Context: an optimization exercise on an open-source flow, tuned for small area. The choices shown serve that exercise and are no tape-out recipe. The RTL was checked by simulation tests, not by an equivalence proof against the original design. Not every run is shown, and edits may drop behaviour that the tests do not exercise.

===== flow/run.sh =====
#!/bin/bash
# synth_recipe.tcl (not shown) runs the flow's synth.tcl, then flattens the netlist and writes it again
# the make line also repeats each setting of config.mk as NAME=value (left out here)
make -C /OpenROAD-flow-scripts/flow DESIGN_CONFIG=/design/flow/config.mk WORK_HOME=/design/flow/orfs CLKGATE_MAP_FILE= SYNTH_SCRIPT=/design/flow/synth_recipe.tcl finish

===== flow/config.mk =====
export PLATFORM = sky130hd
export DESIGN_NAME = dct2d_top
export DESIGN_NICKNAME = dct2d_top
export VERILOG_FILES = /design/flow/design.v
export SDC_FILE = /design/flow/constraint.sdc
export NUM_CORES = 4
export LEC_CHECK = 0
export CAP_MARGIN = 20
export CORE_MARGIN = 2
export CORE_UTILIZATION = 65
export CTS_CLUSTER_DIAMETER = 90
export CTS_CLUSTER_SIZE = 28
export PLACE_DENSITY_LB_ADDON = 0.1
export SLEW_MARGIN = 20

===== flow/constraint.sdc =====
create_clock -name core_clock -period 12.0 [get_ports {clk}]
set_input_delay 2.4000 -clock core_clock [delete_from_list [all_inputs] [get_ports {clk}]]
set_output_delay 2.4000 -clock core_clock [all_outputs]
set_load 0.01 [all_outputs]

===== flow/design.v =====
module DCT_1D(in, out);
  input  [63:0] in;
  output [41:0] out;
  wire n1 = in[56] ^ in[0];
  wire n2 = in[56] & in[0];
  wire n3 = in[57] ^ in[1] ^ n2;
  wire n4 = (in[57] & in[1]) | (in[57] & n2) | (in[1] & n2);
  wire n5 = in[58] ^ in[2] ^ n4;
  wire n6 = (in[58] & in[2]) | (in[58] & n4) | (in[2] & n4);
  wire n7 = in[59] ^ in[3] ^ n6;
  wire n8 = (in[59] & in[3]) | (in[59] & n6) | (in[3] & n6);
  wire n9 = in[60] ^ in[4] ^ n8;
  wire n10 = (in[60] & in[4]) | (in[60] & n8) | (in[4] & n8);
  wire n11 = in[61] ^ in[5] ^ n10;
  wire n12 = (in[61] & in[5]) | (in[61] & n10) | (in[5] & n10);
  wire n13 = in[62] ^ in[6] ^ n12;
  wire n14 = (in[62] & in[6]) | (in[62] & n12) | (in[6] & n12);
  wire n15 = in[63] ^ in[7] ^ n14;
  wire n16 = (in[63] & in[7]) | (in[63] & n14) | (in[7] & n14);
  wire n17 = in[48] ^ in[8];
  wire n18 = in[48] & in[8];
  wire n19 = in[49] ^ in[9] ^ n18;
  wire n20 = (in[49] & in[9]) | (in[49] & n18) | (in[9] & n18);
  wire n21 = in[50] ^ in[10] ^ n20;
  wire n22 = (in[50] & in[10]) | (in[50] & n20) | (in[10] & n20);
  wire n23 = in[51] ^ in[11] ^ n22;
  wire n24 = (in[51] & in[11]) | (in[51] & n22) | (in[11] & n22);
  wire n25 = in[52] ^ in[12] ^ n24;
  wire n26 = (in[52] & in[12]) | (in[52] & n24) | (in[12] & n24);
  wire n27 = in[53] ^ in[13] ^ n26;
  wire n28 = (in[53] & in[13]) | (in[53] & n26) | (in[13] & n26);
  wire n29 = in[54] ^ in[14] ^ n28;
  wire n30 = (in[54] & in[14]) | (in[54] & n28) | (in[14] & n28);
  wire n31 = in[55] ^ in[15] ^ n30;
  wire n32 = (in[55] & in[15]) | (in[55] & n30) | (in[15] & n30);
  wire n33 = in[40] ^ in[16];
  wire n34 = in[40] & in[16];
  wire n35 = in[41] ^ in[17] ^ n34;
  wire n36 = (in[41] & in[17]) | (in[41] & n34) | (in[17] & n34);
  wire n37 = in[42] ^ in[18] ^ n36;
  wire n38 = (in[42] & in[18]) | (in[42] & n36) | (in[18] & n36);
  wire n39 = in[43] ^ in[19] ^ n38;
  wire n40 = (in[43] & in[19]) | (in[43] & n38) | (in[19] & n38);
  wire n41 = in[44] ^ in[20] ^ n40;
  wire n42 = (in[44] & in[20]) | (in[44] & n40) | (in[20] & n40);
  wire n43 = in[45] ^ in[21] ^ n42;
  wire n44 = (in[45] & in[21]) | (in[45] & n42) | (in[21] & n42);
  wire n45 = in[46] ^ in[22] ^ n44;
  wire n46 = (in[46] & in[22]) | (in[46] & n44) | (in[22] & n44);
  wire n47 = in[47] ^ in[23] ^ n46;
  wire n48 = (in[47] & in[23]) | (in[47] & n46) | (in[23] & n46);
  wire n49 = in[32] ^ in[24];
  wire n50 = in[32] & in[24];
  wire n51 = in[33] ^ in[25] ^ n50;
  wire n52 = (in[33] & in[25]) | (in[33] & n50) | (in[25] & n50);
  wire n53 = in[34] ^ in[26] ^ n52;
  wire n54 = (in[34] & in[26]) | (in[34] & n52) | (in[26] & n52);
  wire n55 = in[35] ^ in[27] ^ n54;
  wire n56 = (in[35] & in[27]) | (in[35] & n54) | (in[27] & n54);
  wire n57 = in[36] ^ in[28] ^ n56;
  wire n58 = (in[36] & in[28]) | (in[36] & n56) | (in[28] & n56);
  wire n59 = in[37] ^ in[29] ^ n58;
  wire n60 = (in[37] & in[29]) | (in[37] & n58) | (in[29] & n58);
  wire n61 = in[38] ^ in[30] ^ n60;
  wire n62 = (in[38] & in[30]) | (in[38] & n60) | (in[30] & n60);
  wire n63 = in[39] ^ in[31] ^ n62;
  wire n64 = (in[39] & in[31]) | (in[39] & n62) | (in[31] & n62);
  wire n65 = in[57] ^ in[1];
  wire n66 = in[57] & ~in[1];
  wire n67 = in[58] ^ in[2];
  wire n68 = in[58] & ~in[2];
  wire n69 = in[59] ^ in[3];
  wire n70 = in[59] & ~in[3];
  wire n71 = in[60] ^ in[4];
  wire n72 = in[60] & ~in[4];
  wire n73 = in[61] ^ in[5];
  wire n74 = in[61] & ~in[5];
  wire n75 = in[62] ^ in[6];
  wire n76 = in[62] & ~in[6];
  wire n77 = in[63] ^ in[7];
  wire n78 = in[63] & ~in[7];
  wire n79 = in[56] ^ in[0];
  wire n80 = in[56] | in[0];
  wire n81 = ~in[56];
  wire n82 = n65 ^ n81 ^ n80;
  wire n83 = (n65 & n81) | (n65 & n80) | (n81 & n80);
  wire n84 = ~n66;
  wire n85 = n67 ^ n84 ^ n83;
  wire n86 = (n67 & n84) | (n67 & n83) | (n84 & n83);
  wire n87 = ~n68;
  wire n88 = n69 ^ n87 ^ n86;
  wire n89 = (n69 & n87) | (n69 & n86) | (n87 & n86);
  wire n90 = ~n70;
  wire n91 = n71 ^ n90 ^ n89;
  wire n92 = (n71 & n90) | (n71 & n89) | (n90 & n89);
  wire n93 = ~n72;
  wire n94 = n73 ^ n93 ^ n92;
  wire n95 = (n73 & n93) | (n73 & n92) | (n93 & n92);
  wire n96 = ~n74;
  wire n97 = n75 ^ n96 ^ n95;
  wire n98 = (n75 & n96) | (n75 & n95) | (n96 & n95);
  wire n99 = ~n76;
  wire n100 = n77 ^ n99 ^ n98;
  wire n101 = (n77 & n99) | (n77 & n98) | (n99 & n98);
  wire n102 = n78 ^ n101;
  wire n103 = n78 | ~n101;
  wire n104 = in[49] ^ in[9];
  wire n105 = in[49] & ~in[9];
  wire n106 = in[50] ^ in[10];
  wire n107 = in[50] & ~in[10];
  wire n108 = in[51] ^ in[11];
  wire n109 = in[51] & ~in[11];
  wire n110 = in[52] ^ in[12];
  wire n111 = in[52] & ~in[12];
  wire n112 = in[53] ^ in[13];
  wire n113 = in[53] & ~in[13];
  wire n114 = in[54] ^ in[14];
  wire n115 = in[54] & ~in[14];
  wire n116 = in[55] ^ in[15];
  wire n117 = in[55] & ~in[15];
  wire n118 = in[48] ^ in[8];
  wire n119 = in[48] | in[8];
  wire n120 = ~in[48];
  wire n121 = n104 ^ n120 ^ n119;
  wire n122 = (n104 & n120) | (n104 & n119) | (n120 & n119);
  wire n123 = ~n105;
  wire n124 = n106 ^ n123 ^ n122;
  wire n125 = (n106 & n123) | (n106 & n122) | (n123 & n122);
  wire n126 = ~n107;
  wire n127 = n108 ^ n126 ^ n125;
  wire n128 = (n108 & n126) | (n108 & n125) | (n126 & n125);
  wire n129 = ~n109;
  wire n130 = n110 ^ n129 ^ n128;
  wire n131 = (n110 & n129) | (n110 & n128) | (n129 & n128);
  wire n132 = ~n111;
  wire n133 = n112 ^ n132 ^ n131;
  wire n134 = (n112 & n132) | (n112 & n131) | (n132 & n131);
  wire n135 = ~n113;
  wire n136 = n114 ^ n135 ^ n134;
  wire n137 = (n114 & n135) | (n114 & n134) | (n135 & n134);
  wire n138 = ~n115;
  wire n139 = n116 ^ n138 ^ n137;
  wire n140 = (n116 & n138) | (n116 & n137) | (n138 & n137);
  wire n141 = n117 ^ n140;
  wire n142 = n117 | ~n140;
  wire n143 = in[41] ^ in[17];
  wire n144 = in[41] & ~in[17];
  wire n145 = in[42] ^ in[18];
  wire n146 = in[42] & ~in[18];
  wire n147 = in[43] ^ in[19];
  wire n148 = in[43] & ~in[19];
  wire n149 = in[44] ^ in[20];
  wire n150 = in[44] & ~in[20];
  wire n151 = in[45] ^ in[21];
  wire n152 = in[45] & ~in[21];
  wire n153 = in[46] ^ in[22];
  wire n154 = in[46] & ~in[22];
  wire n155 = in[47] ^ in[23];
  wire n156 = in[47] & ~in[23];
  wire n157 = in[40] ^ in[16];
  wire n158 = in[40] | in[16];
  wire n159 = ~in[40];
  wire n160 = n143 ^ n159 ^ n158;
  wire n161 = (n143 & n159) | (n143 & n158) | (n159 & n158);
  wire n162 = ~n144;
  wire n163 = n145 ^ n162 ^ n161;
  wire n164 = (n145 & n162) | (n145 & n161) | (n162 & n161);
  wire n165 = ~n146;
  wire n166 = n147 ^ n165 ^ n164;
  wire n167 = (n147 & n165) | (n147 & n164) | (n165 & n164);
  wire n168 = ~n148;
  wire n169 = n149 ^ n168 ^ n167;
  wire n170 = (n149 & n168) | (n149 & n167) | (n168 & n167);
  wire n171 = ~n150;
  wire n172 = n151 ^ n171 ^ n170;
  wire n173 = (n151 & n171) | (n151 & n170) | (n171 & n170);
  wire n174 = ~n152;
  wire n175 = n153 ^ n174 ^ n173;
  wire n176 = (n153 & n174) | (n153 & n173) | (n174 & n173);
  wire n177 = ~n154;
  wire n178 = n155 ^ n177 ^ n176;
  wire n179 = (n155 & n177) | (n155 & n176) | (n177 & n176);
  wire n180 = n156 ^ n179;
  wire n181 = n156 | ~n179;
  wire n182 = in[33] ^ in[25];
  wire n183 = in[33] & ~in[25];
  wire n184 = in[34] ^ in[26];
  wire n185 = in[34] & ~in[26];
  wire n186 = in[35] ^ in[27];
  wire n187 = in[35] & ~in[27];
  wire n188 = in[36] ^ in[28];
  wire n189 = in[36] & ~in[28];
  wire n190 = in[37] ^ in[29];
  wire n191 = in[37] & ~in[29];
  wire n192 = in[38] ^ in[30];
  wire n193 = in[38] & ~in[30];
  wire n194 = in[39] ^ in[31];
  wire n195 = in[39] & ~in[31];
  wire n196 = in[32] ^ in[24];
  wire n197 = in[32] | in[24];
  wire n198 = ~in[32];
  wire n199 = n182 ^ n198 ^ n197;
  wire n200 = (n182 & n198) | (n182 & n197) | (n198 & n197);
  wire n201 = ~n183;
  wire n202 = n184 ^ n201 ^ n200;
  wire n203 = (n184 & n201) | (n184 & n200) | (n201 & n200);
  wire n204 = ~n185;
  wire n205 = n186 ^ n204 ^ n203;
  wire n206 = (n186 & n204) | (n186 & n203) | (n204 & n203);
  wire n207 = ~n187;
  wire n208 = n188 ^ n207 ^ n206;
  wire n209 = (n188 & n207) | (n188 & n206) | (n207 & n206);
  wire n210 = ~n189;
  wire n211 = n190 ^ n210 ^ n209;
  wire n212 = (n190 & n210) | (n190 & n209) | (n210 & n209);
  wire n213 = ~n191;
  wire n214 = n192 ^ n213 ^ n212;
  wire n215 = (n192 & n213) | (n192 & n212) | (n213 & n212);
  wire n216 = ~n193;
  wire n217 = n194 ^ n216 ^ n215;
  wire n218 = (n194 & n216) | (n194 & n215) | (n216 & n215);
  wire n219 = n195 ^ n218;
  wire n220 = n195 | ~n218;
  wire n221 = n1 ^ n49;
  wire n222 = n1 & n49;
  wire n223 = n3 ^ n51 ^ n222;
  wire n224 = (n3 & n51) | (n3 & n222) | (n51 & n222);
  wire n225 = n5 ^ n53 ^ n224;
  wire n226 = (n5 & n53) | (n5 & n224) | (n53 & n224);
  wire n227 = n7 ^ n55 ^ n226;
  wire n228 = (n7 & n55) | (n7 & n226) | (n55 & n226);
  wire n229 = n9 ^ n57 ^ n228;
  wire n230 = (n9 & n57) | (n9 & n228) | (n57 & n228);
  wire n231 = n11 ^ n59 ^ n230;
  wire n232 = (n11 & n59) | (n11 & n230) | (n59 & n230);
  wire n233 = n13 ^ n61 ^ n232;
  wire n234 = (n13 & n61) | (n13 & n232) | (n61 & n232);
  wire n235 = n15 ^ n63 ^ n234;
  wire n236 = (n15 & n63) | (n15 & n234) | (n63 & n234);
  wire n237 = n16 ^ n64 ^ n236;
  wire n238 = (n16 & n64) | (n16 & n236) | (n64 & n236);
  wire n239 = n17 ^ n33;
  wire n240 = n17 & n33;
  wire n241 = n19 ^ n35 ^ n240;
  wire n242 = (n19 & n35) | (n19 & n240) | (n35 & n240);
  wire n243 = n21 ^ n37 ^ n242;
  wire n244 = (n21 & n37) | (n21 & n242) | (n37 & n242);
  wire n245 = n23 ^ n39 ^ n244;
  wire n246 = (n23 & n39) | (n23 & n244) | (n39 & n244);
  wire n247 = n25 ^ n41 ^ n246;
  wire n248 = (n25 & n41) | (n25 & n246) | (n41 & n246);
  wire n249 = n27 ^ n43 ^ n248;
  wire n250 = (n27 & n43) | (n27 & n248) | (n43 & n248);
  wire n251 = n29 ^ n45 ^ n250;
  wire n252 = (n29 & n45) | (n29 & n250) | (n45 & n250);
  wire n253 = n31 ^ n47 ^ n252;
  wire n254 = (n31 & n47) | (n31 & n252) | (n47 & n252);
  wire n255 = n32 ^ n48 ^ n254;
  wire n256 = (n32 & n48) | (n32 & n254) | (n48 & n254);
  wire n257 = n3 ^ n51;
  wire n258 = n3 & ~n51;
  wire n259 = n5 ^ n53;
  wire n260 = n5 & ~n53;
  wire n261 = n7 ^ n55;
  wire n262 = n7 & ~n55;
  wire n263 = n9 ^ n57;
  wire n264 = n9 & ~n57;
  wire n265 = n11 ^ n59;
  wire n266 = n11 & ~n59;
  wire n267 = n13 ^ n61;
  wire n268 = n13 & ~n61;
  wire n269 = n15 ^ n63;
  wire n270 = n15 & ~n63;
  wire n271 = n16 ^ n64;
  wire n272 = n16 & ~n64;
  wire n273 = n1 ^ n49;
  wire n274 = n1 | n49;
  wire n275 = ~n1;
  wire n276 = n257 ^ n275 ^ n274;
  wire n277 = (n257 & n275) | (n257 & n274) | (n275 & n274);
  wire n278 = ~n258;
  wire n279 = n259 ^ n278 ^ n277;
  wire n280 = (n259 & n278) | (n259 & n277) | (n278 & n277);
  wire n281 = ~n260;
  wire n282 = n261 ^ n281 ^ n280;
  wire n283 = (n261 & n281) | (n261 & n280) | (n281 & n280);
  wire n284 = ~n262;
  wire n285 = n263 ^ n284 ^ n283;
  wire n286 = (n263 & n284) | (n263 & n283) | (n284 & n283);
  wire n287 = ~n264;
  wire n288 = n265 ^ n287 ^ n286;
  wire n289 = (n265 & n287) | (n265 & n286) | (n287 & n286);
  wire n290 = ~n266;
  wire n291 = n267 ^ n290 ^ n289;
  wire n292 = (n267 & n290) | (n267 & n289) | (n290 & n289);
  wire n293 = ~n268;
  wire n294 = n269 ^ n293 ^ n292;
  wire n295 = (n269 & n293) | (n269 & n292) | (n293 & n292);
  wire n296 = ~n270;
  wire n297 = n271 ^ n296 ^ n295;
  wire n298 = (n271 & n296) | (n271 & n295) | (n296 & n295);
  wire n299 = n272 ^ n298;
  wire n300 = n272 | ~n298;
  wire n301 = n19 ^ n35;
  wire n302 = n19 & ~n35;
  wire n303 = n21 ^ n37;
  wire n304 = n21 & ~n37;
  wire n305 = n23 ^ n39;
  wire n306 = n23 & ~n39;
  wire n307 = n25 ^ n41;
  wire n308 = n25 & ~n41;
  wire n309 = n27 ^ n43;
  wire n310 = n27 & ~n43;
  wire n311 = n29 ^ n45;
  wire n312 = n29 & ~n45;
  wire n313 = n31 ^ n47;
  wire n314 = n31 & ~n47;
  wire n315 = n32 ^ n48;
  wire n316 = n32 & ~n48;
  wire n317 = n17 ^ n33;
  wire n318 = n17 | n33;
  wire n319 = ~n17;
  wire n320 = n301 ^ n319 ^ n318;
  wire n321 = (n301 & n319) | (n301 & n318) | (n319 & n318);
  wire n322 = ~n302;
  wire n323 = n303 ^ n322 ^ n321;
  wire n324 = (n303 & n322) | (n303 & n321) | (n322 & n321);
  wire n325 = ~n304;
  wire n326 = n305 ^ n325 ^ n324;
  wire n327 = (n305 & n325) | (n305 & n324) | (n325 & n324);
  wire n328 = ~n306;
  wire n329 = n307 ^ n328 ^ n327;
  wire n330 = (n307 & n328) | (n307 & n327) | (n328 & n327);
  wire n331 = ~n308;
  wire n332 = n309 ^ n331 ^ n330;
  wire n333 = (n309 & n331) | (n309 & n330) | (n331 & n330);
  wire n334 = ~n310;
  wire n335 = n311 ^ n334 ^ n333;
  wire n336 = (n311 & n334) | (n311 & n333) | (n334 & n333);
  wire n337 = ~n312;
  wire n338 = n313 ^ n337 ^ n336;
  wire n339 = (n313 & n337) | (n313 & n336) | (n337 & n336);
  wire n340 = ~n314;
  wire n341 = n315 ^ n340 ^ n339;
  wire n342 = (n315 & n340) | (n315 & n339) | (n340 & n339);
  wire n343 = n316 ^ n342;
  wire n344 = n316 | ~n342;
  wire n345 = n221 ^ n239;
  wire n346 = n221 & n239;
  wire n347 = n223 ^ n241 ^ n346;
  wire n348 = (n223 & n241) | (n223 & n346) | (n241 & n346);
  wire n349 = n225 ^ n243 ^ n348;
  wire n350 = (n225 & n243) | (n225 & n348) | (n243 & n348);
  wire n351 = n227 ^ n245 ^ n350;
  wire n352 = (n227 & n245) | (n227 & n350) | (n245 & n350);
  wire n353 = n229 ^ n247 ^ n352;
  wire n354 = (n229 & n247) | (n229 & n352) | (n247 & n352);
  wire n355 = n231 ^ n249 ^ n354;
  wire n356 = (n231 & n249) | (n231 & n354) | (n249 & n354);
  wire n357 = n233 ^ n251 ^ n356;
  wire n358 = (n233 & n251) | (n233 & n356) | (n251 & n356);
  wire n359 = n235 ^ n253 ^ n358;
  wire n360 = (n235 & n253) | (n235 & n358) | (n253 & n358);
  wire n361 = n237 ^ n255 ^ n360;
  wire n362 = (n237 & n255) | (n237 & n360) | (n255 & n360);
  wire n363 = n238 ^ n256 ^ n362;
  wire n364 = (n238 & n256) | (n238 & n362) | (n256 & n362);
  wire n365 = n223 ^ n241;
  wire n366 = n223 & ~n241;
  wire n367 = n225 ^ n243;
  wire n368 = n225 & ~n243;
  wire n369 = n227 ^ n245;
  wire n370 = n227 & ~n245;
  wire n371 = n229 ^ n247;
  wire n372 = n229 & ~n247;
  wire n373 = n231 ^ n249;
  wire n374 = n231 & ~n249;
  wire n375 = n233 ^ n251;
  wire n376 = n233 & ~n251;
  wire n377 = n235 ^ n253;
  wire n378 = n235 & ~n253;
  wire n379 = n237 ^ n255;
  wire n380 = n237 & ~n255;
  wire n381 = n238 ^ n256;
  wire n382 = n238 & ~n256;
  wire n383 = n221 ^ n239;
  wire n384 = n221 | n239;
  wire n385 = ~n221;
  wire n386 = n365 ^ n385 ^ n384;
  wire n387 = (n365 & n385) | (n365 & n384) | (n385 & n384);
  wire n388 = ~n366;
  wire n389 = n367 ^ n388 ^ n387;
  wire n390 = (n367 & n388) | (n367 & n387) | (n388 & n387);
  wire n391 = ~n368;
  wire n392 = n369 ^ n391 ^ n390;
  wire n393 = (n369 & n391) | (n369 & n390) | (n391 & n390);
  wire n394 = ~n370;
  wire n395 = n371 ^ n394 ^ n393;
  wire n396 = (n371 & n394) | (n371 & n393) | (n394 & n393);
  wire n397 = ~n372;
  wire n398 = n373 ^ n397 ^ n396;
  wire n399 = (n373 & n397) | (n373 & n396) | (n397 & n396);
  wire n400 = ~n374;
  wire n401 = n375 ^ n400 ^ n399;
  wire n402 = (n375 & n400) | (n375 & n399) | (n400 & n399);
  wire n403 = ~n376;
  wire n404 = n377 ^ n403 ^ n402;
  wire n405 = (n377 & n403) | (n377 & n402) | (n403 & n402);
  wire n406 = ~n378;
  wire n407 = n379 ^ n406 ^ n405;
  wire n408 = (n379 & n406) | (n379 & n405) | (n406 & n405);
  wire n409 = ~n380;
  wire n410 = n381 ^ n409 ^ n408;
  wire n411 = (n381 & n409) | (n381 & n408) | (n409 & n408);
  wire n412 = n382 ^ n411;
  wire n413 = n382 | ~n411;
  wire n414 = n357 ^ n353;
  wire n415 = n357 | n353;
  wire n416 = n359 ^ n355 ^ n349;
  wire n417 = (n359 & n355) | (n359 & n349) | (n355 & n349);
  wire n418 = n361 ^ n357 ^ n351;
  wire n419 = (n361 & n357) | (n361 & n351) | (n357 & n351);
  wire n420 = n363 ^ n359 ^ n353;
  wire n421 = (n363 & n359) | (n363 & n353) | (n359 & n353);
  wire n422 = n364 ^ n361 ^ n355;
  wire n423 = (n364 & n361) | (n364 & n355) | (n361 & n355);
  wire n424 = n363 ^ n357 ^ n423;
  wire n425 = (n363 & n357) | (n363 & n423) | (n357 & n423);
  wire n426 = n364 ^ n359 ^ n425;
  wire n427 = (n364 & n359) | (n364 & n425) | (n359 & n425);
  wire n428 = n351 ^ n347;
  wire n429 = n351 | n347;
  wire n430 = n353 ^ n349;
  wire n431 = n353 | n349;
  wire n432 = n351 ^ n345 ^ n431;
  wire n433 = (n351 & n345) | (n351 & n431) | (n345 & n431);
  wire n434 = n347 ^ n355 ^ n433;
  wire n435 = (n347 & n355) | (n347 & n433) | (n355 & n433);
  wire n436 = n416 ^ n415 ^ n435;
  wire n437 = (n416 & n415) | (n416 & n435) | (n415 & n435);
  wire n438 = n418 ^ n417 ^ n437;
  wire n439 = (n418 & n417) | (n418 & n437) | (n417 & n437);
  wire n440 = n420 ^ n419 ^ n439;
  wire n441 = (n420 & n419) | (n420 & n439) | (n419 & n439);
  wire n442 = n422 ^ n421 ^ n441;
  wire n443 = (n422 & n421) | (n422 & n441) | (n421 & n441);
  wire n444 = n424 ^ n443;
  wire n445 = n424 & n443;
  wire n446 = n426 ^ n445;
  wire n447 = n426 & n445;
  wire n448 = n361 ^ n427 ^ n447;
  wire n449 = (n361 & n427) | (n361 & n447) | (n427 & n447);
  wire n450 = n363 ^ n449;
  wire n451 = n363 & n449;
  wire n452 = n364 ^ n451;
  wire n453 = n364 & n451;
  wire n454 = n347 ^ n345;
  wire n455 = n347 | n345;
  wire n456 = ~n349;
  wire n457 = n456 ^ n345 ^ n455;
  wire n458 = (n456 & n345) | (n456 & n455) | (n345 & n455);
  wire n459 = ~n428;
  wire n460 = n459 ^ n349 ^ n458;
  wire n461 = (n459 & n349) | (n459 & n458) | (n349 & n458);
  wire n462 = ~n430;
  wire n463 = n462 ^ n429 ^ n461;
  wire n464 = (n462 & n429) | (n462 & n461) | (n429 & n461);
  wire n465 = ~n355;
  wire n466 = n432 ^ n465 ^ n464;
  wire n467 = (n432 & n465) | (n432 & n464) | (n465 & n464);
  wire n468 = ~n414;
  wire n469 = n434 ^ n468 ^ n467;
  wire n470 = (n434 & n468) | (n434 & n467) | (n468 & n467);
  wire n471 = ~n345;
  wire n472 = n436 ^ n471 ^ n470;
  wire n473 = (n436 & n471) | (n436 & n470) | (n471 & n470);
  wire n474 = ~n347;
  wire n475 = n438 ^ n474 ^ n473;
  wire n476 = (n438 & n474) | (n438 & n473) | (n474 & n473);
  wire n477 = ~n349;
  wire n478 = n440 ^ n477 ^ n476;
  wire n479 = (n440 & n477) | (n440 & n476) | (n477 & n476);
  wire n480 = ~n351;
  wire n481 = n442 ^ n480 ^ n479;
  wire n482 = (n442 & n480) | (n442 & n479) | (n480 & n479);
  wire n483 = ~n353;
  wire n484 = n444 ^ n483 ^ n482;
  wire n485 = (n444 & n483) | (n444 & n482) | (n483 & n482);
  wire n486 = ~n355;
  wire n487 = n446 ^ n486 ^ n485;
  wire n488 = (n446 & n486) | (n446 & n485) | (n486 & n485);
  wire n489 = ~n357;
  wire n490 = n448 ^ n489 ^ n488;
  wire n491 = (n448 & n489) | (n448 & n488) | (n489 & n488);
  wire n492 = ~n359;
  wire n493 = n450 ^ n492 ^ n491;
  wire n494 = (n450 & n492) | (n450 & n491) | (n492 & n491);
  wire n495 = ~n361;
  wire n496 = n452 ^ n495 ^ n494;
  wire n497 = (n452 & n495) | (n452 & n494) | (n495 & n494);
  wire n498 = ~n363;
  wire n499 = n498 ^ n453 ^ n497;
  wire n500 = (n498 & n453) | (n498 & n497) | (n453 & n497);
  wire n501 = n364 ^ n500;
  wire n502 = n364 | ~n500;
  wire n503 = n401 ^ n395;
  wire n504 = n401 & n395;
  wire n505 = n404 ^ n398 ^ n389;
  wire n506 = (n404 & n398) | (n404 & n389) | (n398 & n389);
  wire n507 = n407 ^ n401 ^ n392;
  wire n508 = (n407 & n401) | (n407 & n392) | (n401 & n392);
  wire n509 = n410 ^ n404 ^ n395;
  wire n510 = (n410 & n404) | (n410 & n395) | (n404 & n395);
  wire n511 = n407 ^ n398 ^ n510;
  wire n512 = (n407 & n398) | (n407 & n510) | (n398 & n510);
  wire n513 = n401 ^ n412 ^ n512;
  wire n514 = (n401 & n412) | (n401 & n512) | (n412 & n512);
  wire n515 = n412 ^ n404 ^ n410;
  wire n516 = (n412 & n404) | (n412 & n410) | (n404 & n410);
  wire n517 = n392 ^ n386;
  wire n518 = n392 & n386;
  wire n519 = n395 ^ n389;
  wire n520 = n395 & n389;
  wire n521 = ~n392;
  wire n522 = n398 ^ n521 ^ n383;
  wire n523 = (n398 & n521) | (n398 & n383) | (n521 & n383);
  wire n524 = n503 ^ n386 ^ n398;
  wire n525 = (n503 & n386) | (n503 & n398) | (n386 & n398);
  wire n526 = n505 ^ n383 ^ n504;
  wire n527 = (n505 & n383) | (n505 & n504) | (n383 & n504);
  wire n528 = n507 ^ n506 ^ n527;
  wire n529 = (n507 & n506) | (n507 & n527) | (n506 & n527);
  wire n530 = n509 ^ n508 ^ n529;
  wire n531 = (n509 & n508) | (n509 & n529) | (n508 & n529);
  wire n532 = ~n511;
  wire n533 = n532 ^ n412 ^ n392;
  wire n534 = (n532 & n412) | (n532 & n392) | (n412 & n392);
  wire n535 = n410 ^ n395 ^ n534;
  wire n536 = (n410 & n395) | (n410 & n534) | (n395 & n534);
  wire n537 = ~n398;
  wire n538 = n515 ^ n537 ^ n514;
  wire n539 = (n515 & n537) | (n515 & n514) | (n537 & n514);
  wire n540 = ~n516;
  wire n541 = n407 ^ n401 ^ n540;
  wire n542 = (n407 & n401) | (n407 & n540) | (n401 & n540);
  wire n543 = n410 ^ n404 ^ n542;
  wire n544 = (n410 & n404) | (n410 & n542) | (n404 & n542);
  wire n545 = ~n407;
  wire n546 = n412 ^ n545 ^ n410;
  wire n547 = (n412 & n545) | (n412 & n410) | (n545 & n410);
  wire n548 = n386 ^ n383;
  wire n549 = n386 & ~n383;
  wire n550 = ~n549;
  wire n551 = n389 ^ n383 ^ n550;
  wire n552 = (n389 & n383) | (n389 & n550) | (n383 & n550);
  wire n553 = ~n552;
  wire n554 = n517 ^ n389 ^ n553;
  wire n555 = (n517 & n389) | (n517 & n553) | (n389 & n553);
  wire n556 = n519 ^ n518 ^ n555;
  wire n557 = (n519 & n518) | (n519 & n555) | (n518 & n555);
  wire n558 = ~n522;
  wire n559 = n558 ^ n520 ^ n557;
  wire n560 = (n558 & n520) | (n558 & n557) | (n520 & n557);
  wire n561 = ~n523;
  wire n562 = n524 ^ n561 ^ n560;
  wire n563 = (n524 & n561) | (n524 & n560) | (n561 & n560);
  wire n564 = n526 ^ n525 ^ n563;
  wire n565 = (n526 & n525) | (n526 & n563) | (n525 & n563);
  wire n566 = ~n386;
  wire n567 = n528 ^ n566 ^ n565;
  wire n568 = (n528 & n566) | (n528 & n565) | (n566 & n565);
  wire n569 = ~n389;
  wire n570 = n530 ^ n569 ^ n568;
  wire n571 = (n530 & n569) | (n530 & n568) | (n569 & n568);
  wire n572 = ~n533;
  wire n573 = n572 ^ n531 ^ n571;
  wire n574 = (n572 & n531) | (n572 & n571) | (n531 & n571);
  wire n575 = ~n535;
  wire n576 = n575 ^ n513 ^ n574;
  wire n577 = (n575 & n513) | (n575 & n574) | (n513 & n574);
  wire n578 = ~n536;
  wire n579 = n538 ^ n578 ^ n577;
  wire n580 = (n538 & n578) | (n538 & n577) | (n578 & n577);
  wire n581 = ~n541;
  wire n582 = n581 ^ n539 ^ n580;
  wire n583 = (n581 & n539) | (n581 & n580) | (n539 & n580);
  wire n584 = ~n543;
  wire n585 = n584 ^ n407 ^ n583;
  wire n586 = (n584 & n407) | (n584 & n583) | (n407 & n583);
  wire n587 = ~n544;
  wire n588 = n546 ^ n587 ^ n586;
  wire n589 = (n546 & n587) | (n546 & n586) | (n587 & n586);
  wire n590 = n410 ^ n547 ^ n589;
  wire n591 = (n410 & n547) | (n410 & n589) | (n547 & n589);
  wire n592 = ~n591;
  wire n593 = n412 ^ n410 ^ n592;
  wire n594 = (n412 & n410) | (n412 & n592) | (n410 & n592);
  wire n595 = n288 ^ n279 ^ n323;
  wire n596 = (n288 & n279) | (n288 & n323) | (n279 & n323);
  wire n597 = n291 ^ n282 ^ n273;
  wire n598 = (n291 & n282) | (n291 & n273) | (n282 & n273);
  wire n599 = n338 ^ n326;
  wire n600 = ~n338 & n326;
  wire n601 = n294 ^ n285 ^ n329;
  wire n602 = (n294 & n285) | (n294 & n329) | (n285 & n329);
  wire n603 = n276 ^ n341 ^ n323;
  wire n604 = (n276 & n341) | (n276 & n323) | (n341 & n323);
  wire n605 = n288 ^ n332 ^ n602;
  wire n606 = (n288 & n332) | (n288 & n602) | (n332 & n602);
  wire n607 = n297 ^ n279 ^ n343;
  wire n608 = (n297 & n279) | (n297 & n343) | (n279 & n343);
  wire n609 = n299 ^ n291 ^ n335;
  wire n610 = (n299 & n291) | (n299 & n335) | (n291 & n335);
  wire n611 = n282 ^ n329 ^ n608;
  wire n612 = (n282 & n329) | (n282 & n608) | (n329 & n608);
  wire n613 = n294 ^ n338 ^ n610;
  wire n614 = (n294 & n338) | (n294 & n610) | (n338 & n610);
  wire n615 = n297 ^ n341 ^ n614;
  wire n616 = (n297 & n341) | (n297 & n614) | (n341 & n614);
  wire n617 = n299 ^ n343 ^ n616;
  wire n618 = (n299 & n343) | (n299 & n616) | (n343 & n616);
  wire n619 = n282 ^ n273;
  wire n620 = n282 & ~n273;
  wire n621 = n276 ^ n320 ^ n620;
  wire n622 = (n276 & n320) | (n276 & n620) | (n320 & n620);
  wire n623 = n595 ^ n317 ^ n285;
  wire n624 = (n595 & n317) | (n595 & n285) | (n317 & n285);
  wire n625 = n597 ^ n596 ^ n624;
  wire n626 = (n597 & n596) | (n597 & n624) | (n596 & n624);
  wire n627 = n601 ^ n598 ^ n600;
  wire n628 = (n601 & n598) | (n601 & n600) | (n598 & n600);
  wire n629 = n607 ^ n326 ^ n604;
  wire n630 = (n607 & n326) | (n607 & n604) | (n326 & n604);
  wire n631 = n609 ^ n297 ^ n606;
  wire n632 = (n609 & n297) | (n609 & n606) | (n297 & n606);
  wire n633 = n613 ^ n285 ^ n632;
  wire n634 = (n613 & n285) | (n613 & n632) | (n285 & n632);
  wire n635 = n615 ^ n288 ^ n634;
  wire n636 = (n615 & n288) | (n615 & n634) | (n288 & n634);
  wire n637 = n617 ^ n291 ^ n636;
  wire n638 = (n617 & n291) | (n617 & n636) | (n291 & n636);
  wire n639 = n294 ^ n341 ^ n291;
  wire n640 = (n294 & n341) | (n294 & n291) | (n341 & n291);
  wire n641 = n276 ^ n323;
  wire n642 = n276 & ~n323;
  wire n643 = n279 ^ n326;
  wire n644 = n279 & ~n326;
  wire n645 = n619 ^ n329 ^ n317;
  wire n646 = (n619 & n329) | (n619 & n317) | (n329 & n317);
  wire n647 = n285 ^ n332 ^ n646;
  wire n648 = (n285 & n332) | (n285 & n646) | (n332 & n646);
  wire n649 = ~n335;
  wire n650 = n623 ^ n649 ^ n622;
  wire n651 = (n623 & n649) | (n623 & n622) | (n649 & n622);
  wire n652 = ~n625;
  wire n653 = n652 ^ n599 ^ n320;
  wire n654 = (n652 & n599) | (n652 & n320) | (n599 & n320);
  wire n655 = ~n603;
  wire n656 = n627 ^ n655 ^ n626;
  wire n657 = (n627 & n655) | (n627 & n626) | (n655 & n626);
  wire n658 = n605 ^ n628 ^ n657;
  wire n659 = (n605 & n628) | (n605 & n657) | (n628 & n657);
  wire n660 = ~n631;
  wire n661 = n660 ^ n611 ^ n630;
  wire n662 = (n660 & n611) | (n660 & n630) | (n611 & n630);
  wire n663 = n332 ^ n612 ^ n662;
  wire n664 = (n332 & n612) | (n332 & n662) | (n612 & n662);
  wire n665 = n335 ^ n285 ^ n664;
  wire n666 = (n335 & n285) | (n335 & n664) | (n285 & n664);
  wire n667 = n338 ^ n288 ^ n666;
  wire n668 = (n338 & n288) | (n338 & n666) | (n288 & n666);
  wire n669 = ~n639;
  wire n670 = n669 ^ n618 ^ n638;
  wire n671 = (n669 & n618) | (n669 & n638) | (n618 & n638);
  wire n672 = n297 ^ n343 ^ n640;
  wire n673 = (n297 & n343) | (n297 & n640) | (n343 & n640);
  wire n674 = n273 ^ n320;
  wire n675 = n273 & ~n320;
  wire n676 = ~n675;
  wire n677 = n641 ^ n273 ^ n676;
  wire n678 = (n641 & n273) | (n641 & n676) | (n273 & n676);
  wire n679 = ~n642;
  wire n680 = n643 ^ n679 ^ n678;
  wire n681 = (n643 & n679) | (n643 & n678) | (n679 & n678);
  wire n682 = ~n644;
  wire n683 = n645 ^ n682 ^ n681;
  wire n684 = (n645 & n682) | (n645 & n681) | (n682 & n681);
  wire n685 = ~n621;
  wire n686 = n647 ^ n685 ^ n684;
  wire n687 = (n647 & n685) | (n647 & n684) | (n685 & n684);
  wire n688 = ~n650;
  wire n689 = n688 ^ n648 ^ n687;
  wire n690 = (n688 & n648) | (n688 & n687) | (n648 & n687);
  wire n691 = ~n651;
  wire n692 = n653 ^ n691 ^ n690;
  wire n693 = (n653 & n691) | (n653 & n690) | (n691 & n690);
  wire n694 = ~n656;
  wire n695 = n694 ^ n654 ^ n693;
  wire n696 = (n694 & n654) | (n694 & n693) | (n654 & n693);
  wire n697 = ~n658;
  wire n698 = n697 ^ n629 ^ n696;
  wire n699 = (n697 & n629) | (n697 & n696) | (n629 & n696);
  wire n700 = ~n659;
  wire n701 = n661 ^ n700 ^ n699;
  wire n702 = (n661 & n700) | (n661 & n699) | (n700 & n699);
  wire n703 = ~n633;
  wire n704 = n663 ^ n703 ^ n702;
  wire n705 = (n663 & n703) | (n663 & n702) | (n703 & n702);
  wire n706 = ~n635;
  wire n707 = n665 ^ n706 ^ n705;
  wire n708 = (n665 & n706) | (n665 & n705) | (n706 & n705);
  wire n709 = ~n637;
  wire n710 = n667 ^ n709 ^ n708;
  wire n711 = (n667 & n709) | (n667 & n708) | (n709 & n708);
  wire n712 = ~n670;
  wire n713 = n712 ^ n668 ^ n711;
  wire n714 = (n712 & n668) | (n712 & n711) | (n668 & n711);
  wire n715 = ~n671;
  wire n716 = n672 ^ n715 ^ n714;
  wire n717 = (n672 & n715) | (n672 & n714) | (n715 & n714);
  wire n718 = n299 ^ n673 ^ n717;
  wire n719 = (n299 & n673) | (n299 & n717) | (n673 & n717);
  wire n720 = n94 ^ n121 ^ n175;
  wire n721 = (n94 & n121) | (n94 & n175) | (n121 & n175);
  wire n722 = n97 ^ n79 ^ n124;
  wire n723 = (n97 & n79) | (n97 & n124) | (n79 & n124);
  wire n724 = n118 ^ n178 ^ n208;
  wire n725 = (n118 & n178) | (n118 & n208) | (n178 & n208);
  wire n726 = n100 ^ n127 ^ n180;
  wire n727 = (n100 & n127) | (n100 & n180) | (n127 & n180);
  wire n728 = n211 ^ n723 ^ n725;
  wire n729 = (n211 & n723) | (n211 & n725) | (n723 & n725);
  wire n730 = n82 ^ n139;
  wire n731 = n82 | n139;
  wire n732 = n102 ^ n130 ^ n214;
  wire n733 = (n102 & n130) | (n102 & n214) | (n130 & n214);
  wire n734 = n85 ^ n141 ^ n136;
  wire n735 = (n85 & n141) | (n85 & n136) | (n141 & n136);
  wire n736 = n133 ^ n217 ^ n733;
  wire n737 = (n133 & n217) | (n133 & n733) | (n217 & n733);
  wire n738 = n85 ^ n118 ^ n166;
  wire n739 = (n85 & n118) | (n85 & n166) | (n118 & n166);
  wire n740 = n88 ^ n169 ^ n199;
  wire n741 = (n88 & n169) | (n88 & n199) | (n169 & n199);
  wire n742 = n172 ^ n202 ^ n196;
  wire n743 = (n172 & n202) | (n172 & n196) | (n202 & n196);
  wire n744 = n91 ^ n130 ^ n124;
  wire n745 = (n91 & n130) | (n91 & n124) | (n130 & n124);
  wire n746 = n720 ^ n157 ^ n205;
  wire n747 = (n720 & n157) | (n720 & n205) | (n157 & n205);
  wire n748 = n133 ^ n127 ^ n166;
  wire n749 = (n133 & n127) | (n133 & n166) | (n127 & n166);
  wire n750 = n214 ^ n199;
  wire n751 = n214 | n199;
  wire n752 = n722 ^ n724 ^ n721;
  wire n753 = (n722 & n724) | (n722 & n721) | (n724 & n721);
  wire n754 = n136 ^ n130 ^ n169;
  wire n755 = (n136 & n130) | (n136 & n169) | (n130 & n169);
  wire n756 = n160 ^ n217 ^ n202;
  wire n757 = (n160 & n217) | (n160 & n202) | (n217 & n202);
  wire n758 = n726 ^ n728 ^ n730;
  wire n759 = (n726 & n728) | (n726 & n730) | (n728 & n730);
  wire n760 = n133 ^ n121 ^ n172;
  wire n761 = (n133 & n121) | (n133 & n172) | (n121 & n172);
  wire n762 = n163 ^ n219 ^ n205;
  wire n763 = (n163 & n219) | (n163 & n205) | (n219 & n205);
  wire n764 = n732 ^ n124 ^ n727;
  wire n765 = (n732 & n124) | (n732 & n727) | (n124 & n727);
  wire n766 = n734 ^ n175 ^ n166;
  wire n767 = (n734 & n175) | (n734 & n166) | (n175 & n166);
  wire n768 = n208 ^ n731 ^ n761;
  wire n769 = (n208 & n731) | (n208 & n761) | (n731 & n761);
  wire n770 = n88 ^ n139 ^ n127;
  wire n771 = (n88 & n139) | (n88 & n127) | (n139 & n127);
  wire n772 = n178 ^ n169 ^ n211;
  wire n773 = (n178 & n169) | (n178 & n211) | (n169 & n211);
  wire n774 = n735 ^ n124 ^ n767;
  wire n775 = (n735 & n124) | (n735 & n767) | (n124 & n767);
  wire n776 = n136 ^ n219 ^ n737;
  wire n777 = (n136 & n219) | (n136 & n737) | (n219 & n737);
  wire n778 = n91 ^ n141 ^ n130;
  wire n779 = (n91 & n141) | (n91 & n130) | (n141 & n130);
  wire n780 = n180 ^ n172 ^ n214;
  wire n781 = (n180 & n172) | (n180 & n214) | (n172 & n214);
  wire n782 = n94 ^ n133 ^ n175;
  wire n783 = (n94 & n133) | (n94 & n175) | (n133 & n175);
  wire n784 = n82 ^ n121;
  wire n785 = n82 & ~n121;
  wire n786 = n738 ^ n157 ^ n785;
  wire n787 = (n738 & n157) | (n738 & n785) | (n157 & n785);
  wire n788 = n740 ^ n739 ^ n787;
  wire n789 = (n740 & n739) | (n740 & n787) | (n739 & n787);
  wire n790 = n127 ^ n121 ^ n160;
  wire n791 = (n127 & n121) | (n127 & n160) | (n121 & n160);
  wire n792 = n742 ^ n741 ^ n789;
  wire n793 = (n742 & n741) | (n742 & n789) | (n741 & n789);
  wire n794 = n744 ^ n118 ^ n163;
  wire n795 = (n744 & n118) | (n744 & n163) | (n118 & n163);
  wire n796 = n746 ^ n750 ^ n91;
  wire n797 = (n746 & n750) | (n746 & n91) | (n750 & n91);
  wire n798 = n748 ^ n745 ^ n795;
  wire n799 = (n748 & n745) | (n748 & n795) | (n745 & n795);
  wire n800 = n752 ^ n747 ^ n797;
  wire n801 = (n752 & n747) | (n752 & n797) | (n747 & n797);
  wire n802 = n754 ^ n756 ^ n749;
  wire n803 = (n754 & n756) | (n754 & n749) | (n756 & n749);
  wire n804 = n758 ^ n753 ^ n801;
  wire n805 = (n758 & n753) | (n758 & n801) | (n753 & n801);
  wire n806 = n760 ^ n762 ^ n755;
  wire n807 = (n760 & n762) | (n760 & n755) | (n762 & n755);
  wire n808 = n764 ^ n729 ^ n759;
  wire n809 = (n764 & n729) | (n764 & n759) | (n729 & n759);
  wire n810 = n766 ^ n768 ^ n763;
  wire n811 = (n766 & n768) | (n766 & n763) | (n768 & n763);
  wire n812 = n736 ^ n765 ^ n809;
  wire n813 = (n736 & n765) | (n736 & n809) | (n765 & n809);
  wire n814 = n770 ^ n772 ^ n774;
  wire n815 = (n770 & n772) | (n770 & n774) | (n772 & n774);
  wire n816 = n778 ^ n780 ^ n771;
  wire n817 = (n778 & n780) | (n778 & n771) | (n780 & n771);
  wire n818 = n773 ^ n775 ^ n815;
  wire n819 = (n773 & n775) | (n773 & n815) | (n775 & n815);
  wire n820 = n782 ^ n217 ^ n779;
  wire n821 = (n782 & n217) | (n782 & n779) | (n217 & n779);
  wire n822 = n781 ^ n817 ^ n819;
  wire n823 = (n781 & n817) | (n781 & n819) | (n817 & n819);
  wire n824 = n136 ^ n178 ^ n219;
  wire n825 = (n136 & n178) | (n136 & n219) | (n178 & n219);
  wire n826 = n783 ^ n821 ^ n823;
  wire n827 = (n783 & n821) | (n783 & n823) | (n821 & n823);
  wire n828 = n100 ^ n139 ^ n180;
  wire n829 = (n100 & n139) | (n100 & n180) | (n139 & n180);
  wire n830 = n79 ^ n118;
  wire n831 = n79 & n118;
  wire n832 = n784 ^ n202 ^ n79;
  wire n833 = (n784 & n202) | (n784 & n79) | (n202 & n79);
  wire n834 = n205 ^ n196 ^ n833;
  wire n835 = (n205 & n196) | (n205 & n833) | (n196 & n833);
  wire n836 = n790 ^ n208 ^ n124;
  wire n837 = (n790 & n208) | (n790 & n124) | (n208 & n124);
  wire n838 = n794 ^ n211 ^ n791;
  wire n839 = (n794 & n211) | (n794 & n791) | (n211 & n791);
  wire n840 = n796 ^ n743 ^ n793;
  wire n841 = (n796 & n743) | (n796 & n793) | (n743 & n793);
  wire n842 = n802 ^ n751 ^ n799;
  wire n843 = (n802 & n751) | (n802 & n799) | (n751 & n799);
  wire n844 = n806 ^ n757 ^ n803;
  wire n845 = (n806 & n757) | (n806 & n803) | (n757 & n803);
  wire n846 = n810 ^ n807 ^ n845;
  wire n847 = (n810 & n807) | (n810 & n845) | (n807 & n845);
  wire n848 = n814 ^ n769 ^ n811;
  wire n849 = (n814 & n769) | (n814 & n811) | (n769 & n811);
  wire n850 = n816 ^ n818 ^ n849;
  wire n851 = (n816 & n818) | (n816 & n849) | (n818 & n849);
  wire n852 = n820 ^ n822 ^ n851;
  wire n853 = (n820 & n822) | (n820 & n851) | (n822 & n851);
  wire n854 = n824 ^ n826 ^ n853;
  wire n855 = (n824 & n826) | (n824 & n853) | (n826 & n853);
  wire n856 = n828 ^ n825 ^ n827;
  wire n857 = (n828 & n825) | (n828 & n827) | (n825 & n827);
  wire n858 = n102 ^ n141 ^ n829;
  wire n859 = (n102 & n141) | (n102 & n829) | (n141 & n829);
  wire n860 = ~n199;
  wire n861 = n830 ^ n160 ^ n860;
  wire n862 = (n830 & n160) | (n830 & n860) | (n160 & n860);
  wire n863 = n163 ^ n831 ^ n862;
  wire n864 = (n163 & n831) | (n163 & n862) | (n831 & n862);
  wire n865 = n786 ^ n124 ^ n864;
  wire n866 = (n786 & n124) | (n786 & n864) | (n124 & n864);
  wire n867 = ~n788;
  wire n868 = n836 ^ n867 ^ n835;
  wire n869 = (n836 & n867) | (n836 & n835) | (n867 & n835);
  wire n870 = n838 ^ n837 ^ n869;
  wire n871 = (n838 & n837) | (n838 & n869) | (n837 & n869);
  wire n872 = n798 ^ n839 ^ n871;
  wire n873 = (n798 & n839) | (n798 & n871) | (n839 & n871);
  wire n874 = ~n842;
  wire n875 = n874 ^ n800 ^ n841;
  wire n876 = (n874 & n800) | (n874 & n841) | (n800 & n841);
  wire n877 = ~n804;
  wire n878 = n844 ^ n877 ^ n843;
  wire n879 = (n844 & n877) | (n844 & n843) | (n877 & n843);
  wire n880 = ~n846;
  wire n881 = n880 ^ n808 ^ n805;
  wire n882 = (n880 & n808) | (n880 & n805) | (n808 & n805);
  wire n883 = ~n812;
  wire n884 = n848 ^ n883 ^ n847;
  wire n885 = (n848 & n883) | (n848 & n847) | (n883 & n847);
  wire n886 = ~n850;
  wire n887 = n886 ^ n776 ^ n813;
  wire n888 = (n886 & n776) | (n886 & n813) | (n776 & n813);
  wire n889 = n139 ^ n777 ^ n888;
  wire n890 = (n139 & n777) | (n139 & n888) | (n777 & n888);
  wire n891 = n97 ^ n141 ^ n890;
  wire n892 = (n97 & n141) | (n97 & n890) | (n141 & n890);
  wire n893 = ~n97;
  wire n894 = n856 ^ n893 ^ n855;
  wire n895 = (n856 & n893) | (n856 & n855) | (n893 & n855);
  wire n896 = n858 ^ n97 ^ n857;
  wire n897 = (n858 & n97) | (n858 & n857) | (n97 & n857);
  wire n898 = n157 ^ n196;
  wire n899 = n157 & n196;
  wire n900 = ~n157;
  wire n901 = n861 ^ n900 ^ n899;
  wire n902 = (n861 & n900) | (n861 & n899) | (n900 & n899);
  wire n903 = ~n832;
  wire n904 = n863 ^ n903 ^ n902;
  wire n905 = (n863 & n903) | (n863 & n902) | (n903 & n902);
  wire n906 = ~n834;
  wire n907 = n865 ^ n906 ^ n905;
  wire n908 = (n865 & n906) | (n865 & n905) | (n906 & n905);
  wire n909 = ~n868;
  wire n910 = n909 ^ n866 ^ n908;
  wire n911 = (n909 & n866) | (n909 & n908) | (n866 & n908);
  wire n912 = ~n870;
  wire n913 = n912 ^ n792 ^ n911;
  wire n914 = (n912 & n792) | (n912 & n911) | (n792 & n911);
  wire n915 = ~n872;
  wire n916 = n915 ^ n840 ^ n914;
  wire n917 = (n915 & n840) | (n915 & n914) | (n840 & n914);
  wire n918 = ~n873;
  wire n919 = n875 ^ n918 ^ n917;
  wire n920 = (n875 & n918) | (n875 & n917) | (n918 & n917);
  wire n921 = ~n878;
  wire n922 = n921 ^ n876 ^ n920;
  wire n923 = (n921 & n876) | (n921 & n920) | (n876 & n920);
  wire n924 = ~n879;
  wire n925 = n881 ^ n924 ^ n923;
  wire n926 = (n881 & n924) | (n881 & n923) | (n924 & n923);
  wire n927 = ~n884;
  wire n928 = n927 ^ n882 ^ n926;
  wire n929 = (n927 & n882) | (n927 & n926) | (n882 & n926);
  wire n930 = ~n885;
  wire n931 = n887 ^ n930 ^ n929;
  wire n932 = (n887 & n930) | (n887 & n929) | (n930 & n929);
  wire n933 = ~n852;
  wire n934 = n889 ^ n933 ^ n932;
  wire n935 = (n889 & n933) | (n889 & n932) | (n933 & n932);
  wire n936 = ~n854;
  wire n937 = n891 ^ n936 ^ n935;
  wire n938 = (n891 & n936) | (n891 & n935) | (n936 & n935);
  wire n939 = ~n894;
  wire n940 = n939 ^ n892 ^ n938;
  wire n941 = (n939 & n892) | (n939 & n938) | (n892 & n938);
  wire n942 = ~n941;
  wire n943 = n896 ^ n895 ^ n942;
  wire n944 = (n896 & n895) | (n896 & n942) | (n895 & n942);
  wire n945 = n859 ^ n897 ^ n944;
  wire n946 = (n859 & n897) | (n859 & n944) | (n897 & n944);
  wire n947 = n94 ^ n88;
  wire n948 = n94 | n88;
  wire n949 = n85 ^ n79 ^ n139;
  wire n950 = (n85 & n79) | (n85 & n139) | (n79 & n139);
  wire n951 = n124 ^ n208 ^ n199;
  wire n952 = (n124 & n208) | (n124 & n199) | (n208 & n199);
  wire n953 = n88 ^ n141 ^ n127;
  wire n954 = (n88 & n141) | (n88 & n127) | (n141 & n127);
  wire n955 = n160 ^ n211 ^ n202;
  wire n956 = (n160 & n211) | (n160 & n202) | (n211 & n202);
  wire n957 = n100 ^ n94 ^ n82;
  wire n958 = (n100 & n94) | (n100 & n82) | (n94 & n82);
  wire n959 = n91 ^ n130 ^ n163;
  wire n960 = (n91 & n130) | (n91 & n163) | (n130 & n163);
  wire n961 = n214 ^ n205 ^ n954;
  wire n962 = (n214 & n205) | (n214 & n954) | (n205 & n954);
  wire n963 = n94 ^ n133 ^ n166;
  wire n964 = (n94 & n133) | (n94 & n166) | (n133 & n166);
  wire n965 = n79 ^ n127 ^ n118;
  wire n966 = (n79 & n127) | (n79 & n118) | (n127 & n118);
  wire n967 = n130 ^ n199 ^ n966;
  wire n968 = (n130 & n199) | (n130 & n966) | (n199 & n966);
  wire n969 = n133 ^ n202 ^ n968;
  wire n970 = (n133 & n202) | (n133 & n968) | (n202 & n968);
  wire n971 = n91 ^ n85 ^ n79;
  wire n972 = (n91 & n85) | (n91 & n79) | (n85 & n79);
  wire n973 = n947 ^ n82 ^ n136;
  wire n974 = (n947 & n82) | (n947 & n136) | (n82 & n136);
  wire n975 = n121 ^ n205 ^ n970;
  wire n976 = (n121 & n205) | (n121 & n970) | (n205 & n970);
  wire n977 = n127 ^ n172;
  wire n978 = n127 | n172;
  wire n979 = n949 ^ n951 ^ n974;
  wire n980 = (n949 & n951) | (n949 & n974) | (n951 & n974);
  wire n981 = n97 ^ n91 ^ n130;
  wire n982 = (n97 & n91) | (n97 & n130) | (n91 & n130);
  wire n983 = n175 ^ n157 ^ n217;
  wire n984 = (n175 & n157) | (n175 & n217) | (n157 & n217);
  wire n985 = n953 ^ n955 ^ n950;
  wire n986 = (n953 & n955) | (n953 & n950) | (n955 & n950);
  wire n987 = n957 ^ n133 ^ n178;
  wire n988 = (n957 & n133) | (n957 & n178) | (n133 & n178);
  wire n989 = n219 ^ n982 ^ n984;
  wire n990 = (n219 & n982) | (n219 & n984) | (n982 & n984);
  wire n991 = n959 ^ n961 ^ n102;
  wire n992 = (n959 & n961) | (n959 & n102) | (n961 & n102);
  wire n993 = n97 ^ n85 ^ n136;
  wire n994 = (n97 & n85) | (n97 & n136) | (n85 & n136);
  wire n995 = n180 ^ n958 ^ n988;
  wire n996 = (n180 & n958) | (n180 & n988) | (n958 & n988);
  wire n997 = n963 ^ n217 ^ n208;
  wire n998 = (n963 & n217) | (n963 & n208) | (n217 & n208);
  wire n999 = n960 ^ n962 ^ n992;
  wire n1000 = (n960 & n962) | (n960 & n992) | (n962 & n992);
  wire n1001 = n100 ^ n88 ^ n139;
  wire n1002 = (n100 & n88) | (n100 & n139) | (n88 & n139);
  wire n1003 = n97 ^ n136 ^ n169;
  wire n1004 = (n97 & n136) | (n97 & n169) | (n136 & n169);
  wire n1005 = n219 ^ n211 ^ n964;
  wire n1006 = (n219 & n211) | (n219 & n964) | (n211 & n964);
  wire n1007 = n102 ^ n91 ^ n141;
  wire n1008 = (n102 & n91) | (n102 & n141) | (n91 & n141);
  wire n1009 = n100 ^ n139 ^ n172;
  wire n1010 = (n100 & n139) | (n100 & n172) | (n139 & n172);
  wire n1011 = n85 ^ n163 ^ n205;
  wire n1012 = (n85 & n163) | (n85 & n205) | (n163 & n205);
  wire n1013 = n88 ^ n82 ^ n121;
  wire n1014 = (n88 & n82) | (n88 & n121) | (n82 & n121);
  wire n1015 = n967 ^ n166;
  wire n1016 = n967 & ~n166;
  wire n1017 = n971 ^ n124 ^ n118;
  wire n1018 = (n971 & n124) | (n971 & n118) | (n124 & n118);
  wire n1019 = n169 ^ n211 ^ n1014;
  wire n1020 = (n169 & n211) | (n169 & n1014) | (n211 & n1014);
  wire n1021 = n973 ^ n975 ^ n977;
  wire n1022 = (n973 & n975) | (n973 & n977) | (n975 & n977);
  wire n1023 = n214 ^ n196 ^ n972;
  wire n1024 = (n214 & n196) | (n214 & n972) | (n196 & n972);
  wire n1025 = n979 ^ n976 ^ n1022;
  wire n1026 = (n979 & n976) | (n979 & n1022) | (n976 & n1022);
  wire n1027 = n981 ^ n983 ^ n948;
  wire n1028 = (n981 & n983) | (n981 & n948) | (n983 & n948);
  wire n1029 = n985 ^ n952 ^ n980;
  wire n1030 = (n985 & n952) | (n985 & n980) | (n952 & n980);
  wire n1031 = n987 ^ n989 ^ n1028;
  wire n1032 = (n987 & n989) | (n987 & n1028) | (n989 & n1028);
  wire n1033 = n991 ^ n956 ^ n986;
  wire n1034 = (n991 & n956) | (n991 & n986) | (n956 & n986);
  wire n1035 = n993 ^ n995 ^ n990;
  wire n1036 = (n993 & n995) | (n993 & n990) | (n995 & n990);
  wire n1037 = n997 ^ n999 ^ n1034;
  wire n1038 = (n997 & n999) | (n997 & n1034) | (n999 & n1034);
  wire n1039 = n1001 ^ n102 ^ n994;
  wire n1040 = (n1001 & n102) | (n1001 & n994) | (n102 & n994);
  wire n1041 = n1003 ^ n1005 ^ n998;
  wire n1042 = (n1003 & n1005) | (n1003 & n998) | (n1005 & n998);
  wire n1043 = n1007 ^ n1002 ^ n1040;
  wire n1044 = (n1007 & n1002) | (n1007 & n1040) | (n1002 & n1040);
  wire n1045 = n1009 ^ n214 ^ n1004;
  wire n1046 = (n1009 & n214) | (n1009 & n1004) | (n214 & n1004);
  wire n1047 = n94 ^ n1008 ^ n1044;
  wire n1048 = (n94 & n1008) | (n94 & n1044) | (n1008 & n1044);
  wire n1049 = n141 ^ n175 ^ n217;
  wire n1050 = (n141 & n175) | (n141 & n217) | (n175 & n217);
  wire n1051 = n102 ^ n97 ^ n1048;
  wire n1052 = (n102 & n97) | (n102 & n1048) | (n97 & n1048);
  wire n1053 = n178 ^ n219 ^ n102;
  wire n1054 = (n178 & n219) | (n178 & n102) | (n219 & n102);
  wire n1055 = n79 ^ n121;
  wire n1056 = n79 & n121;
  wire n1057 = n82 ^ n160 ^ n202;
  wire n1058 = (n82 & n160) | (n82 & n202) | (n160 & n202);
  wire n1059 = n1011 ^ n196 ^ n1058;
  wire n1060 = (n1011 & n196) | (n1011 & n1058) | (n196 & n1058);
  wire n1061 = n1013 ^ n1015 ^ n208;
  wire n1062 = (n1013 & n1015) | (n1013 & n208) | (n1015 & n208);
  wire n1063 = n1017 ^ n1019 ^ n1062;
  wire n1064 = (n1017 & n1019) | (n1017 & n1062) | (n1019 & n1062);
  wire n1065 = n1023 ^ n1018 ^ n1020;
  wire n1066 = (n1023 & n1018) | (n1023 & n1020) | (n1018 & n1020);
  wire n1067 = n1027 ^ n978 ^ n1024;
  wire n1068 = (n1027 & n978) | (n1027 & n1024) | (n978 & n1024);
  wire n1069 = n1029 ^ n1026;
  wire n1070 = n1029 | n1026;
  wire n1071 = n1033 ^ n1030 ^ n1070;
  wire n1072 = (n1033 & n1030) | (n1033 & n1070) | (n1030 & n1070);
  wire n1073 = n1039 ^ n996 ^ n1036;
  wire n1074 = (n1039 & n996) | (n1039 & n1036) | (n996 & n1036);
  wire n1075 = n1041 ^ n1000 ^ n1038;
  wire n1076 = (n1041 & n1000) | (n1041 & n1038) | (n1000 & n1038);
  wire n1077 = n1045 ^ n1006 ^ n1042;
  wire n1078 = (n1045 & n1006) | (n1045 & n1042) | (n1006 & n1042);
  wire n1079 = n1049 ^ n1010 ^ n1046;
  wire n1080 = (n1049 & n1010) | (n1049 & n1046) | (n1010 & n1046);
  wire n1081 = n1053 ^ n100 ^ n1050;
  wire n1082 = (n1053 & n100) | (n1053 & n1050) | (n100 & n1050);
  wire n1083 = n180 ^ n1054 ^ n1082;
  wire n1084 = (n180 & n1054) | (n180 & n1082) | (n1054 & n1082);
  wire n1085 = ~n199;
  wire n1086 = n1055 ^ n157 ^ n1085;
  wire n1087 = (n1055 & n157) | (n1055 & n1085) | (n157 & n1085);
  wire n1088 = n124 ^ n1056 ^ n1087;
  wire n1089 = (n124 & n1056) | (n124 & n1087) | (n1056 & n1087);
  wire n1090 = n965 ^ n1089;
  wire n1091 = n965 | n1089;
  wire n1092 = n1061 ^ n1012 ^ n1060;
  wire n1093 = (n1061 & n1012) | (n1061 & n1060) | (n1012 & n1060);
  wire n1094 = ~n1063;
  wire n1095 = n1094 ^ n969 ^ n1016;
  wire n1096 = (n1094 & n969) | (n1094 & n1016) | (n969 & n1016);
  wire n1097 = ~n1021;
  wire n1098 = n1065 ^ n1097 ^ n1064;
  wire n1099 = (n1065 & n1097) | (n1065 & n1064) | (n1097 & n1064);
  wire n1100 = n1067 ^ n1066 ^ n1099;
  wire n1101 = (n1067 & n1066) | (n1067 & n1099) | (n1066 & n1099);
  wire n1102 = n1069 ^ n1031 ^ n1068;
  wire n1103 = (n1069 & n1031) | (n1069 & n1068) | (n1031 & n1068);
  wire n1104 = n1035 ^ n1032 ^ n1103;
  wire n1105 = (n1035 & n1032) | (n1035 & n1103) | (n1032 & n1103);
  wire n1106 = ~n1073;
  wire n1107 = n1106 ^ n1037 ^ n1072;
  wire n1108 = (n1106 & n1037) | (n1106 & n1072) | (n1037 & n1072);
  wire n1109 = ~n1075;
  wire n1110 = n1109 ^ n1043 ^ n1074;
  wire n1111 = (n1109 & n1043) | (n1109 & n1074) | (n1043 & n1074);
  wire n1112 = ~n1047;
  wire n1113 = n1077 ^ n1112 ^ n1076;
  wire n1114 = (n1077 & n1112) | (n1077 & n1076) | (n1112 & n1076);
  wire n1115 = n1079 ^ n1078 ^ n1114;
  wire n1116 = (n1079 & n1078) | (n1079 & n1114) | (n1078 & n1114);
  wire n1117 = n1081 ^ n1080 ^ n1116;
  wire n1118 = (n1081 & n1080) | (n1081 & n1116) | (n1080 & n1116);
  wire n1119 = ~n1083;
  wire n1120 = n1119 ^ n102 ^ n100;
  wire n1121 = (n1119 & n102) | (n1119 & n100) | (n102 & n100);
  wire n1122 = n118 ^ n196;
  wire n1123 = n118 & n196;
  wire n1124 = ~n118;
  wire n1125 = n1086 ^ n1124 ^ n1123;
  wire n1126 = (n1086 & n1124) | (n1086 & n1123) | (n1124 & n1123);
  wire n1127 = ~n1057;
  wire n1128 = n1088 ^ n1127 ^ n1126;
  wire n1129 = (n1088 & n1127) | (n1088 & n1126) | (n1127 & n1126);
  wire n1130 = ~n1129;
  wire n1131 = n1090 ^ n1059 ^ n1130;
  wire n1132 = (n1090 & n1059) | (n1090 & n1130) | (n1059 & n1130);
  wire n1133 = ~n1091;
  wire n1134 = n1092 ^ n1133 ^ n1132;
  wire n1135 = (n1092 & n1133) | (n1092 & n1132) | (n1133 & n1132);
  wire n1136 = ~n1095;
  wire n1137 = n1136 ^ n1093 ^ n1135;
  wire n1138 = (n1136 & n1093) | (n1136 & n1135) | (n1093 & n1135);
  wire n1139 = ~n1096;
  wire n1140 = n1098 ^ n1139 ^ n1138;
  wire n1141 = (n1098 & n1139) | (n1098 & n1138) | (n1139 & n1138);
  wire n1142 = ~n1025;
  wire n1143 = n1100 ^ n1142 ^ n1141;
  wire n1144 = (n1100 & n1142) | (n1100 & n1141) | (n1142 & n1141);
  wire n1145 = n1102 ^ n1101 ^ n1144;
  wire n1146 = (n1102 & n1101) | (n1102 & n1144) | (n1101 & n1144);
  wire n1147 = ~n1071;
  wire n1148 = n1104 ^ n1147 ^ n1146;
  wire n1149 = (n1104 & n1147) | (n1104 & n1146) | (n1147 & n1146);
  wire n1150 = ~n1107;
  wire n1151 = n1150 ^ n1105 ^ n1149;
  wire n1152 = (n1150 & n1105) | (n1150 & n1149) | (n1105 & n1149);
  wire n1153 = ~n1108;
  wire n1154 = n1110 ^ n1153 ^ n1152;
  wire n1155 = (n1110 & n1153) | (n1110 & n1152) | (n1153 & n1152);
  wire n1156 = ~n1113;
  wire n1157 = n1156 ^ n1111 ^ n1155;
  wire n1158 = (n1156 & n1111) | (n1156 & n1155) | (n1111 & n1155);
  wire n1159 = ~n1115;
  wire n1160 = n1159 ^ n1051 ^ n1158;
  wire n1161 = (n1159 & n1051) | (n1159 & n1158) | (n1051 & n1158);
  wire n1162 = ~n1117;
  wire n1163 = n1162 ^ n1052 ^ n1161;
  wire n1164 = (n1162 & n1052) | (n1162 & n1161) | (n1052 & n1161);
  wire n1165 = ~n1118;
  wire n1166 = n1120 ^ n1165 ^ n1164;
  wire n1167 = (n1120 & n1165) | (n1120 & n1164) | (n1165 & n1164);
  wire n1168 = ~n1084;
  wire n1169 = n1168 ^ n1121 ^ n1167;
  wire n1170 = (n1168 & n1121) | (n1168 & n1167) | (n1121 & n1167);
  wire n1171 = n94 ^ n85;
  wire n1172 = n94 | n85;
  wire n1173 = n124 ^ n175 ^ n208;
  wire n1174 = (n124 & n175) | (n124 & n208) | (n175 & n208);
  wire n1175 = n79 ^ n166 ^ n199;
  wire n1176 = (n79 & n166) | (n79 & n199) | (n166 & n199);
  wire n1177 = n91 ^ n169 ^ n202;
  wire n1178 = (n91 & n169) | (n91 & n202) | (n169 & n202);
  wire n1179 = n82 ^ n136 ^ n118;
  wire n1180 = (n82 & n136) | (n82 & n118) | (n136 & n118);
  wire n1181 = n1171 ^ n121 ^ n172;
  wire n1182 = (n1171 & n121) | (n1171 & n172) | (n121 & n172);
  wire n1183 = n139 ^ n166 ^ n211;
  wire n1184 = (n139 & n166) | (n139 & n211) | (n166 & n211);
  wire n1185 = n205 ^ n199;
  wire n1186 = n205 & ~n199;
  wire n1187 = n1173 ^ n1182 ^ n1186;
  wire n1188 = (n1173 & n1182) | (n1173 & n1186) | (n1182 & n1186);
  wire n1189 = n97 ^ n88 ^ n141;
  wire n1190 = (n97 & n88) | (n97 & n141) | (n88 & n141);
  wire n1191 = n169 ^ n214 ^ n202;
  wire n1192 = (n169 & n214) | (n169 & n202) | (n214 & n202);
  wire n1193 = n100 ^ n127 ^ n178;
  wire n1194 = (n100 & n127) | (n100 & n178) | (n127 & n178);
  wire n1195 = n211 ^ n1174 ^ n1188;
  wire n1196 = (n211 & n1174) | (n211 & n1188) | (n1174 & n1188);
  wire n1197 = n91 ^ n172 ^ n217;
  wire n1198 = (n91 & n172) | (n91 & n217) | (n172 & n217);
  wire n1199 = n130 ^ n180 ^ n214;
  wire n1200 = (n130 & n180) | (n130 & n214) | (n180 & n214);
  wire n1201 = n102 ^ n94 ^ n175;
  wire n1202 = (n102 & n94) | (n102 & n175) | (n94 & n175);
  wire n1203 = n219 ^ n208 ^ n100;
  wire n1204 = (n219 & n208) | (n219 & n100) | (n208 & n100);
  wire n1205 = n133 ^ n217 ^ n1200;
  wire n1206 = (n133 & n217) | (n133 & n1200) | (n217 & n1200);
  wire n1207 = n82 ^ n127;
  wire n1208 = n82 | n127;
  wire n1209 = n85 ^ n163 ^ n157;
  wire n1210 = (n85 & n163) | (n85 & n157) | (n163 & n157);
  wire n1211 = n130 ^ n202;
  wire n1212 = n130 | n202;
  wire n1213 = n88 ^ n133 ^ n160;
  wire n1214 = (n88 & n133) | (n88 & n160) | (n133 & n160);
  wire n1215 = n205 ^ n85 ^ n1212;
  wire n1216 = (n205 & n85) | (n205 & n1212) | (n85 & n1212);
  wire n1217 = n1177 ^ n196 ^ n1176;
  wire n1218 = (n1177 & n196) | (n1177 & n1176) | (n196 & n1176);
  wire n1219 = n1179 ^ n163 ^ n208;
  wire n1220 = (n1179 & n163) | (n1179 & n208) | (n163 & n208);
  wire n1221 = n1181 ^ n1178 ^ n1218;
  wire n1222 = (n1181 & n1178) | (n1181 & n1218) | (n1178 & n1218);
  wire n1223 = n1183 ^ n1185 ^ n91;
  wire n1224 = (n1183 & n1185) | (n1183 & n91) | (n1185 & n91);
  wire n1225 = n1189 ^ n1191 ^ n1172;
  wire n1226 = (n1189 & n1191) | (n1189 & n1172) | (n1191 & n1172);
  wire n1227 = n1187 ^ n1222;
  wire n1228 = n1187 | n1222;
  wire n1229 = n1193 ^ n1195 ^ n1228;
  wire n1230 = (n1193 & n1195) | (n1193 & n1228) | (n1195 & n1228);
  wire n1231 = n1197 ^ n205 ^ n1190;
  wire n1232 = (n1197 & n205) | (n1197 & n1190) | (n205 & n1190);
  wire n1233 = n1199 ^ n1194 ^ n1196;
  wire n1234 = (n1199 & n1194) | (n1199 & n1196) | (n1194 & n1196);
  wire n1235 = n1201 ^ n1203 ^ n1198;
  wire n1236 = (n1201 & n1203) | (n1201 & n1198) | (n1203 & n1198);
  wire n1237 = n97 ^ n178 ^ n211;
  wire n1238 = (n97 & n178) | (n97 & n211) | (n178 & n211);
  wire n1239 = n1202 ^ n1204 ^ n1236;
  wire n1240 = (n1202 & n1204) | (n1202 & n1236) | (n1204 & n1236);
  wire n1241 = n100 ^ n136 ^ n219;
  wire n1242 = (n100 & n136) | (n100 & n219) | (n136 & n219);
  wire n1243 = n180 ^ n214 ^ n1238;
  wire n1244 = (n180 & n214) | (n180 & n1238) | (n214 & n1238);
  wire n1245 = n102 ^ n217 ^ n100;
  wire n1246 = (n102 & n217) | (n102 & n100) | (n217 & n100);
  wire n1247 = n79 ^ n124;
  wire n1248 = n79 | n124;
  wire n1249 = n1207 ^ n160 ^ n79;
  wire n1250 = (n1207 & n160) | (n1207 & n79) | (n160 & n79);
  wire n1251 = n1209 ^ n1211 ^ n1250;
  wire n1252 = (n1209 & n1211) | (n1209 & n1250) | (n1211 & n1250);
  wire n1253 = n1175 ^ n1210 ^ n1252;
  wire n1254 = (n1175 & n1210) | (n1175 & n1252) | (n1210 & n1252);
  wire n1255 = n1219 ^ n1214 ^ n1216;
  wire n1256 = (n1219 & n1214) | (n1219 & n1216) | (n1214 & n1216);
  wire n1257 = n1223 ^ n1180 ^ n1220;
  wire n1258 = (n1223 & n1180) | (n1223 & n1220) | (n1180 & n1220);
  wire n1259 = n1225 ^ n1227 ^ n1184;
  wire n1260 = (n1225 & n1227) | (n1225 & n1184) | (n1227 & n1184);
  wire n1261 = n1231 ^ n1192 ^ n1226;
  wire n1262 = (n1231 & n1192) | (n1231 & n1226) | (n1192 & n1226);
  wire n1263 = n1235 ^ n1232 ^ n1262;
  wire n1264 = (n1235 & n1232) | (n1235 & n1262) | (n1232 & n1262);
  wire n1265 = n1237 ^ n1239 ^ n1264;
  wire n1266 = (n1237 & n1239) | (n1237 & n1264) | (n1239 & n1264);
  wire n1267 = n1243 ^ n1240 ^ n1266;
  wire n1268 = (n1243 & n1240) | (n1243 & n1266) | (n1240 & n1266);
  wire n1269 = n1245 ^ n139 ^ n1244;
  wire n1270 = (n1245 & n139) | (n1245 & n1244) | (n139 & n1244);
  wire n1271 = n219 ^ n1246 ^ n1270;
  wire n1272 = (n219 & n1246) | (n219 & n1270) | (n1246 & n1270);
  wire n1273 = n1247 ^ n157;
  wire n1274 = n1247 & ~n157;
  wire n1275 = ~n1249;
  wire n1276 = n1275 ^ n199 ^ n1248;
  wire n1277 = (n1275 & n199) | (n1275 & n1248) | (n199 & n1248);
  wire n1278 = n196 ^ n1208 ^ n1277;
  wire n1279 = (n196 & n1208) | (n196 & n1277) | (n1208 & n1277);
  wire n1280 = n1213 ^ n1215 ^ n1279;
  wire n1281 = (n1213 & n1215) | (n1213 & n1279) | (n1215 & n1279);
  wire n1282 = ~n1255;
  wire n1283 = n1282 ^ n1217 ^ n1254;
  wire n1284 = (n1282 & n1217) | (n1282 & n1254) | (n1217 & n1254);
  wire n1285 = ~n1221;
  wire n1286 = n1257 ^ n1285 ^ n1256;
  wire n1287 = (n1257 & n1285) | (n1257 & n1256) | (n1285 & n1256);
  wire n1288 = n1259 ^ n1224 ^ n1258;
  wire n1289 = (n1259 & n1224) | (n1259 & n1258) | (n1224 & n1258);
  wire n1290 = n1261 ^ n1260 ^ n1289;
  wire n1291 = (n1261 & n1260) | (n1261 & n1289) | (n1260 & n1289);
  wire n1292 = ~n1263;
  wire n1293 = n1292 ^ n1233 ^ n1230;
  wire n1294 = (n1292 & n1233) | (n1292 & n1230) | (n1233 & n1230);
  wire n1295 = n1205 ^ n1234 ^ n1294;
  wire n1296 = (n1205 & n1234) | (n1205 & n1294) | (n1234 & n1294);
  wire n1297 = n1241 ^ n1206 ^ n1296;
  wire n1298 = (n1241 & n1206) | (n1241 & n1296) | (n1206 & n1296);
  wire n1299 = ~n1242;
  wire n1300 = n1269 ^ n1299 ^ n1268;
  wire n1301 = (n1269 & n1299) | (n1269 & n1268) | (n1299 & n1268);
  wire n1302 = ~n1271;
  wire n1303 = n1302 ^ n141 ^ n139;
  wire n1304 = (n1302 & n141) | (n1302 & n139) | (n141 & n139);
  wire n1305 = n1273 ^ n196;
  wire n1306 = ~n1273 & n196;
  wire n1307 = ~n1276;
  wire n1308 = n1307 ^ n1274 ^ n1306;
  wire n1309 = (n1307 & n1274) | (n1307 & n1306) | (n1274 & n1306);
  wire n1310 = ~n1278;
  wire n1311 = n1310 ^ n1251 ^ n1309;
  wire n1312 = (n1310 & n1251) | (n1310 & n1309) | (n1251 & n1309);
  wire n1313 = ~n1280;
  wire n1314 = n1313 ^ n1253 ^ n1312;
  wire n1315 = (n1313 & n1253) | (n1313 & n1312) | (n1253 & n1312);
  wire n1316 = ~n1281;
  wire n1317 = n1283 ^ n1316 ^ n1315;
  wire n1318 = (n1283 & n1316) | (n1283 & n1315) | (n1316 & n1315);
  wire n1319 = ~n1286;
  wire n1320 = n1319 ^ n1284 ^ n1318;
  wire n1321 = (n1319 & n1284) | (n1319 & n1318) | (n1284 & n1318);
  wire n1322 = ~n1321;
  wire n1323 = n1288 ^ n1287 ^ n1322;
  wire n1324 = (n1288 & n1287) | (n1288 & n1322) | (n1287 & n1322);
  wire n1325 = ~n1229;
  wire n1326 = n1290 ^ n1325 ^ n1324;
  wire n1327 = (n1290 & n1325) | (n1290 & n1324) | (n1325 & n1324);
  wire n1328 = ~n1293;
  wire n1329 = n1328 ^ n1291 ^ n1327;
  wire n1330 = (n1328 & n1291) | (n1328 & n1327) | (n1291 & n1327);
  wire n1331 = ~n1295;
  wire n1332 = n1331 ^ n1265 ^ n1330;
  wire n1333 = (n1331 & n1265) | (n1331 & n1330) | (n1265 & n1330);
  wire n1334 = ~n1297;
  wire n1335 = n1334 ^ n1267 ^ n1333;
  wire n1336 = (n1334 & n1267) | (n1334 & n1333) | (n1267 & n1333);
  wire n1337 = ~n1298;
  wire n1338 = n1300 ^ n1337 ^ n1336;
  wire n1339 = (n1300 & n1337) | (n1300 & n1336) | (n1337 & n1336);
  wire n1340 = ~n1303;
  wire n1341 = n1340 ^ n1301 ^ n1339;
  wire n1342 = (n1340 & n1301) | (n1340 & n1339) | (n1301 & n1339);
  wire n1343 = ~n1304;
  wire n1344 = n1272 ^ n1343 ^ n1342;
  wire n1345 = (n1272 & n1343) | (n1272 & n1342) | (n1343 & n1342);
  wire n1346 = ~n499;
  wire n1347 = ~n496;
  wire n1348 = ~n493;
  wire n1349 = ~n490;
  wire n1350 = ~n487;
  wire n1351 = ~n484;
  wire n1352 = ~n945;
  wire n1353 = ~n943;
  wire n1354 = ~n718;
  wire n1355 = ~n716;
  wire n1356 = ~n713;
  wire n1357 = ~n710;
  wire n1358 = ~n707;
  wire n1359 = ~n704;
  wire n1360 = ~n1169;
  wire n1361 = ~n1166;
  wire n1362 = ~n1163;
  wire n1363 = ~n1160;
  wire n1364 = ~n1157;
  wire n1365 = ~n1154;
  wire n1366 = ~n593;
  wire n1367 = ~n1344;
  wire n1368 = ~n1341;
  wire n1369 = ~n1338;
  wire n1370 = ~n1335;
  wire n1371 = ~n1332;
  wire n1372 = ~n1329;
  assign out = {{n501, n1346, n1347, n1348, n1349, n1350, n1351}, {n946, n1352, n1353, n940, n937, n934, n931}, {n719, n1354, n1355, n1356, n1357, n1358, n1359}, {n1170, n1360, n1361, n1362, n1363, n1364, n1365}, {n1366, n590, n588, n585, n582, n579, n576}, {n1345, n1367, n1368, n1369, n1370, n1371, n1372}};
endmodule
module DCT_2D(in, out, col0, col1);
  input  [63:0] in;
  input  col0, col1;  
  output reg [95:0] out;
  wire n1 = in[56] ^ in[0];
  wire n2 = in[56] & in[0];
  wire n3 = in[57] ^ in[1] ^ n2;
  wire n4 = (in[57] & in[1]) | (in[57] & n2) | (in[1] & n2);
  wire n5 = in[58] ^ in[2] ^ n4;
  wire n6 = (in[58] & in[2]) | (in[58] & n4) | (in[2] & n4);
  wire n7 = in[59] ^ in[3] ^ n6;
  wire n8 = (in[59] & in[3]) | (in[59] & n6) | (in[3] & n6);
  wire n9 = in[60] ^ in[4] ^ n8;
  wire n10 = (in[60] & in[4]) | (in[60] & n8) | (in[4] & n8);
  wire n11 = in[61] ^ in[5] ^ n10;
  wire n12 = (in[61] & in[5]) | (in[61] & n10) | (in[5] & n10);
  wire n13 = in[62] ^ in[6] ^ n12;
  wire n14 = (in[62] & in[6]) | (in[62] & n12) | (in[6] & n12);
  wire n15 = ~n14;
  wire n16 = in[63] ^ in[7] ^ n15;
  wire n17 = (in[63] & in[7]) | (in[63] & n15) | (in[7] & n15);
  wire n18 = in[48] ^ in[8];
  wire n19 = in[48] & in[8];
  wire n20 = in[49] ^ in[9] ^ n19;
  wire n21 = (in[49] & in[9]) | (in[49] & n19) | (in[9] & n19);
  wire n22 = in[50] ^ in[10] ^ n21;
  wire n23 = (in[50] & in[10]) | (in[50] & n21) | (in[10] & n21);
  wire n24 = in[51] ^ in[11] ^ n23;
  wire n25 = (in[51] & in[11]) | (in[51] & n23) | (in[11] & n23);
  wire n26 = in[52] ^ in[12] ^ n25;
  wire n27 = (in[52] & in[12]) | (in[52] & n25) | (in[12] & n25);
  wire n28 = in[53] ^ in[13] ^ n27;
  wire n29 = (in[53] & in[13]) | (in[53] & n27) | (in[13] & n27);
  wire n30 = in[54] ^ in[14] ^ n29;
  wire n31 = (in[54] & in[14]) | (in[54] & n29) | (in[14] & n29);
  wire n32 = ~n31;
  wire n33 = in[55] ^ in[15] ^ n32;
  wire n34 = (in[55] & in[15]) | (in[55] & n32) | (in[15] & n32);
  wire n35 = in[40] ^ in[16];
  wire n36 = in[40] & in[16];
  wire n37 = in[41] ^ in[17] ^ n36;
  wire n38 = (in[41] & in[17]) | (in[41] & n36) | (in[17] & n36);
  wire n39 = in[42] ^ in[18] ^ n38;
  wire n40 = (in[42] & in[18]) | (in[42] & n38) | (in[18] & n38);
  wire n41 = in[43] ^ in[19] ^ n40;
  wire n42 = (in[43] & in[19]) | (in[43] & n40) | (in[19] & n40);
  wire n43 = in[44] ^ in[20] ^ n42;
  wire n44 = (in[44] & in[20]) | (in[44] & n42) | (in[20] & n42);
  wire n45 = in[45] ^ in[21] ^ n44;
  wire n46 = (in[45] & in[21]) | (in[45] & n44) | (in[21] & n44);
  wire n47 = in[46] ^ in[22] ^ n46;
  wire n48 = (in[46] & in[22]) | (in[46] & n46) | (in[22] & n46);
  wire n49 = ~n48;
  wire n50 = in[47] ^ in[23] ^ n49;
  wire n51 = (in[47] & in[23]) | (in[47] & n49) | (in[23] & n49);
  wire n52 = in[32] ^ in[24];
  wire n53 = in[32] & in[24];
  wire n54 = in[33] ^ in[25] ^ n53;
  wire n55 = (in[33] & in[25]) | (in[33] & n53) | (in[25] & n53);
  wire n56 = in[34] ^ in[26] ^ n55;
  wire n57 = (in[34] & in[26]) | (in[34] & n55) | (in[26] & n55);
  wire n58 = in[35] ^ in[27] ^ n57;
  wire n59 = (in[35] & in[27]) | (in[35] & n57) | (in[27] & n57);
  wire n60 = in[36] ^ in[28] ^ n59;
  wire n61 = (in[36] & in[28]) | (in[36] & n59) | (in[28] & n59);
  wire n62 = in[37] ^ in[29] ^ n61;
  wire n63 = (in[37] & in[29]) | (in[37] & n61) | (in[29] & n61);
  wire n64 = in[38] ^ in[30] ^ n63;
  wire n65 = (in[38] & in[30]) | (in[38] & n63) | (in[30] & n63);
  wire n66 = ~n65;
  wire n67 = in[39] ^ in[31] ^ n66;
  wire n68 = (in[39] & in[31]) | (in[39] & n66) | (in[31] & n66);
  wire n69 = in[57] ^ in[1];
  wire n70 = in[57] & ~in[1];
  wire n71 = in[58] ^ in[2];
  wire n72 = in[58] & ~in[2];
  wire n73 = in[59] ^ in[3];
  wire n74 = in[59] & ~in[3];
  wire n75 = in[60] ^ in[4];
  wire n76 = in[60] & ~in[4];
  wire n77 = in[61] ^ in[5];
  wire n78 = in[61] & ~in[5];
  wire n79 = in[62] ^ in[6];
  wire n80 = in[62] & ~in[6];
  wire n81 = in[63] ^ in[7];
  wire n82 = ~in[63] & in[7];
  wire n83 = in[56] ^ in[0];
  wire n84 = in[56] | in[0];
  wire n85 = ~in[56];
  wire n86 = n69 ^ n85 ^ n84;
  wire n87 = (n69 & n85) | (n69 & n84) | (n85 & n84);
  wire n88 = ~n70;
  wire n89 = n71 ^ n88 ^ n87;
  wire n90 = (n71 & n88) | (n71 & n87) | (n88 & n87);
  wire n91 = ~n72;
  wire n92 = n73 ^ n91 ^ n90;
  wire n93 = (n73 & n91) | (n73 & n90) | (n91 & n90);
  wire n94 = ~n74;
  wire n95 = n75 ^ n94 ^ n93;
  wire n96 = (n75 & n94) | (n75 & n93) | (n94 & n93);
  wire n97 = ~n76;
  wire n98 = n77 ^ n97 ^ n96;
  wire n99 = (n77 & n97) | (n77 & n96) | (n97 & n96);
  wire n100 = ~n78;
  wire n101 = n79 ^ n100 ^ n99;
  wire n102 = (n79 & n100) | (n79 & n99) | (n100 & n99);
  wire n103 = ~n80;
  wire n104 = n81 ^ n103 ^ n102;
  wire n105 = (n81 & n103) | (n81 & n102) | (n103 & n102);
  wire n106 = n82 ^ n105;
  wire n107 = n82 | ~n105;
  wire n108 = in[49] ^ in[9];
  wire n109 = in[49] & ~in[9];
  wire n110 = in[50] ^ in[10];
  wire n111 = in[50] & ~in[10];
  wire n112 = in[51] ^ in[11];
  wire n113 = in[51] & ~in[11];
  wire n114 = in[52] ^ in[12];
  wire n115 = in[52] & ~in[12];
  wire n116 = in[53] ^ in[13];
  wire n117 = in[53] & ~in[13];
  wire n118 = in[54] ^ in[14];
  wire n119 = in[54] & ~in[14];
  wire n120 = in[55] ^ in[15];
  wire n121 = ~in[55] & in[15];
  wire n122 = in[48] ^ in[8];
  wire n123 = in[48] | in[8];
  wire n124 = ~in[48];
  wire n125 = n108 ^ n124 ^ n123;
  wire n126 = (n108 & n124) | (n108 & n123) | (n124 & n123);
  wire n127 = ~n109;
  wire n128 = n110 ^ n127 ^ n126;
  wire n129 = (n110 & n127) | (n110 & n126) | (n127 & n126);
  wire n130 = ~n111;
  wire n131 = n112 ^ n130 ^ n129;
  wire n132 = (n112 & n130) | (n112 & n129) | (n130 & n129);
  wire n133 = ~n113;
  wire n134 = n114 ^ n133 ^ n132;
  wire n135 = (n114 & n133) | (n114 & n132) | (n133 & n132);
  wire n136 = ~n115;
  wire n137 = n116 ^ n136 ^ n135;
  wire n138 = (n116 & n136) | (n116 & n135) | (n136 & n135);
  wire n139 = ~n117;
  wire n140 = n118 ^ n139 ^ n138;
  wire n141 = (n118 & n139) | (n118 & n138) | (n139 & n138);
  wire n142 = ~n119;
  wire n143 = n120 ^ n142 ^ n141;
  wire n144 = (n120 & n142) | (n120 & n141) | (n142 & n141);
  wire n145 = n121 ^ n144;
  wire n146 = n121 | ~n144;
  wire n147 = in[41] ^ in[17];
  wire n148 = in[41] & ~in[17];
  wire n149 = in[42] ^ in[18];
  wire n150 = in[42] & ~in[18];
  wire n151 = in[43] ^ in[19];
  wire n152 = in[43] & ~in[19];
  wire n153 = in[44] ^ in[20];
  wire n154 = in[44] & ~in[20];
  wire n155 = in[45] ^ in[21];
  wire n156 = in[45] & ~in[21];
  wire n157 = in[46] ^ in[22];
  wire n158 = in[46] & ~in[22];
  wire n159 = in[47] ^ in[23];
  wire n160 = ~in[47] & in[23];
  wire n161 = in[40] ^ in[16];
  wire n162 = in[40] | in[16];
  wire n163 = ~in[40];
  wire n164 = n147 ^ n163 ^ n162;
  wire n165 = (n147 & n163) | (n147 & n162) | (n163 & n162);
  wire n166 = ~n148;
  wire n167 = n149 ^ n166 ^ n165;
  wire n168 = (n149 & n166) | (n149 & n165) | (n166 & n165);
  wire n169 = ~n150;
  wire n170 = n151 ^ n169 ^ n168;
  wire n171 = (n151 & n169) | (n151 & n168) | (n169 & n168);
  wire n172 = ~n152;
  wire n173 = n153 ^ n172 ^ n171;
  wire n174 = (n153 & n172) | (n153 & n171) | (n172 & n171);
  wire n175 = ~n154;
  wire n176 = n155 ^ n175 ^ n174;
  wire n177 = (n155 & n175) | (n155 & n174) | (n175 & n174);
  wire n178 = ~n156;
  wire n179 = n157 ^ n178 ^ n177;
  wire n180 = (n157 & n178) | (n157 & n177) | (n178 & n177);
  wire n181 = ~n158;
  wire n182 = n159 ^ n181 ^ n180;
  wire n183 = (n159 & n181) | (n159 & n180) | (n181 & n180);
  wire n184 = n160 ^ n183;
  wire n185 = n160 | ~n183;
  wire n186 = in[33] ^ in[25];
  wire n187 = in[33] & ~in[25];
  wire n188 = in[34] ^ in[26];
  wire n189 = in[34] & ~in[26];
  wire n190 = in[35] ^ in[27];
  wire n191 = in[35] & ~in[27];
  wire n192 = in[36] ^ in[28];
  wire n193 = in[36] & ~in[28];
  wire n194 = in[37] ^ in[29];
  wire n195 = in[37] & ~in[29];
  wire n196 = in[38] ^ in[30];
  wire n197 = in[38] & ~in[30];
  wire n198 = in[39] ^ in[31];
  wire n199 = ~in[39] & in[31];
  wire n200 = in[32] ^ in[24];
  wire n201 = in[32] | in[24];
  wire n202 = ~in[32];
  wire n203 = n186 ^ n202 ^ n201;
  wire n204 = (n186 & n202) | (n186 & n201) | (n202 & n201);
  wire n205 = ~n187;
  wire n206 = n188 ^ n205 ^ n204;
  wire n207 = (n188 & n205) | (n188 & n204) | (n205 & n204);
  wire n208 = ~n189;
  wire n209 = n190 ^ n208 ^ n207;
  wire n210 = (n190 & n208) | (n190 & n207) | (n208 & n207);
  wire n211 = ~n191;
  wire n212 = n192 ^ n211 ^ n210;
  wire n213 = (n192 & n211) | (n192 & n210) | (n211 & n210);
  wire n214 = ~n193;
  wire n215 = n194 ^ n214 ^ n213;
  wire n216 = (n194 & n214) | (n194 & n213) | (n214 & n213);
  wire n217 = ~n195;
  wire n218 = n196 ^ n217 ^ n216;
  wire n219 = (n196 & n217) | (n196 & n216) | (n217 & n216);
  wire n220 = ~n197;
  wire n221 = n198 ^ n220 ^ n219;
  wire n222 = (n198 & n220) | (n198 & n219) | (n220 & n219);
  wire n223 = n199 ^ n222;
  wire n224 = n199 | ~n222;
  wire n225 = n1 ^ n52;
  wire n226 = n1 & n52;
  wire n227 = n3 ^ n54 ^ n226;
  wire n228 = (n3 & n54) | (n3 & n226) | (n54 & n226);
  wire n229 = n5 ^ n56 ^ n228;
  wire n230 = (n5 & n56) | (n5 & n228) | (n56 & n228);
  wire n231 = n7 ^ n58 ^ n230;
  wire n232 = (n7 & n58) | (n7 & n230) | (n58 & n230);
  wire n233 = n9 ^ n60 ^ n232;
  wire n234 = (n9 & n60) | (n9 & n232) | (n60 & n232);
  wire n235 = n11 ^ n62 ^ n234;
  wire n236 = (n11 & n62) | (n11 & n234) | (n62 & n234);
  wire n237 = n13 ^ n64 ^ n236;
  wire n238 = (n13 & n64) | (n13 & n236) | (n64 & n236);
  wire n239 = ~n238;
  wire n240 = n16 ^ n67 ^ n239;
  wire n241 = (n16 & n67) | (n16 & n239) | (n67 & n239);
  wire n242 = n17 ^ n68 ^ n241;
  wire n243 = (n17 & n68) | (n17 & n241) | (n68 & n241);
  wire n244 = n18 ^ n35;
  wire n245 = n18 & n35;
  wire n246 = n20 ^ n37 ^ n245;
  wire n247 = (n20 & n37) | (n20 & n245) | (n37 & n245);
  wire n248 = n22 ^ n39 ^ n247;
  wire n249 = (n22 & n39) | (n22 & n247) | (n39 & n247);
  wire n250 = n24 ^ n41 ^ n249;
  wire n251 = (n24 & n41) | (n24 & n249) | (n41 & n249);
  wire n252 = n26 ^ n43 ^ n251;
  wire n253 = (n26 & n43) | (n26 & n251) | (n43 & n251);
  wire n254 = n28 ^ n45 ^ n253;
  wire n255 = (n28 & n45) | (n28 & n253) | (n45 & n253);
  wire n256 = n30 ^ n47 ^ n255;
  wire n257 = (n30 & n47) | (n30 & n255) | (n47 & n255);
  wire n258 = ~n257;
  wire n259 = n33 ^ n50 ^ n258;
  wire n260 = (n33 & n50) | (n33 & n258) | (n50 & n258);
  wire n261 = n34 ^ n51 ^ n260;
  wire n262 = (n34 & n51) | (n34 & n260) | (n51 & n260);
  wire n263 = n3 ^ n54;
  wire n264 = n3 & ~n54;
  wire n265 = n5 ^ n56;
  wire n266 = n5 & ~n56;
  wire n267 = n7 ^ n58;
  wire n268 = n7 & ~n58;
  wire n269 = n9 ^ n60;
  wire n270 = n9 & ~n60;
  wire n271 = n11 ^ n62;
  wire n272 = n11 & ~n62;
  wire n273 = n13 ^ n64;
  wire n274 = n13 & ~n64;
  wire n275 = n16 ^ n67;
  wire n276 = ~n16 & n67;
  wire n277 = n17 ^ n68;
  wire n278 = ~n17 & n68;
  wire n279 = n1 ^ n52;
  wire n280 = n1 | n52;
  wire n281 = ~n1;
  wire n282 = n263 ^ n281 ^ n280;
  wire n283 = (n263 & n281) | (n263 & n280) | (n281 & n280);
  wire n284 = ~n264;
  wire n285 = n265 ^ n284 ^ n283;
  wire n286 = (n265 & n284) | (n265 & n283) | (n284 & n283);
  wire n287 = ~n266;
  wire n288 = n267 ^ n287 ^ n286;
  wire n289 = (n267 & n287) | (n267 & n286) | (n287 & n286);
  wire n290 = ~n268;
  wire n291 = n269 ^ n290 ^ n289;
  wire n292 = (n269 & n290) | (n269 & n289) | (n290 & n289);
  wire n293 = ~n270;
  wire n294 = n271 ^ n293 ^ n292;
  wire n295 = (n271 & n293) | (n271 & n292) | (n293 & n292);
  wire n296 = ~n272;
  wire n297 = n273 ^ n296 ^ n295;
  wire n298 = (n273 & n296) | (n273 & n295) | (n296 & n295);
  wire n299 = ~n274;
  wire n300 = n275 ^ n299 ^ n298;
  wire n301 = (n275 & n299) | (n275 & n298) | (n299 & n298);
  wire n302 = ~n276;
  wire n303 = n277 ^ n302 ^ n301;
  wire n304 = (n277 & n302) | (n277 & n301) | (n302 & n301);
  wire n305 = n278 ^ n304;
  wire n306 = n278 | ~n304;
  wire n307 = n20 ^ n37;
  wire n308 = n20 & ~n37;
  wire n309 = n22 ^ n39;
  wire n310 = n22 & ~n39;
  wire n311 = n24 ^ n41;
  wire n312 = n24 & ~n41;
  wire n313 = n26 ^ n43;
  wire n314 = n26 & ~n43;
  wire n315 = n28 ^ n45;
  wire n316 = n28 & ~n45;
  wire n317 = n30 ^ n47;
  wire n318 = n30 & ~n47;
  wire n319 = n33 ^ n50;
  wire n320 = ~n33 & n50;
  wire n321 = n34 ^ n51;
  wire n322 = ~n34 & n51;
  wire n323 = n18 ^ n35;
  wire n324 = n18 | n35;
  wire n325 = ~n18;
  wire n326 = n307 ^ n325 ^ n324;
  wire n327 = (n307 & n325) | (n307 & n324) | (n325 & n324);
  wire n328 = ~n308;
  wire n329 = n309 ^ n328 ^ n327;
  wire n330 = (n309 & n328) | (n309 & n327) | (n328 & n327);
  wire n331 = ~n310;
  wire n332 = n311 ^ n331 ^ n330;
  wire n333 = (n311 & n331) | (n311 & n330) | (n331 & n330);
  wire n334 = ~n312;
  wire n335 = n313 ^ n334 ^ n333;
  wire n336 = (n313 & n334) | (n313 & n333) | (n334 & n333);
  wire n337 = ~n314;
  wire n338 = n315 ^ n337 ^ n336;
  wire n339 = (n315 & n337) | (n315 & n336) | (n337 & n336);
  wire n340 = ~n316;
  wire n341 = n317 ^ n340 ^ n339;
  wire n342 = (n317 & n340) | (n317 & n339) | (n340 & n339);
  wire n343 = ~n318;
  wire n344 = n319 ^ n343 ^ n342;
  wire n345 = (n319 & n343) | (n319 & n342) | (n343 & n342);
  wire n346 = ~n320;
  wire n347 = n321 ^ n346 ^ n345;
  wire n348 = (n321 & n346) | (n321 & n345) | (n346 & n345);
  wire n349 = n322 ^ n348;
  wire n350 = n322 | ~n348;
  wire n351 = n225 ^ n244;
  wire n352 = n225 & n244;
  wire n353 = n227 ^ n246 ^ n352;
  wire n354 = (n227 & n246) | (n227 & n352) | (n246 & n352);
  wire n355 = n229 ^ n248 ^ n354;
  wire n356 = (n229 & n248) | (n229 & n354) | (n248 & n354);
  wire n357 = n231 ^ n250 ^ n356;
  wire n358 = (n231 & n250) | (n231 & n356) | (n250 & n356);
  wire n359 = n233 ^ n252 ^ n358;
  wire n360 = (n233 & n252) | (n233 & n358) | (n252 & n358);
  wire n361 = n235 ^ n254 ^ n360;
  wire n362 = (n235 & n254) | (n235 & n360) | (n254 & n360);
  wire n363 = n237 ^ n256 ^ n362;
  wire n364 = (n237 & n256) | (n237 & n362) | (n256 & n362);
  wire n365 = ~n364;
  wire n366 = n240 ^ n259 ^ n365;
  wire n367 = (n240 & n259) | (n240 & n365) | (n259 & n365);
  wire n368 = n242 ^ n261 ^ n367;
  wire n369 = (n242 & n261) | (n242 & n367) | (n261 & n367);
  wire n370 = n243 ^ n262 ^ n369;
  wire n371 = (n243 & n262) | (n243 & n369) | (n262 & n369);
  wire n372 = n227 ^ n246;
  wire n373 = n227 & ~n246;
  wire n374 = n229 ^ n248;
  wire n375 = n229 & ~n248;
  wire n376 = n231 ^ n250;
  wire n377 = n231 & ~n250;
  wire n378 = n233 ^ n252;
  wire n379 = n233 & ~n252;
  wire n380 = n235 ^ n254;
  wire n381 = n235 & ~n254;
  wire n382 = n237 ^ n256;
  wire n383 = n237 & ~n256;
  wire n384 = n240 ^ n259;
  wire n385 = ~n240 & n259;
  wire n386 = n242 ^ n261;
  wire n387 = ~n242 & n261;
  wire n388 = n243 ^ n262;
  wire n389 = ~n243 & n262;
  wire n390 = n225 ^ n244;
  wire n391 = n225 | n244;
  wire n392 = ~n225;
  wire n393 = n372 ^ n392 ^ n391;
  wire n394 = (n372 & n392) | (n372 & n391) | (n392 & n391);
  wire n395 = ~n373;
  wire n396 = n374 ^ n395 ^ n394;
  wire n397 = (n374 & n395) | (n374 & n394) | (n395 & n394);
  wire n398 = ~n375;
  wire n399 = n376 ^ n398 ^ n397;
  wire n400 = (n376 & n398) | (n376 & n397) | (n398 & n397);
  wire n401 = ~n377;
  wire n402 = n378 ^ n401 ^ n400;
  wire n403 = (n378 & n401) | (n378 & n400) | (n401 & n400);
  wire n404 = ~n379;
  wire n405 = n380 ^ n404 ^ n403;
  wire n406 = (n380 & n404) | (n380 & n403) | (n404 & n403);
  wire n407 = ~n381;
  wire n408 = n382 ^ n407 ^ n406;
  wire n409 = (n382 & n407) | (n382 & n406) | (n407 & n406);
  wire n410 = ~n383;
  wire n411 = n384 ^ n410 ^ n409;
  wire n412 = (n384 & n410) | (n384 & n409) | (n410 & n409);
  wire n413 = ~n385;
  wire n414 = n386 ^ n413 ^ n412;
  wire n415 = (n386 & n413) | (n386 & n412) | (n413 & n412);
  wire n416 = ~n387;
  wire n417 = n388 ^ n416 ^ n415;
  wire n418 = (n388 & n416) | (n388 & n415) | (n416 & n415);
  wire n419 = n389 ^ n418;
  wire n420 = n389 | ~n418;
  wire n421 = n363 ^ n359;
  wire n422 = n363 | n359;
  wire n423 = n361 ^ n355 ^ n422;
  wire n424 = (n361 & n355) | (n361 & n422) | (n355 & n422);
  wire n425 = n363 ^ n357 ^ n424;
  wire n426 = (n363 & n357) | (n363 & n424) | (n357 & n424);
  wire n427 = n370 ^ n366 ^ n355;
  wire n428 = (n370 & n366) | (n370 & n355) | (n366 & n355);
  wire n429 = n368 ^ n357 ^ n428;
  wire n430 = (n368 & n357) | (n368 & n428) | (n357 & n428);
  wire n431 = n359 ^ n371 ^ n430;
  wire n432 = (n359 & n371) | (n359 & n430) | (n371 & n430);
  wire n433 = n371 ^ n366 ^ n361;
  wire n434 = (n371 & n366) | (n371 & n361) | (n366 & n361);
  wire n435 = n357 ^ n353;
  wire n436 = n357 | n353;
  wire n437 = n359 ^ n355;
  wire n438 = n359 | n355;
  wire n439 = n357 ^ n351 ^ n438;
  wire n440 = (n357 & n351) | (n357 & n438) | (n351 & n438);
  wire n441 = n353 ^ n361 ^ n440;
  wire n442 = (n353 & n361) | (n353 & n440) | (n361 & n440);
  wire n443 = ~n423;
  wire n444 = n443 ^ n366 ^ n351;
  wire n445 = (n443 & n366) | (n443 & n351) | (n366 & n351);
  wire n446 = n368 ^ n353 ^ n445;
  wire n447 = (n368 & n353) | (n368 & n445) | (n353 & n445);
  wire n448 = ~n427;
  wire n449 = n448 ^ n359 ^ n426;
  wire n450 = (n448 & n359) | (n448 & n426) | (n359 & n426);
  wire n451 = n371 ^ n361 ^ n450;
  wire n452 = (n371 & n361) | (n371 & n450) | (n361 & n450);
  wire n453 = n370 ^ n363 ^ n452;
  wire n454 = (n370 & n363) | (n370 & n452) | (n363 & n452);
  wire n455 = n433 ^ n370 ^ n432;
  wire n456 = (n433 & n370) | (n433 & n432) | (n370 & n432);
  wire n457 = n363 ^ n434 ^ n456;
  wire n458 = (n363 & n434) | (n363 & n456) | (n434 & n456);
  wire n459 = ~n368;
  wire n460 = n370 ^ n366 ^ n459;
  wire n461 = (n370 & n366) | (n370 & n459) | (n366 & n459);
  wire n462 = ~n368;
  wire n463 = n371 ^ n462 ^ n370;
  wire n464 = (n371 & n462) | (n371 & n370) | (n462 & n370);
  wire n465 = n353 ^ n351;
  wire n466 = n353 | n351;
  wire n467 = ~n355;
  wire n468 = n467 ^ n351 ^ n466;
  wire n469 = (n467 & n351) | (n467 & n466) | (n351 & n466);
  wire n470 = ~n435;
  wire n471 = n470 ^ n355 ^ n469;
  wire n472 = (n470 & n355) | (n470 & n469) | (n355 & n469);
  wire n473 = ~n437;
  wire n474 = n473 ^ n436 ^ n472;
  wire n475 = (n473 & n436) | (n473 & n472) | (n436 & n472);
  wire n476 = ~n361;
  wire n477 = n439 ^ n476 ^ n475;
  wire n478 = (n439 & n476) | (n439 & n475) | (n476 & n475);
  wire n479 = ~n421;
  wire n480 = n441 ^ n479 ^ n478;
  wire n481 = (n441 & n479) | (n441 & n478) | (n479 & n478);
  wire n482 = ~n444;
  wire n483 = n482 ^ n442 ^ n481;
  wire n484 = (n482 & n442) | (n482 & n481) | (n442 & n481);
  wire n485 = ~n446;
  wire n486 = n485 ^ n425 ^ n484;
  wire n487 = (n485 & n425) | (n485 & n484) | (n425 & n484);
  wire n488 = ~n447;
  wire n489 = n449 ^ n488 ^ n487;
  wire n490 = (n449 & n488) | (n449 & n487) | (n488 & n487);
  wire n491 = ~n429;
  wire n492 = n451 ^ n491 ^ n490;
  wire n493 = (n451 & n491) | (n451 & n490) | (n491 & n490);
  wire n494 = ~n431;
  wire n495 = n453 ^ n494 ^ n493;
  wire n496 = (n453 & n494) | (n453 & n493) | (n494 & n493);
  wire n497 = ~n455;
  wire n498 = n497 ^ n454 ^ n496;
  wire n499 = (n497 & n454) | (n497 & n496) | (n454 & n496);
  wire n500 = ~n457;
  wire n501 = n500 ^ n368 ^ n499;
  wire n502 = (n500 & n368) | (n500 & n499) | (n368 & n499);
  wire n503 = ~n458;
  wire n504 = n460 ^ n503 ^ n502;
  wire n505 = (n460 & n503) | (n460 & n502) | (n503 & n502);
  wire n506 = ~n463;
  wire n507 = n506 ^ n461 ^ n505;
  wire n508 = (n506 & n461) | (n506 & n505) | (n461 & n505);
  wire n509 = ~n508;
  wire n510 = n370 ^ n464 ^ n509;
  wire n511 = (n370 & n464) | (n370 & n509) | (n464 & n509);
  wire n512 = n408 ^ n402;
  wire n513 = n408 & n402;
  wire n514 = n411 ^ n405 ^ n396;
  wire n515 = (n411 & n405) | (n411 & n396) | (n405 & n396);
  wire n516 = n414 ^ n408 ^ n399;
  wire n517 = (n414 & n408) | (n414 & n399) | (n408 & n399);
  wire n518 = n417 ^ n411 ^ n402;
  wire n519 = (n417 & n411) | (n417 & n402) | (n411 & n402);
  wire n520 = n414 ^ n405 ^ n519;
  wire n521 = (n414 & n405) | (n414 & n519) | (n405 & n519);
  wire n522 = n408 ^ n419 ^ n521;
  wire n523 = (n408 & n419) | (n408 & n521) | (n419 & n521);
  wire n524 = n419 ^ n411 ^ n417;
  wire n525 = (n419 & n411) | (n419 & n417) | (n411 & n417);
  wire n526 = n399 ^ n393;
  wire n527 = n399 & n393;
  wire n528 = n402 ^ n396;
  wire n529 = n402 & n396;
  wire n530 = ~n399;
  wire n531 = n405 ^ n530 ^ n390;
  wire n532 = (n405 & n530) | (n405 & n390) | (n530 & n390);
  wire n533 = n512 ^ n393 ^ n405;
  wire n534 = (n512 & n393) | (n512 & n405) | (n393 & n405);
  wire n535 = n514 ^ n390 ^ n513;
  wire n536 = (n514 & n390) | (n514 & n513) | (n390 & n513);
  wire n537 = n516 ^ n515 ^ n536;
  wire n538 = (n516 & n515) | (n516 & n536) | (n515 & n536);
  wire n539 = n518 ^ n517 ^ n538;
  wire n540 = (n518 & n517) | (n518 & n538) | (n517 & n538);
  wire n541 = ~n520;
  wire n542 = n541 ^ n419 ^ n399;
  wire n543 = (n541 & n419) | (n541 & n399) | (n419 & n399);
  wire n544 = n417 ^ n402 ^ n543;
  wire n545 = (n417 & n402) | (n417 & n543) | (n402 & n543);
  wire n546 = ~n405;
  wire n547 = n524 ^ n546 ^ n523;
  wire n548 = (n524 & n546) | (n524 & n523) | (n546 & n523);
  wire n549 = ~n525;
  wire n550 = n414 ^ n408 ^ n549;
  wire n551 = (n414 & n408) | (n414 & n549) | (n408 & n549);
  wire n552 = n417 ^ n411 ^ n551;
  wire n553 = (n417 & n411) | (n417 & n551) | (n411 & n551);
  wire n554 = n393 ^ n390;
  wire n555 = n393 & ~n390;
  wire n556 = ~n555;
  wire n557 = n396 ^ n390 ^ n556;
  wire n558 = (n396 & n390) | (n396 & n556) | (n390 & n556);
  wire n559 = ~n558;
  wire n560 = n526 ^ n396 ^ n559;
  wire n561 = (n526 & n396) | (n526 & n559) | (n396 & n559);
  wire n562 = n528 ^ n527 ^ n561;
  wire n563 = (n528 & n527) | (n528 & n561) | (n527 & n561);
  wire n564 = ~n531;
  wire n565 = n564 ^ n529 ^ n563;
  wire n566 = (n564 & n529) | (n564 & n563) | (n529 & n563);
  wire n567 = ~n532;
  wire n568 = n533 ^ n567 ^ n566;
  wire n569 = (n533 & n567) | (n533 & n566) | (n567 & n566);
  wire n570 = n535 ^ n534 ^ n569;
  wire n571 = (n535 & n534) | (n535 & n569) | (n534 & n569);
  wire n572 = ~n393;
  wire n573 = n537 ^ n572 ^ n571;
  wire n574 = (n537 & n572) | (n537 & n571) | (n572 & n571);
  wire n575 = ~n396;
  wire n576 = n539 ^ n575 ^ n574;
  wire n577 = (n539 & n575) | (n539 & n574) | (n575 & n574);
  wire n578 = ~n542;
  wire n579 = n578 ^ n540 ^ n577;
  wire n580 = (n578 & n540) | (n578 & n577) | (n540 & n577);
  wire n581 = ~n544;
  wire n582 = n581 ^ n522 ^ n580;
  wire n583 = (n581 & n522) | (n581 & n580) | (n522 & n580);
  wire n584 = ~n545;
  wire n585 = n547 ^ n584 ^ n583;
  wire n586 = (n547 & n584) | (n547 & n583) | (n584 & n583);
  wire n587 = ~n550;
  wire n588 = n587 ^ n548 ^ n586;
  wire n589 = (n587 & n548) | (n587 & n586) | (n548 & n586);
  wire n590 = ~n552;
  wire n591 = n590 ^ n414 ^ n589;
  wire n592 = (n590 & n414) | (n590 & n589) | (n414 & n589);
  wire n593 = n294 ^ n285 ^ n329;
  wire n594 = (n294 & n285) | (n294 & n329) | (n285 & n329);
  wire n595 = n297 ^ n288 ^ n279;
  wire n596 = (n297 & n288) | (n297 & n279) | (n288 & n279);
  wire n597 = n344 ^ n332;
  wire n598 = ~n344 & n332;
  wire n599 = n300 ^ n291 ^ n335;
  wire n600 = (n300 & n291) | (n300 & n335) | (n291 & n335);
  wire n601 = n282 ^ n347 ^ n329;
  wire n602 = (n282 & n347) | (n282 & n329) | (n347 & n329);
  wire n603 = n294 ^ n338 ^ n600;
  wire n604 = (n294 & n338) | (n294 & n600) | (n338 & n600);
  wire n605 = n303 ^ n285 ^ n349;
  wire n606 = (n303 & n285) | (n303 & n349) | (n285 & n349);
  wire n607 = n305 ^ n297 ^ n341;
  wire n608 = (n305 & n297) | (n305 & n341) | (n297 & n341);
  wire n609 = n288 ^ n335 ^ n606;
  wire n610 = (n288 & n335) | (n288 & n606) | (n335 & n606);
  wire n611 = n300 ^ n344 ^ n608;
  wire n612 = (n300 & n344) | (n300 & n608) | (n344 & n608);
  wire n613 = n303 ^ n347 ^ n612;
  wire n614 = (n303 & n347) | (n303 & n612) | (n347 & n612);
  wire n615 = n305 ^ n349 ^ n614;
  wire n616 = (n305 & n349) | (n305 & n614) | (n349 & n614);
  wire n617 = n288 ^ n279;
  wire n618 = n288 & ~n279;
  wire n619 = n282 ^ n326 ^ n618;
  wire n620 = (n282 & n326) | (n282 & n618) | (n326 & n618);
  wire n621 = n593 ^ n323 ^ n291;
  wire n622 = (n593 & n323) | (n593 & n291) | (n323 & n291);
  wire n623 = n595 ^ n594 ^ n622;
  wire n624 = (n595 & n594) | (n595 & n622) | (n594 & n622);
  wire n625 = n599 ^ n596 ^ n598;
  wire n626 = (n599 & n596) | (n599 & n598) | (n596 & n598);
  wire n627 = n605 ^ n332 ^ n602;
  wire n628 = (n605 & n332) | (n605 & n602) | (n332 & n602);
  wire n629 = n607 ^ n303 ^ n604;
  wire n630 = (n607 & n303) | (n607 & n604) | (n303 & n604);
  wire n631 = n611 ^ n291 ^ n630;
  wire n632 = (n611 & n291) | (n611 & n630) | (n291 & n630);
  wire n633 = n613 ^ n294 ^ n632;
  wire n634 = (n613 & n294) | (n613 & n632) | (n294 & n632);
  wire n635 = n615 ^ n297 ^ n634;
  wire n636 = (n615 & n297) | (n615 & n634) | (n297 & n634);
  wire n637 = n300 ^ n347 ^ n297;
  wire n638 = (n300 & n347) | (n300 & n297) | (n347 & n297);
  wire n639 = n282 ^ n329;
  wire n640 = n282 & ~n329;
  wire n641 = n285 ^ n332;
  wire n642 = n285 & ~n332;
  wire n643 = n617 ^ n335 ^ n323;
  wire n644 = (n617 & n335) | (n617 & n323) | (n335 & n323);
  wire n645 = n291 ^ n338 ^ n644;
  wire n646 = (n291 & n338) | (n291 & n644) | (n338 & n644);
  wire n647 = ~n341;
  wire n648 = n621 ^ n647 ^ n620;
  wire n649 = (n621 & n647) | (n621 & n620) | (n647 & n620);
  wire n650 = ~n623;
  wire n651 = n650 ^ n597 ^ n326;
  wire n652 = (n650 & n597) | (n650 & n326) | (n597 & n326);
  wire n653 = ~n601;
  wire n654 = n625 ^ n653 ^ n624;
  wire n655 = (n625 & n653) | (n625 & n624) | (n653 & n624);
  wire n656 = n603 ^ n626 ^ n655;
  wire n657 = (n603 & n626) | (n603 & n655) | (n626 & n655);
  wire n658 = ~n629;
  wire n659 = n658 ^ n609 ^ n628;
  wire n660 = (n658 & n609) | (n658 & n628) | (n609 & n628);
  wire n661 = n338 ^ n610 ^ n660;
  wire n662 = (n338 & n610) | (n338 & n660) | (n610 & n660);
  wire n663 = n341 ^ n291 ^ n662;
  wire n664 = (n341 & n291) | (n341 & n662) | (n291 & n662);
  wire n665 = n344 ^ n294 ^ n664;
  wire n666 = (n344 & n294) | (n344 & n664) | (n294 & n664);
  wire n667 = ~n637;
  wire n668 = n667 ^ n616 ^ n636;
  wire n669 = (n667 & n616) | (n667 & n636) | (n616 & n636);
  wire n670 = n279 ^ n326;
  wire n671 = n279 & ~n326;
  wire n672 = ~n671;
  wire n673 = n639 ^ n279 ^ n672;
  wire n674 = (n639 & n279) | (n639 & n672) | (n279 & n672);
  wire n675 = ~n640;
  wire n676 = n641 ^ n675 ^ n674;
  wire n677 = (n641 & n675) | (n641 & n674) | (n675 & n674);
  wire n678 = ~n642;
  wire n679 = n643 ^ n678 ^ n677;
  wire n680 = (n643 & n678) | (n643 & n677) | (n678 & n677);
  wire n681 = ~n619;
  wire n682 = n645 ^ n681 ^ n680;
  wire n683 = (n645 & n681) | (n645 & n680) | (n681 & n680);
  wire n684 = ~n648;
  wire n685 = n684 ^ n646 ^ n683;
  wire n686 = (n684 & n646) | (n684 & n683) | (n646 & n683);
  wire n687 = ~n649;
  wire n688 = n651 ^ n687 ^ n686;
  wire n689 = (n651 & n687) | (n651 & n686) | (n687 & n686);
  wire n690 = ~n654;
  wire n691 = n690 ^ n652 ^ n689;
  wire n692 = (n690 & n652) | (n690 & n689) | (n652 & n689);
  wire n693 = ~n656;
  wire n694 = n693 ^ n627 ^ n692;
  wire n695 = (n693 & n627) | (n693 & n692) | (n627 & n692);
  wire n696 = ~n657;
  wire n697 = n659 ^ n696 ^ n695;
  wire n698 = (n659 & n696) | (n659 & n695) | (n696 & n695);
  wire n699 = ~n631;
  wire n700 = n661 ^ n699 ^ n698;
  wire n701 = (n661 & n699) | (n661 & n698) | (n699 & n698);
  wire n702 = ~n633;
  wire n703 = n663 ^ n702 ^ n701;
  wire n704 = (n663 & n702) | (n663 & n701) | (n702 & n701);
  wire n705 = ~n635;
  wire n706 = n665 ^ n705 ^ n704;
  wire n707 = (n665 & n705) | (n665 & n704) | (n705 & n704);
  wire n708 = ~n668;
  wire n709 = n708 ^ n666 ^ n707;
  wire n710 = (n708 & n666) | (n708 & n707) | (n666 & n707);
  wire n711 = n98 ^ n125 ^ n179;
  wire n712 = (n98 & n125) | (n98 & n179) | (n125 & n179);
  wire n713 = n101 ^ n83 ^ n128;
  wire n714 = (n101 & n83) | (n101 & n128) | (n83 & n128);
  wire n715 = n122 ^ n182 ^ n212;
  wire n716 = (n122 & n182) | (n122 & n212) | (n182 & n212);
  wire n717 = n104 ^ n131 ^ n184;
  wire n718 = (n104 & n131) | (n104 & n184) | (n131 & n184);
  wire n719 = n215 ^ n714 ^ n716;
  wire n720 = (n215 & n714) | (n215 & n716) | (n714 & n716);
  wire n721 = n86 ^ n143;
  wire n722 = n86 | n143;
  wire n723 = n106 ^ n134 ^ n218;
  wire n724 = (n106 & n134) | (n106 & n218) | (n134 & n218);
  wire n725 = n89 ^ n145 ^ n140;
  wire n726 = (n89 & n145) | (n89 & n140) | (n145 & n140);
  wire n727 = n137 ^ n221 ^ n724;
  wire n728 = (n137 & n221) | (n137 & n724) | (n221 & n724);
  wire n729 = n89 ^ n122 ^ n170;
  wire n730 = (n89 & n122) | (n89 & n170) | (n122 & n170);
  wire n731 = n92 ^ n173 ^ n203;
  wire n732 = (n92 & n173) | (n92 & n203) | (n173 & n203);
  wire n733 = n176 ^ n206 ^ n200;
  wire n734 = (n176 & n206) | (n176 & n200) | (n206 & n200);
  wire n735 = n95 ^ n134 ^ n128;
  wire n736 = (n95 & n134) | (n95 & n128) | (n134 & n128);
  wire n737 = n711 ^ n161 ^ n209;
  wire n738 = (n711 & n161) | (n711 & n209) | (n161 & n209);
  wire n739 = n137 ^ n131 ^ n170;
  wire n740 = (n137 & n131) | (n137 & n170) | (n131 & n170);
  wire n741 = n218 ^ n203;
  wire n742 = n218 | n203;
  wire n743 = n713 ^ n715 ^ n712;
  wire n744 = (n713 & n715) | (n713 & n712) | (n715 & n712);
  wire n745 = n140 ^ n134 ^ n173;
  wire n746 = (n140 & n134) | (n140 & n173) | (n134 & n173);
  wire n747 = n164 ^ n221 ^ n206;
  wire n748 = (n164 & n221) | (n164 & n206) | (n221 & n206);
  wire n749 = n717 ^ n719 ^ n721;
  wire n750 = (n717 & n719) | (n717 & n721) | (n719 & n721);
  wire n751 = n137 ^ n125 ^ n176;
  wire n752 = (n137 & n125) | (n137 & n176) | (n125 & n176);
  wire n753 = n167 ^ n223 ^ n209;
  wire n754 = (n167 & n223) | (n167 & n209) | (n223 & n209);
  wire n755 = n723 ^ n128 ^ n718;
  wire n756 = (n723 & n128) | (n723 & n718) | (n128 & n718);
  wire n757 = n725 ^ n179 ^ n170;
  wire n758 = (n725 & n179) | (n725 & n170) | (n179 & n170);
  wire n759 = n212 ^ n722 ^ n752;
  wire n760 = (n212 & n722) | (n212 & n752) | (n722 & n752);
  wire n761 = n92 ^ n143 ^ n131;
  wire n762 = (n92 & n143) | (n92 & n131) | (n143 & n131);
  wire n763 = n182 ^ n173 ^ n215;
  wire n764 = (n182 & n173) | (n182 & n215) | (n173 & n215);
  wire n765 = n726 ^ n128 ^ n758;
  wire n766 = (n726 & n128) | (n726 & n758) | (n128 & n758);
  wire n767 = n140 ^ n223 ^ n728;
  wire n768 = (n140 & n223) | (n140 & n728) | (n223 & n728);
  wire n769 = n95 ^ n145 ^ n134;
  wire n770 = (n95 & n145) | (n95 & n134) | (n145 & n134);
  wire n771 = n184 ^ n176 ^ n218;
  wire n772 = (n184 & n176) | (n184 & n218) | (n176 & n218);
  wire n773 = n98 ^ n137 ^ n179;
  wire n774 = (n98 & n137) | (n98 & n179) | (n137 & n179);
  wire n775 = n86 ^ n125;
  wire n776 = n86 & ~n125;
  wire n777 = n729 ^ n161 ^ n776;
  wire n778 = (n729 & n161) | (n729 & n776) | (n161 & n776);
  wire n779 = n731 ^ n730 ^ n778;
  wire n780 = (n731 & n730) | (n731 & n778) | (n730 & n778);
  wire n781 = n131 ^ n125 ^ n164;
  wire n782 = (n131 & n125) | (n131 & n164) | (n125 & n164);
  wire n783 = n733 ^ n732 ^ n780;
  wire n784 = (n733 & n732) | (n733 & n780) | (n732 & n780);
  wire n785 = n735 ^ n122 ^ n167;
  wire n786 = (n735 & n122) | (n735 & n167) | (n122 & n167);
  wire n787 = n737 ^ n741 ^ n95;
  wire n788 = (n737 & n741) | (n737 & n95) | (n741 & n95);
  wire n789 = n739 ^ n736 ^ n786;
  wire n790 = (n739 & n736) | (n739 & n786) | (n736 & n786);
  wire n791 = n743 ^ n738 ^ n788;
  wire n792 = (n743 & n738) | (n743 & n788) | (n738 & n788);
  wire n793 = n745 ^ n747 ^ n740;
  wire n794 = (n745 & n747) | (n745 & n740) | (n747 & n740);
  wire n795 = n749 ^ n744 ^ n792;
  wire n796 = (n749 & n744) | (n749 & n792) | (n744 & n792);
  wire n797 = n751 ^ n753 ^ n746;
  wire n798 = (n751 & n753) | (n751 & n746) | (n753 & n746);
  wire n799 = n755 ^ n720 ^ n750;
  wire n800 = (n755 & n720) | (n755 & n750) | (n720 & n750);
  wire n801 = n757 ^ n759 ^ n754;
  wire n802 = (n757 & n759) | (n757 & n754) | (n759 & n754);
  wire n803 = n727 ^ n756 ^ n800;
  wire n804 = (n727 & n756) | (n727 & n800) | (n756 & n800);
  wire n805 = n761 ^ n763 ^ n765;
  wire n806 = (n761 & n763) | (n761 & n765) | (n763 & n765);
  wire n807 = n769 ^ n771 ^ n762;
  wire n808 = (n769 & n771) | (n769 & n762) | (n771 & n762);
  wire n809 = n764 ^ n766 ^ n806;
  wire n810 = (n764 & n766) | (n764 & n806) | (n766 & n806);
  wire n811 = n773 ^ n221 ^ n770;
  wire n812 = (n773 & n221) | (n773 & n770) | (n221 & n770);
  wire n813 = n772 ^ n808 ^ n810;
  wire n814 = (n772 & n808) | (n772 & n810) | (n808 & n810);
  wire n815 = n140 ^ n182 ^ n223;
  wire n816 = (n140 & n182) | (n140 & n223) | (n182 & n223);
  wire n817 = n774 ^ n812 ^ n814;
  wire n818 = (n774 & n812) | (n774 & n814) | (n812 & n814);
  wire n819 = n104 ^ n143 ^ n184;
  wire n820 = (n104 & n143) | (n104 & n184) | (n143 & n184);
  wire n821 = n83 ^ n122;
  wire n822 = n83 & n122;
  wire n823 = n775 ^ n206 ^ n83;
  wire n824 = (n775 & n206) | (n775 & n83) | (n206 & n83);
  wire n825 = n209 ^ n200 ^ n824;
  wire n826 = (n209 & n200) | (n209 & n824) | (n200 & n824);
  wire n827 = n781 ^ n212 ^ n128;
  wire n828 = (n781 & n212) | (n781 & n128) | (n212 & n128);
  wire n829 = n785 ^ n215 ^ n782;
  wire n830 = (n785 & n215) | (n785 & n782) | (n215 & n782);
  wire n831 = n787 ^ n734 ^ n784;
  wire n832 = (n787 & n734) | (n787 & n784) | (n734 & n784);
  wire n833 = n793 ^ n742 ^ n790;
  wire n834 = (n793 & n742) | (n793 & n790) | (n742 & n790);
  wire n835 = n797 ^ n748 ^ n794;
  wire n836 = (n797 & n748) | (n797 & n794) | (n748 & n794);
  wire n837 = n801 ^ n798 ^ n836;
  wire n838 = (n801 & n798) | (n801 & n836) | (n798 & n836);
  wire n839 = n805 ^ n760 ^ n802;
  wire n840 = (n805 & n760) | (n805 & n802) | (n760 & n802);
  wire n841 = n807 ^ n809 ^ n840;
  wire n842 = (n807 & n809) | (n807 & n840) | (n809 & n840);
  wire n843 = n811 ^ n813 ^ n842;
  wire n844 = (n811 & n813) | (n811 & n842) | (n813 & n842);
  wire n845 = n815 ^ n817 ^ n844;
  wire n846 = (n815 & n817) | (n815 & n844) | (n817 & n844);
  wire n847 = n819 ^ n816 ^ n818;
  wire n848 = (n819 & n816) | (n819 & n818) | (n816 & n818);
  wire n849 = n106 ^ n145 ^ n820;
  wire n850 = (n106 & n145) | (n106 & n820) | (n145 & n820);
  wire n851 = ~n203;
  wire n852 = n821 ^ n164 ^ n851;
  wire n853 = (n821 & n164) | (n821 & n851) | (n164 & n851);
  wire n854 = n167 ^ n822 ^ n853;
  wire n855 = (n167 & n822) | (n167 & n853) | (n822 & n853);
  wire n856 = n777 ^ n128 ^ n855;
  wire n857 = (n777 & n128) | (n777 & n855) | (n128 & n855);
  wire n858 = ~n779;
  wire n859 = n827 ^ n858 ^ n826;
  wire n860 = (n827 & n858) | (n827 & n826) | (n858 & n826);
  wire n861 = n829 ^ n828 ^ n860;
  wire n862 = (n829 & n828) | (n829 & n860) | (n828 & n860);
  wire n863 = n789 ^ n830 ^ n862;
  wire n864 = (n789 & n830) | (n789 & n862) | (n830 & n862);
  wire n865 = ~n833;
  wire n866 = n865 ^ n791 ^ n832;
  wire n867 = (n865 & n791) | (n865 & n832) | (n791 & n832);
  wire n868 = ~n795;
  wire n869 = n835 ^ n868 ^ n834;
  wire n870 = (n835 & n868) | (n835 & n834) | (n868 & n834);
  wire n871 = ~n837;
  wire n872 = n871 ^ n799 ^ n796;
  wire n873 = (n871 & n799) | (n871 & n796) | (n799 & n796);
  wire n874 = ~n803;
  wire n875 = n839 ^ n874 ^ n838;
  wire n876 = (n839 & n874) | (n839 & n838) | (n874 & n838);
  wire n877 = ~n841;
  wire n878 = n877 ^ n767 ^ n804;
  wire n879 = (n877 & n767) | (n877 & n804) | (n767 & n804);
  wire n880 = n143 ^ n768 ^ n879;
  wire n881 = (n143 & n768) | (n143 & n879) | (n768 & n879);
  wire n882 = n101 ^ n145 ^ n881;
  wire n883 = (n101 & n145) | (n101 & n881) | (n145 & n881);
  wire n884 = ~n101;
  wire n885 = n847 ^ n884 ^ n846;
  wire n886 = (n847 & n884) | (n847 & n846) | (n884 & n846);
  wire n887 = n849 ^ n101 ^ n848;
  wire n888 = (n849 & n101) | (n849 & n848) | (n101 & n848);
  wire n889 = n161 ^ n200;
  wire n890 = n161 & n200;
  wire n891 = ~n161;
  wire n892 = n852 ^ n891 ^ n890;
  wire n893 = (n852 & n891) | (n852 & n890) | (n891 & n890);
  wire n894 = ~n823;
  wire n895 = n854 ^ n894 ^ n893;
  wire n896 = (n854 & n894) | (n854 & n893) | (n894 & n893);
  wire n897 = ~n825;
  wire n898 = n856 ^ n897 ^ n896;
  wire n899 = (n856 & n897) | (n856 & n896) | (n897 & n896);
  wire n900 = ~n859;
  wire n901 = n900 ^ n857 ^ n899;
  wire n902 = (n900 & n857) | (n900 & n899) | (n857 & n899);
  wire n903 = ~n861;
  wire n904 = n903 ^ n783 ^ n902;
  wire n905 = (n903 & n783) | (n903 & n902) | (n783 & n902);
  wire n906 = ~n863;
  wire n907 = n906 ^ n831 ^ n905;
  wire n908 = (n906 & n831) | (n906 & n905) | (n831 & n905);
  wire n909 = ~n864;
  wire n910 = n866 ^ n909 ^ n908;
  wire n911 = (n866 & n909) | (n866 & n908) | (n909 & n908);
  wire n912 = ~n869;
  wire n913 = n912 ^ n867 ^ n911;
  wire n914 = (n912 & n867) | (n912 & n911) | (n867 & n911);
  wire n915 = ~n870;
  wire n916 = n872 ^ n915 ^ n914;
  wire n917 = (n872 & n915) | (n872 & n914) | (n915 & n914);
  wire n918 = ~n875;
  wire n919 = n918 ^ n873 ^ n917;
  wire n920 = (n918 & n873) | (n918 & n917) | (n873 & n917);
  wire n921 = ~n876;
  wire n922 = n878 ^ n921 ^ n920;
  wire n923 = (n878 & n921) | (n878 & n920) | (n921 & n920);
  wire n924 = ~n843;
  wire n925 = n880 ^ n924 ^ n923;
  wire n926 = (n880 & n924) | (n880 & n923) | (n924 & n923);
  wire n927 = ~n845;
  wire n928 = n882 ^ n927 ^ n926;
  wire n929 = (n882 & n927) | (n882 & n926) | (n927 & n926);
  wire n930 = ~n885;
  wire n931 = n930 ^ n883 ^ n929;
  wire n932 = (n930 & n883) | (n930 & n929) | (n883 & n929);
  wire n933 = ~n932;
  wire n934 = n887 ^ n886 ^ n933;
  wire n935 = (n887 & n886) | (n887 & n933) | (n886 & n933);
  wire n936 = n98 ^ n92;
  wire n937 = n98 | n92;
  wire n938 = n89 ^ n83 ^ n143;
  wire n939 = (n89 & n83) | (n89 & n143) | (n83 & n143);
  wire n940 = n128 ^ n212 ^ n203;
  wire n941 = (n128 & n212) | (n128 & n203) | (n212 & n203);
  wire n942 = n92 ^ n145 ^ n131;
  wire n943 = (n92 & n145) | (n92 & n131) | (n145 & n131);
  wire n944 = n164 ^ n215 ^ n206;
  wire n945 = (n164 & n215) | (n164 & n206) | (n215 & n206);
  wire n946 = n104 ^ n98 ^ n86;
  wire n947 = (n104 & n98) | (n104 & n86) | (n98 & n86);
  wire n948 = n95 ^ n134 ^ n167;
  wire n949 = (n95 & n134) | (n95 & n167) | (n134 & n167);
  wire n950 = n218 ^ n209 ^ n943;
  wire n951 = (n218 & n209) | (n218 & n943) | (n209 & n943);
  wire n952 = n98 ^ n137 ^ n170;
  wire n953 = (n98 & n137) | (n98 & n170) | (n137 & n170);
  wire n954 = n83 ^ n131 ^ n122;
  wire n955 = (n83 & n131) | (n83 & n122) | (n131 & n122);
  wire n956 = n134 ^ n203 ^ n955;
  wire n957 = (n134 & n203) | (n134 & n955) | (n203 & n955);
  wire n958 = n137 ^ n206 ^ n957;
  wire n959 = (n137 & n206) | (n137 & n957) | (n206 & n957);
  wire n960 = n95 ^ n89 ^ n83;
  wire n961 = (n95 & n89) | (n95 & n83) | (n89 & n83);
  wire n962 = n936 ^ n86 ^ n140;
  wire n963 = (n936 & n86) | (n936 & n140) | (n86 & n140);
  wire n964 = n125 ^ n209 ^ n959;
  wire n965 = (n125 & n209) | (n125 & n959) | (n209 & n959);
  wire n966 = n131 ^ n176;
  wire n967 = n131 | n176;
  wire n968 = n938 ^ n940 ^ n963;
  wire n969 = (n938 & n940) | (n938 & n963) | (n940 & n963);
  wire n970 = n101 ^ n95 ^ n134;
  wire n971 = (n101 & n95) | (n101 & n134) | (n95 & n134);
  wire n972 = n179 ^ n161 ^ n221;
  wire n973 = (n179 & n161) | (n179 & n221) | (n161 & n221);
  wire n974 = n942 ^ n944 ^ n939;
  wire n975 = (n942 & n944) | (n942 & n939) | (n944 & n939);
  wire n976 = n946 ^ n137 ^ n182;
  wire n977 = (n946 & n137) | (n946 & n182) | (n137 & n182);
  wire n978 = n223 ^ n971 ^ n973;
  wire n979 = (n223 & n971) | (n223 & n973) | (n971 & n973);
  wire n980 = n948 ^ n950 ^ n106;
  wire n981 = (n948 & n950) | (n948 & n106) | (n950 & n106);
  wire n982 = n101 ^ n89 ^ n140;
  wire n983 = (n101 & n89) | (n101 & n140) | (n89 & n140);
  wire n984 = n184 ^ n947 ^ n977;
  wire n985 = (n184 & n947) | (n184 & n977) | (n947 & n977);
  wire n986 = n952 ^ n221 ^ n212;
  wire n987 = (n952 & n221) | (n952 & n212) | (n221 & n212);
  wire n988 = n949 ^ n951 ^ n981;
  wire n989 = (n949 & n951) | (n949 & n981) | (n951 & n981);
  wire n990 = n104 ^ n92 ^ n143;
  wire n991 = (n104 & n92) | (n104 & n143) | (n92 & n143);
  wire n992 = n101 ^ n140 ^ n173;
  wire n993 = (n101 & n140) | (n101 & n173) | (n140 & n173);
  wire n994 = n223 ^ n215 ^ n953;
  wire n995 = (n223 & n215) | (n223 & n953) | (n215 & n953);
  wire n996 = n106 ^ n95 ^ n145;
  wire n997 = (n106 & n95) | (n106 & n145) | (n95 & n145);
  wire n998 = n104 ^ n143 ^ n176;
  wire n999 = (n104 & n143) | (n104 & n176) | (n143 & n176);
  wire n1000 = n89 ^ n167 ^ n209;
  wire n1001 = (n89 & n167) | (n89 & n209) | (n167 & n209);
  wire n1002 = n92 ^ n86 ^ n125;
  wire n1003 = (n92 & n86) | (n92 & n125) | (n86 & n125);
  wire n1004 = n956 ^ n170;
  wire n1005 = n956 & ~n170;
  wire n1006 = n960 ^ n128 ^ n122;
  wire n1007 = (n960 & n128) | (n960 & n122) | (n128 & n122);
  wire n1008 = n173 ^ n215 ^ n1003;
  wire n1009 = (n173 & n215) | (n173 & n1003) | (n215 & n1003);
  wire n1010 = n962 ^ n964 ^ n966;
  wire n1011 = (n962 & n964) | (n962 & n966) | (n964 & n966);
  wire n1012 = n218 ^ n200 ^ n961;
  wire n1013 = (n218 & n200) | (n218 & n961) | (n200 & n961);
  wire n1014 = n968 ^ n965 ^ n1011;
  wire n1015 = (n968 & n965) | (n968 & n1011) | (n965 & n1011);
  wire n1016 = n970 ^ n972 ^ n937;
  wire n1017 = (n970 & n972) | (n970 & n937) | (n972 & n937);
  wire n1018 = n974 ^ n941 ^ n969;
  wire n1019 = (n974 & n941) | (n974 & n969) | (n941 & n969);
  wire n1020 = n976 ^ n978 ^ n1017;
  wire n1021 = (n976 & n978) | (n976 & n1017) | (n978 & n1017);
  wire n1022 = n980 ^ n945 ^ n975;
  wire n1023 = (n980 & n945) | (n980 & n975) | (n945 & n975);
  wire n1024 = n982 ^ n984 ^ n979;
  wire n1025 = (n982 & n984) | (n982 & n979) | (n984 & n979);
  wire n1026 = n986 ^ n988 ^ n1023;
  wire n1027 = (n986 & n988) | (n986 & n1023) | (n988 & n1023);
  wire n1028 = n990 ^ n106 ^ n983;
  wire n1029 = (n990 & n106) | (n990 & n983) | (n106 & n983);
  wire n1030 = n992 ^ n994 ^ n987;
  wire n1031 = (n992 & n994) | (n992 & n987) | (n994 & n987);
  wire n1032 = n996 ^ n991 ^ n1029;
  wire n1033 = (n996 & n991) | (n996 & n1029) | (n991 & n1029);
  wire n1034 = n998 ^ n218 ^ n993;
  wire n1035 = (n998 & n218) | (n998 & n993) | (n218 & n993);
  wire n1036 = n98 ^ n997 ^ n1033;
  wire n1037 = (n98 & n997) | (n98 & n1033) | (n997 & n1033);
  wire n1038 = n145 ^ n179 ^ n221;
  wire n1039 = (n145 & n179) | (n145 & n221) | (n179 & n221);
  wire n1040 = n106 ^ n101 ^ n1037;
  wire n1041 = (n106 & n101) | (n106 & n1037) | (n101 & n1037);
  wire n1042 = n182 ^ n223 ^ n106;
  wire n1043 = (n182 & n223) | (n182 & n106) | (n223 & n106);
  wire n1044 = n83 ^ n125;
  wire n1045 = n83 & n125;
  wire n1046 = n86 ^ n164 ^ n206;
  wire n1047 = (n86 & n164) | (n86 & n206) | (n164 & n206);
  wire n1048 = n1000 ^ n200 ^ n1047;
  wire n1049 = (n1000 & n200) | (n1000 & n1047) | (n200 & n1047);
  wire n1050 = n1002 ^ n1004 ^ n212;
  wire n1051 = (n1002 & n1004) | (n1002 & n212) | (n1004 & n212);
  wire n1052 = n1006 ^ n1008 ^ n1051;
  wire n1053 = (n1006 & n1008) | (n1006 & n1051) | (n1008 & n1051);
  wire n1054 = n1012 ^ n1007 ^ n1009;
  wire n1055 = (n1012 & n1007) | (n1012 & n1009) | (n1007 & n1009);
  wire n1056 = n1016 ^ n967 ^ n1013;
  wire n1057 = (n1016 & n967) | (n1016 & n1013) | (n967 & n1013);
  wire n1058 = n1018 ^ n1015;
  wire n1059 = n1018 | n1015;
  wire n1060 = n1022 ^ n1019 ^ n1059;
  wire n1061 = (n1022 & n1019) | (n1022 & n1059) | (n1019 & n1059);
  wire n1062 = n1028 ^ n985 ^ n1025;
  wire n1063 = (n1028 & n985) | (n1028 & n1025) | (n985 & n1025);
  wire n1064 = n1030 ^ n989 ^ n1027;
  wire n1065 = (n1030 & n989) | (n1030 & n1027) | (n989 & n1027);
  wire n1066 = n1034 ^ n995 ^ n1031;
  wire n1067 = (n1034 & n995) | (n1034 & n1031) | (n995 & n1031);
  wire n1068 = n1038 ^ n999 ^ n1035;
  wire n1069 = (n1038 & n999) | (n1038 & n1035) | (n999 & n1035);
  wire n1070 = n1042 ^ n104 ^ n1039;
  wire n1071 = (n1042 & n104) | (n1042 & n1039) | (n104 & n1039);
  wire n1072 = ~n203;
  wire n1073 = n1044 ^ n161 ^ n1072;
  wire n1074 = (n1044 & n161) | (n1044 & n1072) | (n161 & n1072);
  wire n1075 = n128 ^ n1045 ^ n1074;
  wire n1076 = (n128 & n1045) | (n128 & n1074) | (n1045 & n1074);
  wire n1077 = n954 ^ n1076;
  wire n1078 = n954 | n1076;
  wire n1079 = n1050 ^ n1001 ^ n1049;
  wire n1080 = (n1050 & n1001) | (n1050 & n1049) | (n1001 & n1049);
  wire n1081 = ~n1052;
  wire n1082 = n1081 ^ n958 ^ n1005;
  wire n1083 = (n1081 & n958) | (n1081 & n1005) | (n958 & n1005);
  wire n1084 = ~n1010;
  wire n1085 = n1054 ^ n1084 ^ n1053;
  wire n1086 = (n1054 & n1084) | (n1054 & n1053) | (n1084 & n1053);
  wire n1087 = n1056 ^ n1055 ^ n1086;
  wire n1088 = (n1056 & n1055) | (n1056 & n1086) | (n1055 & n1086);
  wire n1089 = n1058 ^ n1020 ^ n1057;
  wire n1090 = (n1058 & n1020) | (n1058 & n1057) | (n1020 & n1057);
  wire n1091 = n1024 ^ n1021 ^ n1090;
  wire n1092 = (n1024 & n1021) | (n1024 & n1090) | (n1021 & n1090);
  wire n1093 = ~n1062;
  wire n1094 = n1093 ^ n1026 ^ n1061;
  wire n1095 = (n1093 & n1026) | (n1093 & n1061) | (n1026 & n1061);
  wire n1096 = ~n1064;
  wire n1097 = n1096 ^ n1032 ^ n1063;
  wire n1098 = (n1096 & n1032) | (n1096 & n1063) | (n1032 & n1063);
  wire n1099 = ~n1036;
  wire n1100 = n1066 ^ n1099 ^ n1065;
  wire n1101 = (n1066 & n1099) | (n1066 & n1065) | (n1099 & n1065);
  wire n1102 = n1068 ^ n1067 ^ n1101;
  wire n1103 = (n1068 & n1067) | (n1068 & n1101) | (n1067 & n1101);
  wire n1104 = n1070 ^ n1069 ^ n1103;
  wire n1105 = (n1070 & n1069) | (n1070 & n1103) | (n1069 & n1103);
  wire n1106 = n122 ^ n200;
  wire n1107 = n122 & n200;
  wire n1108 = ~n122;
  wire n1109 = n1073 ^ n1108 ^ n1107;
  wire n1110 = (n1073 & n1108) | (n1073 & n1107) | (n1108 & n1107);
  wire n1111 = ~n1046;
  wire n1112 = n1075 ^ n1111 ^ n1110;
  wire n1113 = (n1075 & n1111) | (n1075 & n1110) | (n1111 & n1110);
  wire n1114 = ~n1113;
  wire n1115 = n1077 ^ n1048 ^ n1114;
  wire n1116 = (n1077 & n1048) | (n1077 & n1114) | (n1048 & n1114);
  wire n1117 = ~n1078;
  wire n1118 = n1079 ^ n1117 ^ n1116;
  wire n1119 = (n1079 & n1117) | (n1079 & n1116) | (n1117 & n1116);
  wire n1120 = ~n1082;
  wire n1121 = n1120 ^ n1080 ^ n1119;
  wire n1122 = (n1120 & n1080) | (n1120 & n1119) | (n1080 & n1119);
  wire n1123 = ~n1083;
  wire n1124 = n1085 ^ n1123 ^ n1122;
  wire n1125 = (n1085 & n1123) | (n1085 & n1122) | (n1123 & n1122);
  wire n1126 = ~n1014;
  wire n1127 = n1087 ^ n1126 ^ n1125;
  wire n1128 = (n1087 & n1126) | (n1087 & n1125) | (n1126 & n1125);
  wire n1129 = n1089 ^ n1088 ^ n1128;
  wire n1130 = (n1089 & n1088) | (n1089 & n1128) | (n1088 & n1128);
  wire n1131 = ~n1060;
  wire n1132 = n1091 ^ n1131 ^ n1130;
  wire n1133 = (n1091 & n1131) | (n1091 & n1130) | (n1131 & n1130);
  wire n1134 = ~n1094;
  wire n1135 = n1134 ^ n1092 ^ n1133;
  wire n1136 = (n1134 & n1092) | (n1134 & n1133) | (n1092 & n1133);
  wire n1137 = ~n1095;
  wire n1138 = n1097 ^ n1137 ^ n1136;
  wire n1139 = (n1097 & n1137) | (n1097 & n1136) | (n1137 & n1136);
  wire n1140 = ~n1100;
  wire n1141 = n1140 ^ n1098 ^ n1139;
  wire n1142 = (n1140 & n1098) | (n1140 & n1139) | (n1098 & n1139);
  wire n1143 = ~n1102;
  wire n1144 = n1143 ^ n1040 ^ n1142;
  wire n1145 = (n1143 & n1040) | (n1143 & n1142) | (n1040 & n1142);
  wire n1146 = ~n1104;
  wire n1147 = n1146 ^ n1041 ^ n1145;
  wire n1148 = (n1146 & n1041) | (n1146 & n1145) | (n1041 & n1145);
  wire n1149 = n98 ^ n89;
  wire n1150 = n98 | n89;
  wire n1151 = n128 ^ n179 ^ n212;
  wire n1152 = (n128 & n179) | (n128 & n212) | (n179 & n212);
  wire n1153 = n83 ^ n170 ^ n203;
  wire n1154 = (n83 & n170) | (n83 & n203) | (n170 & n203);
  wire n1155 = n95 ^ n173 ^ n206;
  wire n1156 = (n95 & n173) | (n95 & n206) | (n173 & n206);
  wire n1157 = n86 ^ n140 ^ n122;
  wire n1158 = (n86 & n140) | (n86 & n122) | (n140 & n122);
  wire n1159 = n1149 ^ n125 ^ n176;
  wire n1160 = (n1149 & n125) | (n1149 & n176) | (n125 & n176);
  wire n1161 = n143 ^ n170 ^ n215;
  wire n1162 = (n143 & n170) | (n143 & n215) | (n170 & n215);
  wire n1163 = n209 ^ n203;
  wire n1164 = n209 & ~n203;
  wire n1165 = n1151 ^ n1160 ^ n1164;
  wire n1166 = (n1151 & n1160) | (n1151 & n1164) | (n1160 & n1164);
  wire n1167 = n101 ^ n92 ^ n145;
  wire n1168 = (n101 & n92) | (n101 & n145) | (n92 & n145);
  wire n1169 = n173 ^ n218 ^ n206;
  wire n1170 = (n173 & n218) | (n173 & n206) | (n218 & n206);
  wire n1171 = n104 ^ n131 ^ n182;
  wire n1172 = (n104 & n131) | (n104 & n182) | (n131 & n182);
  wire n1173 = n215 ^ n1152 ^ n1166;
  wire n1174 = (n215 & n1152) | (n215 & n1166) | (n1152 & n1166);
  wire n1175 = n95 ^ n176 ^ n221;
  wire n1176 = (n95 & n176) | (n95 & n221) | (n176 & n221);
  wire n1177 = n134 ^ n184 ^ n218;
  wire n1178 = (n134 & n184) | (n134 & n218) | (n184 & n218);
  wire n1179 = n106 ^ n98 ^ n179;
  wire n1180 = (n106 & n98) | (n106 & n179) | (n98 & n179);
  wire n1181 = n223 ^ n212 ^ n104;
  wire n1182 = (n223 & n212) | (n223 & n104) | (n212 & n104);
  wire n1183 = n137 ^ n221 ^ n1178;
  wire n1184 = (n137 & n221) | (n137 & n1178) | (n221 & n1178);
  wire n1185 = n86 ^ n131;
  wire n1186 = n86 | n131;
  wire n1187 = n89 ^ n167 ^ n161;
  wire n1188 = (n89 & n167) | (n89 & n161) | (n167 & n161);
  wire n1189 = n134 ^ n206;
  wire n1190 = n134 | n206;
  wire n1191 = n92 ^ n137 ^ n164;
  wire n1192 = (n92 & n137) | (n92 & n164) | (n137 & n164);
  wire n1193 = n209 ^ n89 ^ n1190;
  wire n1194 = (n209 & n89) | (n209 & n1190) | (n89 & n1190);
  wire n1195 = n1155 ^ n200 ^ n1154;
  wire n1196 = (n1155 & n200) | (n1155 & n1154) | (n200 & n1154);
  wire n1197 = n1157 ^ n167 ^ n212;
  wire n1198 = (n1157 & n167) | (n1157 & n212) | (n167 & n212);
  wire n1199 = n1159 ^ n1156 ^ n1196;
  wire n1200 = (n1159 & n1156) | (n1159 & n1196) | (n1156 & n1196);
  wire n1201 = n1161 ^ n1163 ^ n95;
  wire n1202 = (n1161 & n1163) | (n1161 & n95) | (n1163 & n95);
  wire n1203 = n1167 ^ n1169 ^ n1150;
  wire n1204 = (n1167 & n1169) | (n1167 & n1150) | (n1169 & n1150);
  wire n1205 = n1165 ^ n1200;
  wire n1206 = n1165 | n1200;
  wire n1207 = n1171 ^ n1173 ^ n1206;
  wire n1208 = (n1171 & n1173) | (n1171 & n1206) | (n1173 & n1206);
  wire n1209 = n1175 ^ n209 ^ n1168;
  wire n1210 = (n1175 & n209) | (n1175 & n1168) | (n209 & n1168);
  wire n1211 = n1177 ^ n1172 ^ n1174;
  wire n1212 = (n1177 & n1172) | (n1177 & n1174) | (n1172 & n1174);
  wire n1213 = n1179 ^ n1181 ^ n1176;
  wire n1214 = (n1179 & n1181) | (n1179 & n1176) | (n1181 & n1176);
  wire n1215 = n101 ^ n182 ^ n215;
  wire n1216 = (n101 & n182) | (n101 & n215) | (n182 & n215);
  wire n1217 = n1180 ^ n1182 ^ n1214;
  wire n1218 = (n1180 & n1182) | (n1180 & n1214) | (n1182 & n1214);
  wire n1219 = n104 ^ n140 ^ n223;
  wire n1220 = (n104 & n140) | (n104 & n223) | (n140 & n223);
  wire n1221 = n184 ^ n218 ^ n1216;
  wire n1222 = (n184 & n218) | (n184 & n1216) | (n218 & n1216);
  wire n1223 = n106 ^ n221 ^ n104;
  wire n1224 = (n106 & n221) | (n106 & n104) | (n221 & n104);
  wire n1225 = n83 ^ n128;
  wire n1226 = n83 | n128;
  wire n1227 = n1185 ^ n164 ^ n83;
  wire n1228 = (n1185 & n164) | (n1185 & n83) | (n164 & n83);
  wire n1229 = n1187 ^ n1189 ^ n1228;
  wire n1230 = (n1187 & n1189) | (n1187 & n1228) | (n1189 & n1228);
  wire n1231 = n1153 ^ n1188 ^ n1230;
  wire n1232 = (n1153 & n1188) | (n1153 & n1230) | (n1188 & n1230);
  wire n1233 = n1197 ^ n1192 ^ n1194;
  wire n1234 = (n1197 & n1192) | (n1197 & n1194) | (n1192 & n1194);
  wire n1235 = n1201 ^ n1158 ^ n1198;
  wire n1236 = (n1201 & n1158) | (n1201 & n1198) | (n1158 & n1198);
  wire n1237 = n1203 ^ n1205 ^ n1162;
  wire n1238 = (n1203 & n1205) | (n1203 & n1162) | (n1205 & n1162);
  wire n1239 = n1209 ^ n1170 ^ n1204;
  wire n1240 = (n1209 & n1170) | (n1209 & n1204) | (n1170 & n1204);
  wire n1241 = n1213 ^ n1210 ^ n1240;
  wire n1242 = (n1213 & n1210) | (n1213 & n1240) | (n1210 & n1240);
  wire n1243 = n1215 ^ n1217 ^ n1242;
  wire n1244 = (n1215 & n1217) | (n1215 & n1242) | (n1217 & n1242);
  wire n1245 = n1221 ^ n1218 ^ n1244;
  wire n1246 = (n1221 & n1218) | (n1221 & n1244) | (n1218 & n1244);
  wire n1247 = n1223 ^ n143 ^ n1222;
  wire n1248 = (n1223 & n143) | (n1223 & n1222) | (n143 & n1222);
  wire n1249 = n1225 ^ n161;
  wire n1250 = n1225 & ~n161;
  wire n1251 = ~n1227;
  wire n1252 = n1251 ^ n203 ^ n1226;
  wire n1253 = (n1251 & n203) | (n1251 & n1226) | (n203 & n1226);
  wire n1254 = n200 ^ n1186 ^ n1253;
  wire n1255 = (n200 & n1186) | (n200 & n1253) | (n1186 & n1253);
  wire n1256 = n1191 ^ n1193 ^ n1255;
  wire n1257 = (n1191 & n1193) | (n1191 & n1255) | (n1193 & n1255);
  wire n1258 = ~n1233;
  wire n1259 = n1258 ^ n1195 ^ n1232;
  wire n1260 = (n1258 & n1195) | (n1258 & n1232) | (n1195 & n1232);
  wire n1261 = ~n1199;
  wire n1262 = n1235 ^ n1261 ^ n1234;
  wire n1263 = (n1235 & n1261) | (n1235 & n1234) | (n1261 & n1234);
  wire n1264 = n1237 ^ n1202 ^ n1236;
  wire n1265 = (n1237 & n1202) | (n1237 & n1236) | (n1202 & n1236);
  wire n1266 = n1239 ^ n1238 ^ n1265;
  wire n1267 = (n1239 & n1238) | (n1239 & n1265) | (n1238 & n1265);
  wire n1268 = ~n1241;
  wire n1269 = n1268 ^ n1211 ^ n1208;
  wire n1270 = (n1268 & n1211) | (n1268 & n1208) | (n1211 & n1208);
  wire n1271 = n1183 ^ n1212 ^ n1270;
  wire n1272 = (n1183 & n1212) | (n1183 & n1270) | (n1212 & n1270);
  wire n1273 = n1219 ^ n1184 ^ n1272;
  wire n1274 = (n1219 & n1184) | (n1219 & n1272) | (n1184 & n1272);
  wire n1275 = ~n1220;
  wire n1276 = n1247 ^ n1275 ^ n1246;
  wire n1277 = (n1247 & n1275) | (n1247 & n1246) | (n1275 & n1246);
  wire n1278 = n1249 ^ n200;
  wire n1279 = ~n1249 & n200;
  wire n1280 = ~n1252;
  wire n1281 = n1280 ^ n1250 ^ n1279;
  wire n1282 = (n1280 & n1250) | (n1280 & n1279) | (n1250 & n1279);
  wire n1283 = ~n1254;
  wire n1284 = n1283 ^ n1229 ^ n1282;
  wire n1285 = (n1283 & n1229) | (n1283 & n1282) | (n1229 & n1282);
  wire n1286 = ~n1256;
  wire n1287 = n1286 ^ n1231 ^ n1285;
  wire n1288 = (n1286 & n1231) | (n1286 & n1285) | (n1231 & n1285);
  wire n1289 = ~n1257;
  wire n1290 = n1259 ^ n1289 ^ n1288;
  wire n1291 = (n1259 & n1289) | (n1259 & n1288) | (n1289 & n1288);
  wire n1292 = ~n1262;
  wire n1293 = n1292 ^ n1260 ^ n1291;
  wire n1294 = (n1292 & n1260) | (n1292 & n1291) | (n1260 & n1291);
  wire n1295 = ~n1294;
  wire n1296 = n1264 ^ n1263 ^ n1295;
  wire n1297 = (n1264 & n1263) | (n1264 & n1295) | (n1263 & n1295);
  wire n1298 = ~n1207;
  wire n1299 = n1266 ^ n1298 ^ n1297;
  wire n1300 = (n1266 & n1298) | (n1266 & n1297) | (n1298 & n1297);
  wire n1301 = ~n1269;
  wire n1302 = n1301 ^ n1267 ^ n1300;
  wire n1303 = (n1301 & n1267) | (n1301 & n1300) | (n1267 & n1300);
  wire n1304 = ~n1271;
  wire n1305 = n1304 ^ n1243 ^ n1303;
  wire n1306 = (n1304 & n1243) | (n1304 & n1303) | (n1243 & n1303);
  wire n1307 = ~n1273;
  wire n1308 = n1307 ^ n1245 ^ n1306;
  wire n1309 = (n1307 & n1245) | (n1307 & n1306) | (n1245 & n1306);
  wire n1310 = ~n1274;
  wire n1311 = n1276 ^ n1310 ^ n1309;
  wire n1312 = (n1276 & n1310) | (n1276 & n1309) | (n1310 & n1309);
  wire n1313 = ~n507;
  wire n1314 = ~n504;
  wire n1315 = ~n501;
  wire n1316 = ~n498;
  wire n1317 = ~n495;
  wire n1318 = ~n492;
  wire n1319 = ~n489;
  wire n1320 = ~n486;
  wire n1321 = ~n483;
  wire n1322 = ~n480;
  wire n1323 = ~n477;
  wire n1324 = ~n474;
  wire n1325 = ~n471;
  wire n1326 = ~n934;
  wire n1327 = ~n709;
  wire n1328 = ~n706;
  wire n1329 = ~n703;
  wire n1330 = ~n700;
  wire n1331 = ~n697;
  wire n1332 = ~n694;
  wire n1333 = ~n691;
  wire n1334 = ~n688;
  wire n1335 = ~n685;
  wire n1336 = ~n682;
  wire n1337 = ~n679;
  wire n1338 = ~n676;
  wire n1339 = ~n1147;
  wire n1340 = ~n1144;
  wire n1341 = ~n1141;
  wire n1342 = ~n1138;
  wire n1343 = ~n1135;
  wire n1344 = ~n1132;
  wire n1345 = ~n1129;
  wire n1346 = ~n1127;
  wire n1347 = ~n1124;
  wire n1348 = ~n1121;
  wire n1349 = ~n1118;
  wire n1350 = ~n1115;
  wire n1351 = ~n1311;
  wire n1352 = ~n1308;
  wire n1353 = ~n1305;
  wire n1354 = ~n1302;
  wire n1355 = ~n1299;
  wire n1356 = ~n1296;
  wire n1357 = ~n1278;
  wire [16:3] z0 = {n510, n1313, n1314, n1315, n1316, n1317, n1318, n1319, n1320, n1321, n1322, n1323, n1324, n1325};
  wire [15:3] z1 = {n1326, n931, n928, n925, n922, n919, n916, n913, n910, n907, n904, n901, n898};
  wire [14:3] z2 = {n1327, n1328, n1329, n1330, n1331, n1332, n1333, n1334, n1335, n1336, n1337, n1338};
  wire [14:3] z3 = {n1339, n1340, n1341, n1342, n1343, n1344, n1345, n1346, n1347, n1348, n1349, n1350};
  wire [14:3] z4 = {n591, n588, n585, n582, n579, n576, n573, n570, n568, n565, n562, n560};
  wire [14:3] z5 = {n1351, n1352, n1353, n1354, n1355, n1356, n1293, n1290, n1287, n1284, n1281, n1357};
  always @(*) begin
    if (col0) begin  
      if (z1[15] != z1[14])
        out = {z0[16:5], z1[15] ? 12'b1000_0000_0000 : 12'b0111_1111_1111, z2[14:3], z3[14:3], z4[14:3], z5[14:3], 24'b0};
      else
        out = {z0[16:5], z1[14:3], z2[14:3], z3[14:3], z4[14:3], z5[14:3], 24'b0};
    end
    else if (col1) begin  
      if (z0[15] != z0[14])
        out = {z0[15] ? 12'b1000_0000_0000 : 12'b0111_1111_1111, z1[14:3], z2[14:3], z3[14:3], z4[14:3], z5[14:3], 24'b0};
      else
        out = {z0[14:3], z1[14:3], z2[14:3], z3[14:3], z4[14:3], z5[14:3], 24'b0};
    end
    else
      out = {z0[14:3], z1[14:3], z2[14:3], z3[14:3], z4[14:3], z5[14:3], 24'b0};
  end
endmodule
module TPmem_1 #(parameter D = 14) (
  input             i_clk,
  input      [7:0]  i_sel,      
  input      [41:0] i_data,     
  output reg [63:0] o_data      
);
  genvar h;
  generate
    for (h = 0; h < 6; h = h + 1) begin : lane
      reg [7*(D+h)-1:0] q;
      always @(posedge i_clk)
        q <= {q[7*(D-1+h)-1:0], i_data[41-7*h -: 7]};
    end
  endgenerate
  integer r;
  always @(*) begin
    for (r = 0; r < 8; r = r + 1)
      o_data[63-8*r -: 8] =
          ({8{i_sel[0]}} & {1'b0, lane[0].q[7*(D+0-r)-1 -: 7]})
        | ({8{i_sel[1]}} & {lane[1].q[7*(D+1-r)-1], lane[1].q[7*(D+1-r)-1 -: 7]})
        | ({8{i_sel[2]}} & {lane[2].q[7*(D+2-r)-1], lane[2].q[7*(D+2-r)-1 -: 7]})
        | ({8{i_sel[3]}} & {lane[3].q[7*(D+3-r)-1], lane[3].q[7*(D+3-r)-1 -: 7]})
        | ({8{i_sel[4]}} & {lane[4].q[7*(D+4-r)-1], lane[4].q[7*(D+4-r)-1 -: 7]})
        | ({8{i_sel[5]}} & {lane[5].q[7*(D+5-r)-1], lane[5].q[7*(D+5-r)-1 -: 7]});
  end
endmodule
module TPmem_2 (
  input             i_clk,
  input      [7:0]  i_sel,      
  input      [71:0] i_data,     
  output reg [71:0] o_data      
);
  genvar k;
  generate
    for (k = 0; k < 6; k = k + 1) begin : lane
      reg [12*(6+k)-1:0] q;
      always @(posedge i_clk)
        q <= {q[12*(5+k)-1:0], i_data[71-12*k -: 12]};
    end
  endgenerate
  integer h;
  always @(*) begin
    for (h = 0; h < 6; h = h + 1)
      o_data[71-12*h -: 12] =
          ({12{i_sel[0]}} & lane[0].q[12*(6+0-h)-1 -: 12])
        | ({12{i_sel[1]}} & lane[1].q[12*(6+1-h)-1 -: 12])
        | ({12{i_sel[2]}} & lane[2].q[12*(6+2-h)-1 -: 12])
        | ({12{i_sel[3]}} & lane[3].q[12*(6+3-h)-1 -: 12])
        | ({12{i_sel[4]}} & lane[4].q[12*(6+4-h)-1 -: 12])
        | ({12{i_sel[5]}} & lane[5].q[12*(6+5-h)-1 -: 12]);
  end
endmodule
module counter1(count,clk,reset);
  input clk,reset;
  output reg [2:0]count;
  always @(posedge clk)
  begin
    if(~reset)
      count <= 3'd1;
    else
      count <= count + 1'b1;
  end
endmodule
module dct2d_top (clk, rst_n, pix_row, coef_row);
  input clk, rst_n;
  input  [63:0] pix_row;
  output [95:0] coef_row;
  wire [2:0]  ph;           
  wire [41:0] DCT1_out;
  wire [63:0] DCT2_in;
  wire [95:0] DCT2_out;
  wire [71:0] TP2_out;
  counter1 cnt(ph, clk, rst_n);
  wire [7:0] col_sel = 8'b1 << ph;                  
  wire [7:0] row_sel = 8'b1 << (ph + 3'd2);         
  reg [63:0] pix_q;        
  always @(posedge clk)
    pix_q <= pix_row;
  DCT_1D DCT1(pix_q, DCT1_out);
  TPmem_1 #(.D(13)) TP1(.i_clk(clk), .i_sel(col_sel), .i_data(DCT1_out), .o_data(DCT2_in));
  DCT_2D DCT2(DCT2_in, DCT2_out, col_sel[0], col_sel[1]);
  TPmem_2 TP2(.i_clk(clk), .i_sel(row_sel), .i_data(DCT2_out[95:24]), .o_data(TP2_out));
  assign coef_row = {TP2_out, 24'b0};
endmodule

==> flow_metrics.tcl, run 1 <==
set metrics [dict create \
    hp-start "TP2.lane[2].q[5]" \
    mostFrequentLayoutCells "dfxtp_1, inv_1, fa_1" \
    cp_num_buf_inv 9 \
    worstSetupEndpoint "TP2.lane[0].q[0]" \
    antenna_found_initial 5 \
    clock-root-buffer "clkbuf_16" \
    synth.distinct_cells 52 \
    synth_xor_xnor_area_share_pct 1.14 \
    drtPass1Iterations 10 \
    initial_core_util_pct 65.8 \
    final_core_util_pct 70.9 \
    fillers 6261 \
    cts_buffer_depth 3 \
    core_area_mm2 0.0888 \
    min_path_type "register to register" \
    r2r_start "cnt.count[1]" \
    syn-cell-area_mm2 0.0585 \
    cts_tree "yes" \
    worstPathRequired_ns 12.55 \
    synth_top_family_by_area "adder cells" \
    cts_buffers 57 \
    ys_warn_count 5 \
    postCtsSetupBuffers 0 \
    dp_hpwl_mm 95.3 \
    timing.critical_path.slowest_stage_cell "fa_1" \
    die_h_um 304 \
    slew_headroom_pct 24.0 \
    yosys.area_share.simple_pct 2.62 \
    clk_pin_slew_ns 0.10 \
    rr_worst_depth 38 \
    mostFrequentLayoutCell "dfxtp_1" \
    dieArea_mm2 0.0923 \
    synth_top_area_share_pct 45.6 \
    finalInstanceArea_mm2 0.0630 \
    finalCriticalPeriod_ns 11.50 \
    avgSynthCellArea_um2 12.7 \
    path_max_fanout 10 \
    fmax_mhz 87.0 \
    whs_path_depth 0 \
    worstSkewPairLatency_ns 0.70 \
    nets 5961 \
    synth_mux_area_share_pct 3.00 \
    globalRouteOverflowTotal 0 \
    setup_ws_ns 0.504 \
    arrival_ns 12.05 \
    r2r_end "TP2.lane[0].q[0]" \
    worst_pin_slew_ns 1.14 \
    cts.sinks 1330 \
    wl_per_cell_um 20.0 \
    synth_fa_ha_area_share_pct 35.7 \
    status "complete, no violations" \
    grt_max_degree 73 \
    register_area_mm2 0.0266 \
    synth_compound_area_share_pct 4.11 \
    crit_path_max_incr_delay_ns 0.61 \
    synth_edf_count 0 \
    drv_slew 0 \
    finalClockSkew_ns 0.0621 \
    routed_via_density 5.09 \
    setup.worst_path.start "cnt.count[1]" \
    cp_top_family "adder cells" \
    path_depth 38 \
    whs_ns 0.297 \
    grtUsageTotal_pct 26.6 \
    hold_violations 0 \
    placed_cell_area_mm2 0.0613 \
    grt_pass1_wl_mm 187 \
    first_iter_violations 1892 \
    cap_violations 0 \
    ant_nets 0 \
    placed_cells 5851 \
    synth.top_cells.by_area "dfxtp_1, fa_1, inv_1" \
    area_delta_synth_final_pct 7.76 \
    async_reset_ff_share_pct 0 \
    start_kind "register" \
    yosysTopAreaCell "dfxtp_1" \
    rsz0062_at_grt "false" \
    ctsHoldBuffers 0 \
    dp_slack_ns 0.122 \
    multiInputGateArea_mm2 0.0274 \
    ys_seq_elements 1330 \
    htree_levels 2 \
    yosysSeqAreaShare_pct 45.6 \
    critPathCaptureType "register" \
    setup_viol_count_final 0 \
    grt_pass1_vias 33000 \
    stdcell_count 5933 \
    drc 0 \
    place_congestion 0.933 \
    period_share_pct 95.8 \
    cpMostUsedCell "fa_1" \
    reg2reg_slack_ns 0.50 \
    criticalPathCategory "register to register" \
    cts-resized-gates 0 \
    setup_tns_ns 0 \
    io_pins 162 \
    fp.dieW_um 304 \
    numPortBuffers 137 \
    drive_gt1_share_pct 6.32 \
    rows 109 \
    hold_path_end "TP2.lane[2].q[17]" \
    synth_ff_type "dfxtp_1" \
    netlist_instances 4593 \
]
-- run 1: final cells by class --
| cell class | count | share of cell area (%) |
|---|---|---|
| antenna | 7 | 0.0278 |
| clock buffer | 57 | 2.26 |
| clock inverter | 14 | 0.356 |
| inverter | 1091 | 6.50 |
| multi-input combinational | 2081 | 43.4 |
| sequential | 1330 | 42.3 |
| tap | 1165 | 2.31 |
| timing repair buffer | 188 | 2.81 |
-- run 1: cells in the mapped netlist, types with 26 or more instances --
library cell,n
a222oi_1,52
fa_1,845
ha_1,301
dfxtp_1,1330
nand2_1,194
nand3_1,64
a21oi_1,34
xnor2_1,60
clkbuf_1,71
nor2_1,26
mux2_2,155
a22oi_1,152
inv_1,1091
-- run 1: state kept, by name (all words and copies together), names as in the netlist --
signal,flops
TP2.lane.q,612
cnt.count,3
TP1.lane.q,651
pix_q,64
-- run 1: layer usage --
layer / vias up / share of wire, % / track usage (%)
met5: - / 0 / 0
met4: 0 / 3.8 / 9.31
met3: 200 / 3.6 / 2.80
met2: 654 / 53 / 48.4
li1: 14100 / - / -
met1: 15300 / 40 / 33.0
Fig. 1: run 1, met1 routing
(1.5 px per µm)
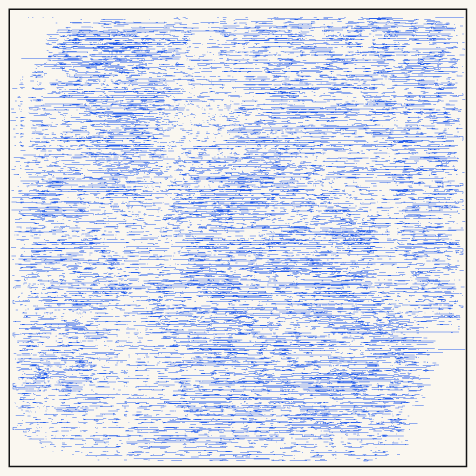
The longest straight run is 98.4 µm. 5553 nets have wire on it. The layer holds 40% of the routed length.

Fig. 2: run 1, M2 wires
(1.5 px per µm) Cells faint in the background.
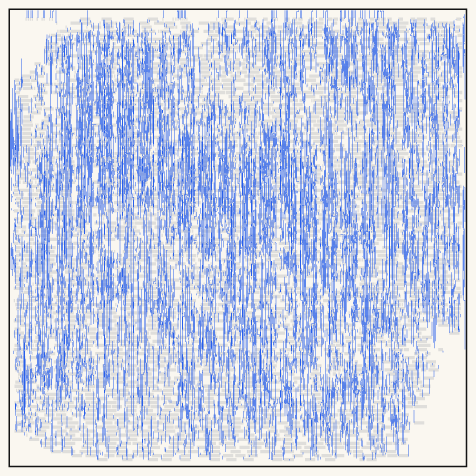
5006 nets have wire on it. The layer holds 53% of the routed length. The longest straight run is 152 µm.
Via Count: 30200
Total Wirelength: 118 mm
met2 Use GR: 48.4%

Fig. 3: run 1, met3 routing
(1 px per µm) Cells faint in the background.
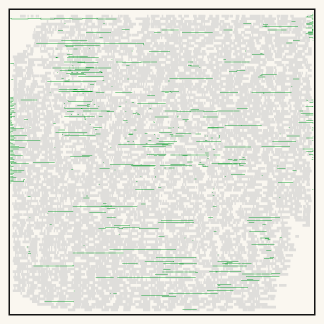
294 nets have wire on it. The layer carries 4320 µm of wire. The wires run mostly horizontal.

Fig. 4: run 1, met4 routing
(1.5 px per µm) Cells faint in the background.
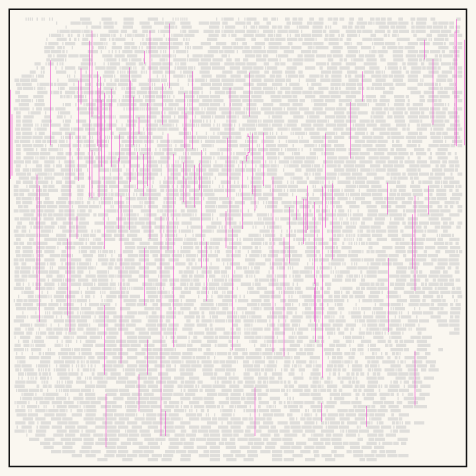
The layer holds 3.8% of the routed length. The wires run mostly vertical. The longest straight run is 146 µm. 70 nets have wire on it. The layer carries 4520 µm of wire.

==> run 2, diff against run 1 <==
--- a/flow/config.mk
+++ b/flow/config.mk
@@ -8,7 +8,7 @@
 export CAP_MARGIN = 20
 export CORE_MARGIN = 2
-export CORE_UTILIZATION = 65
-export CTS_CLUSTER_DIAMETER = 90
-export CTS_CLUSTER_SIZE = 28
-export PLACE_DENSITY_LB_ADDON = 0.1
+export CORE_UTILIZATION = 70
+export CTS_CLUSTER_DIAMETER = 100
+export CTS_CLUSTER_SIZE = 30
+export GPL_TIMING_DRIVEN = 0
 export SLEW_MARGIN = 20
Fig. 5: run 2, met1 routing
(1.5 px per µm)
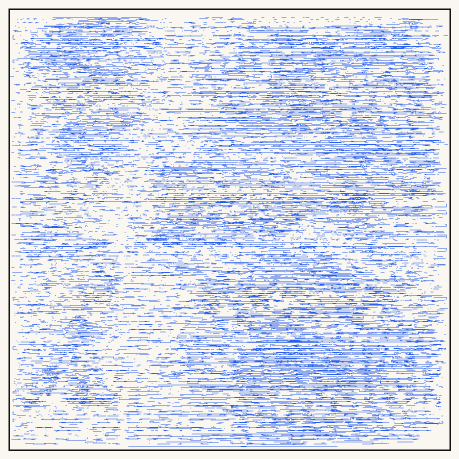
The layer carries 51.0 mm of wire. The layer holds 39% of the routed length. The longest straight run is 88.3 µm. The wires run mostly horizontal. 5632 nets have wire on it.

Fig. 6: run 2, M2 wires
(1.5 px per µm) Cells faint in the background.
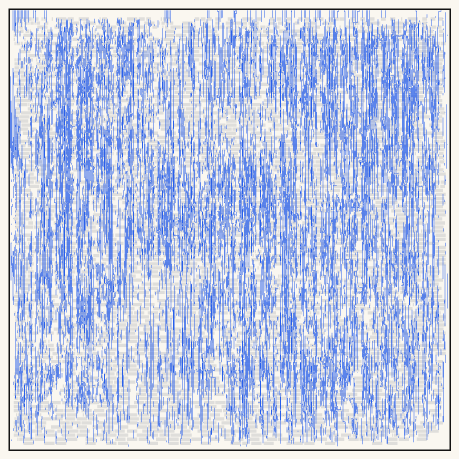
5114 nets have wire on it. The longest straight run is 115 µm. The wires run mostly vertical.
Via Count: 31600
met2 Use GR: 54.6%
Total Wirelength: 131 mm

==> run 2 against run 1 <==
Compared with the run above: first-iteration DRC count is 19% higher; still clean on timing, DRC and antenna; flip-flop and latch count stayed put; worst hold slack better by 0.022 ns; largest cell class unchanged.
==> flow_metrics.tcl, run 2 <==
set metrics [dict create \
    status "complete, no violations" \
    htree_levels 2 \
    reg_top3 "TP1.lane.q x651, TP2.lane.q x612, pix_q x64" \
    ys_seq_elements 1330 \
    met1_usage_pct 40.5 \
    dp_hpwl_mm 103 \
    clk_pin_slew_ns 0.11 \
    placed_cell_area_mm2 0.0613 \
    nets 6045 \
    cpMostUsedCell "fa_1" \
    area_delta_synth_final_pct 8.75 \
    ys_top_cells_by_count "dfxtp_1, inv_1, fa_1" \
    ant_nets 0 \
    timing.critical_path.slowest_stage_cell "fa_2" \
    synth.top_cells.by_area "dfxtp_1, fa_1, inv_1" \
    hold_violations 0 \
    period_share_pct 97.0 \
    r2r_start "cnt.count[2]" \
    netlist_instances 4593 \
    top_register "TP1.lane.q" \
    die_h_um 293 \
    drv_slew 0 \
    grt_use_met3_pct 4.59 \
    worstPathRequired_ns 12.51 \
    largest_reg_flops 651 \
    route.met2.wl_mm 65.4 \
    async_reset_ff_share_pct 0 \
    whs_ns 0.319 \
    ys_warn_count 5 \
    hp-start "TP2.lane[3].q[32]" \
    grt-busiest-layer "met2" \
    placed_cells 5823 \
    rr_worst_depth 38 \
    avgSynthCellArea_um2 12.7 \
    reg2reg_slack_ns 0.35 \
    mostFrequentLayoutCell "dfxtp_1" \
    place_congestion 0.919 \
    fmax_mhz 85.9 \
    setup_viol_count_final 0 \
    syn-cell-area_mm2 0.0585 \
    crit_path_max_incr_delay_ns 0.67 \
    r2r_end "TP2.lane[0].q[8]" \
    cts_buffer_depth 3 \
    synth_top_area_share_pct 45.6 \
    grtUsageTotal_pct 31.6 \
    cts.sinks 1330 \
    min_path_type "register to register" \
    post-synth-top-count-cell "dfxtp_1" \
    arrival_ns 12.16 \
    cts_buffers 54 \
    yosysSeqAreaShare_pct 45.6 \
    core_area_mm2 0.0824 \
    synth.distinct_cells 52 \
    drt-met1-wl_mm 51.0 \
    initial_core_util_pct 71.0 \
    worstSetupEndpoint "TP2.lane[0].q[8]" \
    cts_tree "yes" \
    critPathCaptureType "register" \
    top_layer "met5" \
    antenna_found_initial 3 \
    start_kind "register" \
    globalRouteOverflowTotal 0 \
    rows 105 \
    hold_path_end "TP2.lane[3].q[44]" \
    grt_pass1_vias 34300 \
    whs_path_depth 0 \
    io_pins 162 \
    final_core_util_pct 77.2 \
    setup_ws_ns 0.354 \
    synth_ff_type "dfxtp_1" \
    cap_violations 0 \
    mostFrequentLayoutCells "dfxtp_1, inv_1, fa_1" \
    synth_edf_count 0 \
    path_max_fanout 10 \
    worstSkewPairLatency_ns 0.66 \
    wl_met3_mm 8.34 \
    drc 0 \
    wl_per_cell_um 22.1 \
    clock-root-buffer "clkbuf_16" \
    routed_via_density 5.35 \
    first_iter_violations 2256 \
    slew_headroom_pct 26.1 \
    criticalPathCategory "register to register" \
    dp_slack_ns -1.94 \
    finalClockSkew_ns 0.0300 \
    drtPass1Iterations 7 \
    setup.worst_path.start "cnt.count[2]" \
    grt_pass1_wl_mm 199 \
    finalInstanceArea_mm2 0.0636 \
    fp.dieW_um 293 \
    numPortBuffers 137 \
    dieArea_mm2 0.0858 \
    grt_max_degree 31 \
    worst_pin_slew_ns 1.10 \
    yosysTopAreaCell "dfxtp_1" \
    drive_gt1_share_pct 7.93 \
]
Fig. 7: run 2, met4 routing
(1.5 px per µm) Cells faint in the background.
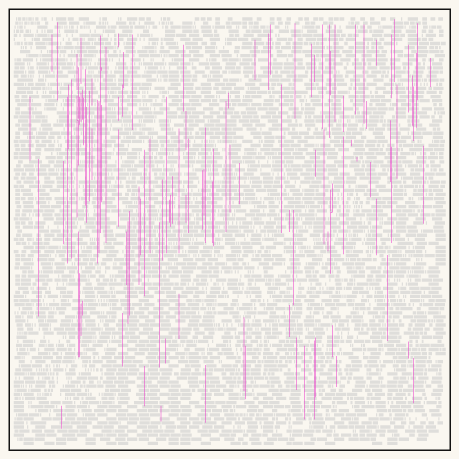
The longest straight run is 131 µm. The layer holds 4.4% of the routed length. 94 nets have wire on it. The layer carries 5730 µm of wire. The wires run mostly vertical.

Fig. 8: run 2, worst path highlighted
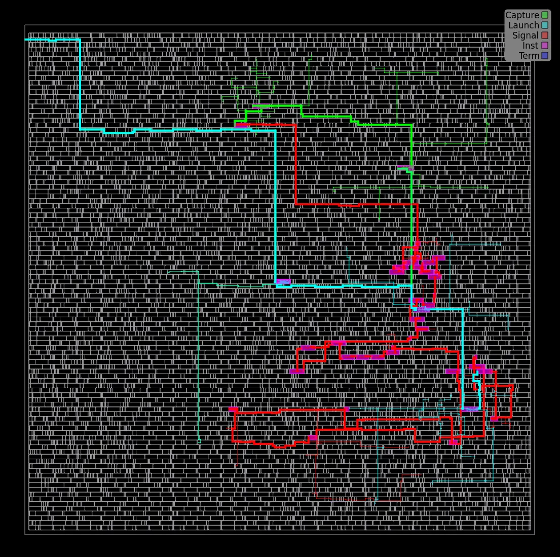
Period minus WS final: 11.65 ns
non-filler instance count after layout: 5913
post-route setup TNS: 0 ns

run 2: worst max-delay path, delay by kind of cell (launching register included):
kind            cells  cell delay [ns]
fa+ha+maj          21             8.61
buf+inv            12             1.30
compound gates      3             0.83
flops               1             0.39
simple gates        2             0.37
run 2: cell families (layout without fill, tap and decap cells):
family / Yosys count / after routing / share of synthesized area [%]
adder cells (fa/ha/maj): 1162 / 1162 / 35.7
other: 1 / 27 / 0.00642
XOR/XNOR: 76 / 76 / 1.14
buffers and inverters: 1206 / 1430 / 7.90
flip-flops: 1330 / 1330 / 45.6
AO/OA/AOI/OAI: 317 / 317 / 4.11
AND/OR/NAND/NOR: 345 / 345 / 2.62
multiplexers: 156 / 156 / 3.00
run 2: final cells by class:
type | count | area, µm²
repair buffers | 164 | 1570
fillers | 5264 | 18800
clock inverters | 8 | 219
flip-flops and latches | 1330 | 26600
clock buffers | 55 | 1370
multi-input cells | 2080 | 27600
plain buffers | 112 | 692
well taps | 1070 | 1340
diodes | 3 | 7.51
inverters | 1091 | 4110
run 2: timing repair:
item,in CTS,in global routing
pin swaps,11,16
hold endpoints to repair,0,0
resized for setup,115,61
setup buffers,12,15
setup endpoints to repair,29,24
hold buffers,0,0
==> run 3, diff against run 2 <==
--- a/flow/config.mk
+++ b/flow/config.mk
@@ -11,4 +11,3 @@
 export CTS_CLUSTER_DIAMETER = 100
 export CTS_CLUSTER_SIZE = 30
-export GPL_TIMING_DRIVEN = 0
 export SLEW_MARGIN = 20
Fig. 9: run 3, met3 routing
(1 px per µm) Cells faint in the background.
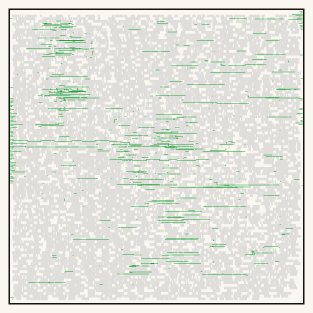
The longest straight run is 72.7 µm. The wires run mostly horizontal. 304 nets have wire on it. The layer holds 3.8% of the routed length. The layer carries 4580 µm of wire.

Fig. 10: run 3, M2 wires
(1.5 px per µm) Cells faint in the background.
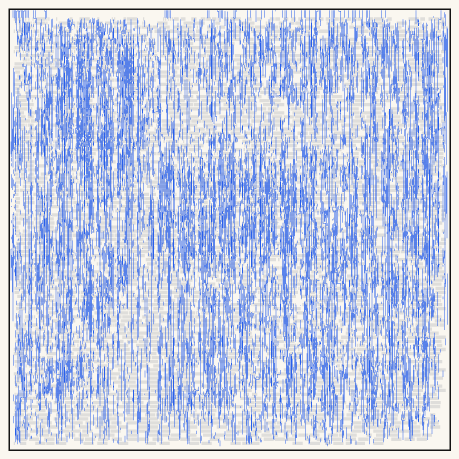
The wires run mostly vertical. The longest straight run is 141 µm.
met2 Use GR: 52.9%
Via Count: 30600
Total Wirelength: 119 mm

==> run 3 against run 2 <==
Compared with the run above: count of clock-buffer cells in the layout stayed put; critical path depth fell by 4; sequential share of layout area up 0.48 points; largest cell class unchanged; synthesized area stayed put; still clean on timing, DRC and antenna; critical path type unchanged.
==> flow_metrics.tcl, run 3 <==
set metrics [dict create \
    status "complete, no violations" \
    grt_use_met3_pct 2.96 \
    rows 105 \
    inverters_excl_clock 1091 \
    syn-cell-area_mm2 0.0585 \
    cts.sinks 1330 \
    fillers 5367 \
    ctsHoldBuffers 0 \
    criticalPathCategory "register to register" \
    grt-busiest-layer "met2" \
    whs_ns 0.316 \
    reg2reg_slack_ns 0.48 \
    area_delta_synth_final_pct 7.50 \
    ys_seq_elements 1330 \
    buf_share_pct 2.90 \
    drv_slew 0 \
    io_pins 162 \
    yosysSeqAreaShare_pct 45.6 \
    postCtsSetupBuffers 0 \
    place_congestion 0.948 \
    core_area_mm2 0.0824 \
    placed_cells 5763 \
    routed_via_density 5.24 \
    antenna_cells 2 \
    grt_pass1_vias 33600 \
    cts_tree "yes" \
    yosysTopAreaCell "dfxtp_1" \
    rsz0062_at_grt "false" \
    first_iter_violations 1756 \
    ys_top_cells_by_count "dfxtp_1, inv_1, fa_1" \
    start_kind "register" \
    async_reset_ff_share_pct 0 \
    ant_nets 0 \
    path_max_fanout 19 \
    wl_per_cell_um 20.5 \
    arrival_ns 12.10 \
    cts_buffer_depth 3 \
    top_register "TP1.lane.q" \
    post-synth-top-count-cell "dfxtp_1" \
    final-clk-cell-share_pct 2.48 \
    top_layer "met4" \
    die_h_um 293 \
    hp-start "TP1.lane[2].q[8]" \
    setup_ws_ns 0.479 \
    crit_path_max_incr_delay_ns 0.74 \
    register_area_mm2 0.0266 \
    initial_core_util_pct 71.0 \
    antenna_found_initial 1 \
    ys_warn_count 5 \
    globalRouteOverflowTotal 0 \
    cap_violations 0 \
    sh_seq_area_pct 42.4 \
    largest_reg_flops 651 \
    setup_viol_count_final 0 \
    route.met2.wl_mm 62.9 \
    multi_input_area_share_pct 43.6 \
    fmax_mhz 86.8 \
    dp_hpwl_mm 94.9 \
    hold_violations 0 \
    drc 0 \
    cts_buffers 53 \
    fp.dieW_um 293 \
    design.seq.count 1330 \
    finalClockSkew_ns 0.0267 \
    critPathCaptureType "register" \
    grtUsageTotal_pct 29.1 \
    worstSkewPairLatency_ns 0.67 \
    period_share_pct 96.0 \
    clkbuf_count 55 \
    min_path_type "register to register" \
    avgSynthCellArea_um2 12.7 \
    drt-met1-wl_mm 47.5 \
    dieArea_mm2 0.0858 \
    mostFrequentLayoutCell "dfxtp_1" \
    r2r_start "cnt.count[2]" \
    grt_max_degree 73 \
    finalInstanceArea_mm2 0.0628 \
    multiInputGateArea_mm2 0.0274 \
    timing.critical_path.slowest_stage_cell "fa_1" \
    netlist_instances 4593 \
    synth.distinct_cells 52 \
    worst_pin_slew_ns 1.22 \
    buffers_excl_clock 195 \
    synth_top_area_share_pct 45.6 \
    numPortBuffers 137 \
    drive_gt1_share_pct 6.45 \
    nets 5964 \
]
Fig. 11: run 3, worst path highlighted
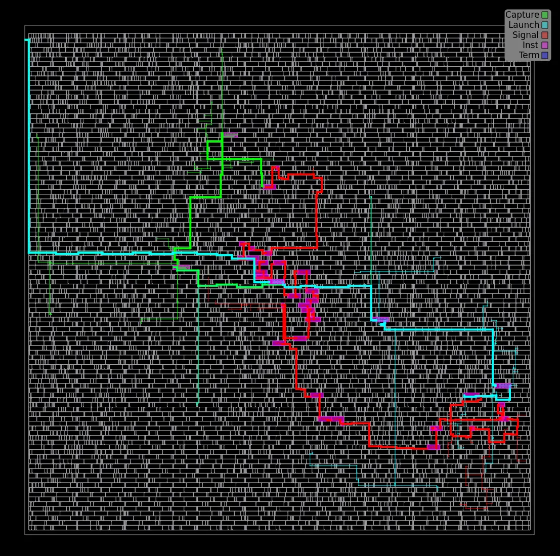
non-filler instance count after layout: 5834
Period minus WS final: 11.52 ns
end-of-flow core utilization: 76.3%

Fig. 12: run 3, met1 routing
(1.5 px per µm)
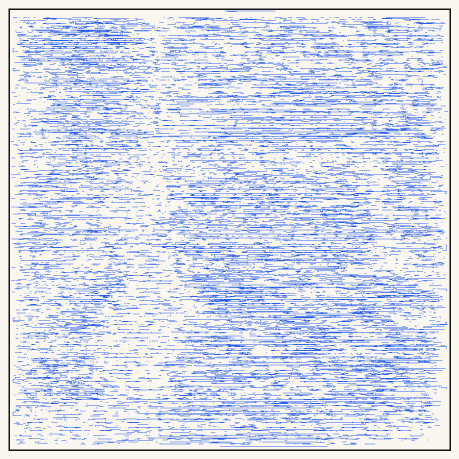
The layer holds 40% of the routed length. The longest straight run is 129 µm.

[run 3: cell types whose count changed in the layout (fill, tap and decap cells not counted), sizes merged]
cell,previous run,this run
buf,79,58
clkbuf,114,55
clkdlybuf4s15,1,0
clkinv,7,6
clkinvlp,4,1
diode,3,2
inv,1088,1094
nor2b,12,13
[run 3: cell families (layout without fill, tap and decap cells)]
| group | after synthesis | in the layout | share of synthesized area [%] |
|---|---|---|---|
| AND/OR/NAND/NOR | 345 | 346 | 2.62 |
| multiplexers | 156 | 156 | 3.00 |
| other | 1 | 26 | 0.00642 |
| buffers and inverters | 1206 | 1351 | 7.90 |
| AO/OA/AOI/OAI | 317 | 317 | 4.11 |
| flip-flops | 1330 | 1330 | 45.6 |
| XOR/XNOR | 76 | 76 | 1.14 |
| adder cells (fa/ha/maj) | 1162 | 1162 | 35.7 |
[run 3: critical path, delay by kind of cell, from the launching register on]
| kind | cells | cell delay (ns) |
|---|---|---|
| AOI/OAI and AO/OA | 2 | 0.43 |
| xor gates and xnor gates | 3 | 0.50 |
| adders and majority gates | 19 | 8.06 |
| buffers and inverters | 6 | 0.79 |
| DFF | 1 | 0.46 |
| muxes | 1 | 0.37 |
| and+or+nand+nor | 3 | 0.80 |
==> run 4, diff against run 3 <==
==> flow/flow/run.sh (new file) <==
#!/bin/bash
# Standard layout, with one netlist pass between synthesis and floorplan:
# flow/invpush.py rebuilds full adders in complemented form where that
# removes inverters (a full adder is self-dual).  Registers and the logic
# function are unchanged.
set -euo pipefail
R=orfs/results/${FLOW_PLATFORM}/dct2d_top/base
bash standard.sh synth > synth.log 2>&1
cp "$R/1_2_yosys.v" netlist_synth.v
python3 flow/invpush.py netlist_synth.v "$R/1_2_yosys.v" > invpush.log 2>&1
rm -f "$R/1_synth.odb" "$R/1_synth.sdc"
touch "$R/1_2_yosys.v"
bash standard.sh finish > layout.log 2>&1
==> flow/flow/invpush.py (new file) <==
#!/usr/bin/env python3
"""Inverter pushing on a synthesized sky130hd netlist.

A full adder is self-dual: FA(~a, ~b, ~c) = (~cout, ~sum).  So any full
adder may be built "flipped": fed the complements of its inputs, it gives
the complements of its outputs.  This script picks, for every full adder,
whether to flip it so that as few signals as possible need an inverter,
and rewrites the netlist: it removes the old inverters and adds one
inverter per signal whose complement is still needed.  The logic function
and every register are unchanged.

usage: invpush.py IN.v OUT.v
"""
import random
import re
import sys

OUT_PINS = {"X", "Y", "Q", "Q_N", "SUM", "COUT", "HI", "LO"}
INV_RE = re.compile(r"^sky130_fd_sc_hd__(inv|clkinv)_\d+$")
FA_RE = re.compile(r"^sky130_fd_sc_hd__fa_\d+$")

src = open(sys.argv[1]).read()
m = re.search(r"^module\s.*?;\n", src, re.M | re.S)
head_end = m.end()
end = src.rindex("endmodule")
body = re.sub(r"\(\*.*?\*\)", "", src[head_end:end], flags=re.S)

# split the body into statements ending with ';'
stmts = []
i = 0
inst_re = re.compile(r"\s*(sky130_fd_sc_hd__\w+)\s+(\\\S+\s|\S+)\s*\((.*)\)\s*;\s*$", re.S)
pin_re = re.compile(r"\.(\w+)\(\s*(.*?)\s*\)\s*(?:,|$)", re.S)
for st in re.findall(r"[^;]*;", body, re.S):
    mm = inst_re.match(st)
    if mm:
        typ, name, conns = mm.group(1), mm.group(2), mm.group(3)
        pins = []
        for pm in re.finditer(r"\.(\w+)\(((?:\\\S+\s)|[^()]*?)\s*\)", conns):
            pins.append((pm.group(1), pm.group(2).strip() if not pm.group(2).startswith("\\") else pm.group(2)))
        stmts.append(["inst", typ, name, pins])
    else:
        stmts.append(["text", st])
tail = body[len("".join(s[1] if s[0] == "text" else "" for s in stmts)):] if False else ""
rest = body[body.rfind(";") + 1:]


def norm(n):
    n = n.strip()
    return n


insts = [s for s in stmts if s[0] == "inst"]
text_nets = set()
for s in stmts:
    if s[0] == "text" and "assign" in s[1]:
        for tok in re.findall(r"(\\\S+|[A-Za-z_][\w$]*(?:\[\d+\])?)", s[1]):
            text_nets.add(tok)
ports = set(re.findall(r"(?:input|output)\s*(?:\[\d+:\d+\])?\s*(\w+)", src[:head_end] + body))

driver = {}
for k, s in enumerate(insts):
    for p, n in s[3]:
        if p in OUT_PINS:
            driver[norm(n)] = (k, p)


def is_port_net(n):
    base = n.split("[")[0].lstrip("\\").strip()
    return base in ports


def is_inv(k):
    return bool(INV_RE.match(insts[k][1]))


def is_fa(k):
    return bool(FA_RE.match(insts[k][1]))


def pin(k, p):
    for q, n in insts[k][3]:
        if q == p:
            return norm(n)
    return None


# removable inverters: output not a port and not used in text
removable = set()
for k in range(len(insts)):
    if is_inv(k):
        y = pin(k, "Y")
        if y not in text_nets and not is_port_net(y):
            removable.add(k)


def resolve(n):
    """(base net, parity) of net n through removable inverters."""
    par = 0
    seen = 0
    while True:
        d = driver.get(n)
        if d is None or d[0] not in removable:
            return n, par
        n = pin(d[0], "A")
        par ^= 1
        seen += 1
        assert seen < 100


# flippable FAs: their outputs are not ports and not used in text
flippable = []
for k in range(len(insts)):
    if is_fa(k):
        outs = [pin(k, "SUM"), pin(k, "COUT")]
        if all(o is not None and o not in text_nets and not is_port_net(o) for o in outs):
            flippable.append(k)
fidx = {k: j for j, k in enumerate(flippable)}

# consumers: (inst k, pin p) of every kept instance input, requiring (base, parity)
cons = []
for k, s in enumerate(insts):
    if k in removable:
        continue
    for p, n in s[3]:
        if p in OUT_PINS:
            continue
        n = norm(n)
        if n.startswith(("1'", "0'")) or re.match(r"^\d+'", n):
            continue
        b, par = resolve(n)
        cons.append((k, p, b, par))
# text references that are inverter outputs we remove are excluded above,
# so text nets always keep their physical = logical value (their drivers
# are not flipped and not removed)

base_drv_fa = {}
for b in set(c[2] for c in cons):
    d = driver.get(b)
    base_drv_fa[b] = fidx.get(d[0]) if d else None

flip = [0] * len(flippable)


def need_of(c):
    k, p, b, par = c
    fk = fidx.get(k)
    fc = flip[fk] if fk is not None else 0
    fd = base_drv_fa[b]
    fdv = flip[fd] if fd is not None else 0
    return par ^ fc ^ fdv


from collections import defaultdict
cons_of_base = defaultdict(list)
for ci, c in enumerate(cons):
    cons_of_base[c[2]].append(ci)
cons_of_fa = defaultdict(list)   # consumer indices at FA inputs
outs_of_fa = defaultdict(list)   # base nets driven by FA
for ci, c in enumerate(cons):
    if c[0] in fidx:
        cons_of_fa[fidx[c[0]]].append(ci)
for b, fd in base_drv_fa.items():
    if fd is not None:
        outs_of_fa[fd].append(b)

needcnt = defaultdict(int)
for ci, c in enumerate(cons):
    if need_of(c):
        needcnt[c[2]] += 1
cost = sum(1 for b, v in needcnt.items() if v > 0)
print("initial inverters needed:", cost, "removable inverters:", len(removable),
      "flippable FAs:", len(flippable), file=sys.stderr)


def delta_flip(j):
    # nets affected: bases consumed by FA j's inputs, and bases driven by j
    affected = {}
    for ci in cons_of_fa[j]:
        b = cons[ci][2]
        affected.setdefault(b, needcnt[b])
    for b in outs_of_fa[j]:
        affected.setdefault(b, needcnt[b])
    before = sum(1 for b, v in affected.items() if v > 0)
    newcnt = dict(affected)
    # consumer pins of FA j flip their need
    for ci in cons_of_fa[j]:
        b = cons[ci][2]
        newcnt[b] += -1 if need_of(cons[ci]) else 1
    # outputs of j: all consumers flip their need, except those at FA j
    # itself (already counted above; flipping both driver and consumer
    # keeps them unchanged)
    for b in outs_of_fa[j]:
        for ci in cons_of_base[b]:
            if fidx.get(cons[ci][0]) == j:
                # undo the change made above for this pin
                newcnt[b] -= -1 if need_of(cons[ci]) else 1
                continue
            newcnt[b] += -1 if need_of(cons[ci]) else 1
    after = sum(1 for b, v in newcnt.items() if v > 0)
    return after - before, newcnt


random.seed(1)
order = list(range(len(flippable)))
for it in range(20):
    random.shuffle(order)
    improved = 0
    for j in order:
        d, newcnt = delta_flip(j)
        if d < 0 or (d == 0 and random.random() < 0.1):
            flip[j] ^= 1
            for b, v in newcnt.items():
                needcnt[b] = v
            cost += d
            if d < 0:
                improved += 1
    if not improved and it > 5:
        break
# recount exactly
needcnt = defaultdict(int)
for c in cons:
    if need_of(c):
        needcnt[c[2]] += 1
cost = sum(1 for b, v in needcnt.items() if v > 0)
pass

# rewrite
newwires = []
cnt = [0]


def fresh():
    cnt[0] += 1
    w = "_ipush%d_" % cnt[0]
    newwires.append(w)
    return w


# physical net of each base net driven by a flipped FA gets a new name
phys = {}
for j, k in enumerate(flippable):
    if flip[j]:
        for p in ("SUM", "COUT"):
            b = pin(k, p)
            phys[b] = fresh()
inv_of = {}      # physical net -> net carrying its complement
newinvs = []


def complement(pn):
    if pn not in inv_of:
        w = fresh()
        inv_of[pn] = w
        newinvs.append((pn, w))
    return inv_of[pn]


# logical nets of flipped FA outputs that are still needed by name
for ci, c in enumerate(cons):
    k, p, b, par = c
    fk = fidx.get(k)
    fc = flip[fk] if fk is not None else 0
    fd = base_drv_fa[b]
    fdv = flip[fd] if fd is not None else 0
    pn = phys.get(b, b)               # physical net of b (value b ^ fdv)
    want = par ^ fc                   # logical parity wanted at the pin
    net = pn if (want ^ fdv) == 0 else complement(pn)
    c_new = net
    s = insts[k]
    s[3] = [(q, (c_new if (q == p) else n)) for q, n in s[3]]
# flipped FA output pins
for j, k in enumerate(flippable):
    if flip[j]:
        s = insts[k]
        s[3] = [(q, (phys[norm(n)] if q in ("SUM", "COUT") else
                     (n))) for q, n in s[3]]

# text-referenced nets driven by flipped FAs cannot occur (not flippable)


def fmt_net(n):
    n = n if isinstance(n, str) else n
    return n if not n.startswith("\\") else (n if n.endswith(" ") else n + " ")


out = [src[:head_end]]
for w in newwires:
    out.append("  wire %s;\n" % w)
ninv = 0
for s in stmts:
    if s[0] == "text":
        out.append(s[1])
        continue
    k = insts.index(s) if False else None
    out.append(None)
# rebuild instance text in order
res = [src[:head_end]]
for w in newwires:
    res.append("  wire %s;\n" % w)
kk = 0
for s in stmts:
    if s[0] == "text":
        res.append(s[1])
        continue
    k = kk
    kk += 1
    if k in removable:
        continue
    typ, name, pins = s[1], s[2], s[3]
    res.append("\n  %s %s (\n%s\n  );" % (typ, name if name.endswith(" ") or not name.startswith("\\") else name + " ",
                                        ",\n".join("    .%s(%s)" % (p, fmt_net(n)) for p, n in pins)))
for a, y in newinvs:
    ninv += 1
    res.append("\n  sky130_fd_sc_hd__inv_1 _ipinv%d_ (\n    .A(%s),\n    .Y(%s)\n  );" % (ninv, fmt_net(a), y))
res.append(rest)
res.append("\nendmodule\n")
res.append(src[end + len("endmodule"):].lstrip("\n"))
open(sys.argv[2], "w").write("".join(res))
print("removed %d inverters, added %d" % (len(removable), ninv), file=sys.stderr)
==> flow/standard.sh (new file) <==
#!/bin/bash
# synth_recipe.tcl (not shown) runs the flow's synth.tcl, then flattens the netlist and writes it again
# the make line also repeats each setting of config.mk as NAME=value (left out here)
make -C /OpenROAD-flow-scripts/flow DESIGN_CONFIG=/design/flow/config.mk WORK_HOME=/design/flow/orfs CLKGATE_MAP_FILE= SYNTH_SCRIPT=/design/flow/synth_recipe.tcl "${@:-finish}"
removed: flow/run.sh
Fig. 13: run 4, met1 routing
(1.5 px per µm)
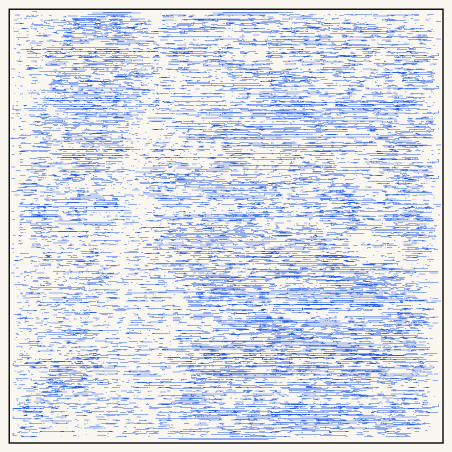
4949 nets have wire on it. The layer holds 39% of the routed length. The longest straight run is 78.7 µm.
Total Wirelength: 117 mm
M1 GR Usage: 37.1%
Via Count: 28900

Fig. 14: run 4, M2 wires
(1.5 px per µm) Cells faint in the background.
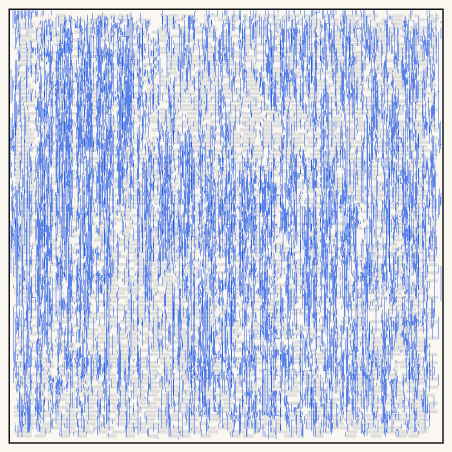
The longest straight run is 102 µm. The wires run mostly vertical. The layer holds 52% of the routed length.
met2 Use GR: 52.1%

==> run 4 against run 3 <==
Compared with the run above: die area down 3.3%; cell count decreased by 9.1%; sequential share of layout area grew 1.3 points; flip-flop and latch count unchanged; first-iteration DRC count fell by 0.80%; critical endpoint is now TP2.lane[1].q[0]; largest cell class unchanged.
==> flow_metrics.tcl, run 4 <==
set metrics [dict create \
    grt_pass1_vias 32000 \
    rr_worst_depth 33 \
    drc 0 \
    routed_via_density 5.46 \
    path_max_fanout 16 \
    path_depth 33 \
    min_path_type "register to register" \
    dp_hpwl_mm 93.1 \
    setup_tns_ns 0 \
    area_delta_synth_final_pct 7.79 \
    ys_warn_count 5 \
    core_area_mm2 0.0802 \
    placed_cells 5235 \
    ctsHoldBuffers 0 \
    cpMostUsedCell "fa_1" \
    largest_reg_flops 651 \
    finalInstanceArea_mm2 0.0609 \
    mostFrequentLayoutCells "dfxtp_1, fa_1, inv_1" \
    worst_pin_slew_ns 1.11 \
    setup_viol_count_final 0 \
    antenna_found_initial 3 \
    initial_core_util_pct 70.5 \
    r2r_start "cnt.count[1]" \
    reg_top3 "TP1.lane.q x651, TP2.lane.q x612, pix_q x64" \
    clk_pin_slew_ns 0.11 \
    cts_buffers 53 \
    numPortBuffers 137 \
    clock-root-buffer "clkbuf_16" \
    cap_violations 0 \
    placed_cell_area_mm2 0.0592 \
    rsz0062_at_grt "false" \
    cts_tree "yes" \
    critPathCaptureType "register" \
    whs_ns 0.316 \
    fmax_mhz 86.9 \
    place_congestion 0.932 \
    hold_violations 0 \
    worstSkewPairLatency_ns 0.67 \
    fp.dieW_um 288 \
    first_iter_violations 1742 \
    start_kind "register" \
    nets 5446 \
    die_h_um 288 \
    io_pins 162 \
    syn-cell-area_mm2 0.0565 \
    grt_max_degree 73 \
    globalRouteOverflowTotal 0 \
    dieArea_mm2 0.0830 \
    netlist_instances 4072 \
    mostFrequentLayoutCell "dfxtp_1" \
    grt_pass1_wl_mm 182 \
    drive_gt1_share_pct 7.33 \
    hp-start "TP2.lane[5].q[19]" \
    drv_slew 0 \
    whs_path_depth 0 \
    avgSynthCellArea_um2 13.9 \
    worstPathRequired_ns 12.59 \
    slew_headroom_pct 25.7 \
    top_register "TP1.lane.q" \
    register_area_mm2 0.0266 \
    multiInputGateArea_mm2 0.0274 \
    arrival_ns 12.10 \
    dp_slack_ns 0.201 \
    status "complete, no violations" \
    cp_top_family "adder cells" \
    ant_nets 0 \
    cts_buffer_depth 3 \
    cts.sinks 1330 \
]
Fig. 15: run 4, met3 routing
(1 px per µm) Cells faint in the background.
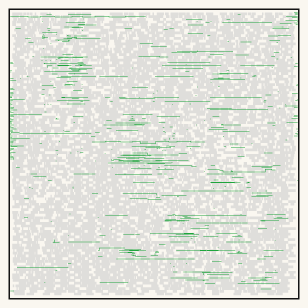
The wires run mostly horizontal. 326 nets have wire on it. The layer holds 4.5% of the routed length. The longest straight run is 78.0 µm.
met3 Use GR: 3.92%

Fig. 16: run 4, worst path highlighted
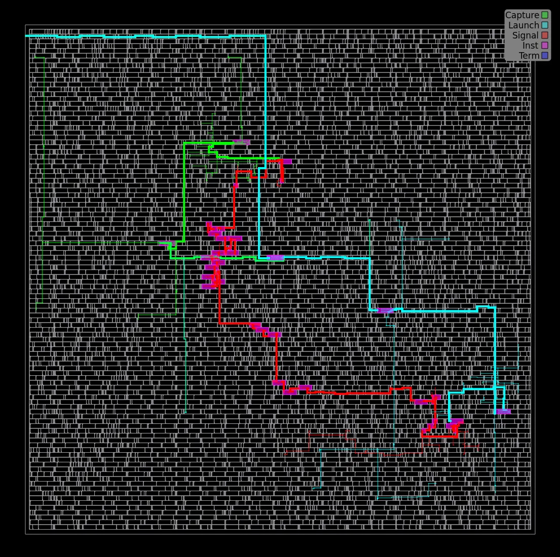
end-of-flow core utilization: 76.0%
non-filler instance count after layout: 5306
Period minus WS final: 11.51 ns

run 4: routing by layer:
layer | routed length [µm] | track usage, % | vias up
met5 | 13 | 0 | -
met4 | 5330 | 11.9 | 2
met3 | 5220 | 3.92 | 240
met2 | 60500 | 52.1 | 786
met1 | 45700 | 37.1 | 14900
li1 | - | - | 13000
run 4: worst paths after layout:
path | endpoint | slack (ns)
hold / removal | TP2.lane[5].q[31] | 0.32
hold reg to reg | TP2.lane[5].q[31] | 0.32
setup reg to reg | TP2.lane[1].q[0] | 0.49
setup / recovery | TP2.lane[1].q[0] | 0.49
run 4: final cells by class:
type | instances | area share, %
Antenna cell | 1 | 0.00411
Inverter | 570 | 3.52
Clock buffer | 55 | 2.21
Sequential cell | 1330 | 43.7
Clock inverter | 11 | 0.353
Timing Repair Buffer | 199 | 3.06
Multi-Input combinational cell | 2080 | 44.9
Tap cell | 1060 | 2.18
run 4: what timing repair did:
action	CTS	global route
buffers inserted	0	3
endpoints found under the setup margin	0	21
resized for setup	0	10
==> run 5, diff against run 4 <==
--- a/flow/flow/run.sh
+++ b/flow/flow/run.sh
@@ -1,7 +1,7 @@
 #!/bin/bash
 # Standard layout, with one netlist pass between synthesis and floorplan:
-# flow/invpush.py rebuilds full adders in complemented form where that
-# removes inverters (a full adder is self-dual).  Registers and the logic
-# function are unchanged.
+# flow/invpush.py rebuilds full adders in complemented form, and half adders
+# as XOR/XNOR plus a NAND/NOR-type gate, where that removes inverters.
+# Registers and the logic function are unchanged.
 set -euo pipefail
 R=orfs/results/${FLOW_PLATFORM}/dct2d_top/base
==> flow/flow/invpush.py (replaced) <==
#!/usr/bin/env python3
"""Inverter pushing on a synthesized sky130hd netlist.

A full adder is self-dual: FA(~a, ~b, ~c) = (~cout, ~sum).  So any full
adder may be built "flipped": fed the complements of its inputs, it gives
the complements of its outputs.  A half adder can take its inputs and give
its outputs in either polarity when it is built from an XOR/XNOR gate and a
two-input AND-type gate (xor2 + nand2 or xor2 + nor2 have the half adder's
own area).  This script chooses the polarity of every full and half
adder's signals so that few inverters are needed (simulated annealing from
fixed seeds), removes the old inverters and adds one per signal whose
complement is still needed.  The logic function and every register stay as
they are.

usage: invpush.py IN.v OUT.v
"""
import math
import random
import re
import sys
from collections import defaultdict

OUT_PINS = {"X", "Y", "Q", "Q_N", "SUM", "COUT", "HI", "LO"}
INV_RE = re.compile(r"^sky130_fd_sc_hd__(inv|clkinv)_\d+$")
FA_RE = re.compile(r"^sky130_fd_sc_hd__fa_\d+$")
HA_RE = re.compile(r"^sky130_fd_sc_hd__ha_1$")
A_INV = 3.7536
A_HA = 12.512
A_X = 8.7584          # xor2 / xnor2
# carry gate of a half adder by (qa, qb, oc): input polarities and output
# polarity (1 = the complement); (cell, area, pin order)
CARRY = {
    (0, 0, 0): ("and2_1", 6.256, ("A", "B")),
    (0, 0, 1): ("nand2_1", 3.7536, ("A", "B")),
    (1, 1, 0): ("nor2_1", 3.7536, ("A", "B")),
    (1, 1, 1): ("or2_1", 6.256, ("A", "B")),
    (1, 0, 0): ("nor2b_1", 6.256, ("A", "B_N")),    # ~a' & b'
    (0, 1, 0): ("nor2b_1", 6.256, ("B_N", "A")),
    (1, 0, 1): ("nand2b_1", 6.256, ("A_N", "B")),   # a' | ~b'
    (0, 1, 1): ("nand2b_1", 6.256, ("B", "A_N")),
}


def ha_cost(qa, qb, hs, hc):
    if qa == 0 and qb == 0 and hs == 0 and hc == 0:
        return A_HA
    return A_X + CARRY[(qa, qb, hc)][1]


src = open(sys.argv[1]).read()
m = re.search(r"^module\s.*?;\n", src, re.M | re.S)
head_end = m.end()
end = src.rindex("endmodule")
body = re.sub(r"\(\*.*?\*\)", "", src[head_end:end], flags=re.S)

stmts = []
inst_re = re.compile(r"\s*(sky130_fd_sc_hd__\w+)\s+(\\\S+\s|\S+)\s*\((.*)\)\s*;\s*$", re.S)
for st in re.findall(r"[^;]*;", body, re.S):
    mm = inst_re.match(st)
    if mm:
        typ, name, conns = mm.group(1), mm.group(2), mm.group(3)
        pins = []
        for pm in re.finditer(r"\.(\w+)\(((?:\\\S+\s)|[^()]*?)\s*\)", conns):
            pins.append((pm.group(1), pm.group(2).strip()))
        stmts.append(["inst", typ, name, pins])
    else:
        stmts.append(["text", st])
rest = body[body.rfind(";") + 1:]
insts = [s for s in stmts if s[0] == "inst"]

text_nets = set()
for s in stmts:
    if s[0] == "text" and "assign" in s[1]:
        for tok in re.findall(r"(\\\S+|[A-Za-z_][\w$]*(?:\[\d+\])?)", s[1]):
            text_nets.add(tok)
ports = set(re.findall(r"(?:input|output)\s*(?:\[\d+:\d+\])?\s*(\w+)", src[:head_end] + body))


def is_port_net(n):
    return n.split("[")[0].lstrip("\\").strip() in ports


def pin(k, p):
    for q, n in insts[k][3]:
        if q == p:
            return n
    return None


driver = {}
for k, s in enumerate(insts):
    for p, n in s[3]:
        if p in OUT_PINS:
            driver[n] = (k, p)

kind = {}
for k, s in enumerate(insts):
    if INV_RE.match(s[1]):
        kind[k] = "inv"
    elif FA_RE.match(s[1]):
        kind[k] = "fa"
    elif HA_RE.match(s[1]):
        kind[k] = "ha"
    else:
        kind[k] = "other"

removable = set()
for k in range(len(insts)):
    if kind[k] == "inv":
        y = pin(k, "Y")
        if y not in text_nets and not is_port_net(y):
            removable.add(k)


def resolve(n):
    par = 0
    while True:
        d = driver.get(n)
        if d is None or d[0] not in removable:
            return n, par
        n = pin(d[0], "A")
        par ^= 1


def free_outputs(k, outs):
    return all(o is not None and o not in text_nets and not is_port_net(o) for o in outs)


# polarity variables: FA k -> one variable for both outputs and its inputs;
# HA k -> one variable per output
var_of_out = {}      # base net -> variable index
vars_ = []           # (kind, inst)
fa_var = {}
for k in range(len(insts)):
    if kind[k] == "fa" and free_outputs(k, [pin(k, "SUM"), pin(k, "COUT")]):
        v = len(vars_)
        vars_.append(("fa", k))
        fa_var[k] = v
        var_of_out[pin(k, "SUM")] = v
        var_of_out[pin(k, "COUT")] = v
ha_vars = {}
for k in range(len(insts)):
    if kind[k] == "ha" and free_outputs(k, [pin(k, "SUM"), pin(k, "COUT")]):
        vs = len(vars_)
        vars_.append(("has", k))
        vc = len(vars_)
        vars_.append(("hac", k))
        ha_vars[k] = (vs, vc)
        var_of_out[pin(k, "SUM")] = vs
        var_of_out[pin(k, "COUT")] = vc
pol = [0] * len(vars_)

# consumer pins
cons = []            # (k, p, base, par)
for k, s in enumerate(insts):
    if k in removable:
        continue
    for p, n in s[3]:
        if p in OUT_PINS:
            continue
        if re.match(r"^\d+'", n):
            continue
        b, par = resolve(n)
        cons.append((k, p, b, par))
cons_of_base = defaultdict(list)
for ci, c in enumerate(cons):
    cons_of_base[c[2]].append(ci)
cons_of_inst = defaultdict(list)
for ci, c in enumerate(cons):
    cons_of_inst[c[0]].append(ci)
outs_of_var = defaultdict(list)
for b, v in var_of_out.items():
    outs_of_var[v].append(b)


def polv(b):
    v = var_of_out.get(b)
    return pol[v] if v is not None else 0


def need(ci):
    """1 if consumer ci (not at a free HA) needs the complement of the
    physical net; None for a free HA pin."""
    k, p, b, par = cons[ci]
    if k in ha_vars:
        return None
    f = pol[fa_var[k]] if k in fa_var else 0
    return par ^ f ^ polv(b)


def q_of(ci):
    k, p, b, par = cons[ci]
    return par ^ polv(b)


def ha_q(k):
    qa = qb = 0
    for ci in cons_of_inst[k]:
        if cons[ci][1] == "A":
            qa = q_of(ci)
        elif cons[ci][1] == "B":
            qb = q_of(ci)
    return qa, qb


def cost_ha(k):
    vs, vc = ha_vars[k]
    qa, qb = ha_q(k)
    return ha_cost(qa, qb, pol[vs], pol[vc])


needcnt = defaultdict(int)
for ci in range(len(cons)):
    if need(ci):
        needcnt[cons[ci][2]] += 1


def total_cost():
    return A_INV * sum(1 for v in needcnt.values() if v > 0) + sum(cost_ha(k) for k in ha_vars)


def affected(v):
    """consumer indices whose need/q changes, and HAs whose cost changes,
    when variable v toggles."""
    kd, k = vars_[v]
    cis = set()
    if kd == "fa":
        cis.update(cons_of_inst[k])
    for b in outs_of_var[v]:
        cis.update(cons_of_base[b])
    has = set(cons[ci][0] for ci in cis if cons[ci][0] in ha_vars)
    if kd in ("has", "hac"):
        has.add(k)
    return cis, has


aff_cache = {}


def delta(v):
    if v not in aff_cache:
        aff_cache[v] = affected(v)
    cis, has = aff_cache[v]
    nets = set(cons[ci][2] for ci in cis)
    before = A_INV * sum(1 for b in nets if needcnt[b] > 0) + sum(cost_ha(k) for k in has)
    old = {ci: need(ci) for ci in cis}
    pol[v] ^= 1
    newcnt = {b: needcnt[b] for b in nets}
    for ci in cis:
        n1 = need(ci)
        if old[ci] is not None and n1 != old[ci]:
            newcnt[cons[ci][2]] += 1 if n1 else -1
    after = A_INV * sum(1 for b in nets if newcnt[b] > 0) + sum(cost_ha(k) for k in has)
    pol[v] ^= 1
    return after - before, newcnt


def apply(v, newcnt):
    pol[v] ^= 1
    for b, c in newcnt.items():
        needcnt[b] = c


init_cost = total_cost()
init_cnt = dict(needcnt)
print("initial cost %.1f um2, removable inverters %d, FAs %d, HAs %d"
      % (init_cost, len(removable), len(fa_var), len(ha_vars)), file=sys.stderr)
gbest, gpol = None, None
for seed in range(1, int(sys.argv[3]) + 1 if len(sys.argv) > 3 else 21):
    random.seed(seed)
    pol = [0] * len(vars_)
    needcnt = defaultdict(int, init_cnt)
    cost = init_cost
    best, bestpol = cost, list(pol)
    order = list(range(len(vars_)))
    T = 8.0
    for it in range(250):
        random.shuffle(order)
        for v in order:
            d, newcnt = delta(v)
            if d < -1e-9 or (T > 0.05 and random.random() < math.exp(-d / T)):
                apply(v, newcnt)
                cost += d
                if cost < best - 1e-9:
                    best, bestpol = cost, list(pol)
        T *= 0.95
    if gbest is None or best < gbest - 1e-9:
        gbest, gpol = best, bestpol
pol = gpol
needcnt = defaultdict(int)
for ci in range(len(cons)):
    if need(ci):
        needcnt[cons[ci][2]] += 1
print("final cost %.1f um2 (inverter nets %d)" % (total_cost(), sum(1 for v in needcnt.values() if v > 0)),
      file=sys.stderr)

# ---- rewrite ----
newwires = []
cnt = [0]


def fresh():
    cnt[0] += 1
    w = "_ipush%d_" % cnt[0]
    newwires.append(w)
    return w


phys = {}
for b, v in var_of_out.items():
    if pol[v]:
        phys[b] = fresh()
inv_of = {}
newinvs = []


def complement(pn):
    if pn not in inv_of:
        w = fresh()
        inv_of[pn] = w
        newinvs.append((pn, w))
    return inv_of[pn]


conn = {}            # (k, pin) -> net
for ci, (k, p, b, par) in enumerate(cons):
    pn = phys.get(b, b)
    if k in ha_vars:
        conn[(k, p)] = pn
    else:
        conn[(k, p)] = complement(pn) if need(ci) else pn
for b in var_of_out:
    k, p = driver[b]
    conn[(k, p)] = phys.get(b, b)

replaced = {}        # HA k -> list of (type, name, pins)
for k, (vs, vc) in ha_vars.items():
    qa, qb = ha_q(k)
    hs, hc = pol[vs], pol[vc]
    if (qa, qb, hs, hc) == (0, 0, 0, 0):
        continue
    a, bb = conn[(k, "A")], conn[(k, "B")]
    s_out, c_out = conn[(k, "SUM")], conn[(k, "COUT")]
    name = insts[k][2].strip()
    base = name[1:] if name.startswith("\\") else name
    sx = "xnor2_1" if (qa ^ qb ^ hs) else "xor2_1"
    cell, _, order = CARRY[(qa, qb, hc)]
    cpins = {order[0]: a, order[1]: bb}
    replaced[k] = [
        ("sky130_fd_sc_hd__" + sx, "\\%s_s " % base, [("A", a), ("B", bb), ("X" if sx == "xor2_1" else "Y", s_out)]),
        ("sky130_fd_sc_hd__" + cell, "\\%s_c " % base,
         [(pn, cpins[pn]) for pn in sorted(cpins)] + [("X" if cell in ("and2_1", "or2_1") else "Y", c_out)]),
    ]


def fmt(n):
    return n + " " if n.startswith("\\") and not n.endswith(" ") else n


def inst_text(typ, name, pins):
    name = name if name.endswith(" ") or not name.startswith("\\") else name + " "
    return "\n  %s %s (\n%s\n  );" % (typ, name, ",\n".join("    .%s(%s)" % (p, fmt(n)) for p, n in pins))


res = [src[:head_end]]
for w in newwires:
    res.append("  wire %s;\n" % w)
k = -1
for s in stmts:
    if s[0] == "text":
        res.append(s[1])
        continue
    k += 1
    if k in removable:
        continue
    if k in replaced:
        for typ, name, pins in replaced[k]:
            res.append(inst_text(typ, name, pins))
        continue
    pins = [(p, conn.get((k, p), n)) for p, n in s[3]]
    res.append(inst_text(s[1], s[2], pins))
for i, (a, y) in enumerate(newinvs):
    res.append(inst_text("sky130_fd_sc_hd__inv_1", "_ipinv%d_" % (i + 1), [("A", a), ("Y", y)]))
res.append(rest)
res.append("\nendmodule\n")
res.append(src[end + len("endmodule"):].lstrip("\n"))
open(sys.argv[2], "w").write("".join(res))
print("removed %d inverters, added %d; %d half adders rebuilt" % (len(removable), len(newinvs), len(replaced)),
      file=sys.stderr)
Fig. 17: run 5, met4 routing
(1.5 px per µm) Cells faint in the background.
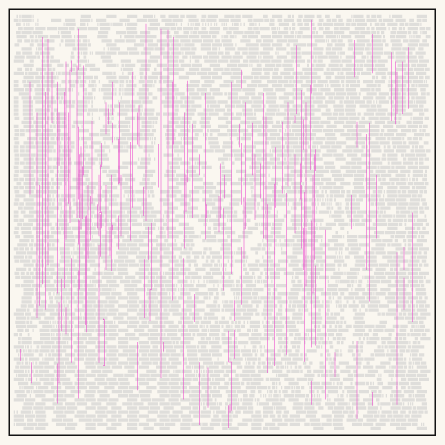
The layer holds 6.5% of the routed length. 114 nets have wire on it. The wires run mostly vertical. The layer carries 7930 µm of wire.

Fig. 18: run 5, met1 routing
(1.5 px per µm)
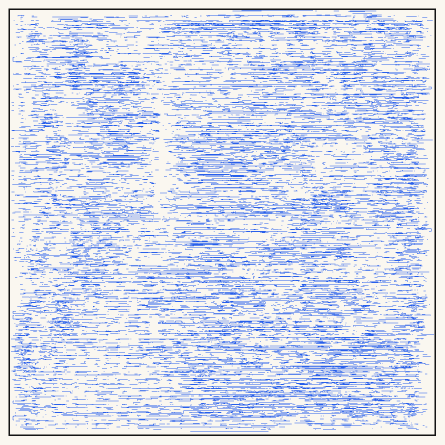
4616 nets have wire on it. The wires run mostly horizontal.
Via Count: 28700
M1 GR Usage: 35.9%
Total Wirelength: 122 mm

==> run 5 against run 4 <==
Compared with the run above: still clean on timing, DRC and antenna; design area down 3.2%; critical path depth shrank 1; cell count down 4.7%; largest cell class unchanged; wire length grew 4.1%; critical endpoint is now TP2.lane[0].q[4]; register-to-register slack better by 0.02 ns; die area decreased by 3.5%; highest routed layer unchanged.
==> flow_metrics.tcl, run 5 <==
set metrics [dict create \
    status "complete, no violations" \
    top_register "TP1.lane.q" \
    grt_use_met3_pct 3.85 \
    cpMostUsedCell "fa_1" \
    dieArea_mm2 0.0801 \
    hold_violations 0 \
    antenna_found_initial 4 \
    worst_pin_slew_ns 1.13 \
    clock-root-buffer "clkbuf_16" \
    cts_buffers 52 \
    worstSkewPairLatency_ns 0.65 \
    timing.critical_path.slowest_stage_cell "fa_1" \
    rsz0062_at_grt "false" \
    dp_hpwl_mm 95.6 \
    avgSynthCellArea_um2 14.2 \
    cts.sinks 1330 \
    reg2reg_slack_ns 0.51 \
    netlist_instances 3826 \
    top_layer "met5" \
    drc 0 \
    mostFrequentLayoutCell "dfxtp_1" \
    wl_per_cell_um 24.0 \
    path_max_fanout 17 \
    worstPathRequired_ns 12.51 \
    routed_via_density 5.68 \
    reg_top3 "TP1.lane.q x651, TP2.lane.q x612, pix_q x64" \
    arrival_ns 12.00 \
    setup_viol_count_final 0 \
    drt-met1-wl_mm 43.4 \
    numPortBuffers 137 \
    grt-busiest-layer "met2" \
    rows 102 \
    largest_reg_flops 651 \
    grt_max_degree 73 \
    cts_tree "yes" \
    ys_warn_count 5 \
    die_h_um 283 \
    criticalPathCategory "register to register" \
    period_share_pct 95.7 \
    place_congestion 0.962 \
    clk_pin_slew_ns 0.11 \
    cp_top_family "adder cells" \
    finalInstanceArea_mm2 0.0589 \
    mostFrequentLayoutCells "dfxtp_1, fa_1, inv_1" \
    cts_buffer_depth 3 \
    syn-cell-area_mm2 0.0545 \
    ctsHoldBuffers 0 \
    start_kind "register" \
    min_path_type "register to register" \
    ant_nets 0 \
    setup_tns_ns 0 \
    cp_num_buf_inv 4 \
    fillers 4717 \
    htree_levels 2 \
    route.met2.wl_mm 64.6 \
    fmax_mhz 87.0 \
    area_delta_synth_final_pct 8.14 \
    grtUsageTotal_pct 31.3 \
    grt_pass1_vias 32700 \
    fp.dieW_um 283 \
    whs_ns 0.326 \
    drtPass1Iterations 8 \
    crit_path_max_incr_delay_ns 0.68 \
    wl_met3_mm 5.60 \
    drv_slew 0 \
    nets 4962 \
    globalRouteOverflowTotal 0 \
    first_iter_violations 1950 \
    grt_pass1_wl_mm 189 \
    slew_headroom_pct 24.2 \
    initial_core_util_pct 70.6 \
    io_pins 162 \
    grt.met2_usage_pct 57.1 \
    finalClockSkew_ns 0.0286 \
    core_area_mm2 0.0772 \
    placed_cell_area_mm2 0.0574 \
    drive_gt1_share_pct 8.05 \
    critPathCaptureType "register" \
    cap_violations 0 \
]
Fig. 19: run 5, M2 wires
(1.5 px per µm) Cells faint in the background.
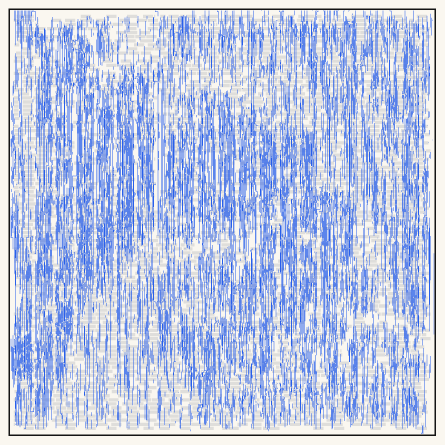
4525 nets have wire on it. The wires run mostly vertical. The layer holds 53% of the routed length.

Fig. 20: run 5, worst path highlighted
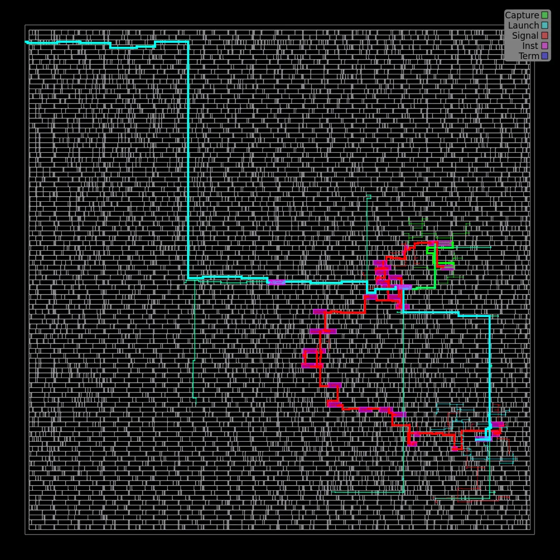
end-of-flow core utilization: 76.3%
non-filler instance count after layout: 5057
worst setup margin: 0.511 ns
Period minus WS final: 11.49 ns

run 5: per-stage QoR:
step | setup WS (ns) | cells | util (%)
global placement | 0.489 | 4984 | 74.3
finish | 0.511 | 5057 | 76.3
CTS | 0.144 | 5046 | 76.2
floorplan | 0.522 | 3849 | -
global route | 0.0409 | 5056 | 76.3
detailed placement | 0.175 | 4984 | 74.3
run 5: final timing paths:
kind                            depth (start not counted)               from           endpoint
worst max register to register                         32       cnt.count[0]   TP2.lane[0].q[4]
worst min-delay path                                    0  TP1.lane[4].q[40]  TP1.lane[4].q[47]
worst max-delay path                                   32       cnt.count[0]   TP2.lane[0].q[4]
worst min register to register                          0  TP1.lane[4].q[40]  TP1.lane[4].q[47]
run 5: final cells by class:
cell class              count  area [µm²]  area share (%)
diodes                      3        7.51          0.0127
clock buffers              54        1320            2.24
clock inverters             8         146           0.248
inverters                 235         882            1.50
multi-input cells        2169       26600            45.2
flip-flops and latches   1330       26600            45.2
well taps                1040        1300            2.21
repair buffers            218        2000            3.39
run 5: what timing repair did:
action                                  CTS  global route
endpoints found under the setup margin    0             9
endpoints found under the hold margin     0             0
resized for setup                         0             4
setup buffers                             0             8
==> run 6, diff against run 5 <==
--- a/flow/design.v
+++ b/flow/design.v
@@ -2814,11 +2814,11 @@
 module counter1(count,clk,reset);
   input clk,reset;
-  output reg [2:0]count;
+  output reg [7:0]count;
   always @(posedge clk)
   begin
     if(~reset)
-      count <= 3'd1;
+      count <= 8'b0000_0010;
     else
-      count <= count + 1'b1;
+      count <= {count[6:0], count[7]};
   end
 endmodule
@@ -2827,5 +2827,5 @@
   input  [63:0] pix_row;
   output [95:0] coef_row;
-  wire [2:0]  ph;           
+  wire [7:0]  ph;           
   wire [41:0] DCT1_out;
   wire [63:0] DCT2_in;
@@ -2833,6 +2833,6 @@
   wire [71:0] TP2_out;
   counter1 cnt(ph, clk, rst_n);
-  wire [7:0] col_sel = 8'b1 << ph;                  
-  wire [7:0] row_sel = 8'b1 << (ph + 3'd2);         
+  wire [7:0] col_sel = ph;                          
+  wire [7:0] row_sel = {ph[5:0], ph[7:6]};          
   reg [63:0] pix_q;        
   always @(posedge clk)
Fig. 21: run 6, met4 routing
(1.5 px per µm) Cells faint in the background.
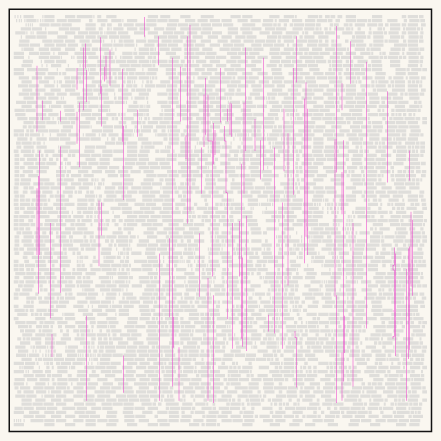
The wires run mostly vertical. The longest straight run is 219 µm. The layer holds 4.7% of the routed length.
Via Count: 27600
Total Wirelength: 112 mm

Fig. 22: run 6, met1 routing
(1.5 px per µm)
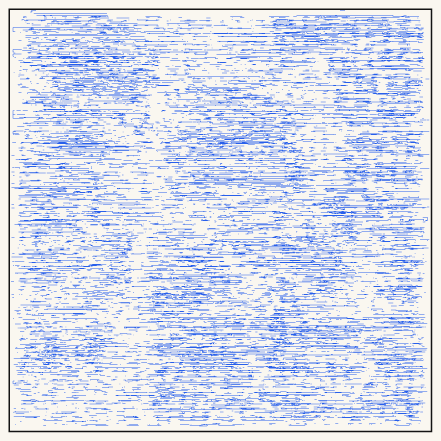
The wires run mostly horizontal. The layer holds 37% of the routed length. The layer carries 41.4 mm of wire. 4463 nets have wire on it.
M1 GR Usage: 35.5%

==> run 6 against run 5 <==
Compared with the run above: sequential share of layout area rose by 1.2 points; critical endpoint is now TP2.lane[1].q[7]; global-route usage fell by 1.5 points; still clean on timing, DRC and antenna; largest cell class is now registers; maximum frequency fell by 0.17%; non-clock buffer count fell by 26.
==> flow_metrics.tcl, run 6 <==
set metrics [dict create \
    critPathCaptureType "register" \
    status "complete, no violations" \
    first_iter_violations 1833 \
    hold_path_end "TP1.lane[3].q[56]" \
    setup.worst_path.start "cnt.count[0]" \
    routed_via_density 5.68 \
    dp_hpwl_mm 87.8 \
    clock-root-buffer "clkbuf_16" \
    cts.sinks 1335 \
    dp_slack_ns 0.502 \
    hp-start "TP1.lane[3].q[49]" \
    dieArea_mm2 0.0787 \
    cpMostUsedCell "fa_1" \
    numPortBuffers 137 \
    period_share_pct 95.9 \
    drv_slew 0 \
    stdcell_count 4864 \
    drtPass1Iterations 5 \
    grt_max_degree 79 \
    area_delta_synth_final_pct 7.82 \
    setup_viol_count_final 0 \
    crit_path_max_incr_delay_ns 0.67 \
    fmax_mhz 86.9 \
    arrival_ns 12.10 \
    path_max_fanout 40 \
    start_kind "register" \
    reg2reg_slack_ns 0.49 \
    worstSetupEndpoint "TP2.lane[1].q[7]" \
    route.met2.wl_mm 60.0 \
    whs_path_depth 0 \
    fillers 4735 \
    place_congestion 0.934 \
    htree_levels 2 \
    finalInstanceArea_mm2 0.0577 \
    placed_cell_area_mm2 0.0561 \
    grt_pass1_wl_mm 175 \
    setup_tns_ns 0 \
    rr_worst_depth 28 \
    rsz0062_at_grt "false" \
    core_area_mm2 0.0758 \
    postCtsSetupBuffers 0 \
    criticalPathCategory "register to register" \
    avgSynthCellArea_um2 14.4 \
    reg_top3 "TP1.lane.q x651, TP2.lane.q x612, pix_q x64" \
    top_layer "met4" \
    cp_top_family "adder cells" \
    netlist_instances 3717 \
    cap_violations 0 \
    clk_pin_slew_ns 0.11 \
    cts_tree "yes" \
    initial_core_util_pct 70.6 \
    whs_ns 0.314 \
    syn-cell-area_mm2 0.0535 \
    top_register "TP1.lane.q" \
    placed_cells 4792 \
    r2r_start "cnt.count[0]" \
    finalClockSkew_ns 0.0283 \
    min_path_type "register to register" \
    antenna_found_initial 1 \
    ctsHoldBuffers 0 \
    die_h_um 280 \
    cp_num_buf_inv 2 \
    cts-resized-gates 0 \
    hold_violations 0 \
    path_depth 28 \
    largest_reg_flops 651 \
    drive_gt1_share_pct 3.66 \
    globalRouteOverflowTotal 0 \
    r2r_end "TP2.lane[1].q[7]" \
    nets 4836 \
    worstSkewPairLatency_ns 0.67 \
    wl_per_cell_um 23.0 \
    timing.critical_path.slowest_stage_cell "dfxtp_4" \
    mostFrequentLayoutCell "dfxtp_1" \
    wl_met3_mm 5.31 \
    grt_pass1_vias 30700 \
    worstPathRequired_ns 12.59 \
    ys_warn_count 5 \
    grtUsageTotal_pct 29.8 \
    cts_buffers 55 \
    fp.dieW_um 280 \
    ant_nets 0 \
    rows 101 \
    slew_headroom_pct 31.7 \
    worst_pin_slew_ns 1.02 \
    drc 0 \
    io_pins 162 \
    mostFrequentLayoutCells "dfxtp_1, fa_1, a22oi_1" \
    cts_buffer_depth 3 \
    drt-met1-wl_mm 41.4 \
]
Fig. 23: run 6, worst path highlighted
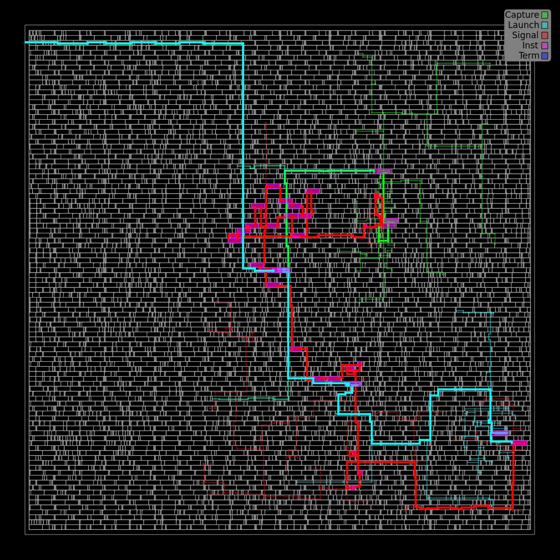
worst setup margin: 0.491 ns
Period minus WS final: 11.51 ns
end-of-flow core utilization: 76.1%

Fig. 24: run 6, M2 wires
(1.5 px per µm) Cells faint in the background.
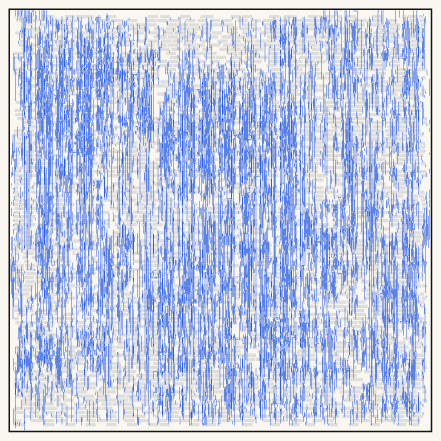
The layer carries 60.0 mm of wire. The wires run mostly vertical. The longest straight run is 127 µm. The layer holds 54% of the routed length. 4345 nets have wire on it.

==> run 6: cell count changes in the layout (fill, tap and decap cells not counted), moves of 10 or more <==
cell      before  now
nor2b_1      104   92
nor2_1        58   71
o21ai_0       23   10
nand3_1       64  117
nand2b_1      41   61
mux2_2       155    0
buf_4         79   55
ha_1          44   54
a22oi_1      152  383
nand2_1      201   41
a222oi_1      52   10
xnor2_1      158  138
==> run 6: worst register-to-register path, delay by kind of cell (launching register included) <==
kind	cells	cell delay (ns)
simple gates	3	0.88
xor+xnor	2	0.57
fa+ha+maj	19	8.08
buf+inv	2	0.75
flops	1	0.67
compound gates	2	0.51
==> run 6: final cells by class <==
| class | instances | area (µm²) | area share (%) |
|---|---|---|---|
| repair buffers | 192 | 1780 | 3.09 |
| diodes | 3 | 7.51 | 0.0130 |
| clock inverters | 12 | 223 | 0.386 |
| multi-input cells | 2056 | 25500 | 44.1 |
| flip-flops and latches | 1335 | 26700 | 46.4 |
| clock buffers | 57 | 1380 | 2.40 |
| well taps | 978 | 1220 | 2.12 |
| inverters | 231 | 867 | 1.50 |
==> run 6: metal layers <==
metal	vias up	GRT usage [%]
met1	14300	35.5
met2	800	55.0
met4	0	11.8
met5	-	0
met3	217	3.66
li1	12300	-
--- run 7: outline of the changes from run 6 ---
flow/design.v: 2845 -> 2570 lines; modules unchanged: 4
  DCT_1D: edited, 1377 -> 1241 lines
  DCT_2D: edited, 1384 -> 1245 lines
--- a/flow/flow/invpush.py
+++ b/flow/flow/invpush.py
@@ -25,4 +25,6 @@
 FA_RE = re.compile(r"^sky130_fd_sc_hd__fa_\d+$")
 HA_RE = re.compile(r"^sky130_fd_sc_hd__ha_1$")
+MAJ_RE = re.compile(r"^sky130_fd_sc_hd__maj3_1$")
+XOR_RE = re.compile(r"^sky130_fd_sc_hd__x(n?)or2_1$")
 A_INV = 3.7536
 A_HA = 12.512
@@ -102,4 +104,8 @@
     elif HA_RE.match(s[1]):
         kind[k] = "ha"
+    elif MAJ_RE.match(s[1]):
+        kind[k] = "maj"
+    elif XOR_RE.match(s[1]):
+        kind[k] = "xor"
     else:
         kind[k] = "other"
@@ -139,4 +145,19 @@
         var_of_out[pin(k, "SUM")] = v
         var_of_out[pin(k, "COUT")] = v
+for k in range(len(insts)):
+    if kind[k] == "maj" and free_outputs(k, [pin(k, "X")]):
+        v = len(vars_)
+        vars_.append(("fa", k))
+        fa_var[k] = v
+        var_of_out[pin(k, "X")] = v
+xor_var = {}
+for k in range(len(insts)):
+    if kind[k] == "xor":
+        o = "X" if pin(k, "X") is not None else "Y"
+        if free_outputs(k, [pin(k, o)]):
+            v = len(vars_)
+            vars_.append(("xor", k))
+            xor_var[k] = v
+            var_of_out[pin(k, o)] = v
 ha_vars = {}
 for k in range(len(insts)):
@@ -183,5 +204,5 @@
     physical net; None for a free HA pin."""
     k, p, b, par = cons[ci]
-    if k in ha_vars:
+    if k in ha_vars or k in xor_var:
         return None
     f = pol[fa_var[k]] if k in fa_var else 0
@@ -326,5 +347,5 @@
 for ci, (k, p, b, par) in enumerate(cons):
     pn = phys.get(b, b)
-    if k in ha_vars:
+    if k in ha_vars or k in xor_var:
         conn[(k, p)] = pn
     else:
@@ -354,4 +375,16 @@
 
 
+for k, v in xor_var.items():
+    qa, qb = ha_q(k)
+    xn = 1 if "xnor" in insts[k][1] else 0
+    a, bb = conn[(k, "A")], conn[(k, "B")]
+    o = "X" if pin(k, "X") is not None else "Y"
+    out_net = conn[(k, o)]
+    if qa ^ qb ^ xn ^ pol[v]:
+        replaced[k] = [("sky130_fd_sc_hd__xnor2_1", insts[k][2], [("A", a), ("B", bb), ("Y", out_net)])]
+    else:
+        replaced[k] = [("sky130_fd_sc_hd__xor2_1", insts[k][2], [("A", a), ("B", bb), ("X", out_net)])]
+
+
 def fmt(n):
     return n + " " if n.startswith("\\") and not n.endswith(" ") else n
@@ -386,4 +419,4 @@
 res.append(src[end + len("endmodule"):].lstrip("\n"))
 open(sys.argv[2], "w").write("".join(res))
-print("removed %d inverters, added %d; %d half adders rebuilt" % (len(removable), len(newinvs), len(replaced)),
+print("removed %d inverters, added %d; %d half adders and xor gates rebuilt" % (len(removable), len(newinvs), len(replaced)),
       file=sys.stderr)
--- a/flow/config.mk
+++ b/flow/config.mk
@@ -8,5 +8,5 @@
 export CAP_MARGIN = 20
 export CORE_MARGIN = 2
-export CORE_UTILIZATION = 70
+export CORE_UTILIZATION = 75
 export CTS_CLUSTER_DIAMETER = 100
 export CTS_CLUSTER_SIZE = 30
Fig. 25: run 7, worst path highlighted
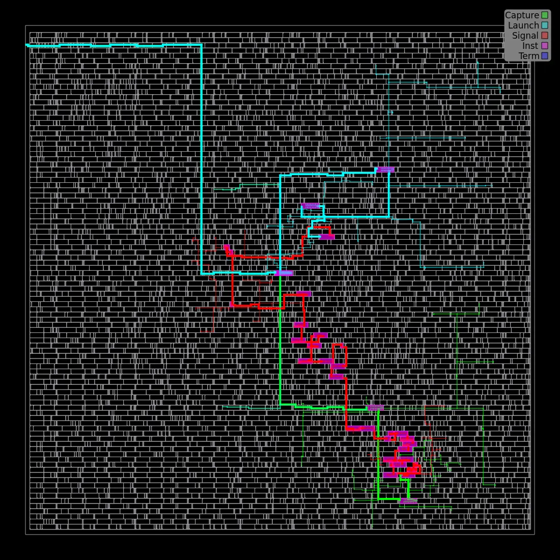
end-of-flow core utilization: 81.3%
worst setup margin: 0.786 ns
Period minus WS final: 11.21 ns

Fig. 26: run 7, met4 routing
(2 px per µm) Cells faint in the background.
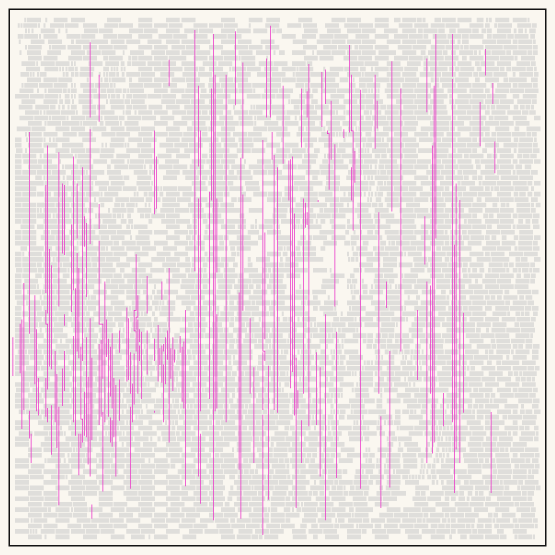
The layer holds 7.9% of the routed length. 157 nets have wire on it.

==> run 7 against run 6 <==
Compared with the run above: register-to-register slack better by 0.30 ns; non-clock buffer count is 28 lower; synthesized cell count is 3.1% lower; wire length is 5.4% higher; maximum frequency is 2.6% higher; worst hold slack hardly changed.
==> flow_metrics.tcl, run 7 <==
set metrics [dict create \
    worstSkewPairLatency_ns 0.67 \
    status "complete, no violations" \
    fp.dieW_um 268 \
    drtPass1Iterations 8 \
    initial_core_util_pct 75.8 \
    cp_top_family "adder cells" \
    area_delta_synth_final_pct 7.28 \
    wl_met3_mm 6.38 \
    mostFrequentLayoutCell "dfxtp_1" \
    avgSynthCellArea_um2 14.5 \
    worst_pin_slew_ns 1.18 \
    clock-root-buffer "clkbuf_16" \
    mostFrequentLayoutCells "dfxtp_1, fa_1, a22oi_1" \
    rows 96 \
    top_layer "met5" \
    hold_violations 0 \
    nets 4644 \
    r2r_start "cnt.count[4]" \
    cpMostUsedCell "fa_1" \
    arrival_ns 11.71 \
    clk_pin_slew_ns 0.11 \
    postCtsSetupBuffers 0 \
    hp-start "TP2.lane[5].q[8]" \
    dp_hpwl_mm 88.3 \
    routed_via_density 5.97 \
    place_congestion 0.935 \
    crit_path_max_incr_delay_ns 0.71 \
    ctsHoldBuffers 0 \
    hold_path_end "TP2.lane[5].q[20]" \
    htree_levels 2 \
    r2r_end "TP2.lane[0].q[11]" \
    wl_per_cell_um 25.3 \
    cts.sinks 1335 \
    finalClockSkew_ns 0.0311 \
    path_max_fanout 25 \
    largest_reg_flops 651 \
    grt_pass1_wl_mm 181 \
    drt-met1-wl_mm 39.7 \
    period_share_pct 93.4 \
    fillers 3601 \
    io_pins 162 \
    numPortBuffers 137 \
    antenna_found_initial 4 \
    ys_warn_count 5 \
    setup_viol_count_final 0 \
    cap_violations 0 \
    rsz0062_at_grt "false" \
    dieArea_mm2 0.0716 \
    critPathCaptureType "register" \
    grtUsageTotal_pct 34.5 \
    first_iter_violations 2417 \
    grt-busiest-layer "met2" \
    cts_tree "yes" \
    grt_max_degree 85 \
    globalRouteOverflowTotal 0 \
    reg_top3 "TP1.lane.q x651, TP2.lane.q x612, pix_q x64" \
    start_kind "register" \
    slew_headroom_pct 21.3 \
    core_area_mm2 0.0687 \
    timing.critical_path.slowest_stage_cell "dfxtp_2" \
    whs_path_depth 0 \
    route.met2.wl_mm 62.7 \
    criticalPathCategory "register to register" \
    rr_worst_depth 30 \
    drive_gt1_share_pct 2.87 \
    worstPathRequired_ns 12.50 \
    stdcell_count 4665 \
    min_path_type "register to register" \
    placed_cells 4598 \
    cp_num_buf_inv 2 \
    top_register "TP1.lane.q" \
    drv_slew 0 \
    die_h_um 268 \
    grt_pass1_vias 31500 \
    syn-cell-area_mm2 0.0521 \
    cts_buffer_depth 3 \
    dp_slack_ns 0.860 \
    fmax_mhz 89.2 \
    netlist_instances 3600 \
    cts_buffers 52 \
    cts-resized-gates 0 \
    setup_tns_ns 0 \
    ant_nets 0 \
    reg2reg_slack_ns 0.79 \
    grt_use_met3_pct 4.90 \
    drc 0 \
]
Fig. 27: run 7, M2 wires
(2 px per µm) Cells faint in the background.
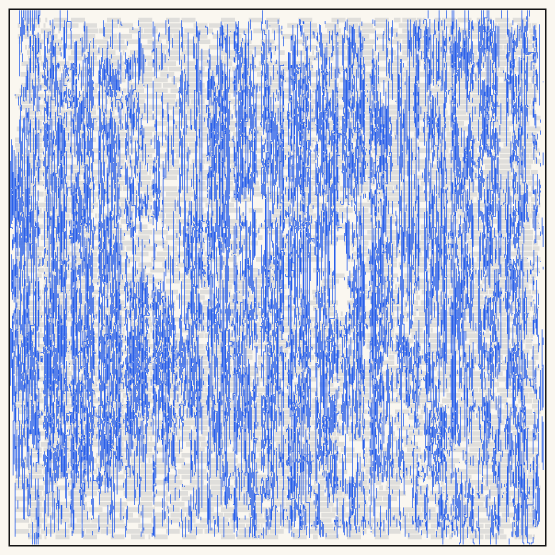
4271 nets have wire on it. The wires run mostly vertical. The layer carries 62.7 mm of wire.
met2 Use GR: 62.2%
Via Count: 27800
Total Wirelength: 118 mm

Fig. 28: run 7, met1 routing
(2 px per µm)
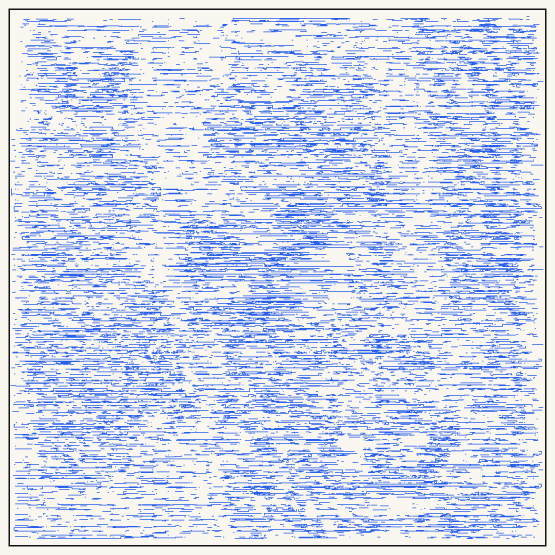
The longest straight run is 49.2 µm. The layer carries 39.7 mm of wire.
M1 GR Usage: 38.1%

## run 7: final cells by class
| type | count | area [µm²] | area share (%) |
|---|---|---|---|
| Antenna cell | 3 | 7.51 | 0.0134 |
| Clock buffer | 54 | 1310 | 2.34 |
| Clock inverter | 10 | 158 | 0.282 |
| Inverter | 280 | 1050 | 1.88 |
| Multi-Input combinational cell | 1888 | 23900 | 42.7 |
| Sequential cell | 1335 | 26700 | 47.9 |
| Tap cell | 931 | 1160 | 2.09 |
| Timing Repair Buffer | 164 | 1570 | 2.82 |
## run 7: worst max path at each step
stage	from	endpoint	slack, ns	cells after the start
final	cnt.count[4]	TP2.lane[0].q[11]	0.79	30
after global routing	cnt.count[0]	TP2.lane[0].q[10]	0.21	31
after CTS	cnt.count[0]	TP2.lane[0].q[11]	0.83	30
after detailed placement	cnt.count[0]	TP2.lane[0].q[11]	0.86	30
after global placement	cnt.count[0]	TP2.lane[0].q[11]	0.98	30
after floorplan	cnt.count[2]	TP2.lane[0].q[0]	1.24	33
## run 7: metrics by stage
step                      area [µm²]  hold WS (ns)
final                          55900         0.314
after global routing           55900         0.311
after CTS                      55900         0.316
after detailed placement       54400         0.312
after global placement         54400         0.310
after floorplan                52200         0.310
==> run 8, diff against run 7 <==
--- a/flow/config.mk
+++ b/flow/config.mk
@@ -6,7 +6,8 @@
 export NUM_CORES = 4
 export LEC_CHECK = 0
+export ABC_AREA = 1
 export CAP_MARGIN = 20
 export CORE_MARGIN = 2
-export CORE_UTILIZATION = 75
+export CORE_UTILIZATION = 70
 export CTS_CLUSTER_DIAMETER = 100
 export CTS_CLUSTER_SIZE = 30
Fig. 29: run 8, worst path highlighted
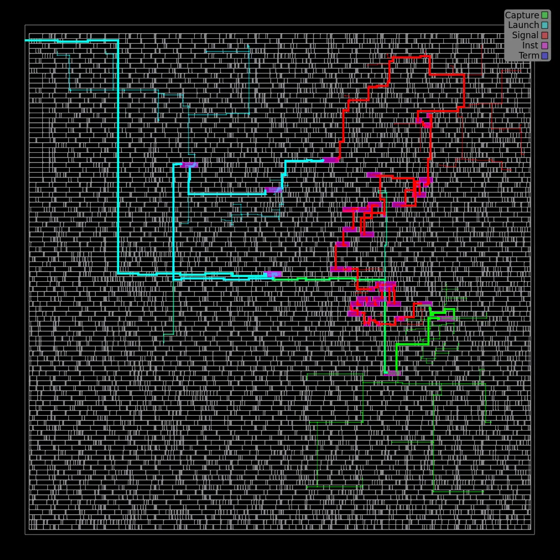
worst setup margin: 0.726 ns
non-filler instance count after layout: 5205
end-of-flow core utilization: 76.3%

Fig. 30: run 8, M2 wires
(1.5 px per µm) Cells faint in the background.
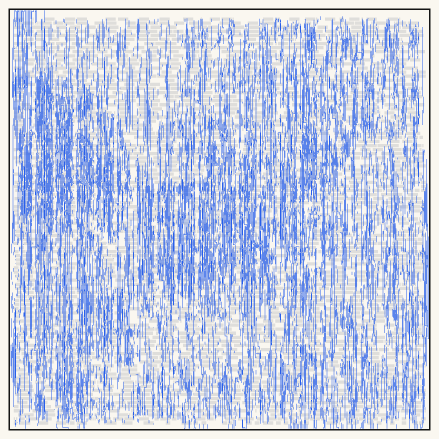
The wires run mostly vertical. The longest straight run is 86.4 µm. 4434 nets have wire on it. The layer holds 51% of the routed length. The layer carries 56.1 mm of wire.
met2 Use GR: 51.3%
Via Count: 28000
Total Wirelength: 110 mm

==> run 8 against run 7 <==
Compared with the run above: count of clock-buffer cells in the layout is 2 higher; flip-flop and latch count is the same; still clean on timing, DRC and antenna; first-iteration DRC count down 31%; design area is 2.2% higher; maximum frequency decreased by 0.54%; synthesized area grew 2.0%; worst hold slack better by 0.0015 ns; global-route usage fell by 5.0 points; die area up 9.1%.
==> flow_metrics.tcl, run 8 <==
set metrics [dict create \
    finalClockSkew_ns 0.0371 \
    fp.dieW_um 279 \
    whs_path_depth 0 \
    path_depth 35 \
    design.seq.count 1335 \
    ys_warn_count 5 \
    avgSynthCellArea_um2 13.0 \
    multi_input_cells 2262 \
    cp_top_family "adder cells" \
    rows 100 \
    cpMostUsedCell "fa_1" \
    sh_seq_area_pct 46.9 \
    hold_path_end "TP1.lane[0].q[36]" \
    rr_worst_depth 35 \
    cts_buffer_depth 3 \
    finalCriticalPeriod_ns 11.27 \
    area_delta_synth_final_pct 7.51 \
    numPortBuffers 137 \
    globalRouteOverflowTotal 0 \
    reg2reg_slack_ns 0.73 \
    mostFrequentLayoutCells "dfxtp_1, fa_1, nand2_1" \
    worstSetupEndpoint "TP2.lane[0].q[5]" \
    antenna_found_initial 5 \
    cts_tree "yes" \
    period_share_pct 94.0 \
    antenna_cells 2 \
    path_max_fanout 38 \
    mostFrequentLayoutCell "dfxtp_1" \
    dieArea_mm2 0.0781 \
    multi_input_area_share_pct 42.8 \
    routed_via_density 5.38 \
    clkbuf_count 56 \
    timing.critical_path.slowest_stage_cell "dfxtp_4" \
    clk_pin_slew_ns 0.11 \
    fmax_mhz 88.7 \
    cts_buffers 53 \
    first_iter_violations 1677 \
    fillers 4703 \
    start_kind "register" \
    nets 5156 \
    largest_reg_flops 651 \
    drtPass1Iterations 5 \
    drv_slew 0 \
    register_area_mm2 0.0267 \
    ant_nets 0 \
    drive_gt1_share_pct 3.52 \
    netlist_instances 4087 \
    htree_levels 2 \
    drc 0 \
    die_h_um 279 \
    hp-start "TP1.lane[0].q[29]" \
    arrival_ns 11.85 \
    r2r_end "TP2.lane[0].q[5]" \
    r2r_start "cnt.count[1]" \
    cap_violations 0 \
    slew_headroom_pct 34.4 \
    worstPathRequired_ns 12.58 \
    final-clk-cell-share_pct 2.71 \
    worst_pin_slew_ns 0.984 \
    min_path_type "register to register" \
    setup_tns_ns 0 \
    grt_pass1_vias 30300 \
    finalInstanceArea_mm2 0.0571 \
    grt_pass1_wl_mm 171 \
    worstSkewPairLatency_ns 0.67 \
    setup_viol_count_final 0 \
    hold_violations 0 \
    wl_per_cell_um 21.1 \
    cts.sinks 1335 \
    critPathCaptureType "register" \
    buf_share_pct 2.91 \
    crit_path_max_incr_delay_ns 0.65 \
    dp_hpwl_mm 86.1 \
    syn-cell-area_mm2 0.0531 \
    setup.worst_path.start "cnt.count[1]" \
    inverters_excl_clock 397 \
    status "complete, no violations" \
    grtUsageTotal_pct 29.5 \
    core_area_mm2 0.0748 \
    multiInputGateArea_mm2 0.0244 \
    place_congestion 0.926 \
    buffers_excl_clock 174 \
    area_dominant_class "registers" \
    rsz0062_at_grt "false" \
    criticalPathCategory "register to register" \
    top_register "TP1.lane.q" \
    reg_top3 "TP1.lane.q x651, TP2.lane.q x612, pix_q x64" \
    io_pins 162 \
    initial_core_util_pct 71.0 \
    taps 969 \
    placed_cell_area_mm2 0.0555 \
    grt_max_degree 74 \
    cp_num_buf_inv 6 \
    clock-root-buffer "clkbuf_16" \
]
Fig. 31: run 8, met4 routing
(1.5 px per µm) Cells faint in the background.
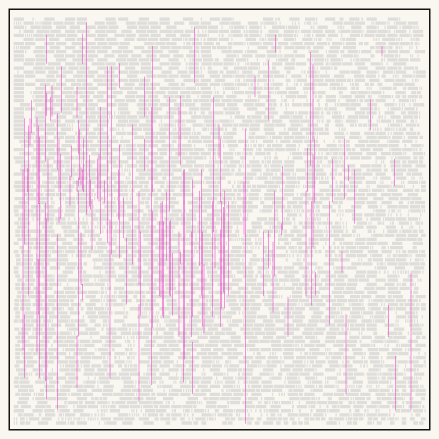
The layer holds 6.3% of the routed length. The wires run mostly vertical. 95 nets have wire on it. The layer carries 6900 µm of wire. The longest straight run is 197 µm.

Fig. 32: run 8, met1 routing
(1.5 px per µm)
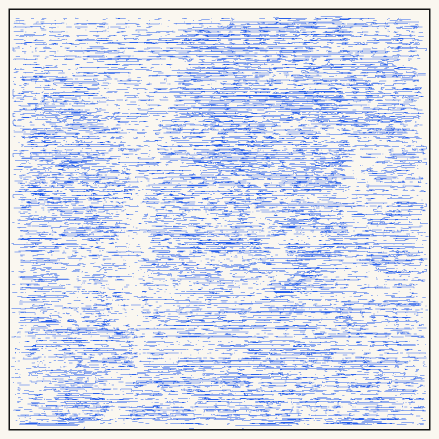
4798 nets have wire on it. The wires run mostly horizontal. The layer holds 38% of the routed length.

==> run 8: through the flow <==
step	util (%)	hold WS (ns)	instances	worst slack [ns]
3_3_place_gp	74.2	0.310	5136	0.826
2_1_floorplan	-	0.310	4110	0.831
3_5_place_dp	74.2	0.312	5136	0.554
4_1_cts	76.3	0.315	5202	0.490
5_1_grt	76.3	0.309	5203	0.0256
6_report	76.3	0.316	5205	0.726
==> run 8: layer usage <==
layer	global-route usage (%)	vias up	wire length [µm]	part of all wire, %
li1	-	12800	-	-
met5	0	-	13	0.012
met4	15.5	2	6900	6.3
met2	51.3	757	56100	51
met3	3.64	290	5080	4.6
met1	36.3	14100	41700	38
==> run 8: timing repair <==
item,in CTS,in global routing
gates resized for setup,0,1
buffers inserted,0,1
setup endpoints to repair,0,9
hold buffers,0,0
==> run 9, diff against run 8 <==
--- a/flow/config.mk
+++ b/flow/config.mk
@@ -6,5 +6,4 @@
 export NUM_CORES = 4
 export LEC_CHECK = 0
-export ABC_AREA = 1
 export CAP_MARGIN = 20
 export CORE_MARGIN = 2
Fig. 33: run 9, M2 wires
(1.5 px per µm) Cells faint in the background.
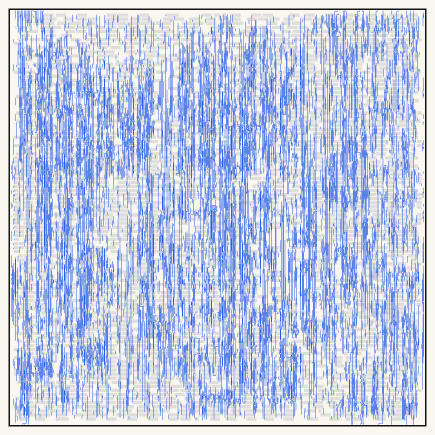
The wires run mostly vertical. The longest straight run is 161 µm.

Fig. 34: run 9, met4 routing
(1.5 px per µm) Cells faint in the background.
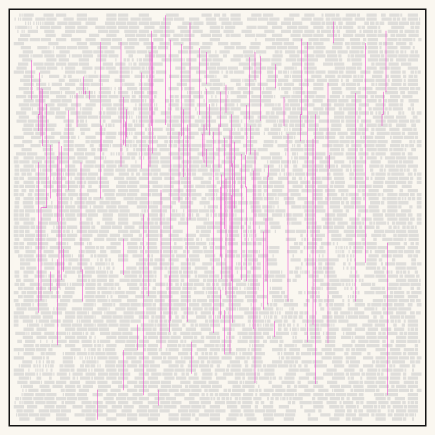
The wires run mostly vertical. The layer holds 5.4% of the routed length.

==> run 9 against run 8 <==
Compared with the run above: via count fell by 4.7%; critical path depth fell by 4; first-iteration DRC count rose by 6.1%; clock skew fell by 0.0029 ns; non-clock buffer count rose by 3; maximum frequency rose by 0.56%; highest routed layer unchanged; global-route usage fell by 0.26 points; utilization fell by 0.61 points; worst setup slack improved by 0.063 ns.
==> flow_metrics.tcl, run 9 <==
set metrics [dict create \
    netlist_instances 3600 \
    timing.critical_path.slowest_stage_cell "dfxtp_4" \
    grt_max_degree 74 \
    hp-start "TP2.lane[3].q[9]" \
    grt_use_met3_pct 3.31 \
    largest_reg_flops 651 \
    grt.met2_usage_pct 54.5 \
    die_h_um 277 \
    ctsHoldBuffers 0 \
    rsz0062_at_grt "false" \
    first_iter_violations 1779 \
    grt_pass1_wl_mm 169 \
    path_max_fanout 58 \
    ys_warn_count 5 \
    wl_per_cell_um 22.9 \
    drv_slew 0 \
    route.met2.wl_mm 58.8 \
    r2r_start "cnt.count[3]" \
    worstPathRequired_ns 12.57 \
    cts_buffers 53 \
    met1_usage_pct 33.6 \
    fmax_mhz 89.2 \
    setup_tns_ns 0 \
    cts_tree "yes" \
    fp.dieW_um 277 \
    dp_slack_ns 0.835 \
    area_delta_synth_final_pct 7.65 \
    postCtsSetupBuffers 0 \
    placed_cell_area_mm2 0.0545 \
    status "complete, no violations" \
    mostFrequentLayoutCells "dfxtp_1, fa_1, a22oi_1" \
    setup_viol_count_final 0 \
    top_register "TP1.lane.q" \
    grt-busiest-layer "met2" \
    arrival_ns 11.78 \
    rr_worst_depth 31 \
    drc 0 \
    ant_nets 0 \
    initial_core_util_pct 70.3 \
    start_kind "register" \
    rows 100 \
    wl_met3_mm 4.29 \
    syn-cell-area_mm2 0.0521 \
    crit_path_max_incr_delay_ns 0.81 \
    reg_top3 "TP1.lane.q x651, TP2.lane.q x612, pix_q x64" \
    dieArea_mm2 0.0766 \
    period_share_pct 93.4 \
    grt_pass1_vias 30100 \
    mostFrequentLayoutCell "dfxtp_1" \
    fillers 4610 \
    drt-met1-wl_mm 38.9 \
    cts-resized-gates 0 \
    nets 4658 \
    critPathCaptureType "register" \
    cap_violations 0 \
    htree_levels 2 \
    antenna_found_initial 1 \
    hold_violations 0 \
]
Fig. 35: run 9, worst path highlighted
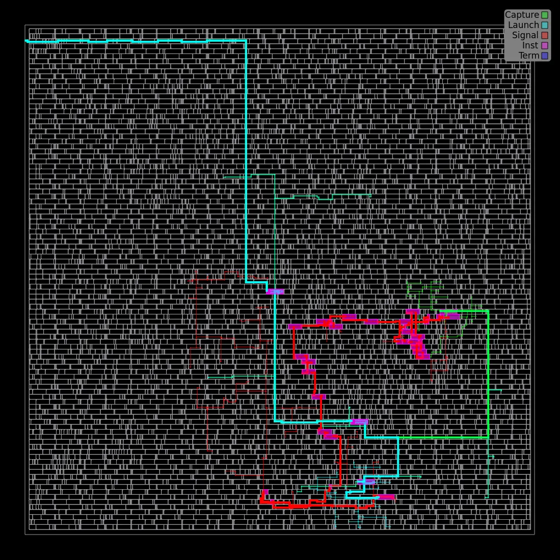
non-filler instance count after layout: 4715
worst setup margin: 0.789 ns

Fig. 36: run 9, met1 routing
(1.5 px per µm)
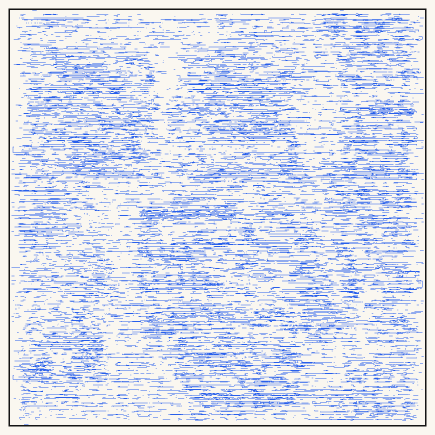
The layer carries 38.9 mm of wire. The longest straight run is 52.9 µm.

run 9: changes by cell type in the layout (fill, tap and decap cells not counted), moves of 24 or more:
| cell | change |
|---|---|
| inv_1 | -117 |
| nor2_1 | +24 |
| a22o_1 | -32 |
| a22oi_1 | +342 |
| nand2_1 | -664 |
| a221oi_1 | -81 |
run 9: worst paths after layout:
kind,end,slack [ns]
max,TP2.lane[0].q[10],0.79
min reg2reg,TP2.lane[3].q[21],0.32
max reg2reg,TP2.lane[0].q[10],0.79
min,TP2.lane[3].q[21],0.32
run 9: critical path: cells and delay by family (launching register included):
family	cells	cell delay [ns]
AOI/OAI and AO/OA	3	0.35
xor gates and xnor gates	2	0.53
adders and majority gates	19	8.60
buffers and inverters	2	0.15
DFF	1	0.81
and+or+nand+nor	5	0.65
run 9: layout make-up:
| type | count | share of cell area, % |
|---|---|---|
| Antenna cell | 1 | 0.00446 |
| Inverter | 280 | 1.87 |
| Clock buffer | 56 | 2.42 |
| Tap cell | 969 | 2.16 |
| Timing Repair Buffer | 177 | 2.98 |
| Multi-Input combinational cell | 1888 | 42.6 |
| Clock inverter | 9 | 0.283 |
| Sequential cell | 1335 | 47.7 |
==> run 10, diff against run 9 <==
==> flow/flow/run.sh (replaced) <==
#!/bin/bash
# Standard layout, with two netlist passes between synthesis and floorplan.
# flow/invpush.py builds full adders and majority gates in complemented form,
# and half adders and XOR gates in whichever polarity suits their neighbours,
# where that removes inverters.  flow/muxmap.py rebuilds six-input AND-OR
# selects (nand3 of three a22oi) as nand2 of two a222oi.  Registers and the
# logic function are unchanged; each tool writes its own log here.
set -euo pipefail
R=orfs/results/${FLOW_PLATFORM}/dct2d_top/base
bash standard.sh synth > synth.log 2>&1
cp "$R/1_2_yosys.v" netlist_synth.v
python3 flow/invpush.py netlist_synth.v netlist_invpush.v > invpush.log 2>&1
python3 flow/muxmap.py netlist_invpush.v "$R/1_2_yosys.v" > muxmap.log 2>&1
rm -f "$R/1_synth.odb" "$R/1_synth.sdc"
touch "$R/1_2_yosys.v"
bash standard.sh finish > layout.log 2>&1
==> flow/flow/muxmap.py (new file) <==
#!/usr/bin/env python3
"""Rebuilds six-input AND-OR selects in a sky130hd netlist with fewer cells.

nand3(a22oi(p1, p2), a22oi(p3, p4), a22oi(p5, p6)) is the OR of six
two-input products; so is nand2(a222oi(p1, p2, p3), a222oi(p4, p5, p6)),
which is smaller (2 x 10.0 + 3.75 um2 against 3 x 7.5 + 5.0 um2).  Only
AND-OR trees whose inner gates feed nothing else are rebuilt; the function
is unchanged.

usage: muxmap.py IN.v OUT.v
"""
import re
import sys
from collections import defaultdict

src = open(sys.argv[1]).read()
m = re.search(r"^module\s.*?;\n", src, re.M | re.S)
head_end = m.end()
end = src.rindex("endmodule")
body = re.sub(r"\(\*.*?\*\)", "", src[head_end:end], flags=re.S)
inst_re = re.compile(r"\s*(sky130_fd_sc_hd__\w+)\s+(\\\S+\s|\S+)\s*\((.*)\)\s*;\s*$", re.S)
stmts = []
for st in re.findall(r"[^;]*;", body, re.S):
    mm = inst_re.match(st)
    if mm:
        pins = [(pm.group(1), pm.group(2).strip())
                for pm in re.finditer(r"\.(\w+)\(((?:\\\S+\s)|[^()]*?)\s*\)", mm.group(3))]
        stmts.append(["inst", mm.group(1), mm.group(2), pins])
    else:
        stmts.append(["text", st])
rest = body[body.rfind(";") + 1:]
insts = [s for s in stmts if s[0] == "inst"]
OUT_PINS = {"X", "Y", "Q", "Q_N", "SUM", "COUT", "HI", "LO"}
text = "".join(s[1] for s in stmts if s[0] == "text" and "assign" in s[1])
ports = set(re.findall(r"(?:input|output)\s*(?:\[\d+:\d+\])?\s*(\w+)", src[:head_end] + body))

driver = {}
nload = defaultdict(int)
for k, s in enumerate(insts):
    for p, n in s[3]:
        if p in OUT_PINS:
            driver[n] = k
        else:
            nload[n] += 1


def pins(k):
    return dict(insts[k][3])


def private(n):
    """net n feeds exactly one pin and is not a port or used in text"""
    base = n.split("[")[0].lstrip("\\").strip()
    return nload[n] == 1 and base not in ports and not re.search(r"(?<![\w\\$.])" + re.escape(n.strip()) + r"(?![\w$\[])", text)


drop = set()
new = {}
for k, s in enumerate(insts):
    if s[1] != "sky130_fd_sc_hd__nand3_1":
        continue
    p = pins(k)
    ins = [p["A"], p["B"], p["C"]]
    srcs = [driver.get(n) for n in ins]
    if any(d is None or insts[d][1] != "sky130_fd_sc_hd__a22oi_1" or d in drop for d in srcs):
        continue
    if len(set(srcs)) != 3 or not all(private(n) for n in ins):
        continue
    pairs = []
    for d in srcs:
        q = pins(d)
        pairs += [(q["A1"], q["A2"]), (q["B1"], q["B2"])]
    g1, g2, g3 = srcs
    y1, y2 = ins[0], ins[1]
    new[g1] = ("sky130_fd_sc_hd__a222oi_1", insts[g1][2],
               [("A1", pairs[0][0]), ("A2", pairs[0][1]), ("B1", pairs[1][0]), ("B2", pairs[1][1]),
                ("C1", pairs[2][0]), ("C2", pairs[2][1]), ("Y", y1)])
    new[g2] = ("sky130_fd_sc_hd__a222oi_1", insts[g2][2],
               [("A1", pairs[3][0]), ("A2", pairs[3][1]), ("B1", pairs[4][0]), ("B2", pairs[4][1]),
                ("C1", pairs[5][0]), ("C2", pairs[5][1]), ("Y", y2)])
    new[k] = ("sky130_fd_sc_hd__nand2_1", s[2], [("A", y1), ("B", y2), ("Y", p["Y"])])
    drop.update([g1, g2, g3])
    drop.discard(g1)
    drop.discard(g2)
    drop.add(g3)


def fmt(n):
    return n + " " if n.startswith("\\") and not n.endswith(" ") else n


def inst_text(typ, name, pl):
    name = name if name.endswith(" ") or not name.startswith("\\") else name + " "
    return "\n  %s %s (\n%s\n  );" % (typ, name, ",\n".join("    .%s(%s)" % (p, fmt(n)) for p, n in pl))


res = [src[:head_end]]
k = -1
count = 0
for s in stmts:
    if s[0] == "text":
        res.append(s[1])
        continue
    k += 1
    if k in new:
        res.append(inst_text(*new[k]))
        continue
    if k in drop:
        continue
    res.append(inst_text(s[1], s[2], s[3]))
res.append(rest)
res.append("\nendmodule\n")
res.append(src[end + len("endmodule"):].lstrip("\n"))
open(sys.argv[2], "w").write("".join(res))
print("rebuilt %d six-input selects" % (len(new) // 3), file=sys.stderr)
--- a/flow/config.mk
+++ b/flow/config.mk
@@ -8,5 +8,5 @@
 export CAP_MARGIN = 20
 export CORE_MARGIN = 2
-export CORE_UTILIZATION = 70
+export CORE_UTILIZATION = 75
 export CTS_CLUSTER_DIAMETER = 100
 export CTS_CLUSTER_SIZE = 30
Fig. 37: run 10, M2 wires
(2 px per µm) Cells faint in the background.
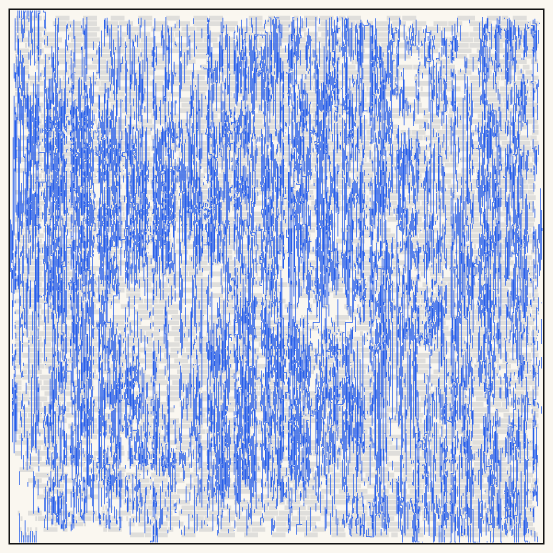
The longest straight run is 116 µm. The layer carries 60.9 mm of wire. 4224 nets have wire on it.
met2 Use GR: 60.1%
Via Count: 27800
Total Wirelength: 117 mm

Fig. 38: run 10, met1 routing
(2 px per µm)
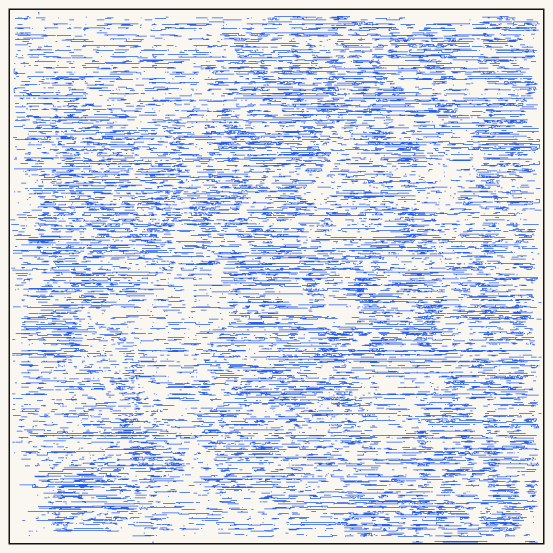
4292 nets have wire on it. The wires run mostly horizontal. The longest straight run is 69.5 µm. The layer holds 33% of the routed length.

==> run 10 against run 9 <==
Compared with the run above: synthesized area fell by 0.72%; utilization rose by 5.4 points; clock skew rose by 0.0043 ns; sequential share of layout area rose by 0.46 points; register-to-register slack got worse by 0.26 ns; maximum frequency fell by 2.2%; design area fell by 0.96%; largest cell class unchanged; highest routed layer unchanged.
==> flow_metrics.tcl, run 10 <==
set metrics [dict create \
    worstSkewPairLatency_ns 0.68 \
    rsz0062_at_grt "false" \
    hold_path_end "TP2.lane[2].q[17]" \
    postCtsSetupBuffers 0 \
    dp_slack_ns 0.648 \
    fp.dieW_um 267 \
    finalInstanceArea_mm2 0.0555 \
    wl_per_cell_um 25.9 \
    status "complete, no violations" \
    path_depth 32 \
    whs_path_depth 0 \
]
Fig. 39: run 10, worst path highlighted
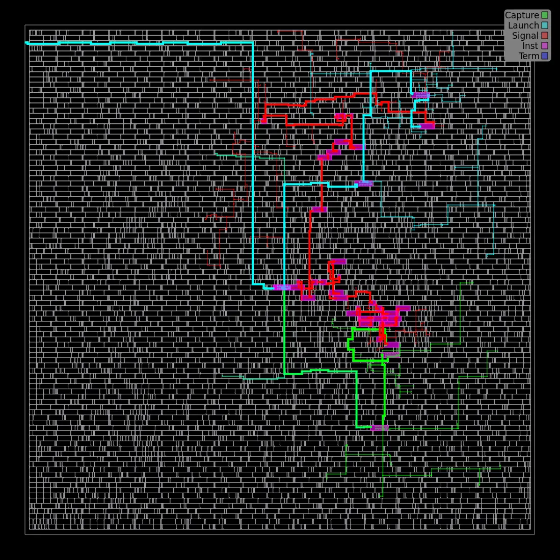
Period minus WS final: 11.47 ns
worst setup margin: 0.531 ns
non-filler instance count after layout: 4518
end-of-flow core utilization: 81.1%

Fig. 40: run 10, met3 routing
(1.5 px per µm) Cells faint in the background.
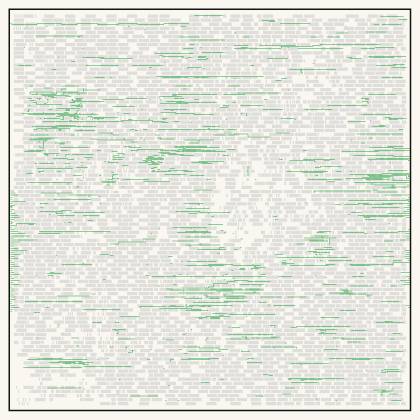
The layer holds 6.1% of the routed length. The longest straight run is 75.9 µm. The layer carries 7120 µm of wire.
met3 Use GR: 5.56%

## run 10: stage by stage
step	utilization, %
finish	81.1
floorplan	-
CTS	81.1
global placement	78.8
global route	81.1
detailed placement	78.8
## run 10: metal layers
layer	up-vias	track usage (%)	wire (µm)
met2	1324	60.1	60900
met1	14300	37.6	38900
met3	478	5.56	7120
met5	-	0	13
li1	11600	-	-
met4	2	25.6	10300
## run 10: cell type report
cell class / instances / share of cell area, %
Tap cell: 882 / 1.99
Sequential cell: 1335 / 48.2
Multi-Input combinational cell: 1788 / 42.3
Timing Repair Buffer: 161 / 2.79
Clock buffer: 57 / 2.45
Inverter: 280 / 1.89
Antenna cell: 2 / 0.00901
Clock inverter: 13 / 0.392

==> gallery <==
Met4 routing.
shot_01.png
(1.5 px per µm) Cells faint in the background.
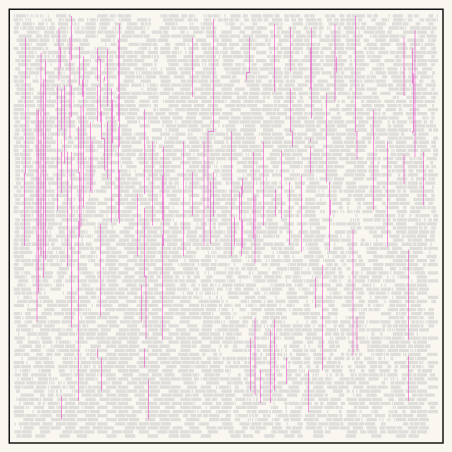
shot_02.png
(2 px per µm) Cells faint in the background.
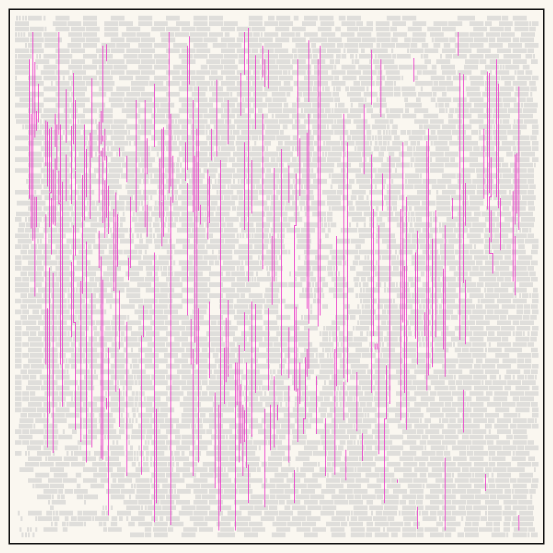
shot_03.png
(1.5 px per µm) Cells faint in the background.
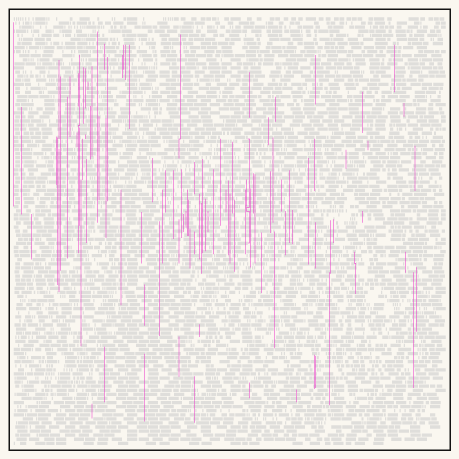
shot_02.png is run 10.
shot_03.png is run 3.
shot_01.png is run 4.
- smallest die: shot_02.png


==> gallery <==
Met3 routing.
(a)
(1.5 px per µm) Cells faint in the background.
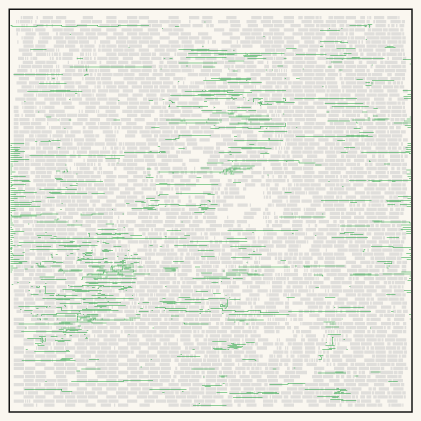
(b)
(1.5 px per µm) Cells faint in the background.
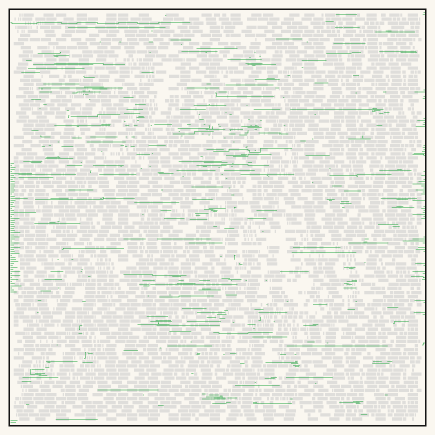
(c)
(1.5 px per µm) Cells faint in the background.
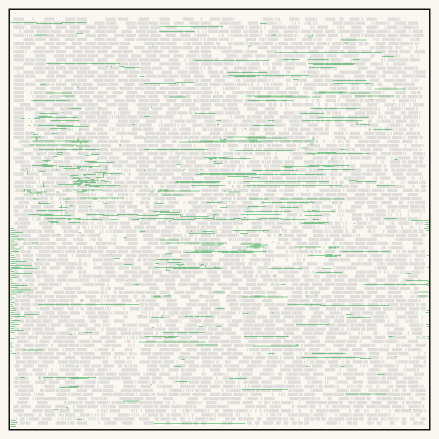
(d)
(1 px per µm) Cells faint in the background.
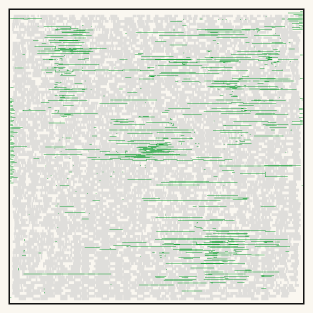
(e)
(1.5 px per µm) Cells faint in the background.
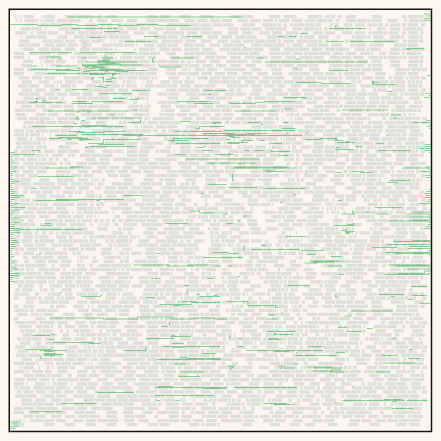
(f)
(1.5 px per µm) Cells faint in the background.
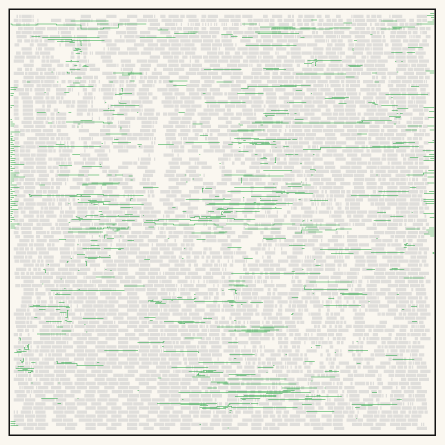
Run 9 is (b).
Run 2 is (d).
Run 5 is (f).
Run 8 is (c).
Run 6 is (e).
Run 7 is (a).

re-timing with driven ports:
The flow's constraints put no driver on any port. The routed layouts listed below were extracted and timed again, unchanged, in two steps.
Step 1 assumes that a clkbuf_16 drives the clock port and a buf_2 every other input.
Step 2 adds t to the input delays and takes it off the output delays; t is the mean of the earliest and latest rising clock arrival at the registers after step 1. Input paths then give back, and output paths get back, about the clock's delay inside the block.
Three values: no drivers, after step 1, after step 2; two values: the first two.
run	t, ns	slack for setup (ns)	clock arrival spread, ns
run 1	0.730	0.504 / 0.504 / 0.504	0.065 / 0.066
run 2	0.732	0.354 / 0.354 / 0.354	0.045 / 0.045
run 3	0.720	0.479 / 0.479 / 0.479	0.036 / 0.037
run 4	0.713	0.489 / 0.489 / 0.489	0.053 / 0.053
run 5	0.710	0.511 / 0.511 / 0.511	0.034 / 0.034
run 6	0.724	0.491 / 0.491 / 0.491	0.035 / 0.035
run 7	0.712	0.786 / 0.786 / 0.786	0.041 / 0.041
run 8	0.720	0.726 / 0.726 / 0.726	0.039 / 0.039
run 9	0.706	0.789 / 0.789 / 0.789	0.039 / 0.039
run 10	0.733	0.531 / 0.531 / 0.531	0.045 / 0.046
After both steps every run listed still meets setup and hold.
